Context: an optimization exercise on an open-source flow, tuned for small area and a short achievable clock period. The choices shown serve that exercise and are no tape-out recipe. In this exercise RTL edits were held to simulation tests only and were not proved equivalent to the original. Not every run is shown, and edits may drop behaviour that the tests do not exercise. The clock port is modelled as an ideal driver; clocking choices that lean on that would not hold on a real chip.

### design.v
module ADC	#(parameter CODING = 1'b1, parameter RANGE = 1'b0) 
	(clock, reset, ADC_CS_N, ADC_DIN, ADC_SCLK, ADC_DOUT,serial_parallel_data); 
	input clock, reset;
	reg [11:0] data;         
	output reg ADC_CS_N;          
	output reg ADC_DIN;           
	output reg ADC_SCLK;          
	input ADC_DOUT;               
	integer temp;
	output reg [11:0] serial_parallel_data;
	parameter QUIET0 = 3'b000, QUIET1 = 3'b001, QUIET2 = 3'b010;
	parameter CYCLE0 = 3'b100, CYCLE1 = 3'b101, CYCLE2 = 3'b110, CYCLE3 = 3'b111;
	reg [2:0] state;    
	reg [2:0] addr;     
	reg [3:0] count;    
	reg [14:0] buffer;  
	integer counter_clk;
	reg clk;
	wire [3:0] count_incr;  
	reg ctrl;               
	assign count_incr = count + 1'b1;
	always @(*)
		case (count)
			4'b0000:  
				ctrl = 1'b1;
			4'b0001:  
				ctrl = 1'b0;
			4'b0010:  
				ctrl = 1'b0;
			4'b0011:  
				ctrl = 0;  
			4'b0100:  
				ctrl = 0;  
			4'b0101:  
				ctrl = 0;  
			4'b0110:  
				ctrl = 1'b1;
			4'b0111:  
				ctrl = 1'b1;
			4'b1000:  
				ctrl = 1'b0;
			4'b1001:  
				ctrl = 1'b0;
			4'b1010:  
				ctrl = RANGE;
			4'b1011:  
				ctrl = CODING;
			default:  
				ctrl = 1'b0;
		endcase
	always @(posedge clock) begin
		if(reset) begin
			counter_clk <= 'd0;
		end else if(counter_clk == 'd4) begin
			counter_clk <= 'd0;
		end else begin
			counter_clk <= counter_clk + 1;
		end
	end
	always @(*) clk = (counter_clk == 'd4);
	always @(posedge clock)
		if (reset)
			begin
				ADC_CS_N <= 1'b1;
				ADC_DIN <= 1'b0;
				ADC_SCLK <= 1'b1;
				state <= QUIET0;
				addr <= 3'b0;
				count <= 4'b0;
				buffer <= 15'b0;
				data <= 12'b0;
				serial_parallel_data <= 12'b0;
			end
		else if (clk)
			begin
				case (state)
					QUIET0:  
						begin
							state <= QUIET1;
							data <= buffer[11:0];
							serial_parallel_data <= data[11:0];
						end
					QUIET1:
						begin
							state <= QUIET2;
						end
					QUIET2:  
						begin
							state <= CYCLE0;
							ADC_CS_N <= 1'b0;
							ADC_DIN <= ctrl;
							count <= count_incr;
						end
					CYCLE0:  
						begin
							state <= CYCLE1;
							ADC_SCLK <= 1'b0;
						end
					CYCLE1:
						begin
							state <= CYCLE2;
						end
					CYCLE2:  
						begin
							state <= CYCLE3;
							ADC_SCLK <= 1'b1;
						end
					CYCLE3:  
						begin
							if (count == 4'b1111)  
								begin
									state <= QUIET0;
									ADC_CS_N <= 1'b1;
									addr <= addr + 1'b1;
								end
							else
								begin
									state <= CYCLE0;
								end
							ADC_DIN <= ctrl;
							buffer <= {buffer[13:0], ADC_DOUT};
							count <= count_incr;
						end
				endcase
			end
endmodule
module magnitude(voltage,clk,reset,amp,dc_offset);
input [11:0] voltage; 
input clk;
input reset;
output reg [11:0] amp;
integer counter;
output reg [13:0] dc_offset;
reg [11:0] max;
reg [11:0] min;
always @(posedge clk)
begin
	if(reset)
	begin
		amp <= 12'b0; 
		max <= 12'b0;
		min <= 12'b111111111111;
		dc_offset <= 14'b0;
		counter <= 'd0;
	end
	else
	begin
	if(max<voltage) max<=voltage;
	else max<=max;
	if(min>voltage) min<=voltage;
	else min<=min;
	amp<=(max-min);
	dc_offset<=(max+min)/2;
	counter<=counter+1;
	if(counter==999999)
	begin
		amp <= 12'b0; 
		max <= 12'b0;
		min <= 12'b111111111111;
		counter <= 'd0;
	end
	end
end
endmodule
module frequency(clk,reset,data,freq_out,mean);
	input clk;
	input reset;
	input [13:0] mean;
	input [11:0] data;
	output reg [31:0] freq_out;
	reg [1:0] mode;
	integer counter;
	localparam integer freq_const = 'd50000000;   
	always @(posedge clk) begin
		if(reset) begin
			counter <= 'd0;
			mode <= 2'b00;
			freq_out <= 32'b0;
		end else if(data < mean && mode == 2'b00) begin
			counter <= counter + 'd1;
		end else if(data > mean && mode == 2'b00) begin
			freq_out <=  freq_const / counter;
			counter <= 'd1;
			mode <= 2'b11;
		end else if(data > mean && mode == 2'b11) begin
			counter <= counter + 'd1; 
			mode <= 2'b01;
		end else if(data > mean && mode == 2'b01) begin
			counter <= counter + 'd1;
		end else if(data < mean && mode == 2'b01) begin
			counter <= counter + 'd1;
			mode <= 2'b00;
		end
	end	
endmodule
module hvsync_generator(
    input clk,
    input reset,
    input ce,
    output vga_h_sync,
    output vga_v_sync,
    output reg inDisplayArea,
    output reg [9:0] CounterX,
    output reg [8:0] CounterY
  );
    reg vga_HS, vga_VS;
    wire CounterXmaxed = (CounterX == 800);  
    wire CounterYmaxed = (CounterY == 525);  
    always @(posedge clk)
    if (reset)
      CounterX <= 0;
    else if (ce)
    begin
    if (CounterXmaxed)
      CounterX <= 0;
    else
      CounterX <= CounterX + 1;
    end
    always @(posedge clk)
    if (reset)
      CounterY <= 0;
    else if (ce)
    begin
      if (CounterXmaxed)
      begin
        if(CounterYmaxed)
          CounterY <= 0;
        else
          CounterY <= CounterY + 1;
      end
    end
    always @(posedge clk)
    if (reset)
    begin
      vga_HS <= 1'b0;
      vga_VS <= 1'b0;
    end
    else if (ce)
    begin
      vga_HS <= (CounterX > (640 + 16) && (CounterX < (640 + 16 + 96)));    
      vga_VS <= (CounterY > (480 + 10) && (CounterY < (480 + 10 + 2)));    
    end
    always @(posedge clk)
    if (reset)
      inDisplayArea <= 1'b0;
    else if (ce)
    begin
        inDisplayArea <= (CounterX < 640) && (CounterY < 480);
    end
    assign vga_h_sync = ~vga_HS;
    assign vga_v_sync = ~vga_VS;
endmodule
module vga(vpp,offset,freq,clk,reset, vga_h_sync, vga_v_sync, vga_R, vga_G, vga_B, vga_clk, vga_blank, vga_sync,dalgalar,a_sayisi);
input clk;
input reset;
input wire [11:0] vpp,offset,freq;
input [1:0] dalgalar;
output vga_h_sync, vga_v_sync, vga_clk, vga_blank, vga_sync;
output reg [7:0] vga_R,vga_G,vga_B;
input [1:0] a_sayisi;
wire inDisplayArea;
wire [9:0] CounterX;
wire [8:0] CounterY;
reg bal;
reg [7:0] red,blue,green;
reg clk_25;
wire pix_ce = ~clk_25;  
integer vpp_sayi1;
integer vpp_sayi2;
integer vrms_sayi1;
integer vrms_sayi2;
integer offset_sayi1;
integer offset_sayi2;
integer freq_sayi1;
integer freq_sayi2;
integer freq_sayi3;
integer freq_sayi4;
integer freq_sayi5;
integer voltdiv1;
integer voltdiv2;
integer timediv1;
integer timediv2;
integer timediv3;
integer timediv4;
integer timediv5;
integer timediv6;
reg [31:0] vpp_reg;
reg [31:0] offset_reg;
reg [31:0] freq_reg;
integer a1, a2, a3,a4,a5,a6,a7,a8;
integer b1,b2,b3,b4,b5,b6,b7;
integer c1,c2,c3,c4,c5,c6,c7,c8;
integer d1,d2,d3,d4,d5,d6,d7;
integer e1,e2,e3,e4,e5,e6,e7,e8;
integer f1,f2,f3,f4,f5,f6,f7;
integer k1,k2,k3,k4,k5,k6,k7;
integer m1,m2,m3,m4,m5,m6,m7;
integer n1,n2,n3,n4,n5,n6,n7;
integer p1,p2,p3,p4,p5,p6,p7;
integer r1,r2,r3,r4,r5,r6,r7;
integer v1,v2,v3,v4,v5,v6,v7,v8;
integer S1,S2,S3,S4,S5,S6,S7;
integer t1,t2,t3,t4,t5,t6,t7;
integer g1,g2,g3,g4,g5,g6,g7;
integer h1,h2,h3,h4,h5,h6,h7;
integer y1,y2,y3,y4,y5,y6,y7;
integer l1,l2,l3,l4,l5,l6,l7;
integer u1,u2,u3,u4,u5,u6,u7;
integer a;
always @(posedge clk)
begin
	if(reset) clk_25 <= 1'b0;
	else clk_25 <= ~clk_25;
end
hvsync_generator hvsync(.clk(clk), .reset(reset), .ce(pix_ce), .vga_h_sync(vga_h_sync), .vga_v_sync(vga_v_sync), 
                            .inDisplayArea(inDisplayArea), .CounterX(CounterX), .CounterY(CounterY));
always @(*) begin
	vrms_sayi1 = 0;
	vrms_sayi2 = 0;
	{v1,v2,v3,v4,v5,v6,v7,v8} = 0;
	{S1,S2,S3,S4,S5,S6,S7} = 0;
	{t1,t2,t3,t4,t5,t6,t7} = 0;
	{g1,g2,g3,g4,g5,g6,g7} = 0;
	{h1,h2,h3,h4,h5,h6,h7} = 0;
	{y1,y2,y3,y4,y5,y6,y7} = 0;
	{l1,l2,l3,l4,l5,l6,l7} = 0;
	{u1,u2,u3,u4,u5,u6,u7} = 0;
	vpp_reg =(50*vpp)/4096;
	vpp_sayi1 = vpp_reg/10;
	vpp_sayi2 = vpp_reg%10;
	offset_reg = (50*offset)/4096;
	offset_sayi1 = offset_reg/10;
	offset_sayi2 = offset_reg%10;
	freq_sayi5 = freq%10;
	freq_sayi4 = (freq/10)%10;
	freq_sayi3 = (freq/100)%10;
	freq_sayi2 = (freq/1000)%10;
	freq_sayi1 = (freq/10000)%10;								 
	case(a_sayisi)
		2'b00: a<=0;
		2'b01: a<=1;
		2'b10: a<=-1;
		2'b11: a<=2;
		default: a<=0;
	endcase				 
end
always @(posedge clk)
if(reset) begin
  red <= 8'h00;green <= 8'h00;blue <= 8'h00;
  vga_R <= 8'h00;
  vga_G <= 8'h00;
  vga_B <= 8'h00;
end
else if(pix_ce)
begin
  if(inDisplayArea)begin
		if(CounterY==0 || CounterY==479) begin
			if(0<=CounterX && CounterX<680) begin
				green <= 8'h00;red <= 8'hFF;blue <= 8'h00;		 
			end
			else begin
				red <= 8'h00;green <= 8'h00;blue <= 8'h00;  end
		end
		if(CounterX==0 || CounterX==679) begin 					 
			if(0<=CounterY && CounterY<480) begin
				green <= 8'h00;red <= 8'hFF;blue <= 8'h00;
				end
			end
		else begin
			red <= 8'h00;green <= 8'h00;blue <= 8'h00;  end	
		if((CounterY==41 )||(CounterY ==439))
			begin
			if(51 < CounterX && CounterX< 601) begin
				green <= 8'h00;red <= 8'hFF;blue <= 8'hFF;
				end
			else begin
				red <= 8'h00;green <= 8'h00;blue <= 8'h00;
				end
			end
		if((CounterX == 41)||(CounterX==600))		 
			begin
			if(40<CounterY && CounterY<440)
				begin
				green <= 8'h00;red <= 8'hFF;blue <= 8'hFF;
				end
			else begin
				red <= 8'h00;green <= 8'h00;blue <= 8'h00;  end
			end 
		if(42<CounterX && CounterX<52)    
			begin
			if(CounterY==41 || CounterY==80 || CounterY==120 || CounterY==160 || CounterY==200 || CounterY==240 || CounterY==280
						|| CounterY==320 || CounterY==360 || CounterY==400 || CounterY==439)
						begin
						green <= 8'h00;red <= 8'hFF;blue <= 8'hFF;
						end
			else begin
					red <= 8'h00;green <= 8'h00;blue <= 8'h00;
					end
			end
		if(41<CounterY && CounterY<50) begin    
			if(CounterX==41 || CounterX==80 || CounterX==120 || CounterX==160 || CounterX==200 || CounterX==240 || CounterX==280 ||
						CounterX==320 || CounterX==360 || CounterX==400 || CounterX==440 || CounterX==480 || CounterX==520 || CounterX==560 || CounterX==600)
						begin
							green <= 8'h00;red <= 8'hFF;blue <= 8'hFF;
						end
				else begin
					red <= 8'h00;green <= 8'h00;blue <= 8'h00;
				end
		end
			case(vpp_sayi1)
			0: begin
				a1 = (CounterY==450 && (CounterX>79  && CounterX<91));
				a2 = (CounterX==90  && (CounterY>449 && CounterY<460));
				a3 = (CounterX==90  && (CounterY>459 && CounterY<471));
				a4 = (CounterY==470 && (CounterX>79  && CounterX<91));
				a5 = (CounterX==79  && (CounterY>459 && CounterY<471));
				a6 = (CounterX==79  && (CounterY>449 && CounterY<460));
				a7 = 0;
				a8 = ((468<CounterY && CounterY<471) && (CounterX>93 && CounterX<96));
			end
			1: begin
				a1 = 0;
				a2 = (CounterX==90  && (CounterY>449 && CounterY<460));
				a3 = (CounterX==90  && (CounterY>459 && CounterY<471));
				a4 = 0;
				a5 = 0;
				a6 = 0;
				a7 = 0;
				a8 = ((468<CounterY && CounterY<471) && (CounterX>93 && CounterX<96));
			end
			2: begin
				a1 = (CounterY==450 && (CounterX>79  && CounterX<91));
				a2 = (CounterX==90  && (CounterY>449 && CounterY<460));
				a3 = 0;
				a4 = (CounterY==470 && (CounterX>79  && CounterX<91));
				a5 = (CounterX==79  && (CounterY>459 && CounterY<471));
				a6 = 0;
				a7 = (CounterY==460 && (CounterX>79  && CounterX<91));
				a8 = ((468<CounterY && CounterY<471) && (CounterX>93 && CounterX<96));
			end
			3: begin
				a1 = (CounterY==450 && (CounterX>79  && CounterX<91));
				a2 = (CounterX==90  && (CounterY>449 && CounterY<460));
				a3 = (CounterX==90  && (CounterY>459 && CounterY<471));
				a4 = (CounterY==470 && (CounterX>79  && CounterX<91));
				a5 = 0;
				a6 = 0;
				a7 = (CounterY==460 && (CounterX>79  && CounterX<91));
				a8 = ((468<CounterY && CounterY<471) && (CounterX>93 && CounterX<96));
			end
			4: begin
				a1 = 0;
				a2 = (CounterX==90  && (CounterY>449 && CounterY<460));
				a3 = (CounterX==90  && (CounterY>459 && CounterY<471));
				a4 = 0;
				a5 = 0;
				a6 = (CounterX==79  && (CounterY>449 && CounterY<460));
				a7 = (CounterY==460 && (CounterX>79  && CounterX<91));
				a8 = ((468<CounterY && CounterY<471) && (CounterX>93 && CounterX<96));
			end
			5: begin
				a1 = (CounterY==450 && (CounterX>79  && CounterX<91));
				a2 = 0;
				a3 = (CounterX==90  && (CounterY>459 && CounterY<471));
				a4 = (CounterY==470 && (CounterX>79  && CounterX<91));
				a5 = 0;
				a6 = (CounterX==79  && (CounterY>449 && CounterY<460));
				a7 = (CounterY==460 && (CounterX>79  && CounterX<91));
				a8 = ((468<CounterY && CounterY<471) && (CounterX>93 && CounterX<96));
			end
			6: begin
				a1 = (CounterY==450 && (CounterX>79  && CounterX<91));
				a2 = 0;
				a3 = (CounterX==90  && (CounterY>459 && CounterY<471));
				a4 = (CounterY==470 && (CounterX>79  && CounterX<91));
				a5 = (CounterX==79  && (CounterY>459 && CounterY<471));
				a6 = (CounterX==79  && (CounterY>449 && CounterY<460));
				a7 = (CounterY==460 && (CounterX>79  && CounterX<91));
				a8 = ((468<CounterY && CounterY<471) && (CounterX>93 && CounterX<96));
			end
			7: begin
				a1 = (CounterY==450 && (CounterX>79  && CounterX<91));
				a2 = (CounterX==90  && (CounterY>449 && CounterY<460));
				a3 = (CounterX==90  && (CounterY>459 && CounterY<471));
				a4 = 0;
				a5 = 0;
				a6 = 0;
				a7 = 0;
				a8 = ((468<CounterY && CounterY<471) && (CounterX>93 && CounterX<96));
			end
			8: begin
				a1 = (CounterY==450 && (CounterX>79  && CounterX<91));
				a2 = (CounterX==90  && (CounterY>449 && CounterY<460));
				a3 = (CounterX==90  && (CounterY>459 && CounterY<471));
				a4 = (CounterY==470 && (CounterX>79  && CounterX<91));
				a5 = (CounterX==79  && (CounterY>459 && CounterY<471));
				a6 = (CounterX==79  && (CounterY>449 && CounterY<460));
				a7 = (CounterY==460 && (CounterX>79  && CounterX<91));
				a8 = ((468<CounterY && CounterY<471) && (CounterX>93 && CounterX<96));
			end
			9: begin
				a1 = (CounterY==450 && (CounterX>79 && CounterX<91));
				a2 = (CounterX==90 && (CounterY>449 && CounterY<460));
				a3 = (CounterX==90 && (CounterY>459 && CounterY<471));
				a4 = (CounterY==470 && (CounterX>79 && CounterX<91));
				a5 = 0;
				a6 = (CounterX==79 && (CounterY>449 && CounterY<460));
				a7 = (CounterY==460 && (CounterX>79  && CounterX<91));
				a8 = ((468<CounterY && CounterY<471) && (CounterX>93 && CounterX<96));
			end
			default: begin
				a1 = (CounterY==450 && (CounterX>79 && CounterX<91));
				a2 = (CounterX==90 && (CounterY>449 && CounterY<460));
				a3 = (CounterX==90 && (CounterY>459 && CounterY<471));
				a4 = (CounterY==470 && (CounterX>79 && CounterX<91));
				a5 = (CounterX==79 && (CounterY>459 && CounterY<471));
				a6 = (CounterX==79 && (CounterY>449 && CounterY<460));
				a7 = 0;
				a8 = ((468<CounterY && CounterY<471) && (CounterX>93 && CounterX<96));			
			end
		endcase
			case(vpp_sayi2)
			0: begin
				b1 = (CounterY==450 && (CounterX>98  && CounterX<108));
				b2 = (CounterX==108 && (CounterY>449 && CounterY<460));
				b3 = (CounterX==108 && (CounterY>459 && CounterY<471));
				b4 = (CounterY==470 && (CounterX>98 && CounterX<108));
				b5 = (CounterX==98 && (CounterY>459 && CounterY<471));
				b6 = (CounterX==98 && (CounterY>449 && CounterY<460));
				b7 = 0;
			end
			1: begin
				b1 = 0;
				b2 = (CounterX==108 && (CounterY>449 && CounterY<460));
				b3 = (CounterX==108 && (CounterY>459 && CounterY<471));
				b4 = 0;
				b5 = 0;
				b6 = 0;
				b7 = 0;
			end
			2: begin
				b1 = (CounterY==450 && (CounterX>98  && CounterX<108));
				b2 = (CounterX==108 && (CounterY>449 && CounterY<460));
				b3 = 0;
				b4 = (CounterY==470 && (CounterX>98 && CounterX<108));
				b5 = (CounterX==98 && (CounterY>459 && CounterY<471));
				b6 = 0;
				b7 = (CounterY==460 && (CounterX>98  && CounterX<108));
			end
			3: begin
				b1 = (CounterY==450 && (CounterX>98  && CounterX<108));
				b2 = (CounterX==108 && (CounterY>449 && CounterY<460));
				b3 = (CounterX==108 && (CounterY>459 && CounterY<471));
				b4 = (CounterY==470 && (CounterX>98 && CounterX<108));
				b5 = 0;
				b6 = 0;
				b7 = (CounterY==460 && (CounterX>98  && CounterX<108));
			end
			4: begin
				b1 = 0;
				b2 = (CounterX==108 && (CounterY>449 && CounterY<460));
				b3 = (CounterX==108 && (CounterY>459 && CounterY<471));
				b4 = 0;
				b5 = 0;
				b6 = (CounterX==98 && (CounterY>449 && CounterY<460));
				b7 = (CounterY==460 && (CounterX>98  && CounterX<108));
			end
			5: begin
				b1 = (CounterY==450 && (CounterX>98  && CounterX<108));
				b2 = 0;
				b3 = (CounterX==108 && (CounterY>459 && CounterY<471));
				b4 = (CounterY==470 && (CounterX>98 && CounterX<108));
				b5 = 0;
				b6 = (CounterX==98 && (CounterY>449 && CounterY<460));
				b7 = (CounterY==460 && (CounterX>98  && CounterX<108));
			end
			6: begin
				b1 = (CounterY==450 && (CounterX>98  && CounterX<108));
				b2 = 0;
				b3 = (CounterX==108 && (CounterY>459 && CounterY<471));
				b4 = (CounterY==470 && (CounterX>98 && CounterX<108));
				b5 = (CounterX==98 && (CounterY>459 && CounterY<471));
				b6 = (CounterX==98 && (CounterY>449 && CounterY<460));
				b7 = (CounterY==460 && (CounterX>98  && CounterX<108));
			end
			7: begin
				b1 = (CounterY==450 && (CounterX>98  && CounterX<108));
				b2 = (CounterX==108 && (CounterY>449 && CounterY<460));
				b3 = (CounterX==108 && (CounterY>459 && CounterY<471));
				b4 = 0;
				b5 = 0;
				b6 = 0;
				b7 = 0;
			end
			8: begin
				b1 = (CounterY==450 && (CounterX>98  && CounterX<108));
				b2 = (CounterX==108 && (CounterY>449 && CounterY<460));
				b3 = (CounterX==108 && (CounterY>459 && CounterY<471));
				b4 = (CounterY==470 && (CounterX>98 && CounterX<108));
				b5 = (CounterX==98 && (CounterY>459 && CounterY<471));
				b6 = (CounterX==98 && (CounterY>449 && CounterY<460));
				b7 = (CounterY==460 && (CounterX>98  && CounterX<108));
			end
			9: begin
				b1 = (CounterY==450 && (CounterX>98  && CounterX<108));
				b2 = (CounterX==108 && (CounterY>449 && CounterY<460));
				b3 = (CounterX==108 && (CounterY>459 && CounterY<471));
				b4 = (CounterY==470 && (CounterX>98 && CounterX<108));
				b5 = 0;
				b6 = (CounterX==98 && (CounterY>449 && CounterY<460));
				b7 = (CounterY==460 && (CounterX>98  && CounterX<108));
			end 
			default: begin
				b1 = (CounterY==450 && (CounterX>98  && CounterX<108));
				b2 = (CounterX==108 && (CounterY>449 && CounterY<460));
				b3 = (CounterX==108 && (CounterY>459 && CounterY<471));
				b4 = (CounterY==470 && (CounterX>98 && CounterX<108));
				b5 = (CounterX==98 && (CounterY>459 && CounterY<471));
				b6 = (CounterX==98 && (CounterY>449 && CounterY<460));
				b7 = (CounterY==460 && (CounterX>98  && CounterX<108));
			end
		endcase
		case(vrms_sayi1)
			0:begin
				c1 = (CounterY==450 && (CounterX>158  && CounterX<168));
				c2 = (CounterX==168 && (CounterY>449 && CounterY<460));
				c3 = (CounterX==168 && (CounterY>459 && CounterY<471));
				c4 = (CounterY==470 && (CounterX>158 && CounterX<168));
				c5 = (CounterX==158 && (CounterY>459 && CounterY<471));
				c6 = (CounterX==158 && (CounterY>449 && CounterY<460));
				c7 = 0;
				c8 = ((468<CounterY && CounterY<471) && (CounterX>170 && CounterX<173));						
			end
			1:begin
				c1 = 0;
				c2 = (CounterX==168 && (CounterY>449 && CounterY<460));
				c3 = (CounterX==168 && (CounterY>459 && CounterY<471));
				c4 = 0;
				c5 = 0;
				c6 = 0;
				c7 = 0;
				c8 = ((468<CounterY && CounterY<471) && (CounterX>170 && CounterX<173));						
			end
			2:begin
				c1 = (CounterY==450 && (CounterX>158  && CounterX<168));
				c2 = (CounterX==168 && (CounterY>449 && CounterY<460));
				c3 = 0;
				c4 = (CounterY==470 && (CounterX>158 && CounterX<168));
				c5 = (CounterX==158 && (CounterY>459 && CounterY<471));
				c6 = 0;
				c7 = (CounterY==460 && (CounterX>158  && CounterX<168));
				c8 = ((468<CounterY && CounterY<471) && (CounterX>170 && CounterX<173));						
			end
			3:begin
				c1 = (CounterY==450 && (CounterX>158  && CounterX<168));
				c2 = (CounterX==168 && (CounterY>449 && CounterY<460));
				c3 = (CounterX==168 && (CounterY>459 && CounterY<471));
				c4 = (CounterY==470 && (CounterX>158 && CounterX<168));
				c5 = 0;
				c6 = 0;
				c7 = (CounterY==460 && (CounterX>158  && CounterX<168));
				c8 = ((468<CounterY && CounterY<471) && (CounterX>170 && CounterX<173));						
			end
			4:begin
				c1 = 0;
				c2 = (CounterX==168 && (CounterY>449 && CounterY<460));
				c3 = (CounterX==168 && (CounterY>459 && CounterY<471));
				c4 = 0;
				c5 = 0;
				c6 = (CounterX==158 && (CounterY>449 && CounterY<460));
				c7 = (CounterY==460 && (CounterX>158  && CounterX<168));
				c8 = ((468<CounterY && CounterY<471) && (CounterX>170 && CounterX<173));						
			end			
			5:begin
				c1 = (CounterY==450 && (CounterX>158  && CounterX<168));
				c2 = 0;
				c3 = (CounterX==168 && (CounterY>459 && CounterY<471));
				c4 = (CounterY==470 && (CounterX>158 && CounterX<168));
				c5 = 0;
				c6 = (CounterX==158 && (CounterY>449 && CounterY<460));
				c7 = (CounterY==460 && (CounterX>158  && CounterX<168));
				c8 = ((468<CounterY && CounterY<471) && (CounterX>170 && CounterX<173));						
			end
			6:begin
				c1 = (CounterY==450 && (CounterX>158  && CounterX<168));
				c2 = 0;
				c3 = (CounterX==168 && (CounterY>459 && CounterY<471));
				c4 = (CounterY==470 && (CounterX>158 && CounterX<168));
				c5 = (CounterX==158 && (CounterY>459 && CounterY<471));
				c6 = (CounterX==158 && (CounterY>449 && CounterY<460));
				c7 = (CounterY==460 && (CounterX>158  && CounterX<168));
				c8 = ((468<CounterY && CounterY<471) && (CounterX>170 && CounterX<173));						
			end			
			7:begin
				c1 = (CounterY==450 && (CounterX>158  && CounterX<168));
				c2 = (CounterX==168 && (CounterY>449 && CounterY<460));
				c3 = (CounterX==168 && (CounterY>459 && CounterY<471));
				c4 = 0;
				c5 = 0;
				c6 = 0;
				c7 = 0;
				c8 = ((468<CounterY && CounterY<471) && (CounterX>170 && CounterX<173));						
			end			
			8:begin
				c1 = (CounterY==450 && (CounterX>158  && CounterX<168));
				c2 = (CounterX==168 && (CounterY>449 && CounterY<460));
				c3 = (CounterX==168 && (CounterY>459 && CounterY<471));
				c4 = (CounterY==470 && (CounterX>158 && CounterX<168));
				c5 = (CounterX==158 && (CounterY>459 && CounterY<471));
				c6 = (CounterX==158 && (CounterY>449 && CounterY<460));
				c7 = (CounterY==460 && (CounterX>158  && CounterX<168));
				c8 = ((468<CounterY && CounterY<471) && (CounterX>170 && CounterX<173));						
			end
			9:begin
				c1 = (CounterY==450 && (CounterX>158  && CounterX<168));
				c2 = (CounterX==168 && (CounterY>449 && CounterY<460));
				c3 = (CounterX==168 && (CounterY>459 && CounterY<471));
				c4 = (CounterY==470 && (CounterX>158 && CounterX<168));
				c5 = 0;
				c6 = (CounterX==158 && (CounterY>449 && CounterY<460));
				c7 = (CounterY==460 && (CounterX>158  && CounterX<168));
				c8 = ((468<CounterY && CounterY<471) && (CounterX>170 && CounterX<173));						
			end			
			default: begin
				c1 = (CounterY==450 && (CounterX>158  && CounterX<168));
				c2 = (CounterX==168 && (CounterY>449 && CounterY<460));
				c3 = (CounterX==168 && (CounterY>459 && CounterY<471));
				c4 = (CounterY==470 && (CounterX>158 && CounterX<168));
				c5 = (CounterX==158 && (CounterY>459 && CounterY<471));
				c6 = (CounterX==158 && (CounterY>449 && CounterY<460));
				c7 = 0;
				c8 = ((468<CounterY && CounterY<471) && (CounterX>170 && CounterX<173));				
				end		
		endcase
		case(vrms_sayi2)
			0: begin
				d1 = (CounterY==450 && (CounterX>177  && CounterX<187));
				d2 = (CounterX==187 && (CounterY>449  && CounterY<460));
				d3 = (CounterX==187 && (CounterY>459  && CounterY<471));
				d4 = (CounterY==470 && (CounterX>177  && CounterX<187));
				d5 = (CounterX==177 && (CounterY>459  && CounterY<471));
				d6 = (CounterX==177 && (CounterY>449  && CounterY<460));
				d7 = 0;			
				end
			1: begin
				d1 = 0;
				d2 = (CounterX==187 && (CounterY>449  && CounterY<460));
				d3 = (CounterX==187 && (CounterY>459  && CounterY<471));
				d4 = 0;
				d5 = 0;
				d6 = 0;
				d7 = 0;			
				end	
			2: begin
				d1 = (CounterY==450 && (CounterX>177  && CounterX<187));
				d2 = (CounterX==187 && (CounterY>449  && CounterY<460));
				d3 = 0;
				d4 = (CounterY==470 && (CounterX>177  && CounterX<187));
				d5 = (CounterX==177 && (CounterY>459  && CounterY<471));
				d6 = 0;
				d7 = (CounterY==460 && (CounterX>177  && CounterX<187));			
				end			
			3: begin
				d1 = (CounterY==450 && (CounterX>177  && CounterX<187));
				d2 = (CounterX==187 && (CounterY>449  && CounterY<460));
				d3 = (CounterX==187 && (CounterY>459  && CounterY<471));
				d4 = (CounterY==470 && (CounterX>177  && CounterX<187));
				d5 = 0;
				d6 = 0;
				d7 = (CounterY==460 && (CounterX>177  && CounterX<187));			
				end	
			4: begin
				d1 = 0;
				d2 = (CounterX==187 && (CounterY>449  && CounterY<460));
				d3 = (CounterX==187 && (CounterY>459  && CounterY<471));
				d4 = 0;
				d5 = 0;
				d6 = (CounterX==177 && (CounterY>449  && CounterY<460));
				d7 = (CounterY==460 && (CounterX>177  && CounterX<187));			
				end	
			5: begin
				d1 = (CounterY==450 && (CounterX>177  && CounterX<187));
				d2 = 0;
				d3 = (CounterX==187 && (CounterY>459  && CounterY<471));
				d4 = (CounterY==470 && (CounterX>177  && CounterX<187));
				d5 = 0;
				d6 = (CounterX==177 && (CounterY>449  && CounterY<460));
				d7 = (CounterY==460 && (CounterX>177  && CounterX<187));			
				end	
			6: begin
				d1 = (CounterY==450 && (CounterX>177  && CounterX<187));
				d2 = 0;
				d3 = (CounterX==187 && (CounterY>459  && CounterY<471));
				d4 = (CounterY==470 && (CounterX>177  && CounterX<187));
				d5 = (CounterX==177 && (CounterY>459  && CounterY<471));
				d6 = (CounterX==177 && (CounterY>449  && CounterY<460));
				d7 = (CounterY==460 && (CounterX>177  && CounterX<187));			
				end			
			7: begin
				d1 = (CounterY==450 && (CounterX>177  && CounterX<187));
				d2 = (CounterX==187 && (CounterY>449  && CounterY<460));
				d3 = (CounterX==187 && (CounterY>459  && CounterY<471));
				d4 = 0;
				d5 = 0;
				d6 = 0;
				d7 = 0;			
				end	
			8: begin
				d1 = (CounterY==450 && (CounterX>177  && CounterX<187));
				d2 = (CounterX==187 && (CounterY>449  && CounterY<460));
				d3 = (CounterX==187 && (CounterY>459  && CounterY<471));
				d4 = (CounterY==470 && (CounterX>177  && CounterX<187));
				d5 = (CounterX==177 && (CounterY>459  && CounterY<471));
				d6 = (CounterX==177 && (CounterY>449  && CounterY<460));
				d7 = (CounterY==460 && (CounterX>177  && CounterX<187));			
				end	
			9: begin
				d1 = (CounterY==450 && (CounterX>177  && CounterX<187));
				d2 = (CounterX==187 && (CounterY>449  && CounterY<460));
				d3 = (CounterX==187 && (CounterY>459  && CounterY<471));
				d4 = (CounterY==470 && (CounterX>177  && CounterX<187));
				d5 = 0;
				d6 = (CounterX==177 && (CounterY>449  && CounterY<460));
				d7 = (CounterY==460 && (CounterX>177  && CounterX<187));			
				end	
			default: begin
				d1 = (CounterY==450 && (CounterX>177  && CounterX<187));
				d2 = (CounterX==187 && (CounterY>449  && CounterY<460));
				d3 = (CounterX==187 && (CounterY>459  && CounterY<471));
				d4 = (CounterY==470 && (CounterX>177  && CounterX<187));
				d5 = (CounterX==177 && (CounterY>459  && CounterY<471));
				d6 = (CounterX==177 && (CounterY>449  && CounterY<460));
				d7 = (CounterY==460 && (CounterX>177  && CounterX<187));			
				end
		endcase
		case(offset_sayi1)
			0: begin
				e1 = (CounterY==450 && (CounterX>247  && CounterX<257));
				e2 = (CounterX==257 && (CounterY>449  && CounterY<460));
				e3 = (CounterX==257 && (CounterY>459  && CounterY<471));
				e4 = (CounterY==470 && (CounterX>247  && CounterX<257));
				e5 = (CounterX==247 && (CounterY>459  && CounterY<471));
				e6 = (CounterX==247 && (CounterY>449  && CounterY<460));
				e7 = 0;
				e8 = ((468<CounterY && CounterY<471)  && (CounterX>260 && CounterX<263));
			end
			1: begin
				e1 = 0;
				e2 = (CounterX==257 && (CounterY>449  && CounterY<460));
				e3 = (CounterX==257 && (CounterY>459  && CounterY<471));
				e4 = 0;
				e5 = 0;
				e6 = 0;
				e7 = 0;
				e8 = ((468<CounterY && CounterY<471)  && (CounterX>260 && CounterX<263));
			end
			2: begin
				e1 = (CounterY==450 && (CounterX>247  && CounterX<257));
				e2 = (CounterX==257 && (CounterY>449  && CounterY<460));
				e3 = 0;
				e4 = (CounterY==470 && (CounterX>247  && CounterX<257));
				e5 = (CounterX==247 && (CounterY>459  && CounterY<471));
				e6 = 0;
				e7 = (CounterY==460 && (CounterX>247  && CounterX<257));
				e8 = ((468<CounterY && CounterY<471)  && (CounterX>260 && CounterX<263));
			end
			3: begin
				e1 = (CounterY==450 && (CounterX>247  && CounterX<257));
				e2 = (CounterX==257 && (CounterY>449  && CounterY<460));
				e3 = (CounterX==257 && (CounterY>459  && CounterY<471));
				e4 = (CounterY==470 && (CounterX>247  && CounterX<257));
				e5 = 0;
				e6 = 0;
				e7 = (CounterY==460 && (CounterX>247  && CounterX<257));
				e8 = ((468<CounterY && CounterY<471)  && (CounterX>260 && CounterX<263));
			end			
			4: begin
				e1 = 0;
				e2 = (CounterX==257 && (CounterY>449  && CounterY<460));
				e3 = (CounterX==257 && (CounterY>459  && CounterY<471));
				e4 = 0;
				e5 = 0;
				e6 = (CounterX==247 && (CounterY>449  && CounterY<460));
				e7 = (CounterY==460 && (CounterX>247  && CounterX<257));
				e8 = ((468<CounterY && CounterY<471)  && (CounterX>260 && CounterX<263));
			end		
			5: begin
				e1 = (CounterY==450 && (CounterX>247  && CounterX<257));
				e2 = 0;
				e3 = (CounterX==257 && (CounterY>459  && CounterY<471));
				e4 = (CounterY==470 && (CounterX>247  && CounterX<257));
				e5 = 0;
				e6 = (CounterX==247 && (CounterY>449  && CounterY<460));
				e7 = (CounterY==460 && (CounterX>247  && CounterX<257));
				e8 = ((468<CounterY && CounterY<471)  && (CounterX>260 && CounterX<263));
			end		
			6: begin
				e1 = (CounterY==450 && (CounterX>247  && CounterX<257));
				e2 = 0;
				e3 = (CounterX==257 && (CounterY>459  && CounterY<471));
				e4 = (CounterY==470 && (CounterX>247  && CounterX<257));
				e5 = (CounterX==247 && (CounterY>459  && CounterY<471));
				e6 = (CounterX==247 && (CounterY>449  && CounterY<460));
				e7 = (CounterY==460 && (CounterX>247  && CounterX<257));
				e8 = ((468<CounterY && CounterY<471)  && (CounterX>260 && CounterX<263));
			end				
			7: begin
				e1 = (CounterY==450 && (CounterX>247  && CounterX<257));
				e2 = (CounterX==257 && (CounterY>449  && CounterY<460));
				e3 = (CounterX==257 && (CounterY>459  && CounterY<471));
				e4 = 0;
				e5 = 0;
				e6 = 0;
				e7 = 0;
				e8 = ((468<CounterY && CounterY<471)  && (CounterX>260 && CounterX<263));
			end			
			8: begin
				e1 = (CounterY==450 && (CounterX>247  && CounterX<257));
				e2 = (CounterX==257 && (CounterY>449  && CounterY<460));
				e3 = (CounterX==257 && (CounterY>459  && CounterY<471));
				e4 = (CounterY==470 && (CounterX>247  && CounterX<257));
				e5 = (CounterX==247 && (CounterY>459  && CounterY<471));
				e6 = (CounterX==247 && (CounterY>449  && CounterY<460));
				e7 = (CounterY==460 && (CounterX>247  && CounterX<257));
				e8 = ((468<CounterY && CounterY<471)  && (CounterX>260 && CounterX<263));
			end		
			9: begin
				e1 = (CounterY==450 && (CounterX>247  && CounterX<257));
				e2 = (CounterX==257 && (CounterY>449  && CounterY<460));
				e3 = (CounterX==257 && (CounterY>459  && CounterY<471));
				e4 = (CounterY==470 && (CounterX>247  && CounterX<257));
				e5 = 0;
				e6 = (CounterX==247 && (CounterY>449  && CounterY<460));
				e7 = (CounterY==460 && (CounterX>247  && CounterX<257));
				e8 = ((468<CounterY && CounterY<471)  && (CounterX>260 && CounterX<263));
			end			
			default: begin
				e1 = (CounterY==450 && (CounterX>247  && CounterX<257));
				e2 = (CounterX==257 && (CounterY>449  && CounterY<460));
				e3 = (CounterX==257 && (CounterY>459  && CounterY<471));
				e4 = (CounterY==470 && (CounterX>247  && CounterX<257));
				e5 = (CounterX==247 && (CounterY>459  && CounterY<471));
				e6 = (CounterX==247 && (CounterY>449  && CounterY<460));
				e7 = (CounterY==460 && (CounterX>247  && CounterX<257));
				e8 = ((468<CounterY && CounterY<471)  && (CounterX>260 && CounterX<263));
			end
		endcase
		case(offset_sayi2)
			0: begin
				f1 = (CounterY==450 && (CounterX>268  && CounterX<278));
				f2 = (CounterX==278 && (CounterY>449  && CounterY<460));
				f3 = (CounterX==278 && (CounterY>459  && CounterY<471));
				f4 = (CounterY==470 && (CounterX>268  && CounterX<278));
				f5 = (CounterX==268 && (CounterY>459  && CounterY<471));
				f6 = (CounterX==268 && (CounterY>449  && CounterY<460));
				f7 = 0;		
			end
			1: begin
				f1 = 0;
				f2 = (CounterX==278 && (CounterY>449  && CounterY<460));
				f3 = (CounterX==278 && (CounterY>459  && CounterY<471));
				f4 = 0;
				f5 = 0;
				f6 = 0;
				f7 = 0;		
			end		
			2: begin
				f1 = (CounterY==450 && (CounterX>268  && CounterX<278));
				f2 = (CounterX==278 && (CounterY>449  && CounterY<460));
				f3 = 0;
				f4 = (CounterY==470 && (CounterX>268  && CounterX<278));
				f5 = (CounterX==268 && (CounterY>459  && CounterY<471));
				f6 = 0;
				f7 = (CounterY==460 && (CounterX>268  && CounterX<278));		
			end		
			3: begin
				f1 = (CounterY==450 && (CounterX>268  && CounterX<278));
				f2 = (CounterX==278 && (CounterY>449  && CounterY<460));
				f3 = (CounterX==278 && (CounterY>459  && CounterY<471));
				f4 = 0;
				f5 = 0;
				f6 = (CounterX==268 && (CounterY>449  && CounterY<460));
				f7 = (CounterY==460 && (CounterX>268  && CounterX<278));		
			end		
			4: begin
				f1 = 0;
				f2 = (CounterX==278 && (CounterY>449  && CounterY<460));
				f3 = (CounterX==278 && (CounterY>459  && CounterY<471));
				f4 = 0;
				f5 = 0;
				f6 = (CounterX==268 && (CounterY>449  && CounterY<460));
				f7 = (CounterY==460 && (CounterX>268  && CounterX<278));		
			end		
			5: begin
				f1 = (CounterY==450 && (CounterX>268  && CounterX<278));
				f2 = 0;
				f3 = (CounterX==278 && (CounterY>459  && CounterY<471));
				f4 = (CounterY==470 && (CounterX>268  && CounterX<278));
				f5 = 0;
				f6 = (CounterX==268 && (CounterY>449  && CounterY<460));
				f7 = (CounterY==460 && (CounterX>268  && CounterX<278));		
			end		
			6: begin
				f1 = (CounterY==450 && (CounterX>268  && CounterX<278));
				f2 = 0;
				f3 = (CounterX==278 && (CounterY>459  && CounterY<471));
				f4 = (CounterY==470 && (CounterX>268  && CounterX<278));
				f5 = (CounterX==268 && (CounterY>459  && CounterY<471));
				f6 = (CounterX==268 && (CounterY>449  && CounterY<460));
				f7 = (CounterY==460 && (CounterX>268  && CounterX<278));		
			end		
			7: begin
				f1 = (CounterY==450 && (CounterX>268  && CounterX<278));
				f2 = (CounterX==278 && (CounterY>449  && CounterY<460));
				f3 = (CounterX==278 && (CounterY>459  && CounterY<471));
				f4 = 0;
				f5 = 0;
				f6 = 0;
				f7 = 0;		
			end		
			8: begin
				f1 = (CounterY==450 && (CounterX>268  && CounterX<278));
				f2 = (CounterX==278 && (CounterY>449  && CounterY<460));
				f3 = (CounterX==278 && (CounterY>459  && CounterY<471));
				f4 = (CounterY==470 && (CounterX>268  && CounterX<278));
				f5 = (CounterX==268 && (CounterY>459  && CounterY<471));
				f6 = (CounterX==268 && (CounterY>449  && CounterY<460));
				f7 = (CounterY==460 && (CounterX>268  && CounterX<278));		
			end		
			9: begin
				f1 = (CounterY==450 && (CounterX>268  && CounterX<278));
				f2 = (CounterX==278 && (CounterY>449  && CounterY<460));
				f3 = (CounterX==278 && (CounterY>459  && CounterY<471));
				f4 = (CounterY==470 && (CounterX>268  && CounterX<278));
				f5 = 0;
				f6 = (CounterX==268 && (CounterY>449  && CounterY<460));
				f7 = (CounterY==460 && (CounterX>268  && CounterX<278));		
			end		
			default: begin
				f1 = (CounterY==450 && (CounterX>268  && CounterX<278));
				f2 = (CounterX==278 && (CounterY>449  && CounterY<460));
				f3 = (CounterX==278 && (CounterY>459  && CounterY<471));
				f4 = (CounterY==470 && (CounterX>268  && CounterX<278));
				f5 = (CounterX==268 && (CounterY>459  && CounterY<471));
				f6 = (CounterX==268 && (CounterY>449  && CounterY<460));
				f7 = (CounterY==460 && (CounterX>268  && CounterX<278));		
			end
		endcase
		case(freq_sayi1)
	0:begin
		k1 = (CounterY==450 && (CounterX>398 && CounterX<411));	
		k2 = (CounterX==410 && (CounterY>449 && CounterY<460));
		k3 = (CounterX==410 && (CounterY>459 && CounterY<471));
		k4 = (CounterY==470 && (CounterX>398 && CounterX<411));
		k5 = (CounterX==399 && (CounterY>459 && CounterY<471));
		k6 = (CounterX==399 && (CounterY>449 && CounterY<460));
		k7 = 0;
		end
	1:begin
		k1 = 0;	
		k2 = (CounterX==410 && (CounterY>449 && CounterY<460));
		k3 = (CounterX==410 && (CounterY>459 && CounterY<471));
		k4 = 0;
		k5 = 0;
		k6 = 0;
		k7 = 0;
		end
	2:begin
		k1 = (CounterY==450 && (CounterX>398 && CounterX<411));	
		k2 = (CounterX==410 && (CounterY>449 && CounterY<460));
		k3 = 0;
		k4 = (CounterY==470 && (CounterX>398 && CounterX<411));
		k5 = (CounterX==399 && (CounterY>459 && CounterY<471));
		k6 = 0;
		k7 = (CounterY==460 && (CounterX>398 && CounterX<411));
		end
	3:begin
		k1 = (CounterY==450 && (CounterX>398 && CounterX<411));	
		k2 = (CounterX==410 && (CounterY>449 && CounterY<460));
		k3 = (CounterX==410 && (CounterY>459 && CounterY<471));
		k4 = (CounterY==470 && (CounterX>398 && CounterX<411));
		k5 = 0;
		k6 = 0;
		k7 = (CounterY==460 && (CounterX>398 && CounterX<411));
		end		
	default : begin
		k1 = (CounterY==450 && (CounterX>398 && CounterX<411));	
		k2 = (CounterX==410 && (CounterY>449 && CounterY<460));
		k3 = (CounterX==410 && (CounterY>459 && CounterY<471));
		k4 = (CounterY==470 && (CounterX>398 && CounterX<411));
		k5 = (CounterX==399 && (CounterY>459 && CounterY<471));
		k6 = (CounterX==399 && (CounterY>449 && CounterY<460));
		k7 = 0;
		end
endcase
		case(freq_sayi2)
	0:begin
		m1 = (CounterY==450 && (CounterX>413 && CounterX<425));	
		m2 = (CounterX==425 && (CounterY>449 && CounterY<460));
		m3 = (CounterX==425 && (CounterY>459 && CounterY<471));
		m4 = (CounterY==470 && (CounterX>413 && CounterX<425));
		m5 = (CounterX==413 && (CounterY>459 && CounterY<471));
		m6 = (CounterX==413 && (CounterY>449 && CounterY<460));
		m7 = 0;
		end
	1:begin
		m1 = 0;	
		m2 = (CounterX==425 && (CounterY>449 && CounterY<460));
		m3 = (CounterX==425 && (CounterY>459 && CounterY<471));
		m4 = 0;
		m5 = 0;
		m6 = 0;
		m7 = 0;		
		end
	2:begin
		m1 = (CounterY==450 && (CounterX>413 && CounterX<425));	
		m2 = (CounterX==425 && (CounterY>449 && CounterY<460));
		m3 = 0;
		m4 = (CounterY==470 && (CounterX>413 && CounterX<425));
		m5 = (CounterX==413 && (CounterY>459 && CounterY<471));
		m6 = 0;
		m7 = (CounterY==460 && (CounterX>413 && CounterX<425));
		end
	3:begin
		m1 = (CounterY==450 && (CounterX>413 && CounterX<425));	
		m2 = (CounterX==425 && (CounterY>449 && CounterY<460));
		m3 = (CounterX==425 && (CounterY>459 && CounterY<471));
		m4 = (CounterY==470 && (CounterX>413 && CounterX<425));
		m5 = 0;
		m6 = 0;
		m7 = (CounterY==460 && (CounterX>413 && CounterX<425));
		end
	4:begin
		m1 = 0;	
		m2 = (CounterX==425 && (CounterY>449 && CounterY<460));
		m3 = (CounterX==425 && (CounterY>459 && CounterY<471));
		m4 = 0;
		m5 = (CounterX==413 && (CounterY>459 && CounterY<471));
		m6 = 0;
		m7 = (CounterY==460 && (CounterX>413 && CounterX<425));
		end
	5:begin
		m1 = (CounterY==450 && (CounterX>413 && CounterX<425));	
		m2 = 0;
		m3 = (CounterX==425 && (CounterY>459 && CounterY<471));
		m4 = (CounterY==470 && (CounterX>413 && CounterX<425));
		m5 = 0;
		m6 = (CounterX==413 && (CounterY>449 && CounterY<460));
		m7 = (CounterY==460 && (CounterX>413 && CounterX<425));
		end
	6:begin
		m1 = (CounterY==450 && (CounterX>413 && CounterX<425));	
		m2 = 0;
		m3 = (CounterX==425 && (CounterY>459 && CounterY<471));
		m4 = (CounterY==470 && (CounterX>413 && CounterX<425));
		m5 = (CounterX==413 && (CounterY>459 && CounterY<471));
		m6 = (CounterX==413 && (CounterY>449 && CounterY<460));
		m7 = (CounterY==460 && (CounterX>413 && CounterX<425));
		end
	7:begin
		m1 = (CounterY==450 && (CounterX>413 && CounterX<425));	
		m2 = (CounterX==425 && (CounterY>449 && CounterY<460));
		m3 = (CounterX==425 && (CounterY>459 && CounterY<471));
		m4 = 0;
		m5 = 0;
		m6 = 0;
		m7 = 0;
		end
	8:begin
		m1 = (CounterY==450 && (CounterX>413 && CounterX<425));	
		m2 = (CounterX==425 && (CounterY>449 && CounterY<460));
		m3 = (CounterX==425 && (CounterY>459 && CounterY<471));
		m4 = (CounterY==470 && (CounterX>413 && CounterX<425));
		m5 = (CounterX==413 && (CounterY>459 && CounterY<471));
		m6 = (CounterX==413 && (CounterY>449 && CounterY<460));
		m7 = (CounterY==460 && (CounterX>413 && CounterX<425));
		end	
	9:begin
		m1 = (CounterY==450 && (CounterX>413 && CounterX<425));	
		m2 = (CounterX==425 && (CounterY>449 && CounterY<460));
		m3 = (CounterX==425 && (CounterY>459 && CounterY<471));
		m4 = (CounterY==470 && (CounterX>413 && CounterX<425));
		m5 = 0;
		m6 = (CounterX==413 && (CounterY>449 && CounterY<460));
		m7 = (CounterY==460 && (CounterX>413 && CounterX<425));
		end
	default:begin
		m1 = (CounterY==450 && (CounterX>413 && CounterX<425));	
		m2 = (CounterX==425 && (CounterY>449 && CounterY<460));
		m3 = (CounterX==425 && (CounterY>459 && CounterY<471));
		m4 = (CounterY==470 && (CounterX>413 && CounterX<425));
		m5 = (CounterX==413 && (CounterY>459 && CounterY<471));
		m6 = (CounterX==413 && (CounterY>449 && CounterY<460));
		m7 = 0;
		end
endcase		
		case(freq_sayi3)
	0:begin
		n1 = (CounterY==450 && (CounterX>428 && CounterX<440));	
		n2 = (CounterX==440 && (CounterY>449 && CounterY<460));
		n3 = (CounterX==440 && (CounterY>459 && CounterY<471));
		n4 = (CounterY==470 && (CounterX>428 && CounterX<440));
		n5 = (CounterX==428 && (CounterY>459 && CounterY<471));
		n6 = (CounterX==428 && (CounterY>449 && CounterY<460));
		n7 = 0;
		end
	1:begin
		n1 = 0;	
		n2 = (CounterX==440 && (CounterY>449 && CounterY<460));
		n3 = (CounterX==440 && (CounterY>459 && CounterY<471));
		n4 = 0;
		n5 = 0;
		n6 = 0;
		n7 = 0;
		end	
	2:begin
		n1 = (CounterY==450 && (CounterX>428 && CounterX<440));	
		n2 = (CounterX==440 && (CounterY>449 && CounterY<460));
		n3 = 0;
		n4 = (CounterY==470 && (CounterX>428 && CounterX<440));
		n5 = (CounterX==428 && (CounterY>459 && CounterY<471));
		n6 = 0;
		n7 = (CounterY==460 && (CounterX>428 && CounterX<440));
		end	
	3:begin
		n1 = (CounterY==450 && (CounterX>428 && CounterX<440));	
		n2 = (CounterX==440 && (CounterY>449 && CounterY<460));
		n3 = (CounterX==440 && (CounterY>459 && CounterY<471));
		n4 = (CounterY==470 && (CounterX>428 && CounterX<440));
		n5 = 0;
		n6 = 0;
		n7 = (CounterY==460 && (CounterX>428 && CounterX<440));
		end	
	4:begin
		n1 = 0;	
		n2 = (CounterX==440 && (CounterY>449 && CounterY<460));
		n3 = (CounterX==440 && (CounterY>459 && CounterY<471));
		n4 = 0;
		n5 = 0;
		n6 = (CounterX==428 && (CounterY>449 && CounterY<460));
		n7 = (CounterY==460 && (CounterX>428 && CounterX<440));
		end	
	5:begin
		n1 = (CounterY==450 && (CounterX>428 && CounterX<440));	
		n2 = 0;
		n3 = (CounterX==440 && (CounterY>459 && CounterY<471));
		n4 = (CounterY==470 && (CounterX>428 && CounterX<440));
		n5 = 0;
		n6 = (CounterX==428 && (CounterY>449 && CounterY<460));
		n7 = (CounterY==460 && (CounterX>428 && CounterX<440));
		end	
	6:begin
		n1 = (CounterY==450 && (CounterX>428 && CounterX<440));	
		n2 = 0;
		n3 = (CounterX==440 && (CounterY>459 && CounterY<471));
		n4 = (CounterY==470 && (CounterX>428 && CounterX<440));
		n5 = (CounterX==428 && (CounterY>459 && CounterY<471));
		n6 = (CounterX==428 && (CounterY>449 && CounterY<460));
		n7 = (CounterY==460 && (CounterX>428 && CounterX<440));
		end	
	7:begin
		n1 = (CounterY==450 && (CounterX>428 && CounterX<440));	
		n2 = (CounterX==440 && (CounterY>449 && CounterY<460));
		n3 = (CounterX==440 && (CounterY>459 && CounterY<471));
		n4 = 0;
		n5 = 0;
		n6 = 0;
		n7 = 0;
		end	
	8:begin
		n1 = (CounterY==450 && (CounterX>428 && CounterX<440));	
		n2 = (CounterX==440 && (CounterY>449 && CounterY<460));
		n3 = (CounterX==440 && (CounterY>459 && CounterY<471));
		n4 = (CounterY==470 && (CounterX>428 && CounterX<440));
		n5 = (CounterX==428 && (CounterY>459 && CounterY<471));
		n6 = (CounterX==428 && (CounterY>449 && CounterY<460));
		n7 = (CounterY==460 && (CounterX>428 && CounterX<440));
		end	
	9:begin
		n1 = (CounterY==450 && (CounterX>428 && CounterX<440));	
		n2 = (CounterX==440 && (CounterY>449 && CounterY<460));
		n3 = (CounterX==440 && (CounterY>459 && CounterY<471));
		n4 = (CounterY==470 && (CounterX>428 && CounterX<440));
		n5 = 0;
		n6 = (CounterX==428 && (CounterY>449 && CounterY<460));
		n7 = (CounterY==460 && (CounterX>428 && CounterX<440));
		end	
	default:begin
		n1 = (CounterY==450 && (CounterX>428 && CounterX<440));	
		n2 = (CounterX==440 && (CounterY>449 && CounterY<460));
		n3 = (CounterX==440 && (CounterY>459 && CounterY<471));
		n4 = (CounterY==470 && (CounterX>428 && CounterX<440));
		n5 = (CounterX==428 && (CounterY>459 && CounterY<471));
		n6 = (CounterX==428 && (CounterY>449 && CounterY<460));
		n7 = 0;
		end	
endcase	
		case(freq_sayi4)
		0:begin
			p1 = (CounterY==450 && (CounterX>444 && CounterX<456));	
			p2 = (CounterX==456 && (CounterY>449 && CounterY<460));
			p3 = (CounterX==456 && (CounterY>459 && CounterY<471));
			p4 = (CounterY==470 && (CounterX>444 && CounterX<456));
			p5 = (CounterX==444 && (CounterY>459 && CounterY<471));
			p6 = (CounterX==444 && (CounterY>449 && CounterY<460));
			p7 = 0;
		end					
		1:begin
			p1 = 0;	
			p2 = (CounterX==456 && (CounterY>449 && CounterY<460));
			p3 = (CounterX==456 && (CounterY>459 && CounterY<471));
			p4 = 0;
			p5 = 0;
			p6 = 0;
			p7 = 0;
		end					
		2:begin
			p1 = (CounterY==450 && (CounterX>444 && CounterX<456));	
			p2 = (CounterX==456 && (CounterY>449 && CounterY<460));
			p3 = 0;
			p4 = (CounterY==470 && (CounterX>444 && CounterX<456));
			p5 = (CounterX==444 && (CounterY>459 && CounterY<471));
			p6 = 0;
			p7 = (CounterY==460 && (CounterX>444 && CounterX<456));
		end					
		3:begin
			p1 = (CounterY==450 && (CounterX>444 && CounterX<456));	
			p2 = (CounterX==456 && (CounterY>449 && CounterY<460));
			p3 = (CounterX==456 && (CounterY>459 && CounterY<471));
			p4 = (CounterY==470 && (CounterX>444 && CounterX<456));
			p5 = 0;
			p6 = 0;
			p7 = (CounterY==460 && (CounterX>444 && CounterX<456));
		end					
		4:begin
			p1 = 0;	
			p2 = (CounterX==456 && (CounterY>449 && CounterY<460));
			p3 = (CounterX==456 && (CounterY>459 && CounterY<471));
			p4 = 0;
			p5 = 0;
			p6 = (CounterX==444 && (CounterY>449 && CounterY<460));
			p7 = (CounterY==460 && (CounterX>444 && CounterX<456));
		end					
		5:begin
			p1 = (CounterY==450 && (CounterX>444 && CounterX<456));	
			p2 = 0;
			p3 = (CounterX==456 && (CounterY>459 && CounterY<471));
			p4 = (CounterY==470 && (CounterX>444 && CounterX<456));
			p5 = 0;
			p6 = (CounterX==444 && (CounterY>449 && CounterY<460));
			p7 = (CounterY==460 && (CounterX>444 && CounterX<456));
		end	
		6:begin
			p1 = (CounterY==450 && (CounterX>444 && CounterX<456));	
			p2 = 0;
			p3 = (CounterX==456 && (CounterY>459 && CounterY<471));
			p4 = (CounterY==470 && (CounterX>444 && CounterX<456));
			p5 = (CounterX==444 && (CounterY>459 && CounterY<471));
			p6 = (CounterX==444 && (CounterY>449 && CounterY<460));
			p7 = (CounterY==460 && (CounterX>444 && CounterX<456));
		end			
		7:begin
			p1 = (CounterY==450 && (CounterX>444 && CounterX<456));	
			p2 = (CounterX==456 && (CounterY>449 && CounterY<460));
			p3 = (CounterX==456 && (CounterY>459 && CounterY<471));
			p4 = 0;
			p5 = 0;
			p6 = 0;
			p7 = 0;
		end			
		8:begin
			p1 = (CounterY==450 && (CounterX>444 && CounterX<456));	
			p2 = (CounterX==456 && (CounterY>449 && CounterY<460));
			p3 = (CounterX==456 && (CounterY>459 && CounterY<471));
			p4 = (CounterY==470 && (CounterX>444 && CounterX<456));
			p5 = (CounterX==444 && (CounterY>459 && CounterY<471));
			p6 = (CounterX==444 && (CounterY>449 && CounterY<460));
			p7 = (CounterY==460 && (CounterX>444 && CounterX<456));
		end			
		9:begin
			p1 = (CounterY==450 && (CounterX>444 && CounterX<456));	
			p2 = (CounterX==456 && (CounterY>449 && CounterY<460));
			p3 = (CounterX==456 && (CounterY>459 && CounterY<471));
			p4 = (CounterY==470 && (CounterX>444 && CounterX<456));
			p5 = 0;
			p6 = (CounterX==444 && (CounterY>449 && CounterY<460));
			p7 = (CounterY==460 && (CounterX>444 && CounterX<456));
		end			
		default:begin
			p1 = (CounterY==450 && (CounterX>444 && CounterX<456));	
			p2 = (CounterX==456 && (CounterY>449 && CounterY<460));
			p3 = (CounterX==456 && (CounterY>459 && CounterY<471));
			p4 = (CounterY==470 && (CounterX>444 && CounterX<456));
			p5 = (CounterX==444 && (CounterY>459 && CounterY<471));
			p6 = (CounterX==444 && (CounterY>449 && CounterY<460));
			p7 = 0;
		end				
		endcase
		case(freq_sayi5)
		0:begin
			r1 = (CounterY==450 && (CounterX>458 && CounterX<470));	
			r2 = (CounterX==470 && (CounterY>449 && CounterY<460));
			r3 = (CounterX==470 && (CounterY>459 && CounterY<471));
			r4 = (CounterY==470 && (CounterX>458 && CounterX<470));
			r5 = (CounterX==458 && (CounterY>459 && CounterY<471));
			r6 = (CounterX==458 && (CounterY>449 && CounterY<460));
			r7 = 0;
		end
		1:begin
			r1 = 0;	
			r2 = (CounterX==470 && (CounterY>449 && CounterY<460));
			r3 = (CounterX==470 && (CounterY>459 && CounterY<471));
			r4 = 0;
			r5 = 0;
			r6 = 0;
			r7 = 0;
		end					
		2:begin
			r1 = (CounterY==450 && (CounterX>458 && CounterX<470));	
			r2 = (CounterX==470 && (CounterY>449 && CounterY<460));
			r3 = 0;
			r4 = (CounterY==470 && (CounterX>458 && CounterX<470));
			r5 = (CounterX==458 && (CounterY>459 && CounterY<471));
			r6 = 0;
			r7 = (CounterY==460 && (CounterX>458 && CounterX<470));
		end					
		3:begin
			r1 = (CounterY==450 && (CounterX>458 && CounterX<470));	
			r2 = (CounterX==470 && (CounterY>449 && CounterY<460));
			r3 = (CounterX==470 && (CounterY>459 && CounterY<471));
			r4 = (CounterY==470 && (CounterX>458 && CounterX<470));
			r5 = 0;
			r6 = 0;
			r7 = (CounterY==460 && (CounterX>458 && CounterX<470));
		end					
		4:begin
			r1 = 0;	
			r2 = (CounterX==470 && (CounterY>449 && CounterY<460));
			r3 = (CounterX==470 && (CounterY>459 && CounterY<471));
			r4 = 0;
			r5 = 0;
			r6 = (CounterX==458 && (CounterY>449 && CounterY<460));
			r7 = (CounterY==460 && (CounterX>458 && CounterX<470));
		end					
		5:begin
			r1 = (CounterY==450 && (CounterX>458 && CounterX<470));	
			r2 = 0;
			r3 = (CounterX==470 && (CounterY>459 && CounterY<471));
			r4 = (CounterY==470 && (CounterX>458 && CounterX<470));
			r5 = 0;
			r6 = (CounterX==458 && (CounterY>449 && CounterY<460));
			r7 = (CounterY==460 && (CounterX>458 && CounterX<470));
		end					
		6:begin
			r1 = (CounterY==450 && (CounterX>458 && CounterX<470));	
			r2 = 0;
			r3 = (CounterX==470 && (CounterY>459 && CounterY<471));
			r4 = (CounterY==470 && (CounterX>458 && CounterX<470));
			r5 = (CounterX==458 && (CounterY>459 && CounterY<471));
			r6 = (CounterX==458 && (CounterY>449 && CounterY<460));
			r7 = (CounterY==460 && (CounterX>458 && CounterX<470));
		end					
		7:begin
			r1 = (CounterY==450 && (CounterX>458 && CounterX<470));	
			r2 = (CounterX==470 && (CounterY>449 && CounterY<460));
			r3 = (CounterX==470 && (CounterY>459 && CounterY<471));
			r4 = 0;
			r5 = 0;
			r6 = 0;
			r7 = 0;
		end					
		8:begin
			r1 = (CounterY==450 && (CounterX>458 && CounterX<470));	
			r2 = (CounterX==470 && (CounterY>449 && CounterY<460));
			r3 = (CounterX==470 && (CounterY>459 && CounterY<471));
			r4 = (CounterY==470 && (CounterX>458 && CounterX<470));
			r5 = (CounterX==458 && (CounterY>459 && CounterY<471));
			r6 = (CounterX==458 && (CounterY>449 && CounterY<460));
			r7 = (CounterY==460 && (CounterX>458 && CounterX<470));
		end					
		9:begin
			r1 = (CounterY==450 && (CounterX>458 && CounterX<470));	
			r2 = (CounterX==470 && (CounterY>449 && CounterY<460));
			r3 = (CounterX==470 && (CounterY>459 && CounterY<471));
			r4 = (CounterY==470 && (CounterX>458 && CounterX<470));
			r5 = 0;
			r6 = (CounterX==458 && (CounterY>449 && CounterY<460));
			r7 = (CounterY==460 && (CounterX>458 && CounterX<470));
		end							
		default:begin
			r1 = (CounterY==450 && (CounterX>458 && CounterX<470));	
			r2 = (CounterX==470 && (CounterY>449 && CounterY<460));
			r3 = (CounterX==470 && (CounterY>459 && CounterY<471));
			r4 = (CounterY==470 && (CounterX>458 && CounterX<470));
			r5 = (CounterX==458 && (CounterY>459 && CounterY<471));
			r6 = (CounterX==458 && (CounterY>449 && CounterY<460));
			r7 = 0;
		end					
		endcase
		case(dalgalar)
		2'b10:begin
		if((CounterX == 80)||(CounterX==240)||(CounterX==400)||(CounterX==560))		
			begin
			if((121<CounterY && CounterY<279))
				begin
				green <= 8'hFF;red <= 8'h00;blue <= 8'h00;
				end
			end
		if((CounterY==121 ))		
			begin
			if((80 < CounterX && CounterX< 240)||(400< CounterX && CounterX< 560))begin
				green <= 8'hFF;red <= 8'h00;blue <= 8'h00;
				end
			end
		if((CounterY==279))
			begin
			if((52 < CounterX && CounterX< 80)||(240 < CounterX && CounterX< 400)||(560< CounterX && CounterX< 590))
				begin
				green <= 8'hFF;red <= 8'h00;blue <= 8'h00;
				end
		end		
		end 
		2'b01:begin 
			if(59<CounterX && CounterX<221 && 119< CounterY && CounterY<281) begin
				if(CounterY==(-CounterX+340)) begin
				green <= 8'hFF;red <= 8'h00;blue <= 8'h00; end
			end
			if(220<CounterX && CounterX<381 && 119< CounterY && CounterY<281)begin
				if(CounterY==(CounterX-100)) begin
				green <= 8'hFF;red <= 8'h00;blue <= 8'h00; end
			end
			if(380<CounterX && CounterX<541 && 119< CounterY && CounterY<281) begin
				if(CounterY==(-(CounterX-320)+340)) begin
				green <= 8'hFF;red <= 8'h00;blue <= 8'h00; end
			end
			if(540<CounterX && CounterX<580 && 119< CounterY && CounterY<281)begin
				if(CounterY==(2*(CounterX-320)-100))begin
				green <= 8'hFF;red <= 8'h00;blue <= 8'h00; end
			end
end	
		2'b11: begin
		if (CounterX >= (  104) && CounterX < (  106)&& CounterY>=( 176) && CounterY<=( 178) )
		begin
			red <= 8'b0;
			green <= 8'b11111111;
			blue <= 8'b0;
		end
			else if (CounterX >= (  109+a) && CounterX < (  111+a)&& CounterY>=( 189) && CounterY<=( 191) )
		begin
			red <= 8'b0;
			green <= 8'b11111111;
			blue <= 8'b0;
		end
		else if (CounterX >= (  114+2*a) && CounterX < (  116+2*a)&& CounterY>=( 202) && CounterY<=( 204) )
		begin
			red <= 8'b0;
			green <= 8'b11111111;
			blue <= 8'b0;
		end
		else if (CounterX >= (  119+3*a) && CounterX < (  121+3*a)&& CounterY>=( 216) && CounterY<=( 218) )
		begin
			red <= 8'b0;
			green <= 8'b11111111;
			blue <= 8'b0;
		end
			else if (CounterX >= (  124+4*a) && CounterX < (  126+4*a)&& CounterY>=( 231) && CounterY<=( 233) )
		begin
			red <= 8'b0;
			green <= 8'b11111111;
			blue <= 8'b0;
		end
			else if (CounterX >= (  129+5*a) && CounterX < (  131+5*a)&& CounterY>=( 245) && CounterY<=( 247) )
		begin
			red <= 8'b0;
			green <= 8'b11111111;
			blue <= 8'b0;
		end
			else if (CounterX >= (  134+6*a) && CounterX < (  136+6*a)&& CounterY>=( 258) && CounterY<=( 260) )
		begin
			red <= 8'b0;
			green <= 8'b11111111;
			blue <= 8'b0;
		end
			else if (CounterX >= (  140+7*a) && CounterX < (  142+7*a)&& CounterY>=( 270) && CounterY<=( 272) )
		begin
			red <= 8'b0;
			green <= 8'b11111111;
			blue <= 8'b0;
		end
			else if (CounterX >= (  146+8*a) && CounterX < (  148+8*a)&& CounterY>=( 281) && CounterY<=( 283) )
		begin
			red <= 8'b0;
			green <= 8'b11111111;
			blue <= 8'b0;
		end
			else if (CounterX >= (  152+9*a) && CounterX < (  154+9*a)&& CounterY>=( 290) && CounterY<=( 292) )
		begin
			red <= 8'b0;
			green <= 8'b11111111;
			blue <= 8'b0;
		end
		else if (CounterX >= (  158+10*a) && CounterX < (  160+10*a)&& CounterY>=( 297) && CounterY<=( 299) )
		begin
			red <= 8'b0;
			green <= 8'b11111111;
			blue <= 8'b0;
		end
			else if (CounterX >= (  164+11*a) && CounterX < (  166+11*a)&& CounterY>=( 301) && CounterY<=( 303) )
		begin
			red <= 8'b0;
			green <= 8'b11111111;
			blue <= 8'b0;
		end
			else if (CounterX >= (  170+12*a) && CounterX < (  172+13*a)&& CounterY>=( 303) && CounterY<=( 305) )
		begin
			red <= 8'b0;
			green <= 8'b11111111;
			blue <= 8'b0;
		end
			else if (CounterX >= (  176+14*a) && CounterX < (  178+14*a)&& CounterY>=( 303) && CounterY<=( 305) )
		begin
			red <= 8'b0;
			green <= 8'b11111111;
			blue <= 8'b0;
		end
			else if (CounterX >= (  182+15*a) && CounterX < (  184+15*a)&& CounterY>=( 299) && CounterY<=( 301) )
		begin
			red <= 8'b0;
			green <= 8'b11111111;
			blue <= 8'b0;
		end
			else if (CounterX >= (  188+16*a) && CounterX < (  190+16*a)&& CounterY>=( 294) && CounterY<=( 296) )
		begin
			red <= 8'b0;
			green <= 8'b11111111;
			blue <= 8'b0;
		end
			else if (CounterX >= (  194+17*a) && CounterX < (  196+17*a)&& CounterY>=( 286) && CounterY<=( 288) )
		begin
			red <= 8'b0;
			green <= 8'b11111111;
			blue <= 8'b0;
		end
			else if (CounterX >= (  200+18*a) && CounterX < (  202+18*a)&& CounterY>=( 276) && CounterY<=( 278) )
		begin
			red <= 8'b0;
			green <= 8'b11111111;
			blue <= 8'b0;
		end
			else if (CounterX >= (  206+19*a) && CounterX < (  208+19*a)&& CounterY>=( 264) && CounterY<=( 266) )
		begin
			red <= 8'b0;
			green <= 8'b11111111;
			blue <= 8'b0;
		end
			else if (CounterX >= (  212+20*a) && CounterX < (  214+20*a)&& CounterY>=( 251) && CounterY<=( 253) )
		begin
			red <= 8'b0;
			green <= 8'b11111111;
			blue <= 8'b0;
		end
			else if (CounterX >= (  218+21*a) && CounterX < (  220+21*a)&& CounterY>=( 239) && CounterY<=( 241) )
		begin
			red <= 8'b0;
			green <= 8'b11111111;
			blue <= 8'b0;
		end
			else if (CounterX >= (  224+22*a) && CounterX < (  226+22*a)&& CounterY>=( 223) && CounterY<=( 225) )
		begin
			red <= 8'b0;
			green <= 8'b11111111;
			blue <= 8'b0;
		end
			else if (CounterX >= (  230+23*a) && CounterX < (  232+23*a)&& CounterY>=( 209) && CounterY<=( 211) )
		begin
			red <= 8'b0;
			green <= 8'b11111111;
			blue <= 8'b0;
		end
			else if (CounterX >= (  236+24*a) && CounterX < (  238+24*a)&& CounterY>=( 195) && CounterY<=( 197) )
		begin
			red <= 8'b0;
			green <= 8'b11111111;
			blue <= 8'b0;
		end
			else if (CounterX >= (  242+25*a) && CounterX < (  244+25*a)&& CounterY>=( 182) && CounterY<=( 184) )
		begin
			red <= 8'b0;
			green <= 8'b11111111;
			blue <= 8'b0;
		end
		else if (CounterX >= (  248+26*a) && CounterX < (  250+26*a)&& CounterY>=( 171) && CounterY<=( 173) )
		begin
			red <= 8'b0;
			green <= 8'b11111111;
			blue <= 8'b0;
		end
			else if (CounterX >= (  254+27*a) && CounterX < (  256+27*a)&& CounterY>=( 161) && CounterY<=( 163) )
		begin
			red <= 8'b0;
			green <= 8'b11111111;
			blue <= 8'b0;
		end
			else if (CounterX >= (  260+28*a) && CounterX < (  262+28*a)&& CounterY>=( 153) && CounterY<=( 155) )
		begin
			red <= 8'b0;
			green <= 8'b11111111;
			blue <= 8'b0;
		end
			else if (CounterX >= (  266+29*a) && CounterX < (  268+29*a)&& CounterY>=( 147) && CounterY<=( 149) )
		begin
			red <= 8'b0;
			green <= 8'b11111111;
			blue <= 8'b0;
		end
			else if (CounterX >= (  272+30*a) && CounterX < (  274+30*a)&& CounterY>=( 144) && CounterY<=( 146) )
		begin
			red <= 8'b0;
			green <= 8'b11111111;
			blue <= 8'b0;
		end
			else if (CounterX >= (  278+31*a) && CounterX < (  280+31*a)&& CounterY>=( 143) && CounterY<=( 145) )
		begin
			red <= 8'b0;
			green <= 8'b11111111;
			blue <= 8'b0;
		end
			else if (CounterX >= (  284+32*a) && CounterX < (  286+32*a)&& CounterY>=( 145) && CounterY<=( 147) )
		begin
			red <= 8'b0;
			green <= 8'b11111111;
			blue <= 8'b0;
		end
			else if (CounterX >= (  290+33*a) && CounterX < (  292+33*a)&& CounterY>=( 150) && CounterY<=( 152) )
		begin
			red <= 8'b0;
			green <= 8'b11111111;
			blue <= 8'b0;
		end
		else if (CounterX >= (  296+34*a) && CounterX < (  298+34*a)&& CounterY>=( 156) && CounterY<=( 158) )
		begin
			red <= 8'b0;
			green <= 8'b11111111;
			blue <= 8'b0;
		end
			else if (CounterX >= (  302+35*a) && CounterX < (  304+35*a)&& CounterY>=( 166) && CounterY<=( 168) )
		begin
			red <= 8'b0;
			green <= 8'b11111111;
			blue <= 8'b0;
		end
			else if (CounterX >= (  308+36*a) && CounterX < (  310+36*a)&& CounterY>=( 176) && CounterY<=( 178) )
		begin
			red <= 8'b0;
			green <= 8'b11111111;
			blue <= 8'b0;
		end
			else if (CounterX >= (  314+37*a) && CounterX < (  316+37*a)&& CounterY>=( 188) && CounterY<=( 190) )
		begin
			red <= 8'b0;
			green <= 8'b11111111;
			blue <= 8'b0;
		end
			else if (CounterX >= (  320+38*a) && CounterX < (  322+38*a)&& CounterY>=( 202) && CounterY<=( 204) )
		begin
			red <= 8'b0;
			green <= 8'b11111111;
			blue <= 8'b0;
		end
			else if (CounterX >= (  326+39*a) && CounterX < (  328+39*a)&& CounterY>=( 216) && CounterY<=( 218) )
		begin
			red <= 8'b0;
			green <= 8'b11111111;
			blue <= 8'b0;
		end
			else if (CounterX >= (  332+40*a) && CounterX < (  334+40*a)&& CounterY>=( 232) && CounterY<=( 234) )
		begin
			red <= 8'b0;
			green <= 8'b11111111;
			blue <= 8'b0;
		end
			else if (CounterX >= (  338+41*a) && CounterX < (  340+41*a)&& CounterY>=( 244) && CounterY<=( 246) )
		begin
			red <= 8'b0;
			green <= 8'b11111111;
			blue <= 8'b0;
		end
			else if (CounterX >= (  344+42*a) && CounterX < (  346+42*a)&& CounterY>=( 258) && CounterY<=( 260) )
		begin
			red <= 8'b0;
			green <= 8'b11111111;
			blue <= 8'b0;
		end
			else if (CounterX >= (  350+43*a) && CounterX < (  352+43*a)&& CounterY>=( 270) && CounterY<=( 272) )
		begin
			red <= 8'b0;
			green <= 8'b11111111;
			blue <= 8'b0;
		end	
			else if (CounterX >= (  356+44*a) && CounterX < (  358+44*a)&& CounterY>=( 281) && CounterY<=( 283) )
		begin
			red <= 8'b0;
			green <= 8'b11111111;
			blue <= 8'b0;
		end
			else if (CounterX >= (  362+45*a) && CounterX < (  364+45*a)&& CounterY>=( 290) && CounterY<=( 292) )
		begin
			red <= 8'b0;
			green <= 8'b11111111;
			blue <= 8'b0;
		end
			else if (CounterX >= (  368+46*a) && CounterX < (  370+46*a)&& CounterY>=( 297) && CounterY<=( 299) )
		begin
			red <= 8'b0;
			green <= 8'b11111111;
			blue <= 8'b0;
		end
			else if (CounterX >= (  374+47*a) && CounterX < (  376+47*a)&& CounterY>=( 301) && CounterY<=( 303) )
		begin
			red <= 8'b0;
			green <= 8'b11111111;
			blue <= 8'b0;
		end
			else if (CounterX >= (  380+48*a) && CounterX < (  382+48*a)&& CounterY>=( 303) && CounterY<=( 305) )
		begin
			red <= 8'b0;
			green <= 8'b11111111;
			blue <= 8'b0;
		end
			else if (CounterX >= (  386+49*a) && CounterX < (  388+49*a)&& CounterY>=( 303) && CounterY<=( 305) )
		begin
			red <= 8'b0;
			green <= 8'b11111111;
			blue <= 8'b0;
		end
			else if (CounterX >= (  392+50*a) && CounterX < (  394+50*a)&& CounterY>=( 302) && CounterY<=( 304) )
		begin
			red <= 8'b0;
			green <= 8'b11111111;
			blue <= 8'b0;
		end
			else if (CounterX >= (  398+51*a) && CounterX < (  400+51*a)&& CounterY>=( 299) && CounterY<=( 301) )
		begin
			red <= 8'b0;
			green <= 8'b11111111;
			blue <= 8'b0;
		end
			else if (CounterX >= (  404+52*a) && CounterX < (  406+52*a)&& CounterY>=( 294) && CounterY<=( 296) )
		begin
			red <= 8'b0;
			green <= 8'b11111111;
			blue <= 8'b0;
		end
			else if (CounterX >= (  410+53*a) && CounterX < (  412+53*a)&& CounterY>=( 286) && CounterY<=( 288) )
		begin
			red <= 8'b0;
			green <= 8'b11111111;
			blue <= 8'b0;
		end
			else if (CounterX >= (  416+54*a) && CounterX < (  418+54*a)&& CounterY>=( 276) && CounterY<=( 278) )
		begin
			red <= 8'b0;
			green <= 8'b11111111;
			blue <= 8'b0;
		end
			else if (CounterX >= (  422+55*a) && CounterX < (  424+55*a)&& CounterY>=( 264) && CounterY<=( 266) )
		begin
			red <= 8'b0;
			green <= 8'b11111111;
			blue <= 8'b0;
		end
			else if (CounterX >= (  428+56*a) && CounterX < (  430+56*a)&& CounterY>=( 251) && CounterY<=( 253) )
		begin
			red <= 8'b0;
			green <= 8'b11111111;
			blue <= 8'b0;
		end
			else if (CounterX >= (  434+57*a) && CounterX < (  436+57*a)&& CounterY>=( 239) && CounterY<=( 241) )
		begin
			red <= 8'b0;
			green <= 8'b11111111;
			blue <= 8'b0;
		end
			else if (CounterX >= (  440+58*a) && CounterX < (  442+58*a)&& CounterY>=( 223) && CounterY<=( 225) )
		begin
			red <= 8'b0;
			green <= 8'b11111111;
			blue <= 8'b0;
		end
			else if (CounterX >= (  446+59*a) && CounterX < (  448+59*a)&& CounterY>=( 209) && CounterY<=( 211) )
		begin
			red <= 8'b0;
			green <= 8'b11111111;
			blue <= 8'b0;
		end
			else if (CounterX >= (  452+60*a) && CounterX < (  454+60*a)&& CounterY>=( 195) && CounterY<=( 197) )
		begin
			red <= 8'b0;
			green <= 8'b11111111;
			blue <= 8'b0;
		end
			else if (CounterX >= (  458+61*a) && CounterX < (  460+61*a)&& CounterY>=( 182) && CounterY<=( 184) )
		begin
			red <= 8'b0;
			green <= 8'b11111111;
			blue <= 8'b0;
		end
		else if (CounterX >= (  464+62*a) && CounterX < (  466+62*a)&& CounterY>=( 171) && CounterY<=( 173) )
		begin
			red <= 8'b0;
			green <= 8'b11111111;
			blue <= 8'b0;
		end
			else if (CounterX >= (  470+63*a) && CounterX < (  472+63*a)&& CounterY>=( 161) && CounterY<=( 163) )
		begin
			red <= 8'b0;
			green <= 8'b11111111;
			blue <= 8'b0;
		end
			else if (CounterX >= (  476+64*a) && CounterX < (  478+64*a)&& CounterY>=( 153) && CounterY<=( 155) )
		begin
			red <= 8'b0;
			green <= 8'b11111111;
			blue <= 8'b0;
		end
			else if (CounterX >= (  482+65*a) && CounterX < (  484+65*a)&& CounterY>=( 147) && CounterY<=( 149) )
		begin
			red <= 8'b0;
			green <= 8'b11111111;
			blue <= 8'b0;
		end
			else if (CounterX >= (  488+66*a) && CounterX < (  490+66*a)&& CounterY>=( 144) && CounterY<=( 146) )
		begin
			red <= 8'b0;
			green <= 8'b11111111;
			blue <= 8'b0;
		end
			else if (CounterX >= (  494+67*a) && CounterX < (  496+67*a)&& CounterY>=( 143) && CounterY<=( 145) )
		begin
			red <= 8'b0;
			green <= 8'b11111111;
			blue <= 8'b0;
		end
			else if (CounterX >= (  500+68*a) && CounterX < (  502+68*a)&& CounterY>=( 145) && CounterY<=( 147) )
		begin
			red <= 8'b0;
			green <= 8'b11111111;
			blue <= 8'b0;
		end
			else if (CounterX >= (  506+69*a) && CounterX < (  508+69*a)&& CounterY>=( 150) && CounterY<=( 152) )
		begin
			red <= 8'b0;
			green <= 8'b11111111;
			blue <= 8'b0;
		end
		else if (CounterX >= (  512+70*a) && CounterX < (  514+70*a)&& CounterY>=( 156) && CounterY<=( 158) )
		begin
			red <= 8'b0;
			green <= 8'b11111111;
			blue <= 8'b0;
		end
			else if (CounterX >= (  518+71*a) && CounterX < (  520+71*a)&& CounterY>=( 166) && CounterY<=( 168) )
		begin
			red <= 8'b0;
			green <= 8'b11111111;
			blue <= 8'b0;
		end
			else if (CounterX >= (  524+72*a) && CounterX < (  526+72*a)&& CounterY>=( 176) && CounterY<=( 178) )
		begin
			red <= 8'b0;
			green <= 8'b11111111;
			blue <= 8'b0;
		end
			else if (CounterX >= (  530+73*a) && CounterX < (  532+73*a)&& CounterY>=( 188) && CounterY<=( 190) )
		begin
			red <= 8'b0;
			green <= 8'b11111111;
			blue <= 8'b0;
		end
			else if (CounterX >= (  536+74*a) && CounterX < (  538+74*a)&& CounterY>=( 202) && CounterY<=( 204) )
		begin
			red <= 8'b0;
			green <= 8'b11111111;
			blue <= 8'b0;
		end
			else if (CounterX >= (  542+75*a) && CounterX < (  544+75*a)&& CounterY>=( 216) && CounterY<=( 218) )
		begin
			red <= 8'b0;
			green <= 8'b11111111;
			blue <= 8'b0;
		end
			else if (CounterX >= (  548+76*a) && CounterX < (  550+76*a)&& CounterY>=( 232) && CounterY<=( 234) )
		begin
			red <= 8'b0;
			green <= 8'b11111111;
			blue <= 8'b0;
		end
			else if (CounterX >= (  554+77*a) && CounterX < (  556+77*a)&& CounterY>=( 244) && CounterY<=( 246) )
		begin
			red <= 8'b0;
			green <= 8'b11111111;
			blue <= 8'b0;
		end
			else if (CounterX >= (  560+78*a) && CounterX < (  562+78*a)&& CounterY>=( 258) && CounterY<=( 260) )
		begin
			red <= 8'b0;
			green <= 8'b11111111;
			blue <= 8'b0;
		end
			else if (CounterX >= (  566+79*a) && CounterX < (  568+79*a)&& CounterY>=( 270) && CounterY<=( 272) )
		begin
			red <= 8'b0;
			green <= 8'b11111111;
			blue <= 8'b0;
		end	
			else if (CounterX >= (  572+80*a) && CounterX < (  574+80*a)&& CounterY>=( 281) && CounterY<=( 283) )
		begin
			red <= 8'b0;
			green <= 8'b11111111;
			blue <= 8'b0;
		end
			else if (CounterX >= (  578+81*a) && CounterX < (  580+81*a)&& CounterY>=( 290) && CounterY<=( 292) )
		begin
			red <= 8'b0;
			green <= 8'b11111111;
			blue <= 8'b0;
		end
			else if (CounterX >= (  584+82*a) && CounterX < (  586+82*a)&& CounterY>=( 297) && CounterY<=( 299) )
		begin
			red <= 8'b0;
			green <= 8'b11111111;
			blue <= 8'b0;
		end
			else if (CounterX >= (  590+83*a) && CounterX < (  592+83*a)&& CounterY>=( 301) && CounterY<=( 303) )
		begin
			red <= 8'b0;
			green <= 8'b11111111;
			blue <= 8'b0;
		end			
end
		endcase
		vga_B <= (blue) ? 8'hFF : 0;
		vga_R <= (a1||a2||a3||a4||a5||a6||a7||a8||b1||b2||b3||b4||b5||b6||b7||c1||c2||c3||c4||c5||c6||c7||c8||d1||d2||d3||d4||d5||d6||d7
					||e1||e2||e3||e4||e5||e6||e7||e8||f1||f2||f3||f4||f5||f6||f7||k1||k2||k3||k4||k5||k6||k7||m1||m2||m3||m4||m5||m6||m7
					||n1||n2||n3||n4||n5||n6||n7||p1||p2||p3||p4||p5||p6||p7||r1||r2||r3||r4||r5||r6||r7||v1||v2||v3||v4||v5||v6||v7||v8
					||S1||S2||S3||S4||S5||S6||S7||t1||t2||t3||t4||t5||t6||t7||g1||g2||g3||g4||g5||g6||g7||h1||h2||h3||h4||h5||h6||h7
					||y1||y2||y3||y4||y5||y6||y7||l1||l2||l3||l4||l5||l6||l7||u1||u2||u3||u4||u5||u6||u7||red) ? 8'hFF : 0;
		vga_G <= (green) ? 8'hFF : 0;
  end else begin
  vga_R <= 8'h00;
  vga_G <= 8'h00;
  vga_B <= 8'h00;
  end
end
assign vga_blank = vga_h_sync&vga_v_sync;
assign vga_sync = (vga_h_sync&vga_v_sync);
assign vga_clk = clk_25;
endmodule 
module adc_to_vga(clock, reset, ADC_CS_N, ADC_DIN, ADC_SCLK, ADC_DOUT, vga_R, vga_G,
vga_B, vga_clk, vga_blank, vga_sync, vga_h_sync, vga_v_sync, dalgalar, a_sayisi);
	output [7:0] vga_R, vga_G, vga_B; 
	output wire vga_clk, vga_blank, vga_sync, vga_h_sync, vga_v_sync;
	input clock, reset;
	input [1:0] a_sayisi, dalgalar;
	output wire ADC_CS_N;          
	output wire  ADC_DIN;           
	output wire ADC_SCLK;          
	input ADC_DOUT;               
	wire [11:0] serial_parallel_data;
	wire [11:0] signal_amp;
	wire  [13:0] signal_offset;
	wire  [31:0] signal_frequency;
ADC system_1(.clock(clock), .reset(reset), .ADC_CS_N(ADC_CS_N), .ADC_DIN(ADC_DIN), .ADC_SCLK(ADC_SCLK), .ADC_DOUT(ADC_DOUT), .serial_parallel_data(serial_parallel_data));
magnitude system_2(.voltage(serial_parallel_data), .clk(clock), .reset(reset), .dc_offset(signal_offset), .amp(signal_amp));
frequency system_3(.clk(clock), .reset(reset), .data(serial_parallel_data), .freq_out(signal_frequency), .mean(signal_offset));
vga system_4(.vpp(signal_amp), .offset(signal_offset), .freq(signal_frequency),.clk(clock), .reset(reset), .vga_h_sync(vga_h_sync), .vga_v_sync(vga_v_sync), 
.vga_R(vga_R), .vga_G(vga_G), .vga_B(vga_B), .vga_clk(vga_clk), .vga_blank(vga_blank), .vga_sync(vga_sync), .dalgalar(dalgalar), .a_sayisi(a_sayisi));
endmodule 
### run.sh
#!/bin/bash
# synth_recipe.tcl (not shown) runs the flow's synth.tcl, then flattens the netlist and writes it again
# the make line also repeats each setting of config.mk as NAME=value (left out here)
make -C /OpenROAD-flow-scripts/flow DESIGN_CONFIG=/design/flow/config.mk WORK_HOME=/design/flow/orfs CLKGATE_MAP_FILE= SYNTH_SCRIPT=/design/flow/synth_recipe.tcl finish
### config.mk
export PLATFORM = sky130hd
export DESIGN_NAME = adc_to_vga
export DESIGN_NICKNAME = adc_to_vga
export VERILOG_FILES = /design/flow/design.v
export SDC_FILE = /design/flow/constraint.sdc
export NUM_CORES = 4
export LEC_CHECK = 0
export CAP_MARGIN = 20
export CORE_MARGIN = 2
export CORE_UTILIZATION = 40
export SLEW_MARGIN = 20
### constraint.sdc
create_clock -name core_clock -period 120.0 [get_ports {clock}]
set_input_delay 24.0000 -clock core_clock [delete_from_list [all_inputs] [get_ports {clock}]]
set_output_delay 24.0000 -clock core_clock [all_outputs]
set_load 0.01 [all_outputs]
==> impl_results.md, run 1 <==
* Status: timing/DRC/antenna clean
* Port Buffers at 38
* Fillers at ~16000
* RSZ-0062 raised after global routing: no
* GR peak layer: met2
* Final hold viol count at 0
* Total Routing Usage GR at 29.8%
* CP Launch Point: system_3.counter[7]$_SDFFE_PP0P_
* R2r setup slk at ~19 ns
* Simple-gate share of the synthesized area at 26.4%
* Fraction of layout cells with a size suffix above 1 at about 5.9%
* Setup crit end kind: flop
* First-pass GRT wire length at 388000 um
* Clk_skew at a little over 0.05 ns
* Gpl congestion at roughly 1.0
* Rel. slew slack at about a fifth
* Initial drt markers at approximately 7300
* Met3 Wirelength at between 20000 and 25000 um
* Final WL at roughly 250000 um
* Avg Cell Area, Syn at approximately 7 sq um
* Sequential cell area share at about 7.6%
* Initial core utilization at 40.1%
* Commonest non-fill, non-tap cells in the layout: nor2_1 (1058), ha_1 (939), nand2_1 (887), a21oi_1 (704), o21ai_0 (636)
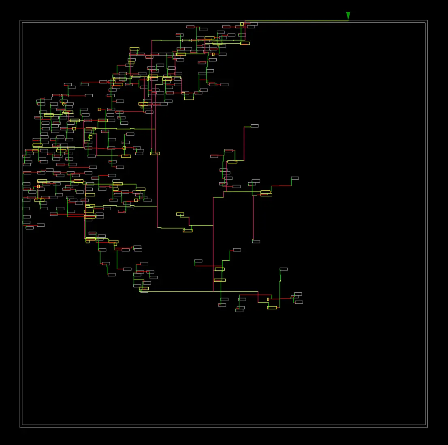
**Above:** run 1 (clock wiring as the flow saved it).
# clk buffers: 42
CTS buffer count: 34
Seq cells: 254
Clk Latency, worst-skew pair: 0.58 ns

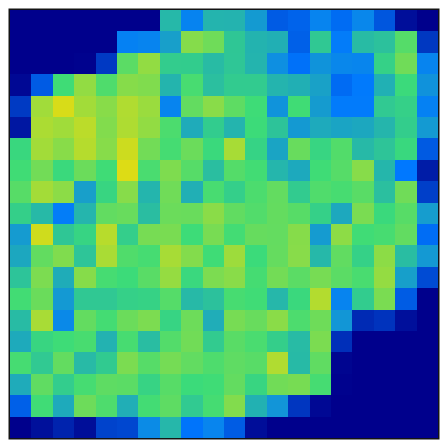
**Above:** run 1 (cell density map).
The die is cut into 20 by 20 equal tiles; dark blue is low, red is high, 0 to 100% covered.
12% of the tiles are nearly empty. The fullest tile reaches 71%. The emptiest ninth of the die: lower right. The mean over all tiles is 40%.

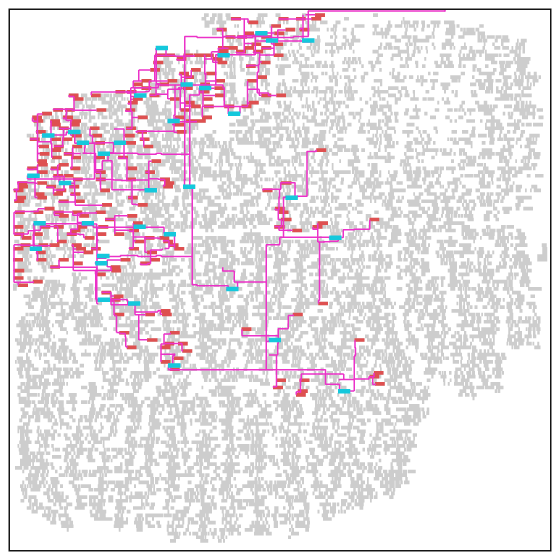
**Above:** run 1 (clock network drawn from the DEF).
clock wires: in magenta, length 4670 um. cells driving clock nets: in cyan, count 34. flip-flops: in red, count 254.
There are 35 routed clock nets.

--- run 2 (changed files replaced; the others as in run 1) ---
==> design.v <==
module ADC(clock, reset, ADC_CS_N, ADC_DIN, ADC_SCLK, ADC_DOUT, serial_parallel_data, data, spdf_load);
	input clock, reset;
	output reg ADC_CS_N;
	output reg ADC_DIN;
	output reg ADC_SCLK;
	input ADC_DOUT;
	output reg [11:0] serial_parallel_data;
	output reg [11:0] data;
	output wire spdf_load;
	localparam QUIET0 = 3'b000, QUIET1 = 3'b001, QUIET2 = 3'b010;
	localparam CYCLE0 = 3'b100, CYCLE1 = 3'b101, CYCLE2 = 3'b110, CYCLE3 = 3'b111;
	reg [2:0] state;
	reg [3:0] count;
	reg [11:0] buffer;
	reg [2:0] cc;
	wire en = (cc == 3'd4);
	wire ctrl = (count == 4'd0) | (count == 4'd6) | (count == 4'd7) | (count == 4'd11);
	wire [3:0] cnt_inc = {count[3] ^ (&count[2:0]), count[2] ^ (&count[1:0]), count[1] ^ count[0], ~count[0]};
	assign spdf_load = (state == CYCLE3) & (count == 4'd14) & (cc == 3'd1);
	always @(posedge clock)
		if (reset | en) cc <= 3'd0;
		else cc <= {cc[1] & cc[0] ^ cc[2], cc[1] ^ cc[0], ~cc[0]};
	always @(posedge clock)
		if (reset) begin
			ADC_CS_N <= 1'b1;
			ADC_DIN <= 1'b0;
			ADC_SCLK <= 1'b1;
			state <= QUIET0;
			count <= 4'b0;
			buffer <= 12'b0;
			data <= 12'b0;
			serial_parallel_data <= 12'b0;
		end else if (en) begin
			case (state)
				QUIET0: begin
					state <= QUIET1;
					data <= buffer;
					serial_parallel_data <= data;
				end
				QUIET1: state <= QUIET2;
				QUIET2: begin
					state <= CYCLE0;
					ADC_CS_N <= 1'b0;
					ADC_DIN <= ctrl;
					count <= cnt_inc;
				end
				CYCLE0: begin
					state <= CYCLE1;
					ADC_SCLK <= 1'b0;
				end
				CYCLE1: state <= CYCLE2;
				CYCLE2: begin
					state <= CYCLE3;
					ADC_SCLK <= 1'b1;
				end
				default: begin  
					if (count == 4'b1111) begin
						state <= QUIET0;
						ADC_CS_N <= 1'b1;
					end else
						state <= CYCLE0;
					ADC_DIN <= ctrl;
					buffer <= {buffer[10:0], ADC_DOUT};
					count <= cnt_inc;
				end
			endcase
		end
endmodule
module magnitude(voltage, clk, reset, win_f, amp, dc_offset);
	input [11:0] voltage;
	input clk;
	input reset;
	input [19:0] win_f;
	output reg [11:0] amp;
	output reg [11:0] dc_offset;
	function lt12(input [11:0] a, input [11:0] b);    
		integer i;
		begin
			lt12 = 1'b0;
			for (i = 0; i < 12; i = i + 1)
				lt12 = (~a[i] & b[i]) | ((~a[i] | b[i]) & lt12);
		end
	endfunction
	function [12:0] add12(input [11:0] a, input [11:0] b, input cin);
		integer i;
		reg c;
		begin
			c = cin;
			for (i = 0; i < 12; i = i + 1) begin
				add12[i] = a[i] ^ b[i] ^ c;
				c = (a[i] & b[i]) | (c & (a[i] ^ b[i]));
			end
			add12[12] = c;
		end
	endfunction
	reg [11:0] max;
	reg [11:0] min;
	wire win = (win_f == 20'd27);
	wire [12:0] sum = add12(max, min, 1'b0);
	wire [12:0] dif = add12(max, ~min, 1'b1);
	always @(posedge clk)
		if (reset) begin
			amp <= 12'b0;
			max <= 12'b0;
			min <= 12'hfff;
			dc_offset <= 12'b0;
		end else begin
			dc_offset <= sum[12:1];
			if (win) begin
				amp <= 12'b0;
				max <= 12'b0;
				min <= 12'hfff;
			end else begin
				amp <= dif[11:0];
				if (lt12(max, voltage)) max <= voltage;
				if (lt12(voltage, min)) min <= voltage;
			end
		end
endmodule
module frequency(clk, reset, data, mean, next_data, spdf_load, win_f, freq_bcd);
	input clk;
	input reset;
	input [11:0] data;        
	input [11:0] mean;        
	input [11:0] next_data;   
	input spdf_load;          
	output reg [19:0] win_f;
	output reg [14:0] freq_bcd;
	localparam [25:0] NCONST = 26'd50000000;
	function lt12(input [11:0] a, input [11:0] b);    
		integer i;
		begin
			lt12 = 1'b0;
			for (i = 0; i < 12; i = i + 1)
				lt12 = (~a[i] & b[i]) | ((~a[i] | b[i]) & lt12);
		end
	endfunction
	function [12:0] add12(input [11:0] a, input [11:0] b);
		integer i;
		reg c;
		begin
			c = 1'b0;
			for (i = 0; i < 12; i = i + 1) begin
				add12[i] = a[i] ^ b[i] ^ c;
				c = (a[i] & b[i]) | (c & (a[i] ^ b[i]));
			end
			add12[12] = c;
		end
	endfunction
	function [31:0] inc32(input [31:0] a);
		integer i;
		reg c;
		begin
			c = 1'b1;
			for (i = 0; i < 32; i = i + 1) begin
				inc32[i] = a[i] ^ c;
				c = c & a[i];
			end
		end
	endfunction
	reg [1:0] mode;
	reg [4:0] csat;           
	wire lt = lt12(data, mean);
	wire gt = lt12(mean, data);
	wire m00 = (mode == 2'b00), m11 = (mode == 2'b11), m01 = (mode == 2'b01);
	wire xing = gt & m00;
	wire inc = (lt & (m00 | m01)) | (gt & (m11 | m01));
	reg [11:0] spd_f, max_f, min_f, dc_f;
	reg [1:0] mode_f;
	reg [31:0] cnt_f;
	wire [12:0] sum_f = add12(max_f, min_f);
	wire lt_f = lt12(spd_f, dc_f);
	wire gt_f = lt12(dc_f, spd_f);
	wire m00_f = (mode_f == 2'b00), m11_f = (mode_f == 2'b11), m01_f = (mode_f == 2'b01);
	wire xing_f = gt_f & m00_f;
	wire inc_f = (lt_f & (m00_f | m01_f)) | (gt_f & (m11_f | m01_f));
	reg [4:0] step;
	reg [4:0] cnt_s;
	wire busy = (step != 5'd27);
	wire big_f = ~busy & (cnt_f[31] | (|cnt_f[30:5]) | (cnt_f[4:0] > 5'd27));
	wire start = xing_f & big_f;
	wire [31:0] cnt_s_inc = inc32({27'd0, cnt_s});
	wire [4:0] cnt_s_nx = xing_f ? 5'd1 : inc_f ? cnt_s_inc[4:0] : cnt_s;
	always @(posedge clk)
		if (reset) begin
			spd_f <= 12'd0;
			max_f <= 12'd0;
			min_f <= 12'd0;
			dc_f <= 12'd0;
			mode_f <= 2'b00;
			cnt_f <= 32'd1;
			win_f <= 20'd28;
		end else begin
			if (spdf_load) spd_f <= next_data;
			dc_f <= sum_f[12:1];
			if (win_f == 20'd999999) begin
				win_f <= 20'd0;
				max_f <= 12'd0;
				min_f <= 12'hfff;
			end else begin
				win_f <= inc32({12'd0, win_f});
				if (lt12(max_f, spd_f)) max_f <= spd_f;
				if (lt12(spd_f, min_f)) min_f <= spd_f;
			end
			if (busy) begin
				if (step == 5'd26) cnt_f <= {27'd0, cnt_s_nx};
			end else if (xing_f) begin
				if (~start) cnt_f <= 32'd1;
			end else if (inc_f)
				cnt_f <= inc32(cnt_f);
			if (xing_f)
				mode_f <= 2'b11;
			else begin
				if (gt_f & m11_f) mode_f <= 2'b01;
				if (lt_f & m01_f) mode_f <= 2'b00;
			end
		end
	always @(posedge clk)
		cnt_s <= cnt_s_nx;
	wire neg = cnt_f[31];
	wire cin = ~neg;
	wire [25:0] dx = neg ? cnt_f[25:0] : ~cnt_f[25:0];
	wire inr = (cnt_f[31:26] == 6'd0) | (cnt_f[31:26] == 6'h3f);
	reg [25:0] rem;
	reg [14:0] bcd;
	wire nbit = NCONST[5'd25 - step];
	wire [26:0] r2 = {rem, nbit};
	reg [27:0] diff;
	reg dc_;
	integer di;
	always @(*) begin
		dc_ = cin;
		for (di = 0; di < 26; di = di + 1) begin
			diff[di] = r2[di] ^ dx[di] ^ dc_;
			dc_ = (r2[di] & dx[di]) | (dc_ & (r2[di] ^ dx[di]));
		end
		diff[26] = ~(r2[26] ^ dc_);
		diff[27] = ~(r2[26] | dc_);
	end
	wire ge = inr & ~diff[27];
	wire qb = ge ^ neg;
	function [3:0] adj(input [3:0] d);
		adj = (d >= 4'd5) ? d + 4'd3 : d;
	endfunction
	wire [3:0] au = adj(bcd[3:0]), at = adj(bcd[7:4]), ah = adj(bcd[11:8]);
	wire [14:0] dd = {bcd[13:12], ah[3], ah[2:0], at[3], at[2:0], au[3], au[2:0], qb};
	wire u9 = (bcd[3:0] == 4'd9), t9 = (bcd[7:4] == 4'd9), h9 = (bcd[11:8] == 4'd9);
	wire wrap = (bcd == 15'h4095);
	wire [3:0] ui = u9 ? 4'd0 : bcd[3:0] + 4'd1;
	wire [3:0] ti = u9 ? (t9 ? 4'd0 : bcd[7:4] + 4'd1) : bcd[7:4];
	wire [3:0] hi = (u9 & t9) ? (h9 ? 4'd0 : bcd[11:8] + 4'd1) : bcd[11:8];
	wire [2:0] thi = (u9 & t9 & h9) ? bcd[14:12] + 3'd1 : bcd[14:12];
	wire [14:0] binc = wrap ? 15'd0 : {thi, hi, ti, ui};
	always @(posedge clk)
		if (reset)
			step <= 5'd27;
		else if (start) begin
			rem <= 26'd0;
			step <= 5'd0;
			bcd <= 15'd0;
		end else if (step < 5'd26) begin
			step <= inc32({27'd0, step});
			if (ge) rem <= diff[25:0];
			else rem <= r2[25:0];
			if (step >= 5'd14) bcd <= dd;
		end else if (step == 5'd26) begin
			step <= 5'd27;
			if (neg) bcd <= binc;
		end
	reg [14:0] rom;
	always @(*)
		case (csat)
			5'd1: rom = 15'h0128;  
			5'd2: rom = 15'h2112;  
			5'd3: rom = 15'h0042;  
			5'd4: rom = 15'h3104;  
			5'd5: rom = 15'h1664;  
			5'd6: rom = 15'h2069;  
			5'd7: rom = 15'h3529;  
			5'd8: rom = 15'h3600;  
			5'd9: rom = 15'h1379;  
			5'd10: rom = 15'h2880;  
			5'd11: rom = 15'h2990;  
			5'd12: rom = 15'h1034;  
			5'd13: rom = 15'h0009;  
			5'd14: rom = 15'h3812;  
			5'd15: rom = 15'h3285;  
			5'd16: rom = 15'h3848;  
			5'd17: rom = 15'h0248;  
			5'd18: rom = 15'h0689;  
			5'd19: rom = 15'h1946;  
			5'd20: rom = 15'h1440;  
			5'd21: rom = 15'h1176;  
			5'd22: rom = 15'h3543;  
			5'd23: rom = 15'h3033;  
			5'd24: rom = 15'h2565;  
			5'd25: rom = 15'h1152;  
			5'd26: rom = 15'h2052;  
			5'd27: rom = 15'h0459;  
			default: rom = 15'h0000;
		endcase
	always @(posedge clk)
		if (reset) begin
			mode <= 2'b00;
			csat <= 5'd0;
			freq_bcd <= 15'd0;
		end else if (xing) begin
			freq_bcd <= (csat > 5'd27) ? bcd : rom;
			csat <= 5'd1;
			mode <= 2'b11;
		end else begin
			if (inc & (csat != 5'd31)) csat <= inc32({27'd0, csat});
			if (gt & m11) mode <= 2'b01;
			if (lt & m01) mode <= 2'b00;
		end
endmodule
module hvsync_generator(
    input clk,
    input reset,
    input ce,
    output reg vga_h_sync,
    output reg vga_v_sync,
    output reg vga_blank,
    output reg inDisplayArea,
    output reg [9:0] CounterX,
    output reg [8:0] CounterY
  );
    reg [9:0] xinc;
    reg [8:0] yinc;
    reg cx, cy;
    integer i;
    always @(*) begin
      cx = 1'b1;
      for (i = 0; i < 10; i = i + 1) begin xinc[i] = CounterX[i] ^ cx; cx = cx & CounterX[i]; end
      cy = 1'b1;
      for (i = 0; i < 9; i = i + 1) begin yinc[i] = CounterY[i] ^ cy; cy = cy & CounterY[i]; end
    end
    wire CounterXmaxed = (CounterX == 10'd800);
    wire hs_n = ~((CounterX > 10'd656) && (CounterX < 10'd752));
    wire vs_n = ~(CounterY == 9'd491);
    always @(posedge clk)
    if (reset) begin
      CounterX <= 10'd0;
      CounterY <= 9'd0;
      vga_h_sync <= 1'b1;
      vga_v_sync <= 1'b1;
      vga_blank <= 1'b1;
      inDisplayArea <= 1'b0;
    end else if (ce) begin
      CounterX <= CounterXmaxed ? 10'd0 : xinc;
      if (CounterXmaxed) CounterY <= yinc;
      vga_h_sync <= hs_n;
      vga_v_sync <= vs_n;
      vga_blank <= hs_n & vs_n;
      inDisplayArea <= (CounterX < 10'd640) && (CounterY < 9'd480);
    end
endmodule
module vga(vpp, offset, freq_bcd, clk, reset, vga_h_sync, vga_v_sync, vga_R, vga_G, vga_B, vga_clk, vga_blank, vga_sync, dalgalar, a_sayisi);
input clk;
input reset;
input [11:0] vpp, offset;
input [14:0] freq_bcd;
input [1:0] dalgalar;
input [1:0] a_sayisi;
output vga_h_sync, vga_v_sync, vga_clk, vga_blank, vga_sync;
output [7:0] vga_R, vga_G, vga_B;
wire inDisplayArea;
wire [9:0] CounterX;
wire [8:0] CounterY;
reg clk_25;
reg [1:0] dal_r, a_r;     
reg r_out, g_out, b_out;
wire pix_ce = ~clk_25;
always @(posedge clk)
	if (reset) clk_25 <= 1'b0;
	else clk_25 <= ~clk_25;
hvsync_generator hvsync(.clk(clk), .reset(reset), .ce(pix_ce), .vga_h_sync(vga_h_sync), .vga_v_sync(vga_v_sync),
	.vga_blank(vga_blank), .inDisplayArea(inDisplayArea), .CounterX(CounterX), .CounterY(CounterY));
localparam D = 1;
wire x_tick = (CounterX == 10'd41 + D) || (CounterX == 10'd80 + D) || (CounterX == 10'd120 + D) || (CounterX == 10'd160 + D) ||
	(CounterX == 10'd200 + D) || (CounterX == 10'd240 + D) || (CounterX == 10'd280 + D) || (CounterX == 10'd320 + D) ||
	(CounterX == 10'd360 + D) || (CounterX == 10'd400 + D) || (CounterX == 10'd440 + D) || (CounterX == 10'd480 + D) ||
	(CounterX == 10'd520 + D) || (CounterX == 10'd560 + D) || (CounterX == 10'd600 + D);
wire y_tick = (CounterY == 9'd41) || (CounterY == 9'd80) || (CounterY == 9'd120) || (CounterY == 9'd160) ||
	(CounterY == 9'd200) || (CounterY == 9'd240) || (CounterY == 9'd280) || (CounterY == 9'd320) ||
	(CounterY == 9'd360) || (CounterY == 9'd400) || (CounterY == 9'd439);
reg frame_m;
always @(*)
	if (CounterY > 9'd41 && CounterY < 9'd50) frame_m = x_tick;
	else if (CounterX > 10'd42 + D && CounterX < 10'd52 + D) frame_m = y_tick;
	else if (CounterX == 10'd41 + D || CounterX == 10'd600 + D) frame_m = (CounterY > 9'd40 && CounterY < 9'd440);
	else if (CounterY == 9'd41 || CounterY == 9'd439) frame_m = (CounterX > 10'd51 + D && CounterX < 10'd601 + D);
	else frame_m = 1'b0;
wire sq = ((CounterX == 10'd80 + D || CounterX == 10'd240 + D || CounterX == 10'd400 + D || CounterX == 10'd560 + D) &&
		CounterY > 9'd121 && CounterY < 9'd279) ||
	(CounterY == 9'd121 && ((CounterX > 10'd80 + D && CounterX < 10'd240 + D) || (CounterX > 10'd400 + D && CounterX < 10'd560 + D))) ||
	(CounterY == 9'd279 && ((CounterX > 10'd52 + D && CounterX < 10'd80 + D) || (CounterX > 10'd240 + D && CounterX < 10'd400 + D) ||
		(CounterX > 10'd560 + D && CounterX < 10'd590 + D)));
reg [10:0] xpy;
reg [9:0] xmy;
reg ca, cs;
integer i;
always @(*) begin
	ca = 1'b0; cs = 1'b1;
	for (i = 0; i < 10; i = i + 1) begin
		xpy[i] = CounterX[i] ^ (i < 9 ? CounterY[i] : 1'b0) ^ ca;
		ca = (CounterX[i] & (i < 9 ? CounterY[i] : 1'b0)) | (ca & (CounterX[i] ^ (i < 9 ? CounterY[i] : 1'b0)));
		xmy[i] = CounterX[i] ^ ~(i < 9 ? CounterY[i] : 1'b0) ^ cs;
		cs = (CounterX[i] & ~(i < 9 ? CounterY[i] : 1'b0)) | (cs & (CounterX[i] ^ ~(i < 9 ? CounterY[i] : 1'b0)));
	end
	xpy[10] = ca;
end
wire ytri = CounterY > 9'd119 && CounterY < 9'd281;
wire tri_ = ytri && ((CounterX > 10'd59 + D && CounterX < 10'd221 + D && xpy == 11'd340 + D) ||
	(CounterX > 10'd220 + D && CounterX < 10'd381 + D && xmy == 10'd100 + D) ||
	(CounterX > 10'd380 + D && CounterX < 10'd541 + D && xpy == 11'd660 + D));
wire [5:0] k0, k1, k2, k3;
wire in0, in1, in2, in3, fp0, fp1, fp2, fp3;
sine_track #(.A(0))  st0(.clk(clk), .reset(reset), .ce(pix_ce), .X(CounterX), .p(k0), .fp(fp0), .inb(in0));
sine_track #(.A(1))  st1(.clk(clk), .reset(reset), .ce(pix_ce), .X(CounterX), .p(k1), .fp(fp1), .inb(in1));
sine_track #(.A(-1)) st2(.clk(clk), .reset(reset), .ce(pix_ce), .X(CounterX), .p(k2), .fp(fp2), .inb(in2));
sine_track #(.A(2))  st3(.clk(clk), .reset(reset), .ce(pix_ce), .X(CounterX), .p(k3), .fp(fp3), .inb(in3));
wire [5:0] ps = (a_r == 2'd0) ? k0 : (a_r == 2'd1) ? k1 : (a_r == 2'd2) ? k2 : k3;
wire fp_s = (a_r == 2'd0) ? fp0 : (a_r == 2'd1) ? fp1 : (a_r == 2'd2) ? fp2 : fp3;
wire ins = (a_r == 2'd0) ? in0 : (a_r == 2'd1) ? in1 : (a_r == 2'd2) ? in2 : in3;
reg [8:0] yb, yb2;       
always @(*)
	case (ps)
		6'd0: yb = 9'd176;
		6'd1: yb = 9'd188;
		6'd2: yb = 9'd202;
		6'd3: yb = 9'd216;
		6'd4: yb = 9'd232;
		6'd5: yb = 9'd244;
		6'd6: yb = 9'd258;
		6'd7: yb = 9'd270;
		6'd8: yb = 9'd281;
		6'd9: yb = 9'd290;
		6'd10: yb = 9'd297;
		6'd11: yb = 9'd301;
		6'd12: yb = 9'd303;
		6'd13: yb = 9'd303;
		6'd14: yb = 9'd302;
		6'd15: yb = 9'd299;
		6'd16: yb = 9'd294;
		6'd17: yb = 9'd286;
		6'd18: yb = 9'd276;
		6'd19: yb = 9'd264;
		6'd20: yb = 9'd251;
		6'd21: yb = 9'd239;
		6'd22: yb = 9'd223;
		6'd23: yb = 9'd209;
		6'd24: yb = 9'd195;
		6'd25: yb = 9'd182;
		6'd26: yb = 9'd171;
		6'd27: yb = 9'd161;
		6'd28: yb = 9'd153;
		6'd29: yb = 9'd147;
		6'd30: yb = 9'd144;
		6'd31: yb = 9'd143;
		6'd32: yb = 9'd145;
		6'd33: yb = 9'd150;
		6'd34: yb = 9'd156;
		6'd35: yb = 9'd166;
		default: yb = 9'd0;
	endcase
always @(*)
	if (1'b0) yb2 = yb;
	else if (fp_s && ps == 6'd1) yb2 = 9'd189;
	else if (fp_s && ps == 6'd4) yb2 = 9'd231;
	else if (fp_s && ps == 6'd5) yb2 = 9'd245;
	else yb2 = yb;
reg [8:0] yd;
reg cy;
integer n;
always @(*) begin
	cy = 1'b1;
	for (n = 0; n < 9; n = n + 1) begin
		yd[n] = CounterY[n] ^ ~yb2[n] ^ cy;
		cy = (CounterY[n] & ~yb2[n]) | (cy & (CounterY[n] ^ ~yb2[n]));
	end
end
wire sine = ins & (yd[8:2] == 7'd0) & (yd[1:0] != 2'd3);
wire wave = (dal_r == 2'b10) ? sq : (dal_r == 2'b01) ? tri_ : (dal_r == 2'b11) ? sine : 1'b0;
wire mag = ~wave & frame_m;
wire sel_vpp = CounterX < 10'd200;
wire [11:0] vsel = sel_vpp ? vpp : offset;
reg [15:0] v9;
reg [16:0] v25;
reg c9, c25;
integer j;
always @(*) begin
	c9 = 1'b0;
	for (j = 0; j < 15; j = j + 1) begin
		v9[j] = (j < 12 ? vsel[j] : 1'b0) ^ (j >= 3 ? vsel[j-3] : 1'b0) ^ c9;
		c9 = ((j < 12 ? vsel[j] : 1'b0) & (j >= 3 ? vsel[j-3] : 1'b0)) | (c9 & ((j < 12 ? vsel[j] : 1'b0) ^ (j >= 3 ? vsel[j-3] : 1'b0)));
	end
	v9[15] = c9;
	c25 = 1'b0;
	for (j = 0; j < 17; j = j + 1) begin
		v25[j] = (j < 16 ? v9[j] : 1'b0) ^ (j >= 4 && j < 16 ? vsel[j-4] : 1'b0) ^ c25;
		c25 = ((j < 16 ? v9[j] : 1'b0) & (j >= 4 && j < 16 ? vsel[j-4] : 1'b0)) | (c25 & ((j < 16 ? v9[j] : 1'b0) ^ (j >= 4 && j < 16 ? vsel[j-4] : 1'b0)));
	end
end
wire [5:0] vr = v25[16:11];
reg [3:0] vt, vu;
always @(*)
	case (vr)
		6'd0: {vt, vu} = 8'h00;
		6'd1: {vt, vu} = 8'h01;
		6'd2: {vt, vu} = 8'h02;
		6'd3: {vt, vu} = 8'h03;
		6'd4: {vt, vu} = 8'h04;
		6'd5: {vt, vu} = 8'h05;
		6'd6: {vt, vu} = 8'h06;
		6'd7: {vt, vu} = 8'h07;
		6'd8: {vt, vu} = 8'h08;
		6'd9: {vt, vu} = 8'h09;
		6'd10: {vt, vu} = 8'h10;
		6'd11: {vt, vu} = 8'h11;
		6'd12: {vt, vu} = 8'h12;
		6'd13: {vt, vu} = 8'h13;
		6'd14: {vt, vu} = 8'h14;
		6'd15: {vt, vu} = 8'h15;
		6'd16: {vt, vu} = 8'h16;
		6'd17: {vt, vu} = 8'h17;
		6'd18: {vt, vu} = 8'h18;
		6'd19: {vt, vu} = 8'h19;
		6'd20: {vt, vu} = 8'h20;
		6'd21: {vt, vu} = 8'h21;
		6'd22: {vt, vu} = 8'h22;
		6'd23: {vt, vu} = 8'h23;
		6'd24: {vt, vu} = 8'h24;
		6'd25: {vt, vu} = 8'h25;
		6'd26: {vt, vu} = 8'h26;
		6'd27: {vt, vu} = 8'h27;
		6'd28: {vt, vu} = 8'h28;
		6'd29: {vt, vu} = 8'h29;
		6'd30: {vt, vu} = 8'h30;
		6'd31: {vt, vu} = 8'h31;
		6'd32: {vt, vu} = 8'h32;
		6'd33: {vt, vu} = 8'h33;
		6'd34: {vt, vu} = 8'h34;
		6'd35: {vt, vu} = 8'h35;
		6'd36: {vt, vu} = 8'h36;
		6'd37: {vt, vu} = 8'h37;
		6'd38: {vt, vu} = 8'h38;
		6'd39: {vt, vu} = 8'h39;
		6'd40: {vt, vu} = 8'h40;
		6'd41: {vt, vu} = 8'h41;
		6'd42: {vt, vu} = 8'h42;
		6'd43: {vt, vu} = 8'h43;
		6'd44: {vt, vu} = 8'h44;
		6'd45: {vt, vu} = 8'h45;
		6'd46: {vt, vu} = 8'h46;
		6'd47: {vt, vu} = 8'h47;
		6'd48: {vt, vu} = 8'h48;
		6'd49: {vt, vu} = 8'h49;
		default: {vt, vu} = 8'h00;
	endcase
reg [3:0] dig;
always @(*)
	if (CounterX <= 10'd95) dig = vt;
	else if (CounterX <= 10'd110) dig = vu;
	else if (CounterX < 10'd200) dig = 4'd0;
	else if (CounterX <= 10'd263) dig = vt;
	else if (CounterX <= 10'd280) dig = vu;
	else if (CounterX <= 10'd411) dig = 4'd0;
	else if (CounterX <= 10'd426) dig = {1'b0, freq_bcd[14:12]};
	else if (CounterX <= 10'd442) dig = freq_bcd[11:8];
	else if (CounterX <= 10'd457) dig = freq_bcd[7:4];
	else dig = freq_bcd[3:0];
wire posF = CounterX >= 10'd264 && CounterX <= 10'd280;
wire posM = CounterX >= 10'd412 && CounterX <= 10'd426;
wire isL = CounterX == 10'd79 || CounterX == 10'd98 || CounterX == 10'd158 || CounterX == 10'd177 || CounterX == 10'd247 ||
	CounterX == 10'd268 || CounterX == 10'd399 || CounterX == 10'd413 || CounterX == 10'd428 || CounterX == 10'd444 ||
	CounterX == 10'd458;
wire isR = CounterX == 10'd90 || CounterX == 10'd108 || CounterX == 10'd168 || CounterX == 10'd187 || CounterX == 10'd257 ||
	CounterX == 10'd278 || CounterX == 10'd410 || CounterX == 10'd425 || CounterX == 10'd440 || CounterX == 10'd456 ||
	CounterX == 10'd470;
wire isH = (CounterX >= 10'd80 && CounterX <= 10'd90) || (CounterX >= 10'd99 && CounterX <= 10'd107) ||
	(CounterX >= 10'd159 && CounterX <= 10'd167) || (CounterX >= 10'd178 && CounterX <= 10'd186) ||
	(CounterX >= 10'd248 && CounterX <= 10'd256) || (CounterX >= 10'd269 && CounterX <= 10'd277) ||
	(CounterX >= 10'd399 && CounterX <= 10'd410) || (CounterX >= 10'd414 && CounterX <= 10'd424) ||
	(CounterX >= 10'd429 && CounterX <= 10'd439) || (CounterX >= 10'd445 && CounterX <= 10'd455) ||
	(CounterX >= 10'd459 && CounterX <= 10'd469);
wire isD = (CounterX >= 10'd94 && CounterX <= 10'd95) || (CounterX >= 10'd171 && CounterX <= 10'd172) ||
	(CounterX >= 10'd261 && CounterX <= 10'd262);
reg [7:1] seg;
always @(*)
	case (dig)
		4'd0: seg = 7'b0111111;
		4'd1: seg = 7'b0000110;
		4'd2: seg = 7'b1011011;
		4'd3: seg = 7'b1001111;
		4'd4: seg = 7'b1100110;
		4'd5: seg = 7'b1101101;
		4'd6: seg = 7'b1111101;
		4'd7: seg = 7'b0000111;
		4'd8: seg = 7'b1111111;
		default: seg = 7'b1101111;
	endcase
wire f3 = posF && dig == 4'd3, m4 = posM && dig == 4'd4;
wire s1 = seg[1], s2 = seg[2], s3 = seg[3], s4 = seg[4] & ~f3, s5 = seg[5] | m4, s6 = (seg[6] & ~m4) | f3, s7 = seg[7];
wire yu = CounterY >= 9'd450 && CounterY <= 9'd459;
wire yl = CounterY >= 9'd460 && CounterY <= 9'd470;
wire digit = (CounterY == 9'd450 && isH && s1) || (isR && yu && s2) || (isR && yl && s3) ||
	(CounterY == 9'd470 && isH && s4) || (isL && yl && s5) || (isL && yu && s6) ||
	(CounterY == 9'd460 && isH && s7) || (isD && (CounterY == 9'd469 || CounterY == 9'd470));
always @(posedge clk)
	if (reset) begin
		dal_r <= 2'b00;
		a_r <= 2'b00;
		r_out <= 1'b0;
		g_out <= 1'b0;
		b_out <= 1'b0;
	end else if (pix_ce) begin
		dal_r <= dalgalar;
		a_r <= a_sayisi;
		if (inDisplayArea) begin
			r_out <= digit | mag;
			g_out <= wave;
			b_out <= mag;
		end else begin
			r_out <= 1'b0;
			g_out <= 1'b0;
			b_out <= 1'b0;
		end
	end
assign vga_R = {8{r_out}};
assign vga_G = {8{g_out}};
assign vga_B = {8{b_out}};
assign vga_sync = vga_blank;
assign vga_clk = clk_25;
endmodule
module sine_track #(parameter integer A = 0) (input clk, input reset, input ce, input [9:0] X, output reg [5:0] p, output fp, output inb);
	reg [3:0] t;
	reg [1:0] per;
	reg on;
	assign fp = (per == 2'd0);
	wire [3:0] last = (fp && p < 6'd6) ? 4 + A : (fp && p < 6'd12) ? 5 + A : (fp && p == 6'd12) ? 5 + 2 * A : 5 + A;
	wire [3:0] wid = (fp && p == 6'd12) ? 2 + A : 2;
	assign inb = on & (t < wid);
	wire [5:0] pinc = {p[5] ^ (&p[4:0]), p[4] ^ (&p[3:0]), p[3] ^ (&p[2:0]), p[2] ^ (&p[1:0]), p[1] ^ p[0], ~p[0]};
	wire [3:0] tinc = {t[3] ^ (&t[2:0]), t[2] ^ (&t[1:0]), t[1] ^ t[0], ~t[0]};
	always @(posedge clk)
		if (reset) on <= 1'b0;
		else if (ce) begin
			if (X == 10'd104) begin
				on <= 1'b1;
				p <= 6'd0;
				per <= 2'd0;
				t <= 4'd0;
			end else if (on) begin
				if (t == last) begin
					t <= 4'd0;
					if (per == 2'd2 && p == 6'd11) on <= 1'b0;
					if (fp && p == 6'd13) p <= 6'd15;
					else if (p == 6'd35) begin
						p <= 6'd0;
						per <= {per[0], ~per[0]};
					end else
						p <= pinc;
				end else
					t <= tinc;
			end
		end
endmodule
module adc_to_vga(clock, reset, ADC_CS_N, ADC_DIN, ADC_SCLK, ADC_DOUT, vga_R, vga_G,
vga_B, vga_clk, vga_blank, vga_sync, vga_h_sync, vga_v_sync, dalgalar, a_sayisi);
	output [7:0] vga_R, vga_G, vga_B;
	output wire vga_clk, vga_blank, vga_sync, vga_h_sync, vga_v_sync;
	input clock, reset;
	input [1:0] a_sayisi, dalgalar;
	output wire ADC_CS_N;          
	output wire ADC_DIN;           
	output wire ADC_SCLK;          
	input ADC_DOUT;                
	wire [11:0] serial_parallel_data;
	wire [11:0] next_data;
	wire spdf_load;
	wire [11:0] signal_amp;
	wire [11:0] signal_offset;
	wire [19:0] win_f;
	wire [14:0] freq_bcd;
ADC system_1(.clock(clock), .reset(reset), .ADC_CS_N(ADC_CS_N), .ADC_DIN(ADC_DIN), .ADC_SCLK(ADC_SCLK), .ADC_DOUT(ADC_DOUT),
	.serial_parallel_data(serial_parallel_data), .data(next_data), .spdf_load(spdf_load));
magnitude system_2(.voltage(serial_parallel_data), .clk(clock), .reset(reset), .win_f(win_f), .dc_offset(signal_offset), .amp(signal_amp));
frequency system_3(.clk(clock), .reset(reset), .data(serial_parallel_data), .mean(signal_offset), .next_data(next_data),
	.spdf_load(spdf_load), .win_f(win_f), .freq_bcd(freq_bcd));
vga system_4(.vpp(signal_amp), .offset(signal_offset), .freq_bcd(freq_bcd), .clk(clock), .reset(reset), .vga_h_sync(vga_h_sync), .vga_v_sync(vga_v_sync),
.vga_R(vga_R), .vga_G(vga_G), .vga_B(vga_B), .vga_clk(vga_clk), .vga_blank(vga_blank), .vga_sync(vga_sync), .dalgalar(dalgalar), .a_sayisi(a_sayisi));
endmodule
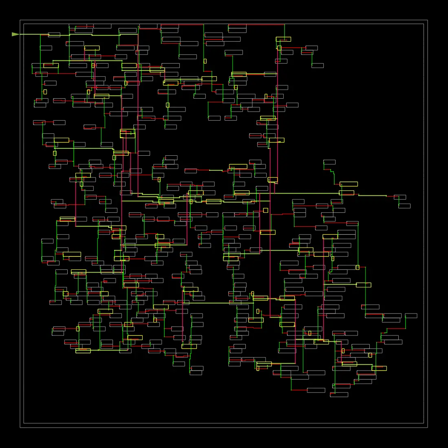
**Above:** run 2 (clock wiring as the flow saved it).
CTS buffer count: 44
clk sink count: 355

==> run 2 against run 1 <==
  * Synthesized cell count decreased by 69%
  * Die area decreased by 61%
  * Flip-flop and latch count increased by 101
  * Sequential share of layout area increased by 22 points
  * Clock-buffer cell count increased by 19
  * Hold slack got worse by 0.020 ns
  * Critical path type is now flop to output pin
  * Non-clock buffer count decreased by 126
==> impl_results.md, run 2 <==
* Synth Instances at about 2900
* Yosys warnings at 9
* Area Growth Syn to Fin at 9.36%
* Clk_skew at 0.0153 ns
* Clk Latency, worst-skew pair at between 0.5 and 0.6 ns
* Port Buffers at 38
* Min Clock Period, post-route at approximately 26 ns
* Status: timing/DRC/antenna clean
* Vias at approximately 21000
* First-pass GRT wire length at slightly above 100000 um
* Gpl congestion at 0.918
* Multi-input gate area at ~15000 sq um
* Rel. slew slack at 32.6%
* Die area at roughly 64000 sq um
* RSZ-0062 raised after global routing: no
* Area share of the largest cell type after synthesis at between 20% and 30%
* GR peak layer: met2
* Met3 Wirelength at between 3000 and 4000 um
* Final hold viol count at 0
* Fraction of layout cells with a size suffix above 1 at under 10%
* R2r setup slk at 106.39 ns
* CTS tree: built
* CP Launch Point: system_4.r_out$_SDFFE_PP0N_
* Fillers at approximately 6000
* Seq cells at 355
* Avg Cell Area, Syn at ~8.6 sq um
* Setup crit end kind: output pin
* Met1 GRT Util at between 20% and 30%
* Fraction of area in multi-input gates at around 56%
* Simple-gate share of the synthesized area at 19.4%
* Commonest non-fill, non-tap cells in the layout: dfxtp_1 (265), nor2_1 (260), nand2_1 (240), a21oi_1 (223), inv_1 (195)
* # clk buffers at 61
* Final WL at between 60000 and 70000 um
* Initial drt markers at ~1600
* Worst-path maximum fanout at 10
* Sequential cell area share at between 20% and 30%
* Reg2reg end: system_3.bcd[0]$_SDFFCE_PP0P_
* Synth Cell Area at around 25000 sq um
* Nonclk inv count at between 200 and 250
* WL/cell at 17.3 um
* Final setup viols at 0
* Total Routing Usage GR at between 10% and 20%
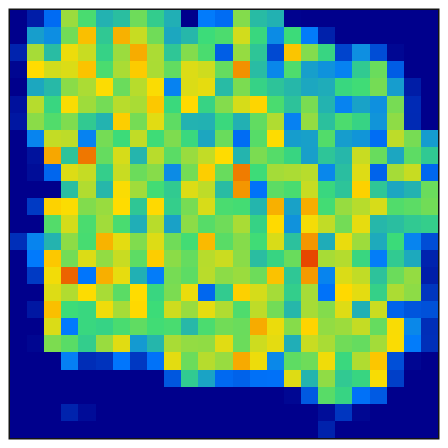
**Above:** run 2 (cell density map).
The die is cut into 25 by 25 equal tiles; dark blue is low, red is high, 0 to 100% covered.
The densest ninth of the die: centre. The emptiest ninth of the die: lower left. 6.7% of the tiles are over 75% full. The fullest tile reaches 92%. 20% of the tiles are nearly empty.
Core Area: 61400 sq um
initial core utilization: 40.3%
fin util: 44.1%

==> run 3: changes to the inputs <==
--- a/design.v
+++ b/design.v
@@ -416,11 +416,34 @@
 	(CounterX > 10'd380 + D && CounterX < 10'd541 + D && xpy == 11'd660 + D));
-wire [5:0] k0, k1, k2, k3;
-wire in0, in1, in2, in3, fp0, fp1, fp2, fp3;
-sine_track #(.A(0))  st0(.clk(clk), .reset(reset), .ce(pix_ce), .X(CounterX), .p(k0), .fp(fp0), .inb(in0));
-sine_track #(.A(1))  st1(.clk(clk), .reset(reset), .ce(pix_ce), .X(CounterX), .p(k1), .fp(fp1), .inb(in1));
-sine_track #(.A(-1)) st2(.clk(clk), .reset(reset), .ce(pix_ce), .X(CounterX), .p(k2), .fp(fp2), .inb(in2));
-sine_track #(.A(2))  st3(.clk(clk), .reset(reset), .ce(pix_ce), .X(CounterX), .p(k3), .fp(fp3), .inb(in3));
-wire [5:0] ps = (a_r == 2'd0) ? k0 : (a_r == 2'd1) ? k1 : (a_r == 2'd2) ? k2 : k3;
-wire fp_s = (a_r == 2'd0) ? fp0 : (a_r == 2'd1) ? fp1 : (a_r == 2'd2) ? fp2 : fp3;
-wire ins = (a_r == 2'd0) ? in0 : (a_r == 2'd1) ? in1 : (a_r == 2'd2) ? in2 : in3;
+wire [3:0] sp6 = (a_r == 2'd0) ? 4'd6 : (a_r == 2'd1) ? 4'd7 : (a_r == 2'd2) ? 4'd5 : 4'd8;    
+wire seg1 = (a_r == 2'd0) ? (CounterX < 10'd135) : (a_r == 2'd1) ? (CounterX < 10'd141) :
+	(a_r == 2'd2) ? (CounterX < 10'd129) : (CounterX < 10'd147);                             
+wire seg3 = (a_r == 2'd0) ? (CounterX >= 10'd177) : (a_r == 2'd1) ? (CounterX >= 10'd190) :
+	(a_r == 2'd2) ? (CounterX >= 10'd163) : (CounterX >= 10'd203);                           
+wire [9:0] offp = seg1 ? 10'd105 : ~seg3 ? 10'd99 :
+	(a_r == 2'd0) ? 10'd99 : (a_r == 2'd1) ? 10'd100 : (a_r == 2'd2) ? 10'd98 : 10'd101;      
+wire [3:0] dv = seg1 ? ((a_r == 2'd0) ? 4'd5 : (a_r == 2'd1) ? 4'd6 : (a_r == 2'd2) ? 4'd4 : 4'd7) : sp6;
+reg [9:0] su;
+reg csu;
+integer m;
+always @(*) begin
+	csu = 1'b1;
+	for (m = 0; m < 10; m = m + 1) begin
+		su[m] = CounterX[m] ^ ~offp[m] ^ csu;
+		csu = (CounterX[m] & ~offp[m]) | (csu & (CounterX[m] ^ ~offp[m]));
+	end
+end
+reg [6:0] kq;
+reg [3:0] rr, tt;
+always @(*) begin
+	rr = {1'b0, su[9:7]};
+	for (m = 6; m >= 0; m = m - 1) begin
+		tt = {rr[2:0], su[m]};
+		kq[m] = (tt >= dv);
+		rr = kq[m] ? tt - dv : tt;
+	end
+end
+wire [3:0] wid = (~seg1 & ~seg3 & kq == 7'd12) ? ((a_r == 2'd0) ? 4'd2 : (a_r == 2'd1) ? 4'd3 : (a_r == 2'd2) ? 4'd1 : 4'd4) : 4'd2;
+wire ins = (CounterX >= 10'd105) && (rr < wid) && (kq <= 7'd82);
+wire fp_s = kq < 7'd35;
+wire [5:0] ps = (kq < 7'd14) ? kq[5:0] : (kq < 7'd35) ? kq[5:0] + 6'd1 : (kq < 7'd71) ? kq[5:0] - 6'd35 : kq[5:0] - 6'd7;
 reg [8:0] yb, yb2;       
@@ -635,35 +658,2 @@
 endmodule
-module sine_track #(parameter integer A = 0) (input clk, input reset, input ce, input [9:0] X, output reg [5:0] p, output fp, output inb);
-	reg [3:0] t;
-	reg [1:0] per;
-	reg on;
-	assign fp = (per == 2'd0);
-	wire [3:0] last = (fp && p < 6'd6) ? 4 + A : (fp && p < 6'd12) ? 5 + A : (fp && p == 6'd12) ? 5 + 2 * A : 5 + A;
-	wire [3:0] wid = (fp && p == 6'd12) ? 2 + A : 2;
-	assign inb = on & (t < wid);
-	wire [5:0] pinc = {p[5] ^ (&p[4:0]), p[4] ^ (&p[3:0]), p[3] ^ (&p[2:0]), p[2] ^ (&p[1:0]), p[1] ^ p[0], ~p[0]};
-	wire [3:0] tinc = {t[3] ^ (&t[2:0]), t[2] ^ (&t[1:0]), t[1] ^ t[0], ~t[0]};
-	always @(posedge clk)
-		if (reset) on <= 1'b0;
-		else if (ce) begin
-			if (X == 10'd104) begin
-				on <= 1'b1;
-				p <= 6'd0;
-				per <= 2'd0;
-				t <= 4'd0;
-			end else if (on) begin
-				if (t == last) begin
-					t <= 4'd0;
-					if (per == 2'd2 && p == 6'd11) on <= 1'b0;
-					if (fp && p == 6'd13) p <= 6'd15;
-					else if (p == 6'd35) begin
-						p <= 6'd0;
-						per <= {per[0], ~per[0]};
-					end else
-						p <= pinc;
-				end else
-					t <= tinc;
-			end
-		end
-endmodule
 module adc_to_vga(clock, reset, ADC_CS_N, ADC_DIN, ADC_SCLK, ADC_DOUT, vga_R, vga_G,
--- a/config.mk
+++ b/config.mk
@@ -10,2 +10,3 @@
 export CORE_UTILIZATION = 40
+export CTS_BUF_LIST = sky130_fd_sc_hd__clkbuf_4 sky130_fd_sc_hd__clkbuf_8
 export SLEW_MARGIN = 20
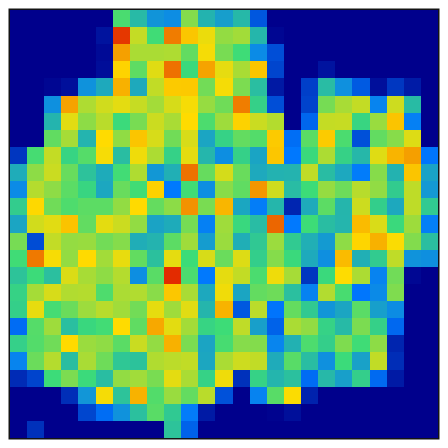
**Above:** run 3 (cell density map).
The die is cut into 25 by 25 equal tiles; dark blue is low, red is high, 0 to 100% covered.
The fullest tile reaches 95%. 22% of the tiles are nearly empty. The mean over all tiles is 40%. 7.5% of the tiles are over 75% full.
initial core utilization: 40.4%
Core Area: 58800 sq um

==> run 3 against run 2 <==
  * Non-clock buffer count unchanged
  * Clock-buffer cell count up 23
  * Clock skew up 0.030 ns
  * Wire length down 3.9%
  * Flip-flop and latch count down 52
  * Cell count down 1.4%
  * Utilization down 0.38 points
  * Worst setup slack worse by 0.059 ns
  * Hold slack worse by 0.0062 ns
  * Die area down 3.9%
==> impl_results.md, run 3 <==
* Status: timing/DRC/antenna clean
* CP delay by family, top: buffers and inverters
* Worst path required time at roughly 96 ns
* CP Launch Point: system_4.r_out$_SDFFE_PP0N_
* Min Clock Period, post-route at 25.81 ns
* Avg Cell Area, Syn at 8.44 sq um
* Rel. slew slack at ~24%
* CTS buffer count at 54
* Post-cts sizing count at 0
* Die Span X at around 250 um
* Simple-gate share of the synthesized area at between 10% and 20%
* Final setup viols at 0
* Fraction of area in multi-input gates at between 60% and 70%
* Worst setup SP type: flop
* Area Growth Syn to Fin at 8.22%
* Yosys warnings at 5
* Setup crit end kind: output pin
* Clk_skew at between 0.04 and 0.05 ns
* Synth Instances at about 2800
* Die area at 61300 sq um
* GR peak layer: met2
* Reg2reg end: system_4.r_out$_SDFFE_PP0N_
* Synth Cell Area at 23700 sq um
* Area share of the largest cell type after synthesis at roughly 22%
* Die height at 248 um
* Max reg flops at 32
* Initial antenna violation count at 0
* Met3 Wirelength at a little over 3000 um
* CTS tree: built
* Seq cells at between 300 and 400
* Worst-path maximum fanout at 9
* Multi-input gate area at roughly 16000 sq um
* Gpl congestion at ~0.94
* Worst path max stage delay at 0.62 ns
* Fraction of layout cells with a size suffix above 1 at about 7.3%
* Fin util at a little over two fifths
* Met1 GRT Util at 24.7%
* # clk buffers at 84
* First-pass GRT wire length at 99000 um
* R2r setup slk at 98.30 ns
* Fillers at a little under 6000
* Port Buffers at 38
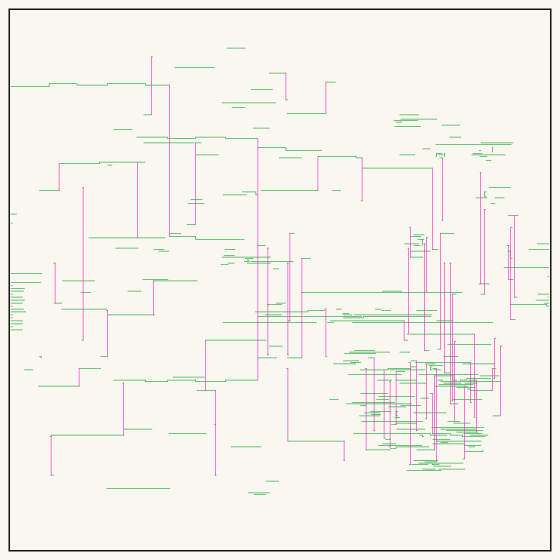
**Above:** run 3 (wiring by layer).
Only two layers are drawn.
met4: in magenta, wire length 2000 um. met3: in green, wire length 3040 um.
Total Routing Usage GR: 19.6%
WL/cell: 16.9 um
vias: 19959
final WL: 60200 um

==> run 4: changes to the inputs <==
--- a/config.mk
+++ b/config.mk
@@ -10,3 +10,2 @@
 export CORE_UTILIZATION = 40
-export CTS_BUF_LIST = sky130_fd_sc_hd__clkbuf_4 sky130_fd_sc_hd__clkbuf_8
 export SLEW_MARGIN = 20
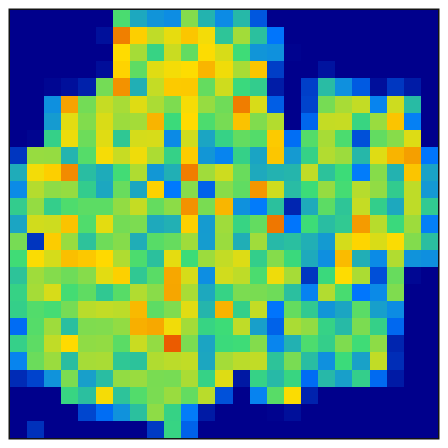
**Above:** run 4 (cell density map).
The die is cut into 25 by 25 equal tiles; dark blue is low, red is high, 0 to 100% covered.
22% of the tiles are nearly empty. The mean over all tiles is 41%. The fullest tile reaches 90%. 7.7% of the tiles are over 75% full.

==> run 4 against run 3 <==
  * Clock skew shrank 0.021 ns
  * Register-to-register slack better by 0.06 ns
  * Design area up 0.40%
==> impl_results.md, run 4 <==
* Met1 GRT Util at between 20% and 30%
* Worst path required time at 120.45 ns
* Die height at approximately 250 um
* Post-cts sizing count at 0
* Area Growth Syn to Fin at 8.65%
* Gpl congestion at about 0.94
* Yosys warnings at 5
* Initial antenna violation count at 0
* R2r setup slk at between 90 and 100 ns
* Multi-input gate area at between 15000 and 20000 sq um
* Worst path max stage delay at 0.65 ns
* CTS tree: built
* Total Routing Usage GR at about a fifth
* Clk Latency, worst-skew pair at around 0.57 ns
* WL/cell at between 15 and 20 um
* CP delay by family, top: buffers and inverters
* First-pass GRT wire length at about 100000 um
* Avg Cell Area, Syn at between 8 and 9 sq um
* Fraction of area in multi-input gates at a little over 60%
* CP Launch Point: reset
* Fin util at a little over two fifths
* Status: timing/DRC/antenna clean
* Synth Instances at roughly 2800
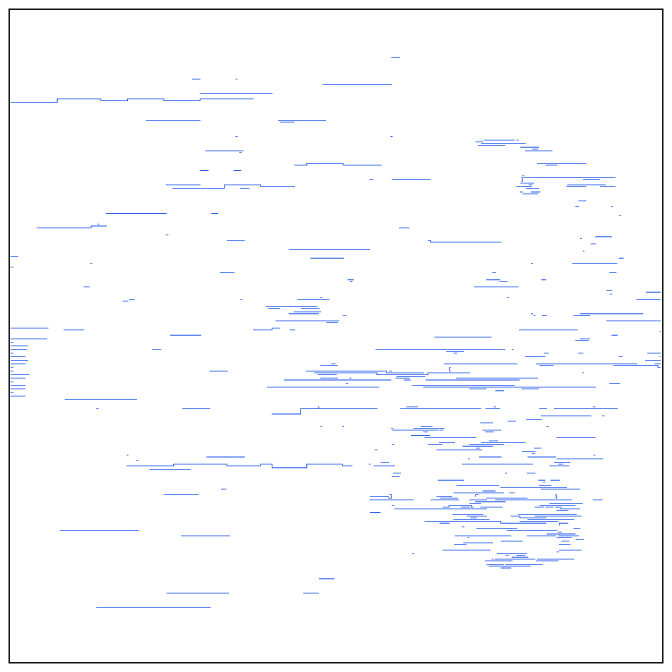
**Above:** run 4 (metal 3).
The layer holds 5.2% of the routed length. The longest straight run is 65.3 um.
vias: 19812
met3 global-route usage: 3.00%
final WL: 60000 um

==> run 5: changes to the inputs <==
--- a/design.v
+++ b/design.v
@@ -1,2 +1,2 @@
-module ADC(clock, reset, ADC_CS_N, ADC_DIN, ADC_SCLK, ADC_DOUT, serial_parallel_data, data, spdf_load);
+module ADC(clock, reset, ADC_CS_N, ADC_DIN, ADC_SCLK, ADC_DOUT, serial_parallel_data, data, spdf_load, spdf_new);
 	input clock, reset;
@@ -9,2 +9,3 @@
 	output wire spdf_load;
+	output wire spdf_new;    
 	localparam QUIET0 = 3'b000, QUIET1 = 3'b001, QUIET2 = 3'b010;
@@ -19,2 +20,3 @@
 	assign spdf_load = (state == CYCLE3) & (count == 4'd14) & (cc == 3'd1);
+	assign spdf_new = (state == CYCLE3) & (count == 4'd14) & (cc == 3'd2);
 	always @(posedge clock)
@@ -119,3 +121,3 @@
 endmodule
-module frequency(clk, reset, data, mean, next_data, spdf_load, win_f, freq_bcd);
+module frequency(clk, reset, data, mean, next_data, spdf_load, spdf_new, win_f, freq_bcd);
 	input clk;
@@ -126,2 +128,3 @@
 	input spdf_load;          
+	input spdf_new;           
 	output reg [19:0] win_f;
@@ -167,6 +170,8 @@
 	wire inc = (lt & (m00 | m01)) | (gt & (m11 | m01));
-	reg [11:0] spd_f, max_f, min_f, dc_f;
+	reg [11:0] spd_f, max_g, min_g;
 	reg [1:0] mode_f;
 	reg [31:0] cnt_f;
-	wire [12:0] sum_f = add12(max_f, min_f);
+	wire [12:0] sum_f = add12(max_g, min_g);
+	wire [11:0] dc_f = sum_f[12:1];
+	wire [11:0] spd_g = spdf_new ? data : spd_f;
 	wire lt_f = lt12(spd_f, dc_f);
@@ -186,5 +191,4 @@
 			spd_f <= 12'd0;
-			max_f <= 12'd0;
-			min_f <= 12'd0;
-			dc_f <= 12'd0;
+			max_g <= 12'd0;
+			min_g <= 12'd0;
 			mode_f <= 2'b00;
@@ -194,11 +198,10 @@
 			if (spdf_load) spd_f <= next_data;
-			dc_f <= sum_f[12:1];
-			if (win_f == 20'd999999) begin
-				win_f <= 20'd0;
-				max_f <= 12'd0;
-				min_f <= 12'hfff;
+			if (win_f == 20'd999999) win_f <= 20'd0;
+			else win_f <= inc32({12'd0, win_f});
+			if (win_f == 20'd0) begin     
+				max_g <= 12'd0;
+				min_g <= 12'hfff;
 			end else begin
-				win_f <= inc32({12'd0, win_f});
-				if (lt12(max_f, spd_f)) max_f <= spd_f;
-				if (lt12(spd_f, min_f)) min_f <= spd_f;
+				if (lt12(max_g, spd_g)) max_g <= spd_g;
+				if (lt12(spd_g, min_g)) min_g <= spd_g;
 			end
@@ -633,5 +636,8 @@
 always @(posedge clk)
+	if (pix_ce) begin
+		dal_r <= dalgalar;
+		a_r <= a_sayisi;
+	end
+always @(posedge clk)
 	if (reset) begin
-		dal_r <= 2'b00;
-		a_r <= 2'b00;
 		r_out <= 1'b0;
@@ -640,4 +646,2 @@
 	end else if (pix_ce) begin
-		dal_r <= dalgalar;
-		a_r <= a_sayisi;
 		if (inDisplayArea) begin
@@ -670,3 +674,3 @@
 	wire [11:0] next_data;
-	wire spdf_load;
+	wire spdf_load, spdf_new;
 	wire [11:0] signal_amp;
@@ -676,6 +680,6 @@
 ADC system_1(.clock(clock), .reset(reset), .ADC_CS_N(ADC_CS_N), .ADC_DIN(ADC_DIN), .ADC_SCLK(ADC_SCLK), .ADC_DOUT(ADC_DOUT),
-	.serial_parallel_data(serial_parallel_data), .data(next_data), .spdf_load(spdf_load));
+	.serial_parallel_data(serial_parallel_data), .data(next_data), .spdf_load(spdf_load), .spdf_new(spdf_new));
 magnitude system_2(.voltage(serial_parallel_data), .clk(clock), .reset(reset), .win_f(win_f), .dc_offset(signal_offset), .amp(signal_amp));
 frequency system_3(.clk(clock), .reset(reset), .data(serial_parallel_data), .mean(signal_offset), .next_data(next_data),
-	.spdf_load(spdf_load), .win_f(win_f), .freq_bcd(freq_bcd));
+	.spdf_load(spdf_load), .spdf_new(spdf_new), .win_f(win_f), .freq_bcd(freq_bcd));
 vga system_4(.vpp(signal_amp), .offset(signal_offset), .freq_bcd(freq_bcd), .clk(clock), .reset(reset), .vga_h_sync(vga_h_sync), .vga_v_sync(vga_v_sync),
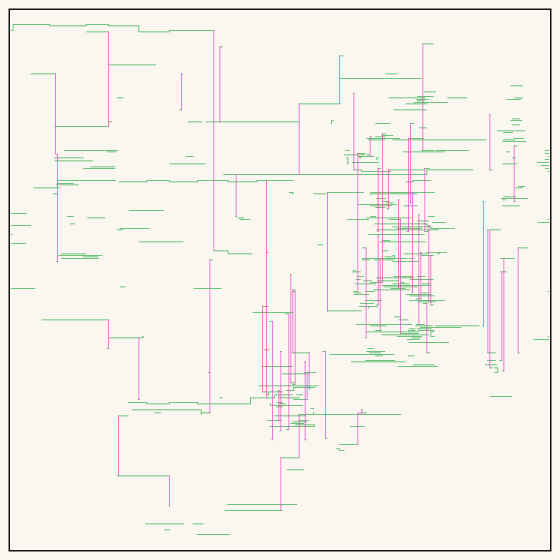
**Above:** run 5 (wiring by layer).
Only two layers are drawn.
met3: in green, wire length 2940 um. met4: in magenta, wire length 2260 um.
final WL: 63500 um
Total Routing Usage GR: 20.7%
WL/cell: 18.1 um
vias: 20247

==> run 5 against run 4 <==
  * Critical path depth shrank 5
  * Register-to-register slack lost 0.49 ns
  * Clock-buffer cell count shrank 4
  * Synthesized cell count shrank 1.4%
  * Clock skew shrank 0.0080 ns
  * Die area shrank 2.2%
  * Still clean
  * Critical path type is now flop to output pin
  * Global-route usage grew 1.1 points
  * Hold slack gained 0.039 ns
==> impl_results.md, run 5 <==
* Die area at around 60000 sq um
* Final setup viols at 0
* CP delay by family, top: buffers and inverters
* Clk Latency, worst-skew pair at 0.56 ns
* Worst-path maximum fanout at 8
* Status: timing/DRC/antenna clean
* CTS tree: built
* Setup crit end kind: output pin
* First-pass GRT wire length at around 100000 um
* GR peak layer: met2
* # clk buffers at 42
* Min Clock Period, post-route at 25.87 ns
* Worst path max stage delay at 0.57 ns
* Initial antenna violation count at 0
* Die Span X at 245 um
* Fraction of layout cells with a size suffix above 1 at slightly below 6%
* Nonclk inv count at between 200 and 250
* Detailed placer's ending HPWL at between 40000 and 50000 um
* CTS buffer count at 37
* Worst setup SP type: flop
* Rel. slew slack at between 20% and 30%
* Area Growth Syn to Fin at 9.43%
* Met3 Wirelength at a little under 3000 um
* Nets at between 3000 and 4000
* Gpl congestion at about 0.94
* Reg2reg end: system_4.g_out$_SDFFE_PP0N_
* Seq cells at ~290
* Worst path required time at roughly 96 ns
* Initial drt markers at about 1600
* Post-cts sizing count at 0
* Sequential cell area share at ~25%
* CTS Buffer Depth at 3
* Area share of the largest cell type after synthesis at a little over a fifth
* Die height at roughly 240 um
* Commonest cells post-synth: nand2_1 (279), nor2_1 (272), dfxtp_1 (246)
* Synth Instances at between 2000 and 3000
* Clk sink count at between 200 and 300
* Fillers at ~5500
* Clk_skew at around 0.017 ns
* Avg Cell Area, Syn at 8.36 sq um
* Multi-input gate area at roughly 15000 sq um
* CP Launch Point: system_4.clk_25$_SDFF_PP0_
* Yosys warnings at 5
* Post-synthesis cell type count at 95
* Met1 GRT Util at about a quarter
* Simple-gate share of the synthesized area at approximately 19%
* RSZ-0062 raised after global routing: no
* Commonest non-fill, non-tap cells in the layout: nand2_1 (279), nor2_1 (269), dfxtp_1 (246), inv_1 (212), ha_1 (195)
* #MultiIn Comb at roughly 2100
* Port Buffers at 38
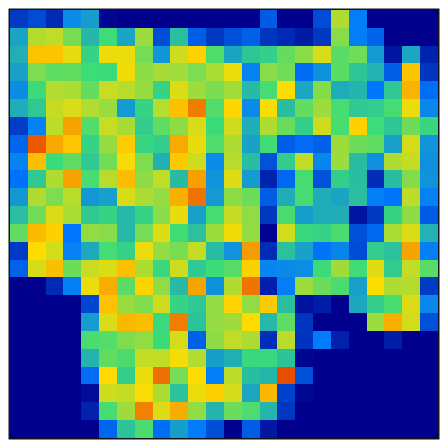
**Above:** run 5 (cell density map).
The die is cut into 24 by 24 equal tiles; dark blue is low, red is high, 0 to 100% covered.
8.2% of the tiles are over 75% full. 18% of the tiles are nearly empty. The emptiest ninth of the die: lower right.
Core Area: 57600 sq um
initial core utilization: 40.3%
fin util: 44.1%

==> run 6: changes to the inputs <==
==> flow/run.sh (new file) <==
#!/bin/bash
# Layout: the standard ORFS flow (standard.sh, unchanged synthesis) with
# these ORFS variables changed:
#  - REMOVE_ABC_BUFFERS=1: floorplan removes the buffers synthesis inserted;
#    with the 120 ns clock they have nothing to do, and repair_design puts
#    back the ones that slew, capacitance or fanout need.
#  - ports are buffered with sky130_fd_sc_hd__buf_2 instead of the delay cell
#    buffer_ports picks by default.
#  - clock tree: no dummy loads, clkbuf_4/clkbuf_8 buffers.
# Each tool's log is in orfs/logs/; make's own output goes to standard.log.
set -euo pipefail
export REMOVE_ABC_BUFFERS=1
export BUFFER_PORTS_ARGS="-buffer_cell sky130_fd_sc_hd__buf_2"
export CTS_ARGS="-sink_clustering_enable -repair_clock_nets -dont_use_dummy_load -buf_list {sky130_fd_sc_hd__clkbuf_4 sky130_fd_sc_hd__clkbuf_8}"
bash standard.sh > standard.log 2>&1
==> standard.sh (new file) <==
#!/bin/bash
# synth_recipe.tcl (not shown) runs the flow's synth.tcl, then flattens the netlist and writes it again
# the make line also repeats each setting of config.mk as NAME=value (left out here)
make -C /OpenROAD-flow-scripts/flow DESIGN_CONFIG=/design/flow/config.mk WORK_HOME=/design/flow/orfs CLKGATE_MAP_FILE= SYNTH_SCRIPT=/design/flow/synth_recipe.tcl "${@:-finish}"
--- a/config.mk
+++ b/config.mk
@@ -10,2 +10,3 @@
 export CORE_UTILIZATION = 40
+export GPL_TIMING_DRIVEN = 0
 export SLEW_MARGIN = 20
removed: run.sh
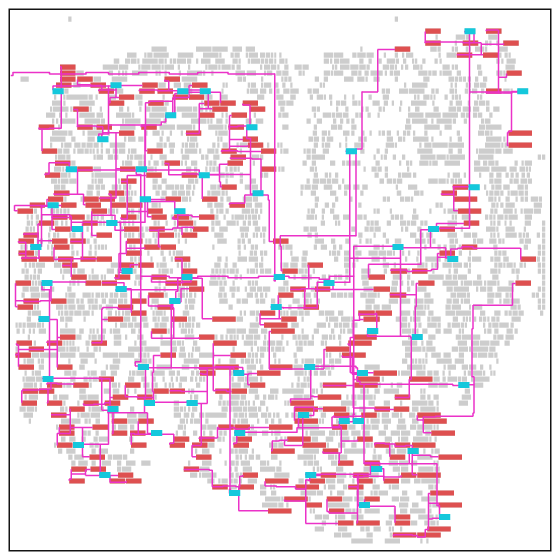
**Above:** run 6 (clock network drawn from the DEF).
flip-flops: in red, count 291. cells driving clock nets: in cyan, count 57. clock wires: in magenta, length 5180 um.
There are 58 routed clock nets. Position of the flops: all over the die.

==> run 6 against run 5 <==
  * Wire length down 0.72%
  * Flip-flop and latch count unchanged
  * Die area unchanged
  * Clock-buffer cell count up 15
  * Worst setup slack better by 0.30 ns
  * Largest cell class unchanged
  * Highest routed layer is now met5
==> impl_results.md, run 6 <==
* Area Growth Syn to Fin at 6.85%
* CTS Buffer Depth at 3
* Reg2reg end: system_4.r_out$_SDFFE_PP0N_
* CP delay by family, top: flip-flops
* Core Area at around 58000 sq um
* Final WL at roughly 63000 um
* Die Span X at ~240 um
* Vias at 20162
* Die area at roughly 60000 sq um
* Final hold viol count at 0
* #MultiIn Comb at approximately 2100
* Rel. slew slack at roughly 29%
* Nets at 3029
* Initial core utilization at about two fifths
* Fraction of layout cells with a size suffix above 1 at 6.94%
* RSZ-0062 raised after global routing: no
* Multi-input gate area at between 15000 and 20000 sq um
* Commonest cells post-synth: nand2_1 (279), nor2_1 (272), dfxtp_1 (246)
* Min Clock Period, post-route at between 20 and 30 ns
* Die height at 245 um
* Simple-gate share of the synthesized area at roughly 19%
* Clk sink count at 291
* Area share of the largest cell type after synthesis at a little over a fifth
* Worst path required time at 96.00 ns
* Detailed placer's ending HPWL at 45800 um
* Post-synthesis cell type count at 95
* First-pass GRT wire length at roughly 100000 um
* Yosys warnings at 5
* CP Launch Point: system_4.clk_25$_SDFF_PP0_
* Status: timing/DRC/antenna clean
* CTS buffer count at 57
* Fillers at approximately 5700
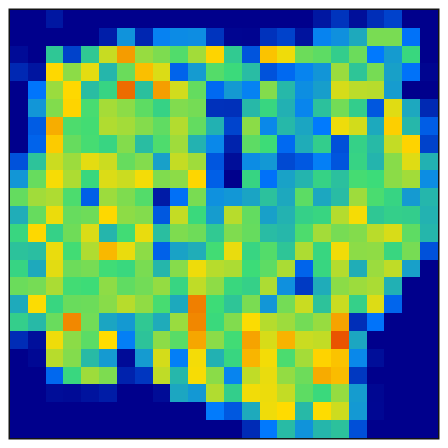
**Above:** run 6 (cell density map).
The die is cut into 24 by 24 equal tiles; dark blue is low, red is high, 0 to 100% covered.
The mean over all tiles is 40%. 17% of the tiles are nearly empty. The densest ninth of the die: middle left. 5.4% of the tiles are over 75% full. The fullest tile reaches 91%.

==> run 7: changes to the inputs <==
--- a/design.v
+++ b/design.v
@@ -1,2 +1,2 @@
-module ADC(clock, reset, ADC_CS_N, ADC_DIN, ADC_SCLK, ADC_DOUT, serial_parallel_data, data, spdf_load, spdf_new);
+module ADC(clock, reset, ADC_CS_N, ADC_DIN, ADC_SCLK, ADC_DOUT, serial_parallel_data, data, late28, late27);
 	input clock, reset;
@@ -8,4 +8,4 @@
 	output reg [11:0] data;
-	output wire spdf_load;
-	output wire spdf_new;    
+	output wire late28;      
+	output wire late27;      
 	localparam QUIET0 = 3'b000, QUIET1 = 3'b001, QUIET2 = 3'b010;
@@ -19,4 +19,5 @@
 	wire [3:0] cnt_inc = {count[3] ^ (&count[2:0]), count[2] ^ (&count[1:0]), count[1] ^ count[0], ~count[0]};
-	assign spdf_load = (state == CYCLE3) & (count == 4'd14) & (cc == 3'd1);
-	assign spdf_new = (state == CYCLE3) & (count == 4'd14) & (cc == 3'd2);
+	wire last_cycles = (state == QUIET0) | (state[2] & (count == 4'd15));
+	assign late28 = last_cycles | ((state == CYCLE3) & (count == 4'd14) & (cc >= 3'd2));
+	assign late27 = last_cycles | ((state == CYCLE3) & (count == 4'd14) & (cc >= 3'd3));
 	always @(posedge clock)
@@ -121,3 +122,3 @@
 endmodule
-module frequency(clk, reset, data, mean, next_data, spdf_load, spdf_new, win_f, freq_bcd);
+module frequency(clk, reset, data, mean, next_data, late28, late27, win_f, freq_bcd);
 	input clk;
@@ -127,4 +128,4 @@
 	input [11:0] next_data;   
-	input spdf_load;          
-	input spdf_new;           
+	input late28;             
+	input late27;             
 	output reg [19:0] win_f;
@@ -170,3 +171,4 @@
 	wire inc = (lt & (m00 | m01)) | (gt & (m11 | m01));
-	reg [11:0] spd_f, max_g, min_g;
+	wire [11:0] spd_f = late28 ? next_data : data;
+	reg [11:0] max_g, min_g;
 	reg [1:0] mode_f;
@@ -175,3 +177,3 @@
 	wire [11:0] dc_f = sum_f[12:1];
-	wire [11:0] spd_g = spdf_new ? data : spd_f;
+	wire [11:0] spd_g = late27 ? next_data : data;
 	wire lt_f = lt12(spd_f, dc_f);
@@ -190,3 +192,2 @@
 		if (reset) begin
-			spd_f <= 12'd0;
 			max_g <= 12'd0;
@@ -197,3 +198,2 @@
 		end else begin
-			if (spdf_load) spd_f <= next_data;
 			if (win_f == 20'd999999) win_f <= 20'd0;
@@ -379,2 +379,6 @@
 	else clk_25 <= ~clk_25;
+reg vclk;
+always @(posedge clk)
+	if (reset) vclk <= 1'b0;
+	else vclk <= ~vclk;
 hvsync_generator hvsync(.clk(clk), .reset(reset), .ce(pix_ce), .vga_h_sync(vga_h_sync), .vga_v_sync(vga_v_sync),
@@ -511,3 +515,18 @@
 wire mag = ~wave & frame_m;
-wire sel_vpp = CounterX < 10'd200;
+reg [3:0] slot;
+reg [4:0] col;
+wire [3:0] nslot = (CounterX == 10'd78) ? 4'd1 : (CounterX == 10'd97) ? 4'd2 : (CounterX == 10'd157) ? 4'd3 :
+	(CounterX == 10'd176) ? 4'd4 : (CounterX == 10'd246) ? 4'd5 : (CounterX == 10'd267) ? 4'd6 :
+	(CounterX == 10'd398) ? 4'd7 : (CounterX == 10'd412) ? 4'd8 : (CounterX == 10'd427) ? 4'd9 :
+	(CounterX == 10'd443) ? 4'd10 : (CounterX == 10'd457) ? 4'd11 : 4'd0;
+wire [4:0] colinc = {col[4] ^ (&col[3:0]), col[3] ^ (&col[2:0]), col[2] ^ (&col[1:0]), col[1] ^ col[0], ~col[0]};
+always @(posedge clk)
+	if (pix_ce) begin
+		if (nslot != 4'd0) begin
+			slot <= nslot;
+			col <= 5'd0;
+		end else if (col != 5'd31)
+			col <= colinc;
+	end
+wire sel_vpp = slot <= 4'd2;
 wire [11:0] vsel = sel_vpp ? vpp : offset;
@@ -588,28 +607,20 @@
 always @(*)
-	if (CounterX <= 10'd95) dig = vt;
-	else if (CounterX <= 10'd110) dig = vu;
-	else if (CounterX < 10'd200) dig = 4'd0;
-	else if (CounterX <= 10'd263) dig = vt;
-	else if (CounterX <= 10'd280) dig = vu;
-	else if (CounterX <= 10'd411) dig = 4'd0;
-	else if (CounterX <= 10'd426) dig = {1'b0, freq_bcd[14:12]};
-	else if (CounterX <= 10'd442) dig = freq_bcd[11:8];
-	else if (CounterX <= 10'd457) dig = freq_bcd[7:4];
-	else dig = freq_bcd[3:0];
-wire posF = CounterX >= 10'd264 && CounterX <= 10'd280;
-wire posM = CounterX >= 10'd412 && CounterX <= 10'd426;
-wire isL = CounterX == 10'd79 || CounterX == 10'd98 || CounterX == 10'd158 || CounterX == 10'd177 || CounterX == 10'd247 ||
-	CounterX == 10'd268 || CounterX == 10'd399 || CounterX == 10'd413 || CounterX == 10'd428 || CounterX == 10'd444 ||
-	CounterX == 10'd458;
-wire isR = CounterX == 10'd90 || CounterX == 10'd108 || CounterX == 10'd168 || CounterX == 10'd187 || CounterX == 10'd257 ||
-	CounterX == 10'd278 || CounterX == 10'd410 || CounterX == 10'd425 || CounterX == 10'd440 || CounterX == 10'd456 ||
-	CounterX == 10'd470;
-wire isH = (CounterX >= 10'd80 && CounterX <= 10'd90) || (CounterX >= 10'd99 && CounterX <= 10'd107) ||
-	(CounterX >= 10'd159 && CounterX <= 10'd167) || (CounterX >= 10'd178 && CounterX <= 10'd186) ||
-	(CounterX >= 10'd248 && CounterX <= 10'd256) || (CounterX >= 10'd269 && CounterX <= 10'd277) ||
-	(CounterX >= 10'd399 && CounterX <= 10'd410) || (CounterX >= 10'd414 && CounterX <= 10'd424) ||
-	(CounterX >= 10'd429 && CounterX <= 10'd439) || (CounterX >= 10'd445 && CounterX <= 10'd455) ||
-	(CounterX >= 10'd459 && CounterX <= 10'd469);
-wire isD = (CounterX >= 10'd94 && CounterX <= 10'd95) || (CounterX >= 10'd171 && CounterX <= 10'd172) ||
-	(CounterX >= 10'd261 && CounterX <= 10'd262);
+	case (slot)
+		4'd1, 4'd5: dig = vt;
+		4'd2, 4'd6: dig = vu;
+		4'd8: dig = {1'b0, freq_bcd[14:12]};
+		4'd9: dig = freq_bcd[11:8];
+		4'd10: dig = freq_bcd[7:4];
+		4'd11: dig = freq_bcd[3:0];
+		default: dig = 4'd0;
+	endcase
+wire posF = slot == 4'd6;
+wire posM = slot == 4'd8;
+wire [4:0] rcol = (slot == 4'd1 || slot == 4'd7) ? 5'd11 : (slot >= 4'd8) ? 5'd12 : 5'd10;
+wire [4:0] hend = (slot == 4'd1 || slot >= 4'd7) ? 5'd11 : 5'd9;
+wire isL = col == 5'd0;
+wire isR = col == rcol;
+wire isH = (col != 5'd0 || slot == 4'd7) && col <= hend;
+wire isD = (slot == 4'd1 && (col == 5'd15 || col == 5'd16)) || (slot == 4'd3 && (col == 5'd13 || col == 5'd14)) ||
+	(slot == 4'd5 && (col == 5'd14 || col == 5'd15));
 reg [7:1] seg;
@@ -660,3 +671,3 @@
 assign vga_sync = vga_blank;
-assign vga_clk = clk_25;
+assign vga_clk = vclk;
 endmodule
@@ -674,3 +685,3 @@
 	wire [11:0] next_data;
-	wire spdf_load, spdf_new;
+	wire late28, late27;
 	wire [11:0] signal_amp;
@@ -680,6 +691,6 @@
 ADC system_1(.clock(clock), .reset(reset), .ADC_CS_N(ADC_CS_N), .ADC_DIN(ADC_DIN), .ADC_SCLK(ADC_SCLK), .ADC_DOUT(ADC_DOUT),
-	.serial_parallel_data(serial_parallel_data), .data(next_data), .spdf_load(spdf_load), .spdf_new(spdf_new));
+	.serial_parallel_data(serial_parallel_data), .data(next_data), .late28(late28), .late27(late27));
 magnitude system_2(.voltage(serial_parallel_data), .clk(clock), .reset(reset), .win_f(win_f), .dc_offset(signal_offset), .amp(signal_amp));
 frequency system_3(.clk(clock), .reset(reset), .data(serial_parallel_data), .mean(signal_offset), .next_data(next_data),
-	.spdf_load(spdf_load), .spdf_new(spdf_new), .win_f(win_f), .freq_bcd(freq_bcd));
+	.late28(late28), .late27(late27), .win_f(win_f), .freq_bcd(freq_bcd));
 vga system_4(.vpp(signal_amp), .offset(signal_offset), .freq_bcd(freq_bcd), .clk(clock), .reset(reset), .vga_h_sync(vga_h_sync), .vga_v_sync(vga_v_sync),
--- a/flow/run.sh
+++ b/flow/run.sh
@@ -8,3 +8,4 @@
 #    buffer_ports picks by default.
-#  - clock tree: no dummy loads, clkbuf_4/clkbuf_8 buffers.
+#  - clock tree: no dummy loads, clkbuf_4/clkbuf_8 buffers, larger sink
+#    clusters.
 # Each tool's log is in orfs/logs/; make's own output goes to standard.log.
@@ -13,3 +14,3 @@
 export BUFFER_PORTS_ARGS="-buffer_cell sky130_fd_sc_hd__buf_2"
-export CTS_ARGS="-sink_clustering_enable -repair_clock_nets -dont_use_dummy_load -buf_list {sky130_fd_sc_hd__clkbuf_4 sky130_fd_sc_hd__clkbuf_8}"
+export CTS_ARGS="-sink_clustering_enable -repair_clock_nets -dont_use_dummy_load -sink_clustering_size 20 -sink_clustering_max_diameter 80 -buf_list {sky130_fd_sc_hd__clkbuf_8 sky130_fd_sc_hd__clkbuf_16}"
 bash standard.sh > standard.log 2>&1
--- a/config.mk
+++ b/config.mk
@@ -9,3 +9,3 @@
 export CORE_MARGIN = 2
-export CORE_UTILIZATION = 40
+export CORE_UTILIZATION = 60
 export GPL_TIMING_DRIVEN = 0
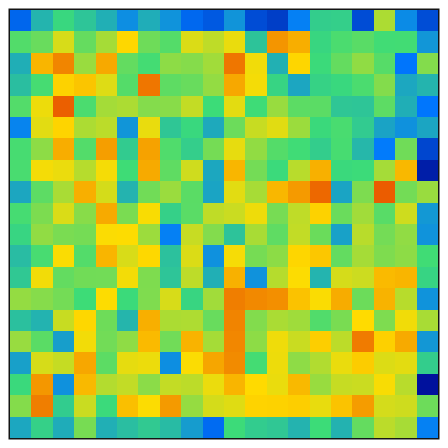
**Above:** run 7 (cell density map).
The die is cut into 20 by 20 equal tiles; dark blue is low, red is high, 0 to 100% covered.
The mean over all tiles is 59%. 17% of the tiles are over 75% full. The fullest tile reaches 90%. The emptiest ninth of the die: upper right.
Core Area: 37700 sq um
fin util: 63.5%
initial core utilization: 60.8%

==> run 7 against run 6 <==
  * Synthesized cell count is 2.7% lower
  * Non-clock buffer count is 5 lower
  * Wire length is 16% lower
  * Clock skew is 0.043 ns lower
  * Highest routed layer is now met4
  * First-iteration DRC count is 15% lower
  * Critical path depth stayed put
  * Clock-buffer cell count is 34 lower
  * Cell count is 10% lower
  * Register-to-register slack better by 0.39 ns
==> impl_results.md, run 7 <==
* Status: timing/DRC/antenna clean
* Post-cts sizing count at 0
* Final hold viol count at 0
* Met3 global-route usage at under 10%
* Reg2reg end: system_4.b_out$_SDFFE_PP0N_
* Initial antenna violation count at 0
* Worst setup SP type: flop
* Simple-gate share of the synthesized area at 18.6%
* Fraction of layout cells with a size suffix above 1 at 6.23%
* Multi-input gate area at roughly 15000 sq um
* Sequential cell area share at about a quarter
* Avg Cell Area, Syn at between 8 and 9 sq um
* Nets at 2930
* Commonest non-fill, non-tap cells in the layout: nor2_1 (259), nand2_1 (245), dfxtp_1 (232), inv_1 (216), ha_1 (204)
* Yosys warnings at 5
* Commonest cells post-synth: nor2_1 (263), nand2_1 (245), dfxtp_1 (235)
* # clk buffers at 23
* Total Routing Usage GR at about 27%
* Post-synthesis cell type count at between 90 and 100
* Die height at 199 um
* Area share of the largest cell type after synthesis at 20.5%
* Met1 GRT Util at about a third
* R2r setup slk at just under 100 ns
* Setup crit end kind: output pin
* CP delay by family, top: flip-flops
* CTS buffer count at 23
* Die area at a little under 40000 sq um
* Die Span X at between 150 and 200 um
* Nonclk inv count at 220
* WL/cell at between 15 and 20 um
* Area Growth Syn to Fin at 4.53%
* Vias at 18668
* Worst-path maximum fanout at 9
* CP Launch Point: system_4.r_out$_SDFFE_PP0N_
* CTS Buffer Depth at 3
* First-pass GRT wire length at slightly below 90000 um
* Max reg flops at 32
* Fillers at approximately 3300
* Synth Cell Area at roughly 23000 sq um
* Final WL at 52800 um
* Seq cells at roughly 290
* Rel. slew slack at between 20 and 30%
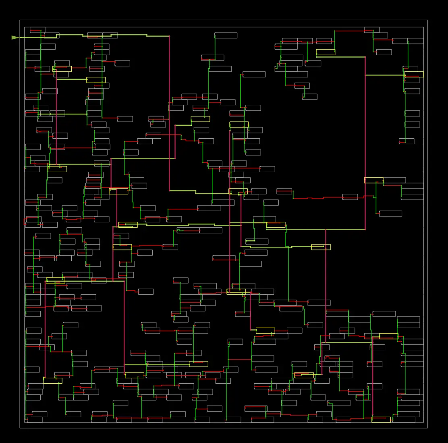
**Above:** run 7 (clock wiring as the flow saved it).
clk sink count: 289
clk_skew: 0.0411 ns
Clk Latency, worst-skew pair: 0.57 ns

==> run 8: changes to the inputs <==
--- a/flow/run.sh
+++ b/flow/run.sh
@@ -14,3 +14,3 @@
 export BUFFER_PORTS_ARGS="-buffer_cell sky130_fd_sc_hd__buf_2"
-export CTS_ARGS="-sink_clustering_enable -repair_clock_nets -dont_use_dummy_load -sink_clustering_size 20 -sink_clustering_max_diameter 80 -buf_list {sky130_fd_sc_hd__clkbuf_8 sky130_fd_sc_hd__clkbuf_16}"
+export CTS_ARGS="-sink_clustering_enable -repair_clock_nets -dont_use_dummy_load -sink_clustering_size 15 -sink_clustering_max_diameter 80 -buf_list {sky130_fd_sc_hd__clkbuf_8}"
 bash standard.sh > standard.log 2>&1
--- a/config.mk
+++ b/config.mk
@@ -9,3 +9,3 @@
 export CORE_MARGIN = 2
-export CORE_UTILIZATION = 60
+export CORE_UTILIZATION = 40
 export GPL_TIMING_DRIVEN = 0
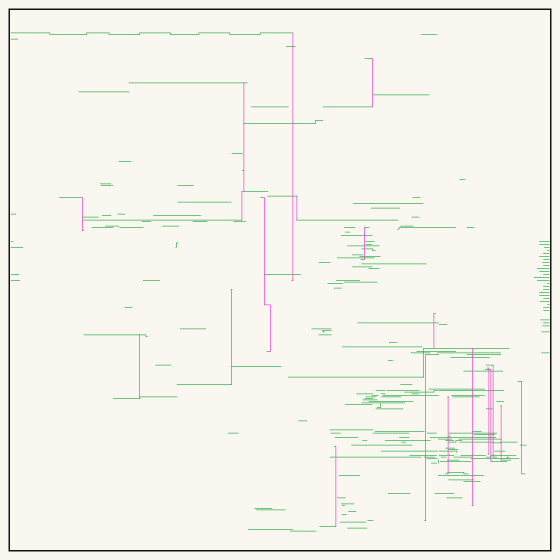
**Above:** run 8 (wiring by layer).
Only two layers are drawn.
met4: in magenta, wire length 812 um. met3: in green, wire length 2370 um.
WL/cell: 15.8 um
vias: 18819
Total Routing Usage GR: 17.9%
final WL: 53400 um

==> run 8 against run 7 <==
  * Maximum frequency decreased by 0.14%
  * Flip-flop and latch count unchanged
  * Global-route usage decreased by 9.1 points
  * Area after synthesis unchanged
  * Synthesized cell count unchanged
  * Cell count increased by 7.9%
  * Worst setup slack got worse by 0.036 ns
  * Clock-buffer cell count increased by 2
==> impl_results.md, run 8 <==
* Status: timing/DRC/antenna clean
* Fin util at a little over two fifths
* Die Span X at 243 um
* Worst path max stage delay at ~0.45 ns
* Setup crit end kind: output pin
* Gpl congestion at roughly 0.90
* Area Growth Syn to Fin at 4.81%
* Final hold viol count at 0
* CTS buffer count at 25
* Initial antenna violation count at 1
* Min Clock Period, post-route at around 25 ns
* Nonclk inv count at 220
* Nets at roughly 2900
* RSZ-0062 raised after global routing: no
* Synth Cell Area at approximately 23000 sq um
* First-pass GRT wire length at between 90000 and 100000 um
* Commonest cells post-synth: nor2_1 (263), nand2_1 (245), dfxtp_1 (235)
* CP Launch Point: system_4.g_out$_SDFFE_PP0N_
* Met3 global-route usage at under 10%
* Clk_skew at 0.0786 ns
* Initial core utilization at about two fifths
* Avg Cell Area, Syn at ~8.5 sq um
* Post-synthesis cell type count at 96
* Worst setup SP type: flop
* Initial drt markers at about 1400
* Met3 Wirelength at roughly 2400 um
* R2r setup slk at roughly 96 ns
* Worst-path maximum fanout at 9
* Simple-gate share of the synthesized area at roughly 19%
* GR peak layer: met2
* Worst path required time at 96.00 ns
* Core Area at around 56000 sq um
* Multi-input gate area at 15100 sq um
* CTS Buffer Depth at 3
* Met1 GRT Util at between 20% and 30%
* Synth Instances at around 2700
* Area share of the largest cell type after synthesis at 20.5%
* Clk Latency, worst-skew pair at 0.62 ns
* Fraction of area in multi-input gates at between 60 and 70%
* Mux contribution to synthesized area at under 10%
* Die area at around 59000 sq um
* Clk sink count at between 200 and 300
* Yosys warnings at 5
* Top FF cell, synth: dfxtp_1
* Seq/Total Area, Yosys at ~28%
* Sequential cell area share at between 20% and 30%
* Port Buffers at 38
* # clk buffers at 25
* Detailed placer's ending HPWL at a little under 40000 um
* Fillers at 5574
* CTS tree: built
* #MultiIn Comb at approximately 2000
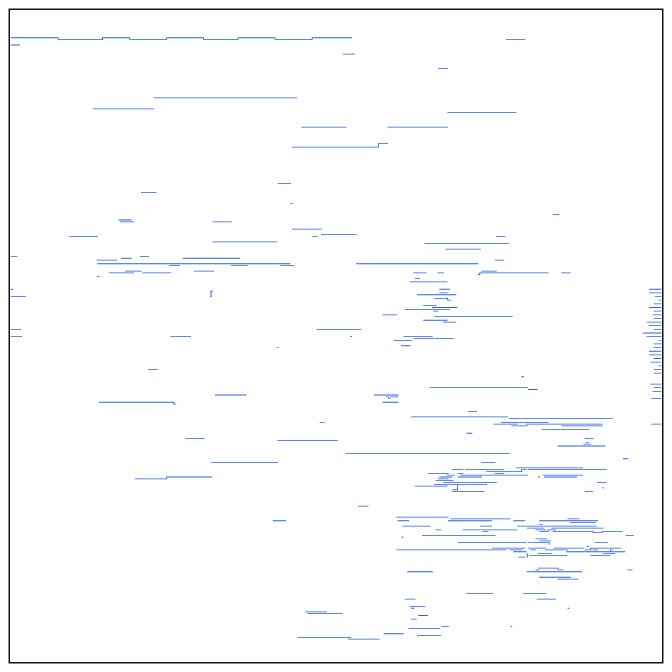
**Above:** run 8 (metal 3).
The layer carries 2370 um of wire. 179 nets have wire on it. The longest straight run is 71.8 um. The wires run mostly horizontal.

==> run 9: changes to the inputs <==
--- a/design.v
+++ b/design.v
@@ -423,3 +423,3 @@
 	(CounterX > 10'd380 + D && CounterX < 10'd541 + D && xpy == 11'd660 + D));
-wire [3:0] sp6 = (a_r == 2'd0) ? 4'd6 : (a_r == 2'd1) ? 4'd7 : (a_r == 2'd2) ? 4'd5 : 4'd8;    
+wire [2:0] dc6 = (a_r == 2'd0) ? 3'd2 : (a_r == 2'd1) ? 3'd3 : (a_r == 2'd2) ? 3'd1 : 3'd4;    
 wire seg1 = (a_r == 2'd0) ? (CounterX < 10'd135) : (a_r == 2'd1) ? (CounterX < 10'd141) :
@@ -430,3 +430,3 @@
 	(a_r == 2'd0) ? 10'd99 : (a_r == 2'd1) ? 10'd100 : (a_r == 2'd2) ? 10'd98 : 10'd101;      
-wire [3:0] dv = seg1 ? ((a_r == 2'd0) ? 4'd5 : (a_r == 2'd1) ? 4'd6 : (a_r == 2'd2) ? 4'd4 : 4'd7) : sp6;
+wire [2:0] dvc = seg1 ? dc6 - 3'd1 : dc6;
 reg [9:0] su;
@@ -441,10 +441,26 @@
 end
+function [2:0] dsub(input [3:0] t, input [2:0] dcode);
+	reg [3:0] d;
+	begin
+		d = t - ({1'b0, dcode} + 4'd4);
+		dsub = d[2:0];
+	end
+endfunction
+function [3:0] dstep(input [2:0] dcode, input [2:0] r, input b);
+	reg [3:0] t;
+	begin
+		t = {r, b};
+		if (t >= {1'b0, dcode} + 4'd4) dstep = {1'b1, dsub(t, dcode)};
+		else dstep = {1'b0, t[2:0]};
+	end
+endfunction
 reg [6:0] kq;
-reg [3:0] rr, tt;
+reg [2:0] rr;
+reg [3:0] st;
 always @(*) begin
-	rr = {1'b0, su[9:7]};
+	rr = su[9:7];
 	for (m = 6; m >= 0; m = m - 1) begin
-		tt = {rr[2:0], su[m]};
-		kq[m] = (tt >= dv);
-		rr = kq[m] ? tt - dv : tt;
+		st = dstep(dvc, rr, su[m]);
+		kq[m] = st[3];
+		rr = st[2:0];
 	end
--- a/flow/run.sh
+++ b/flow/run.sh
@@ -8,2 +8,4 @@
 #    buffer_ports picks by default.
+#  - RECOVER_POWER=100: after global routing, cells on paths with slack are
+#    made smaller.
 #  - clock tree: no dummy loads, clkbuf_4/clkbuf_8 buffers, larger sink
@@ -13,2 +15,3 @@
 export REMOVE_ABC_BUFFERS=1
+export RECOVER_POWER=100
 export BUFFER_PORTS_ARGS="-buffer_cell sky130_fd_sc_hd__buf_2"
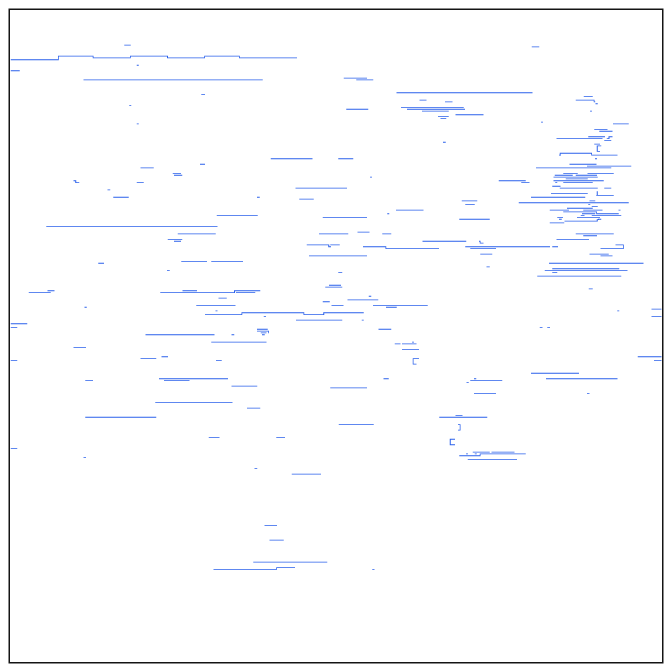
**Above:** run 9 (metal 3).
The layer carries 2020 um of wire. The wires run mostly horizontal.

==> run 9 against run 8 <==
  * The layout now fails its checks (capacitance limit, slew limit)
  * Critical path depth grew 3
  * Register-to-register slack gained 2.2 ns
  * First-iteration DRC count shrank 26%
  * Critical path type is now input port to flop
  * Largest cell class unchanged
==> impl_results.md, run 9 <==
* Initial drt markers at slightly above 1000
* Initial core utilization at 40.3%
* Seq cells at 289
* Mux contribution to synthesized area at between 5 and 6%
* Nets at about 2900
* Final hold viol count at 0
* Die height at 242 um
* Slew Limit Fails at about 260
* Max Cap Violations at 6
* Die Span X at ~240 um
* Top FF cell, synth: dfxtp_1
* Status: failed layout checks
* CP Launch Point: reset
* Yosys warnings at 5
* Worst setup SP type: input port
* Final setup viols at 0
* Detailed placer's ending HPWL at about 40000 um
* Vias at ~18000
* RSZ-0062 raised after global routing: no
* Port Buffers at 38
* Multi-input gate area at around 15000 sq um
* Die area at a little under 60000 sq um
* R2r setup slk at 98.47 ns
* Commonest cells post-synth: nor2_1 (276), dfxtp_1 (235), nand2_1 (233)
* Synth Instances at 2665
* GR peak layer: met2
* Post-synthesis cell type count at 83
* Min Clock Period, post-route at about 29 ns
* # clk buffers at 26
* Worst path max stage delay at about 2.2 ns
* Reg2reg end: system_4.b_out$_SDFFE_PP0N_
* Fin util at 41.8%
* First-pass GRT wire length at 89000 um
* Sequential cell area share at a little over a quarter
* Clk_skew at 0.0869 ns
* CTS buffer count at 26
* Worst-path maximum fanout at 72
* Avg Cell Area, Syn at 8.49 sq um
* #MultiIn Comb at 1989
* Clk sink count at a little under 300
* Nonclk inv count at between 200 and 250
* Area Growth Syn to Fin at 3.75%
* Simple-gate share of the synthesized area at 17.6%
* WL/cell at approximately 16 um
* Post-cts sizing count at 0
* Fillers at about 5700
* Fraction of layout cells with a size suffix above 1 at under 10%
* Fail Reasons: capacitance limit, slew limit
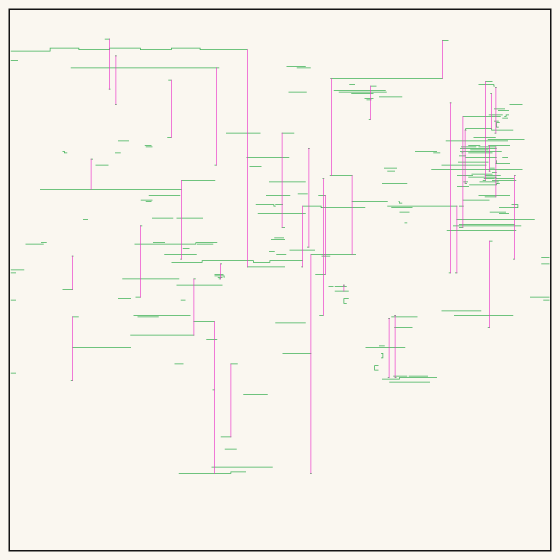
**Above:** run 9 (wiring by layer).
Only two layers are drawn.
met4: in magenta, wire length 1310 um. met3: in green, wire length 2020 um.

==> run 10: changes to the inputs <==
--- a/flow/run.sh
+++ b/flow/run.sh
@@ -8,4 +8,2 @@
 #    buffer_ports picks by default.
-#  - RECOVER_POWER=100: after global routing, cells on paths with slack are
-#    made smaller.
 #  - clock tree: no dummy loads, clkbuf_4/clkbuf_8 buffers, larger sink
@@ -15,3 +13,2 @@
 export REMOVE_ABC_BUFFERS=1
-export RECOVER_POWER=100
 export BUFFER_PORTS_ARGS="-buffer_cell sky130_fd_sc_hd__buf_2"
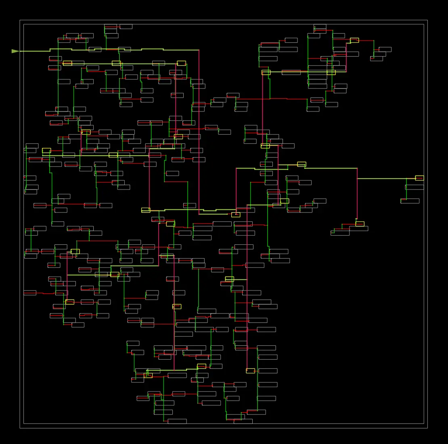
**Above:** run 10 (clock wiring as the flow saved it).
# clk buffers: 26
Clk Latency, worst-skew pair: 0.65 ns

==> run 10 against run 9 <==
  * Now clean on timing, DRC and antenna
  * Register-to-register slack improved by 0.07 ns
  * Cell count did not move
  * Design area rose by 0.72%
  * Hold slack got worse by 0.0022 ns
  * Critical path type is now flop to output pin
==> impl_results.md, run 10 <==
* Status: timing/DRC/antenna clean
* R2r setup slk at just under 100 ns
* Worst path max stage delay at ~0.46 ns
* Worst setup SP type: flop
* Multi-input gate area at 14800 sq um
* Seq cells at roughly 290
* Met3 Wirelength at between 1500 and 2000 um
* Commonest cells post-synth: nor2_1 (276), dfxtp_1 (235), nand2_1 (233)
* Area share of the largest cell type after synthesis at roughly a fifth
* Sequential cell area share at 26.8%
* #MultiIn Comb at 1989
* CTS tree: built
* Initial antenna violation count at 0
* CTS Buffer Depth at 3
* Fillers at 5653
* Final setup viols at 0
* RSZ-0062 raised after global routing: no
* Avg Cell Area, Syn at between 8 and 9 sq um
* Commonest non-fill, non-tap cells in the layout: nor2_1 (273), dfxtp_1 (234), nand2_1 (233), inv_1 (211), ha_1 (204)
* CP Launch Point: system_4.r_out$_SDFFE_PP0N_
* Fin util at 42.1%
* Post-synthesis cell type count at 83
* Post-cts sizing count at 0
* WL/cell at between 15 and 20 um
* Gpl congestion at slightly below 0.9
* Top FF cell, synth: dfxtp_1
* Nets at around 2900
* Final WL at 52800 um
* CP delay by family, top: flip-flops
* Fraction of layout cells with a size suffix above 1 at under 10%
* Die area at just under 60000 sq um
* Final hold viol count at 0
* Rel. slew slack at roughly a third
* Area Growth Syn to Fin at 4.50%
* Clk sink count at 289
* Die height at around 240 um
* Die Span X at between 200 and 250 um
* Synth Cell Area at 22600 sq um
* Reg2reg end: system_4.g_out$_SDFFE_PP0N_
* Min Clock Period, post-route at 25.22 ns
* Met3 global-route usage at 2.03%
* Mux contribution to synthesized area at under 10%
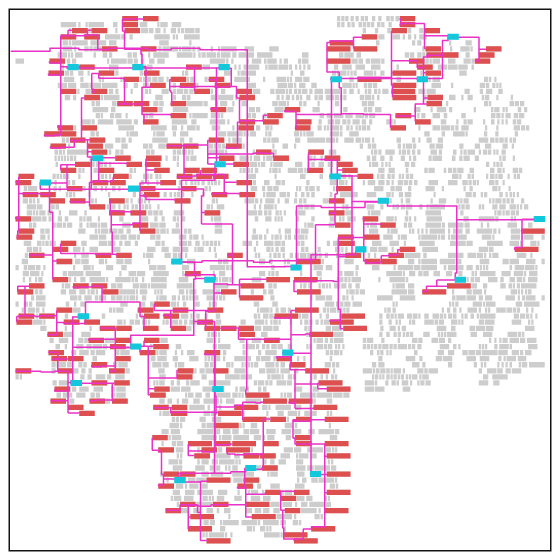
**Above:** run 10 (clock network drawn from the DEF).
flip-flops: in red, count 289. clock wires: in magenta, length 4070 um. cells driving clock nets: in cyan, count 26.
There are 27 routed clock nets.

==> run 11: changes to the inputs <==
--- a/flow/run.sh
+++ b/flow/run.sh
@@ -8,4 +8,4 @@
 #    buffer_ports picks by default.
-#  - clock tree: no dummy loads, clkbuf_4/clkbuf_8 buffers, larger sink
-#    clusters.
+#  - clock tree: no dummy loads, clkbuf_8 buffers, sink clusters of up to
+#    15 flip-flops within 80 um.
 # Each tool's log is in orfs/logs/; make's own output goes to standard.log.
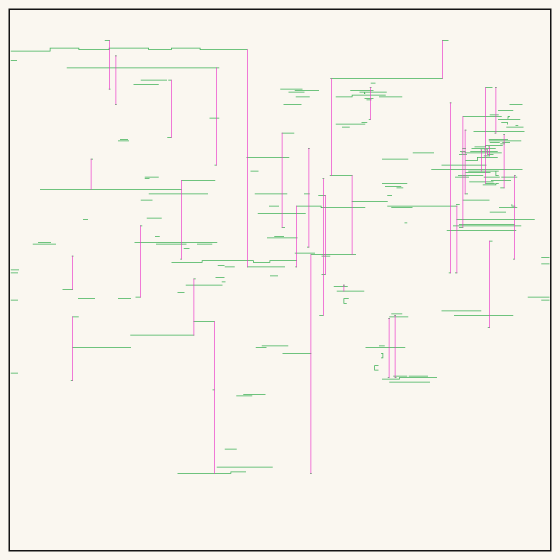
**Above:** run 11 (wiring by layer).
Only two layers are drawn.
met3: in green, wire length 1880 um. met4: in magenta, wire length 1270 um.

==> run 11 against run 10 <==
  * Still clean on timing, DRC and antenna
  * Worst setup slack stayed put
  * Non-clock buffer count stayed put
  * Largest cell class unchanged
==> impl_results.md, run 11 <==
* Core Area at approximately 56000 sq um
* CTS tree: built
* Post-cts sizing count at 0
* First-pass GRT wire length at around 90000 um
* Avg Cell Area, Syn at 8.49 sq um
* Max reg flops at 32
* Sequential cell area share at 26.8%
* Die area at between 50000 and 60000 sq um
* Min Clock Period, post-route at between 20 and 30 ns
* Die Span X at around 240 um
* Status: timing/DRC/antenna clean
* Slew Limit Fails at 0
* CTS Buffer Depth at 3
* Yosys warnings at 5
* Fillers at about 5700
* Initial core utilization at roughly 40%
* Nonclk inv count at between 200 and 250
* Simple-gate share of the synthesized area at about 18%
* GR peak layer: met2
* Reg2reg end: system_4.g_out$_SDFFE_PP0N_
* Clk sink count at between 200 and 300
* Clk_skew at about 0.085 ns
* CP Launch Point: system_4.r_out$_SDFFE_PP0N_
* Worst setup SP type: flop
* Final setup viols at 0
* Nets at just under 3000
* CP delay by family, top: flip-flops
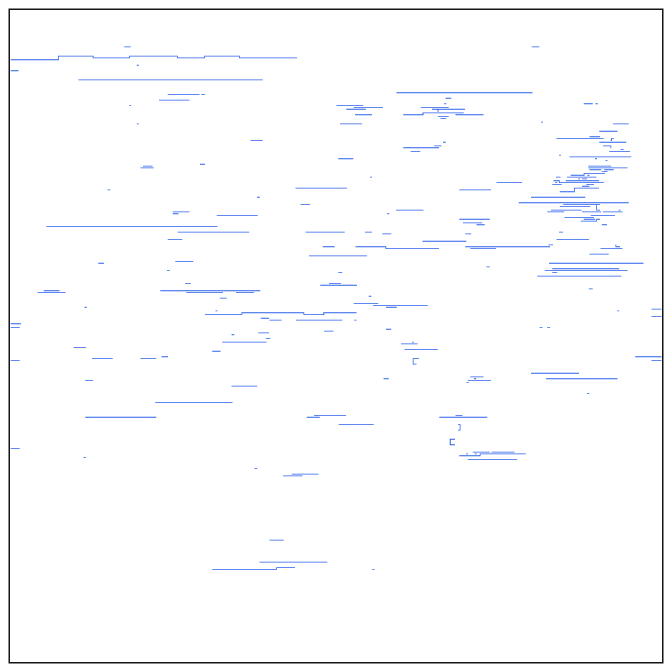
**Above:** run 11 (metal 3).
The longest straight run is 68.1 um. The wires run mostly horizontal. The layer holds 3.6% of the routed length.

==> run 12: changes to the inputs <==
--- a/flow/run.sh
+++ b/flow/run.sh
@@ -10,3 +10,6 @@
 #    15 flip-flops within 80 um.
-# Each tool's log is in orfs/logs/; make's own output goes to standard.log.
+# After clock tree synthesis, flow/upsize.tcl gives the flip-flops that drive
+# the colour outputs a stronger drive; then the standard flow continues.
+# make's output goes to standard_cts.log and standard.log, OpenROAD's for the
+# upsizing to upsize.log; each ORFS step's log is in orfs/logs/.
 set -euo pipefail
@@ -15,2 +18,4 @@
 export CTS_ARGS="-sink_clustering_enable -repair_clock_nets -dont_use_dummy_load -sink_clustering_size 15 -sink_clustering_max_diameter 80 -buf_list {sky130_fd_sc_hd__clkbuf_8}"
+bash standard.sh cts > standard_cts.log 2>&1
+openroad -no_init -exit flow/upsize.tcl > upsize.log 2>&1
 bash standard.sh > standard.log 2>&1
==> flow/upsize.tcl (new file) <==
# Give the three flip-flops that drive the 24 colour outputs (8 output
# buffers each) the strongest drive of their cell type, then legalize.
read_db orfs/results/sky130hd/adc_to_vga/base/4_cts.odb
set db [ord::get_db]
set block [ord::get_db_block]
set m4 [$db findMaster sky130_fd_sc_hd__dfxtp_4]
foreach inst [$block getInsts] {
  set n [$inst getName]
  if {[regexp {^system_4\.[rgb]_out\$} $n] && [[$inst getMaster] getName] == "sky130_fd_sc_hd__dfxtp_1"} {
    puts "upsizing $n"
    $inst swapMaster $m4
  }
}
detailed_placement
check_placement -verbose
write_db orfs/results/sky130hd/adc_to_vga/base/4_cts.odb
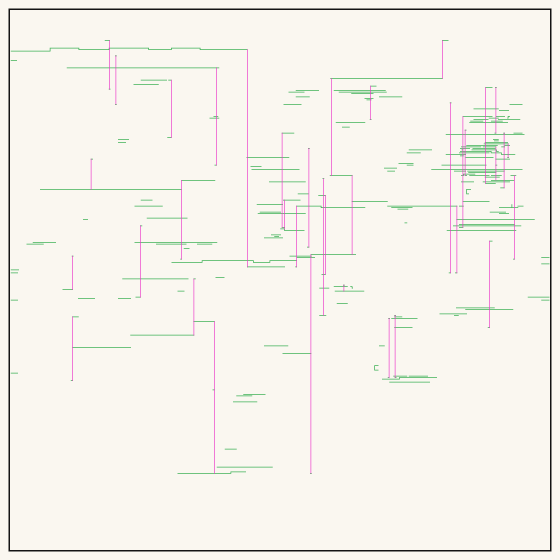
**Above:** run 12 (wiring by layer).
Only two layers are drawn.
met3: in green, wire length 2040 um. met4: in magenta, wire length 1280 um.
vias: 18261
WL/cell: 15.9 um
Total Routing Usage GR: 17.7%
final WL: 52800 um

==> run 12 against run 11 <==
  * Area after synthesis stayed put
  * Clock-buffer cell count stayed put
  * Critical endpoint is now ADC_CS_N
  * Flip-flop and latch count stayed put
  * Highest routed layer unchanged
  * Maximum frequency is 0.25% higher
  * Still clean on timing, DRC and antenna
  * Sequential share of layout area hardly changed
  * Synthesized cell count stayed put
==> impl_results.md, run 12 <==
* CTS Buffer Depth at 3
* Multi-input gate area at ~15000 sq um
* Post-cts sizing count at 0
* Final setup viols at 0
* Met3 global-route usage at a little over 2%
* Avg Cell Area, Syn at approximately 8.5 sq um
* Seq/Total Area, Yosys at approximately 28%
* Fraction of layout cells with a size suffix above 1 at approximately 5.8%
* Initial drt markers at 979
* Synth Cell Area at 22600 sq um
* Max reg flops at 32
* Min Clock Period, post-route at between 20 and 30 ns
* Synth Instances at ~2700
* Core Area at 56200 sq um
* Initial antenna violation count at 0
* RSZ-0062 raised after global routing: no
* Sequential cell area share at 26.8%
* Simple-gate share of the synthesized area at 17.6%
* Final hold viol count at 0
* CTS buffer count at 26
* Fin util at a little over two fifths
* Die area at between 50000 and 60000 sq um
* Commonest non-fill, non-tap cells in the layout: nor2_1 (273), nand2_1 (233), dfxtp_1 (231), inv_1 (211), ha_1 (204)
* Seq cells at about 290
* Nets at 2885
* Clk Latency, worst-skew pair at 0.65 ns
* Reg2reg end: system_4.g_out$_SDFFE_PP0N_
* #MultiIn Comb at roughly 2000
* Slew Limit Fails at 0
* # clk buffers at 26
* Initial core utilization at 40.3%
* Area Growth Syn to Fin at 4.55%
* Detailed placer's ending HPWL at about 40000 um
* Post-synthesis cell type count at 83
* Die Span X at between 200 and 250 um
* Fraction of area in multi-input gates at between 60% and 70%
* Mux contribution to synthesized area at 5.56%
* Setup crit end kind: output pin
* Worst setup SP type: flop
* Gpl congestion at ~0.88
* CP Launch Point: system_1.ADC_CS_N$_SDFFE_PP1P_
* Clk_skew at ~0.086 ns
* Max Cap Violations at 0
* Met3 Wirelength at 2040 um
* Fillers at roughly 5700
* CTS tree: built
* Commonest cells post-synth: nor2_1 (276), dfxtp_1 (235), nand2_1 (233)
* Area share of the largest cell type after synthesis at 20.8%
* Port Buffers at 38
* Die height at roughly 240 um
* Met1 GRT Util at a little under a quarter
* Status: timing/DRC/antenna clean
* Clk sink count at a little under 300
* Nonclk inv count at between 200 and 250
* Yosys warnings at 5
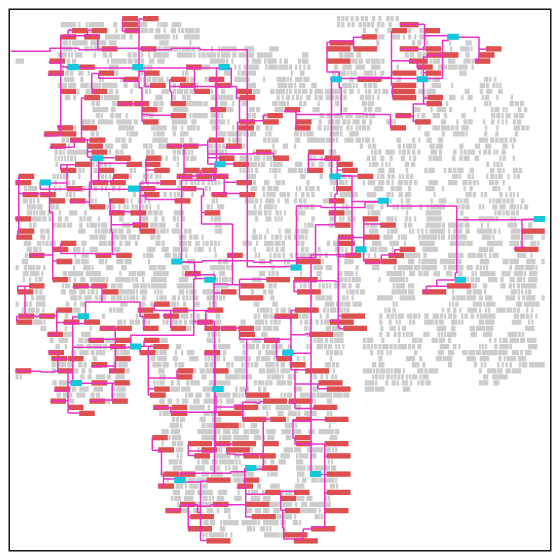
**Above:** run 12 (clock network drawn from the DEF).
cells driving clock nets: in cyan, count 26. clock wires: in magenta, length 4080 um. flip-flops: in red, count 289.
There are 27 routed clock nets.

## Run 13: large edit since run 12, in outline
design.v: 714 -> 736 lines; modules unchanged: 0
  ADC: edited, 71 -> 67 lines
  magnitude: edited, 51 -> 30 lines
  frequency: edited, 197 -> 145 lines
  hvsync_generator: edited, 41 -> 31 lines
  vga: edited, 329 -> 438 lines
  adc_to_vga: edited, 25 -> 25 lines
==> module ADC as of run 13 <==
module ADC(clock, reset, ADC_CS_N, ADC_DIN, ADC_SCLK, ADC_DOUT, serial_parallel_data, data, spdf_load);
	input clock, reset;
	output reg ADC_CS_N;
	output reg ADC_DIN;
	output reg ADC_SCLK;
	input ADC_DOUT;
	output reg [11:0] serial_parallel_data;
	output reg [11:0] data;
	output wire spdf_load;
	localparam QUIET0 = 3'b000, QUIET1 = 3'b001, QUIET2 = 3'b010;
	localparam CYCLE0 = 3'b100, CYCLE1 = 3'b101, CYCLE2 = 3'b110, CYCLE3 = 3'b111;
	reg [2:0] state;
	reg [3:0] count;
	reg [11:0] buffer;
	reg [2:0] cc;
	wire en = (cc == 3'd4);
	wire ctrl = (count == 4'd0) | (count == 4'd6) | (count == 4'd7) | (count == 4'd11);
	assign spdf_load = (state == CYCLE3) & (count == 4'd14) & (cc == 3'd1);
	always @(posedge clock)
		if (reset | en) cc <= 3'd0;
		else cc <= cc + 3'd1;
	always @(posedge clock)
		if (reset) begin
			ADC_CS_N <= 1'b1;
			ADC_DIN <= 1'b0;
			ADC_SCLK <= 1'b1;
			state <= QUIET0;
			count <= 4'b0;
			buffer <= 12'b0;
			data <= 12'b0;
			serial_parallel_data <= 12'b0;
		end else if (en) begin
			case (state)
				QUIET0: begin
					state <= QUIET1;
					data <= buffer;
					serial_parallel_data <= data;
				end
				QUIET1: state <= QUIET2;
				QUIET2: begin
					state <= CYCLE0;
					ADC_CS_N <= 1'b0;
					ADC_DIN <= ctrl;
					count <= count + 4'd1;
				end
				CYCLE0: begin
					state <= CYCLE1;
					ADC_SCLK <= 1'b0;
				end
				CYCLE1: state <= CYCLE2;
				CYCLE2: begin
					state <= CYCLE3;
					ADC_SCLK <= 1'b1;
				end
				default: begin  
					if (count == 4'b1111) begin
						state <= QUIET0;
						ADC_CS_N <= 1'b1;
					end else
						state <= CYCLE0;
					ADC_DIN <= ctrl;
					buffer <= {buffer[10:0], ADC_DOUT};
					count <= count + 4'd1;
				end
			endcase
		end
endmodule
==> module adc_to_vga as of run 13 <==
module adc_to_vga(clock, reset, ADC_CS_N, ADC_DIN, ADC_SCLK, ADC_DOUT, vga_R, vga_G,
vga_B, vga_clk, vga_blank, vga_sync, vga_h_sync, vga_v_sync, dalgalar, a_sayisi);
	output [7:0] vga_R, vga_G, vga_B;
	output wire vga_clk, vga_blank, vga_sync, vga_h_sync, vga_v_sync;
	input clock, reset;
	input [1:0] a_sayisi, dalgalar;
	output wire ADC_CS_N;          
	output wire ADC_DIN;           
	output wire ADC_SCLK;          
	input ADC_DOUT;                
	wire [11:0] serial_parallel_data;
	wire [11:0] next_data;
	wire spdf_load;
	wire [11:0] signal_amp;
	wire [11:0] signal_offset;
	wire [19:0] win_f;
	wire [14:0] freq_bcd;
ADC system_1(.clock(clock), .reset(reset), .ADC_CS_N(ADC_CS_N), .ADC_DIN(ADC_DIN), .ADC_SCLK(ADC_SCLK), .ADC_DOUT(ADC_DOUT),
	.serial_parallel_data(serial_parallel_data), .data(next_data), .spdf_load(spdf_load));
magnitude system_2(.voltage(serial_parallel_data), .clk(clock), .reset(reset), .win_f(win_f), .dc_offset(signal_offset), .amp(signal_amp));
frequency system_3(.clk(clock), .reset(reset), .data(serial_parallel_data), .mean(signal_offset), .next_data(next_data),
	.spdf_load(spdf_load), .win_f(win_f), .freq_bcd(freq_bcd));
vga system_4(.vpp(signal_amp), .offset(signal_offset), .freq_bcd(freq_bcd), .clk(clock), .reset(reset), .vga_h_sync(vga_h_sync), .vga_v_sync(vga_v_sync),
.vga_R(vga_R), .vga_G(vga_G), .vga_B(vga_B), .vga_clk(vga_clk), .vga_blank(vga_blank), .vga_sync(vga_sync), .dalgalar(dalgalar), .a_sayisi(a_sayisi));
endmodule
==> module hvsync_generator as of run 13 <==
module hvsync_generator(
    input clk,
    input reset,
    input ce,
    output reg vga_h_sync,
    output reg vga_v_sync,
    output reg vga_blank,
    output reg inDisplayArea,
    output reg [9:0] CounterX,
    output reg [8:0] CounterY
  );
    wire CounterXmaxed = (CounterX == 10'd800);
    wire hs_n = ~((CounterX > 10'd656) && (CounterX < 10'd752));
    wire vs_n = ~(CounterY == 9'd491);
    always @(posedge clk)
    if (reset) begin
      CounterX <= 10'd0;
      CounterY <= 9'd0;
      vga_h_sync <= 1'b1;
      vga_v_sync <= 1'b1;
      vga_blank <= 1'b1;
      inDisplayArea <= 1'b0;
    end else if (ce) begin
      CounterX <= CounterXmaxed ? 10'd0 : CounterX + 10'd1;
      if (CounterXmaxed) CounterY <= CounterY + 9'd1;
      vga_h_sync <= hs_n;
      vga_v_sync <= vs_n;
      vga_blank <= hs_n & vs_n;
      inDisplayArea <= (CounterX < 10'd640) && (CounterY < 9'd480);
    end
endmodule
==> module frequency as of run 13 <==
module frequency(clk, reset, data, mean, next_data, spdf_load, win_f, freq_bcd);
	input clk;
	input reset;
	input [11:0] data;        
	input [11:0] mean;        
	input [11:0] next_data;   
	input spdf_load;          
	output reg [19:0] win_f;
	output reg [14:0] freq_bcd;
	localparam [25:0] NCONST = 26'd50000000;
	reg [1:0] mode;
	reg [4:0] csat;           
	wire lt = data < mean;
	wire gt = data > mean;
	wire m00 = (mode == 2'b00), m11 = (mode == 2'b11), m01 = (mode == 2'b01);
	wire xing = gt & m00;
	wire inc = (lt & (m00 | m01)) | (gt & (m11 | m01));
	reg [11:0] spd_f, max_f, min_f, dc_f;
	reg [1:0] mode_f;
	reg [31:0] cnt_f;
	wire [12:0] sum_f = max_f + min_f;
	wire lt_f = spd_f < dc_f;
	wire gt_f = spd_f > dc_f;
	wire m00_f = (mode_f == 2'b00), m11_f = (mode_f == 2'b11), m01_f = (mode_f == 2'b01);
	wire xing_f = gt_f & m00_f;
	wire inc_f = (lt_f & (m00_f | m01_f)) | (gt_f & (m11_f | m01_f));
	wire big_f = cnt_f[31] | (|cnt_f[30:5]) | (cnt_f[4:0] > 5'd27);
	wire start = xing_f & big_f;
	always @(posedge clk)
		if (reset) begin
			spd_f <= 12'd0;
			max_f <= 12'd0;
			min_f <= 12'd0;
			dc_f <= 12'd0;
			mode_f <= 2'b00;
			cnt_f <= 32'd1;
			win_f <= 20'd28;
		end else begin
			if (spdf_load) spd_f <= next_data;
			dc_f <= sum_f[12:1];
			if (win_f == 20'd999999) begin
				win_f <= 20'd0;
				max_f <= 12'd0;
				min_f <= 12'hfff;
			end else begin
				win_f <= win_f + 20'd1;
				if (max_f < spd_f) max_f <= spd_f;
				if (min_f > spd_f) min_f <= spd_f;
			end
			if (xing_f) begin
				cnt_f <= 32'd1;
				mode_f <= 2'b11;
			end else begin
				if (inc_f) cnt_f <= cnt_f + 32'd1;
				if (gt_f & m11_f) mode_f <= 2'b01;
				if (lt_f & m01_f) mode_f <= 2'b00;
			end
		end
	reg [25:0] dx;
	reg cin, inr, neg;
	reg [25:0] rem;
	reg [4:0] step;
	reg [14:0] bcd;
	wire nbit = NCONST[5'd25 - step];
	wire [26:0] r2 = {rem, nbit};
	wire [27:0] diff = {1'b0, r2} + {2'b11, dx} + {27'd0, cin};
	wire ge = inr & ~diff[27];
	wire qb = ge ^ neg;
	function [3:0] adj(input [3:0] d);
		adj = (d >= 4'd5) ? d + 4'd3 : d;
	endfunction
	wire [3:0] au = adj(bcd[3:0]), at = adj(bcd[7:4]), ah = adj(bcd[11:8]);
	wire [14:0] dd = {bcd[13:12], ah[3], ah[2:0], at[3], at[2:0], au[3], au[2:0], qb};
	wire u9 = (bcd[3:0] == 4'd9), t9 = (bcd[7:4] == 4'd9), h9 = (bcd[11:8] == 4'd9);
	wire wrap = (bcd == 15'h4095);
	wire [3:0] ui = u9 ? 4'd0 : bcd[3:0] + 4'd1;
	wire [3:0] ti = u9 ? (t9 ? 4'd0 : bcd[7:4] + 4'd1) : bcd[7:4];
	wire [3:0] hi = (u9 & t9) ? (h9 ? 4'd0 : bcd[11:8] + 4'd1) : bcd[11:8];
	wire [2:0] thi = (u9 & t9 & h9) ? bcd[14:12] + 3'd1 : bcd[14:12];
	wire [14:0] binc = wrap ? 15'd0 : {thi, hi, ti, ui};
	always @(posedge clk)
		if (start) begin
			dx <= cnt_f[31] ? cnt_f[25:0] : ~cnt_f[25:0];
			cin <= ~cnt_f[31];
			neg <= cnt_f[31];
			inr <= (cnt_f[31:26] == 6'd0) | (cnt_f[31:26] == 6'h3f);
			rem <= 26'd0;
			step <= 5'd0;
			bcd <= 15'd0;
		end else if (step < 5'd26) begin
			step <= step + 5'd1;
			if (ge) rem <= diff[25:0];
			else rem <= r2[25:0];
			if (step >= 5'd14) bcd <= dd;
		end else if (step == 5'd26) begin
			step <= 5'd27;
			if (neg) bcd <= binc;
		end
	reg [14:0] rom;
	always @(*)
		case (csat)
			5'd1: rom = 15'h0128;  
			5'd2: rom = 15'h2112;  
			5'd3: rom = 15'h0042;  
			5'd4: rom = 15'h3104;  
			5'd5: rom = 15'h1664;  
			5'd6: rom = 15'h2069;  
			5'd7: rom = 15'h3529;  
			5'd8: rom = 15'h3600;  
			5'd9: rom = 15'h1379;  
			5'd10: rom = 15'h2880;  
			5'd11: rom = 15'h2990;  
			5'd12: rom = 15'h1034;  
			5'd13: rom = 15'h0009;  
			5'd14: rom = 15'h3812;  
			5'd15: rom = 15'h3285;  
			5'd16: rom = 15'h3848;  
			5'd17: rom = 15'h0248;  
			5'd18: rom = 15'h0689;  
			5'd19: rom = 15'h1946;  
			5'd20: rom = 15'h1440;  
			5'd21: rom = 15'h1176;  
			5'd22: rom = 15'h3543;  
			5'd23: rom = 15'h3033;  
			5'd24: rom = 15'h2565;  
			5'd25: rom = 15'h1152;  
			5'd26: rom = 15'h2052;  
			5'd27: rom = 15'h0459;  
			default: rom = 15'h0000;
		endcase
	always @(posedge clk)
		if (reset) begin
			mode <= 2'b00;
			csat <= 5'd0;
			freq_bcd <= 15'd0;
		end else if (xing) begin
			freq_bcd <= (csat > 5'd27) ? bcd : rom;
			csat <= 5'd1;
			mode <= 2'b11;
		end else begin
			if (inc & (csat != 5'd31)) csat <= csat + 5'd1;
			if (gt & m11) mode <= 2'b01;
			if (lt & m01) mode <= 2'b00;
		end
endmodule
==> module magnitude as of run 13 <==
module magnitude(voltage, clk, reset, win_f, amp, dc_offset);
	input [11:0] voltage;
	input clk;
	input reset;
	input [19:0] win_f;
	output reg [11:0] amp;
	output reg [11:0] dc_offset;
	reg [11:0] max;
	reg [11:0] min;
	wire win = (win_f == 20'd27);
	wire [12:0] sum = max + min;
	always @(posedge clk)
		if (reset) begin
			amp <= 12'b0;
			max <= 12'b0;
			min <= 12'hfff;
			dc_offset <= 12'b0;
		end else begin
			dc_offset <= sum[12:1];
			if (win) begin
				amp <= 12'b0;
				max <= 12'b0;
				min <= 12'hfff;
			end else begin
				amp <= max - min;
				if (max < voltage) max <= voltage;
				if (min > voltage) min <= voltage;
			end
		end
endmodule
==> run.sh (new file) <==
#!/bin/bash
# synth_recipe.tcl (not shown) runs the flow's synth.tcl, then flattens the netlist and writes it again
# the make line also repeats each setting of config.mk as NAME=value (left out here)
make -C /OpenROAD-flow-scripts/flow DESIGN_CONFIG=/design/flow/config.mk WORK_HOME=/design/flow/orfs CLKGATE_MAP_FILE= SYNTH_SCRIPT=/design/flow/synth_recipe.tcl finish
--- a/config.mk
+++ b/config.mk
@@ -9,4 +9,3 @@
 export CORE_MARGIN = 2
 export CORE_UTILIZATION = 40
-export GPL_TIMING_DRIVEN = 0
 export SLEW_MARGIN = 20
removed: flow/run.sh
removed: flow/upsize.tcl
removed: standard.sh
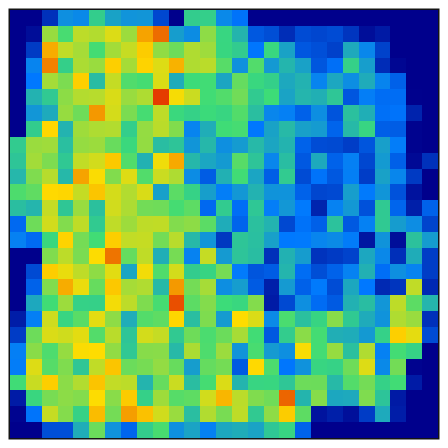
**Above:** run 13 (cell density map).
The die is cut into 27 by 27 equal tiles; dark blue is low, red is high, 0 to 100% covered.
The mean over all tiles is 41%. The fullest tile reaches 93%. The densest ninth of the die: middle left. The emptiest ninth of the die: upper right. 9.2% of the tiles are nearly empty.

==> run 13 against run 12 <==
  * Cell count increased by 39%
  * Utilization increased by 2.2 points
  * Clock skew down 0.044 ns
  * Largest cell class unchanged
  * Highest routed layer is now met5
==> impl_results.md, run 13 <==
* GR peak layer: met2
* RSZ-0062 raised after global routing: no
* Top FF cell, synth: dfxtp_1
* Post-cts sizing count at 0
* Max Cap Violations at 0
* Die Span X at about 270 um
* Initial core utilization at between 40% and 50%
* Commonest cells post-synth: nor2_1 (450), nand2_1 (359), a21oi_1 (301)
* Clk sink count at about 330
* Mux contribution to synthesized area at 3.23%
* First-pass GRT wire length at 189000 um
* Status: timing/DRC/antenna clean
* Worst setup SP type: input port
* Die height at between 200 and 300 um
* Detailed placer's ending HPWL at 89700 um
* Port Buffers at 38
* CP Launch Point: a_sayisi[0]
* Vias at 30126
* Area share of the largest cell type after synthesis at 21.3%
* Post-synthesis cell type count at between 100 and 150
* Clk Latency, worst-skew pair at 0.60 ns
* Simple-gate share of the synthesized area at about a quarter
* Seq/Total Area, Yosys at 24.5%
* Avg Cell Area, Syn at 7.39 sq um
* Met1 GRT Util at around 43%
* Fin util at between 40 and 50%
* Total Routing Usage GR at ~36%
* Synth Cell Area at 27800 sq um
* Gpl congestion at 1.16
* Commonest non-fill, non-tap cells in the layout: nor2_1 (444), nand2_1 (359), a21oi_1 (300), dfxtp_1 (289), ha_1 (213)
* R2r setup slk at between 100 and 150 ns
* WL/cell at 27.9 um
* Initial antenna violation count at 13
* Multi-input gate area at between 15000 and 20000 sq um
* Seq cells at 325
* Final WL at 129000 um
* Fraction of area in multi-input gates at between 60% and 70%
* Nets at between 3000 and 4000
* Synth Instances at ~3800
* Min Clock Period, post-route at ~26 ns
* Nonclk inv count at ~170
* CP delay by family, top: compound AO/OA/AOI/OAI gates
* Initial drt markers at roughly 3800
* Final hold viol count at 0
* Die area at 71600 sq um
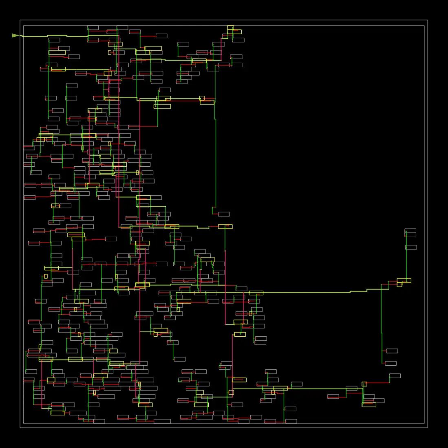
**Above:** run 13 (clock wiring as the flow saved it).
# clk buffers: 56
CTS buffer count: 40


## Gallery

Wiring by layer.
Only two layers are drawn.
picture 1
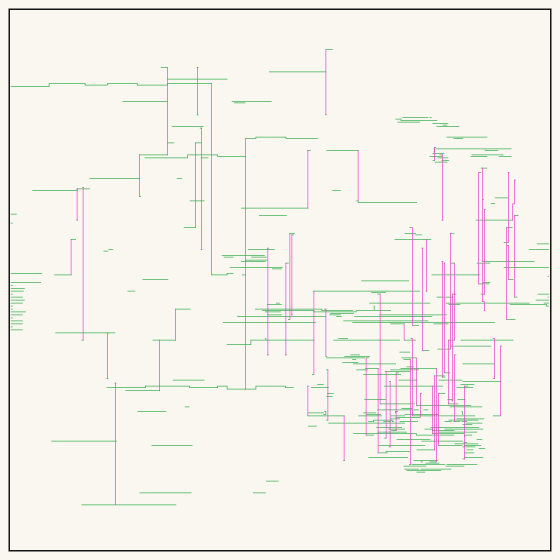
picture 2
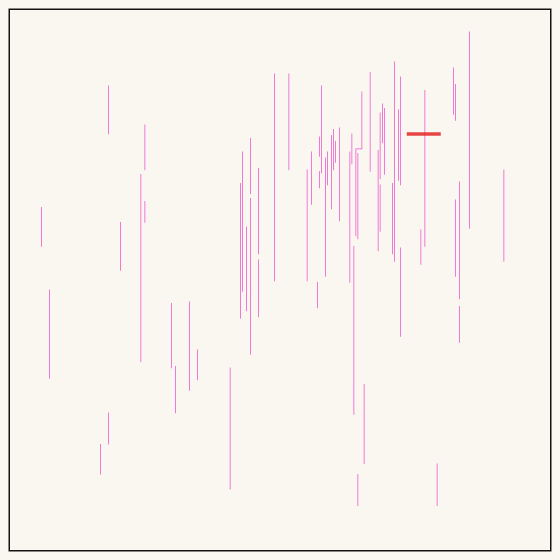
picture 3
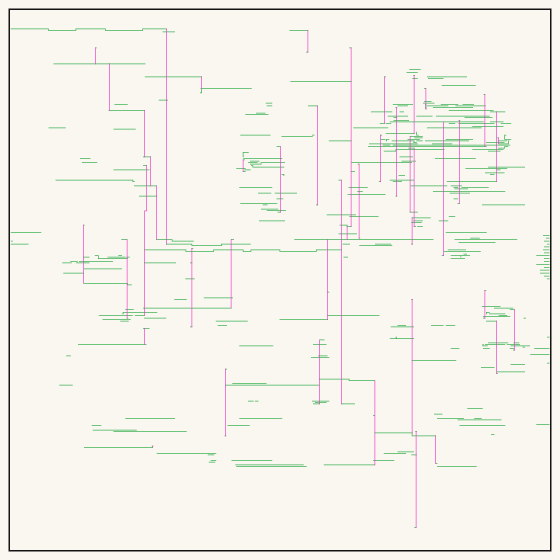
picture 4
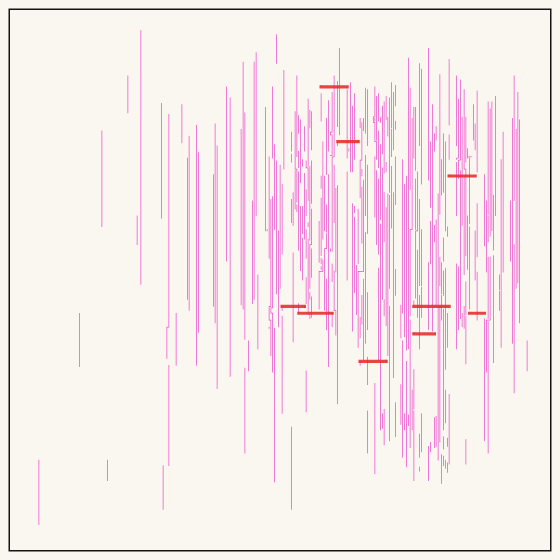
picture 5
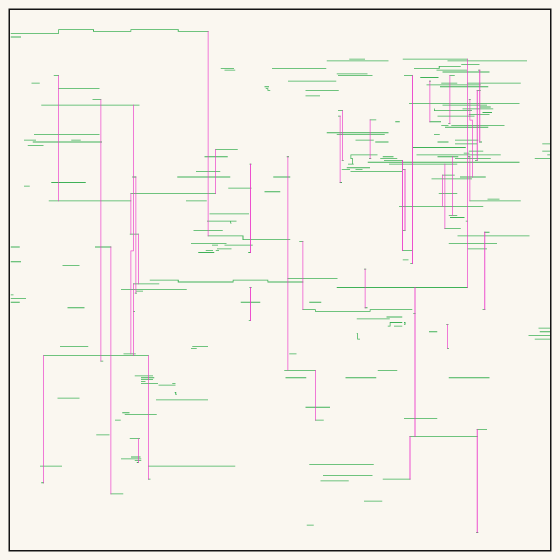
picture 6
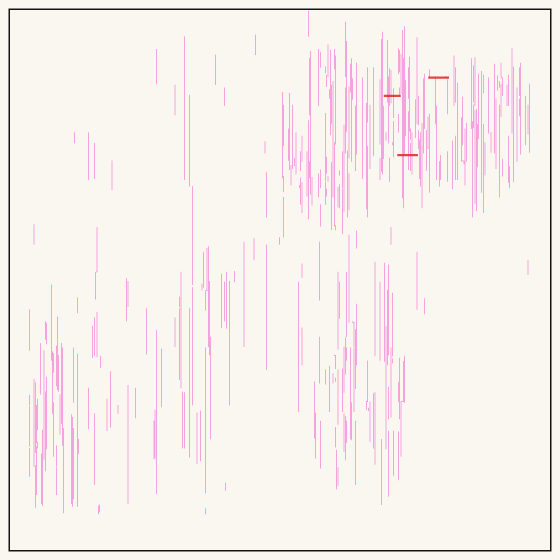
run 7 -> picture 5
run 6 -> picture 2
run 2 -> picture 3
run 13 -> picture 4
run 4 -> picture 1
run 1 -> picture 6
- most wire: picture 6

Key to picture 5:
met4: in magenta, wire length 1400 um. met3: in green, wire length 2060 um.


==> screenshots <==
Metal 3.
panel A
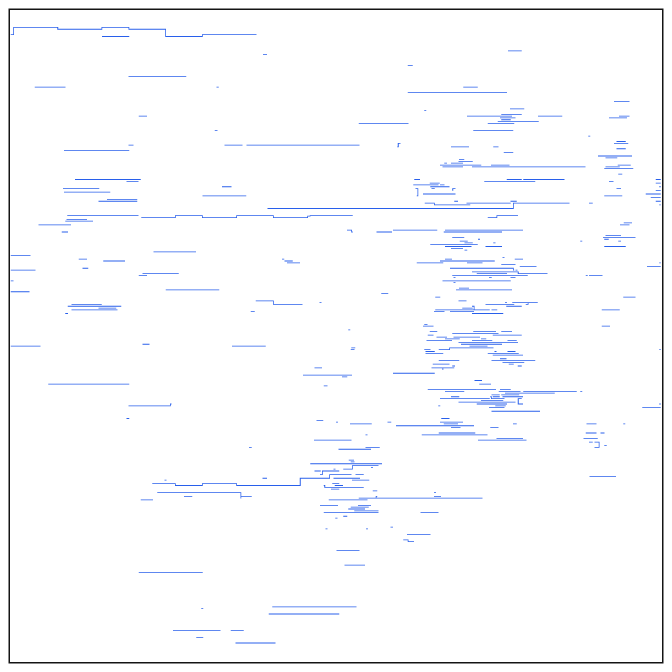
panel B
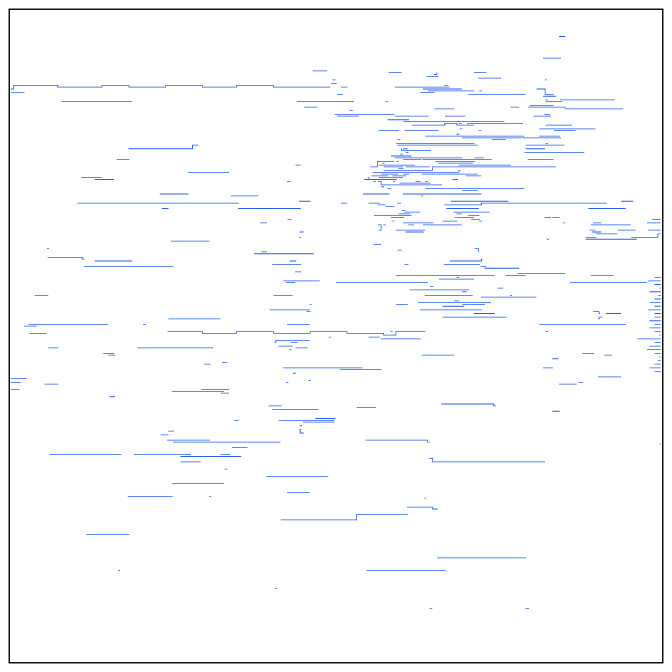
panel C
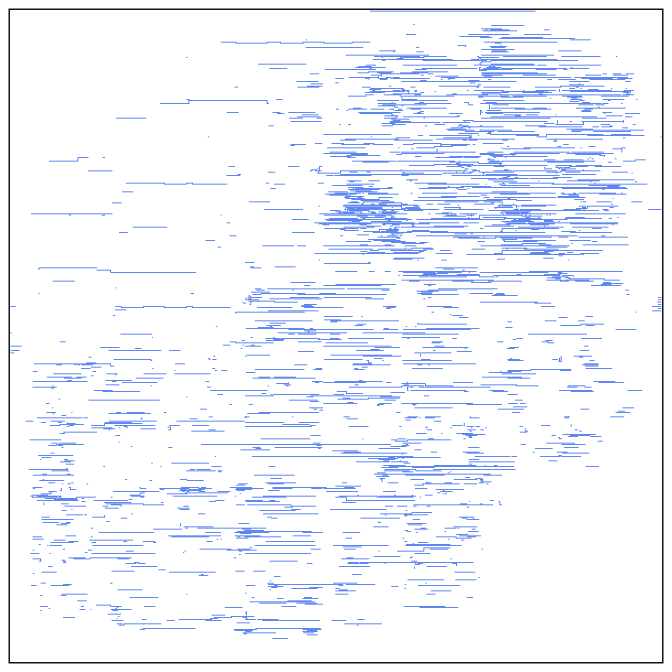
panel D
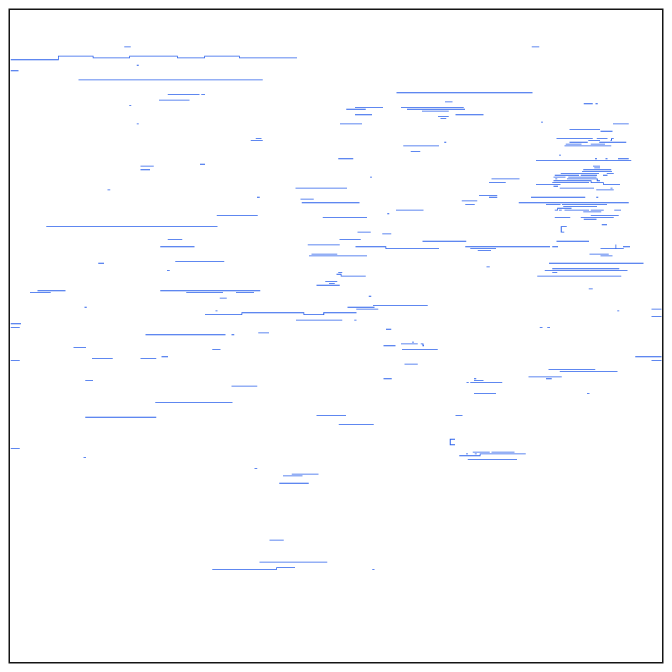
panel E
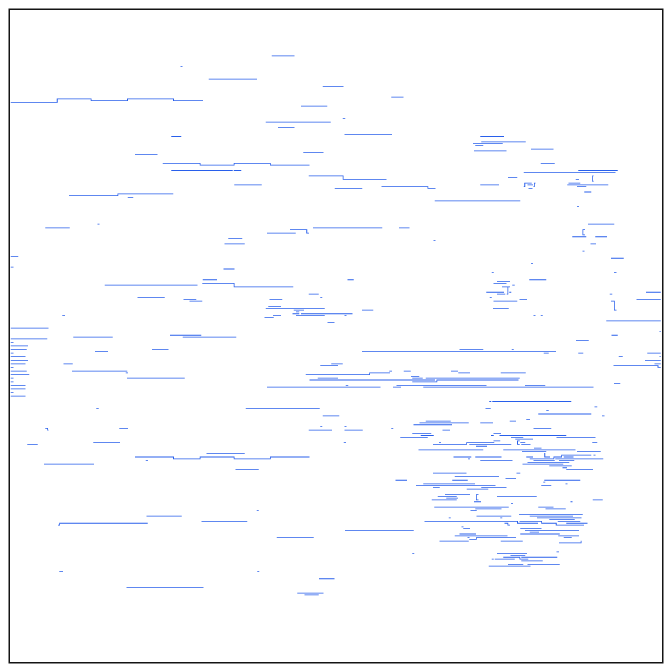
panel F
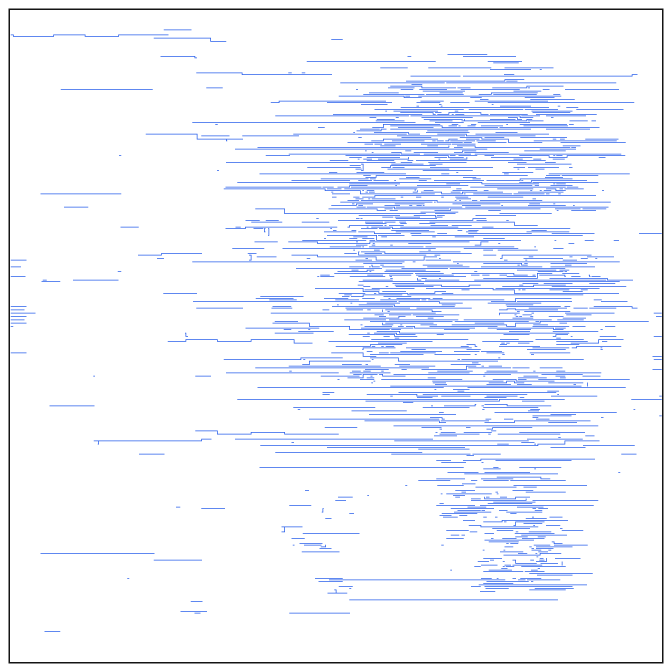
run 6 -> panel B
run 5 -> panel A
run 12 -> panel D
run 13 -> panel F
run 3 -> panel E
run 1 -> panel C

## static timing again, ports no longer ideal
The flow's constraints put no driver on any port. The routed layouts listed below were extracted and timed again, unchanged, in two steps.
Step 1, drivers: a clkbuf_16 drives clock and a buf_2 each remaining input, both assumed.
Step 2, shift: input delay + t, output delay - t, t = (earliest + latest rising clock arrival at the registers) / 2. This alone moves slack from input paths to output paths.
Three values: ideal, step 1, step 2; two values: the first two.
run | t, ns | slack for setup (ns) | worst setup path after step 2 | worst register clock-pin slew, ns
run 1 | 0.627 | 18.924 / 18.924 / 18.924 | register to register | 0.06 / 0.06
run 2 | 0.629 | 94.247 / 94.187 / 93.817 | input to register | 0.06 / 0.06
run 3 | 0.689 | 94.188 / 94.140 / 93.586 | input to register | 0.07 / 0.07
run 4 | 0.605 | 94.176 / 94.203 / 93.598 | input to register | 0.06 / 0.06
run 5 | 0.606 | 94.128 / 94.073 / 93.654 | input to register | 0.06 / 0.06
run 6 | 0.684 | 94.425 / 94.372 / 93.919 | input to register | 0.07 / 0.07
run 7 | 0.603 | 94.831 / 94.775 / 94.285 | input to register | 0.09 / 0.09
run 8 | 0.641 | 94.795 / 94.738 / 94.279 | input to register | 0.10 / 0.10
run 9 | 0.645 | 91.329 / 91.337 / 90.692 | input to register | 0.11 / 0.11
run 10 | 0.644 | 94.777 / 94.722 / 94.455 | input to register | 0.11 / 0.11
run 11 | 0.644 | 94.777 / 94.722 / 94.455 | input to register | 0.11 / 0.11
run 12 | 0.644 | 94.841 / 94.786 / 94.453 | input to register | 0.11 / 0.11
run 13 | 0.649 | 93.743 / 93.779 / 93.130 | input to register | 0.07 / 0.07
The setup slack of run 9, which loses most, moves by +0.008 ns with the drivers and by -0.637 ns with both steps.
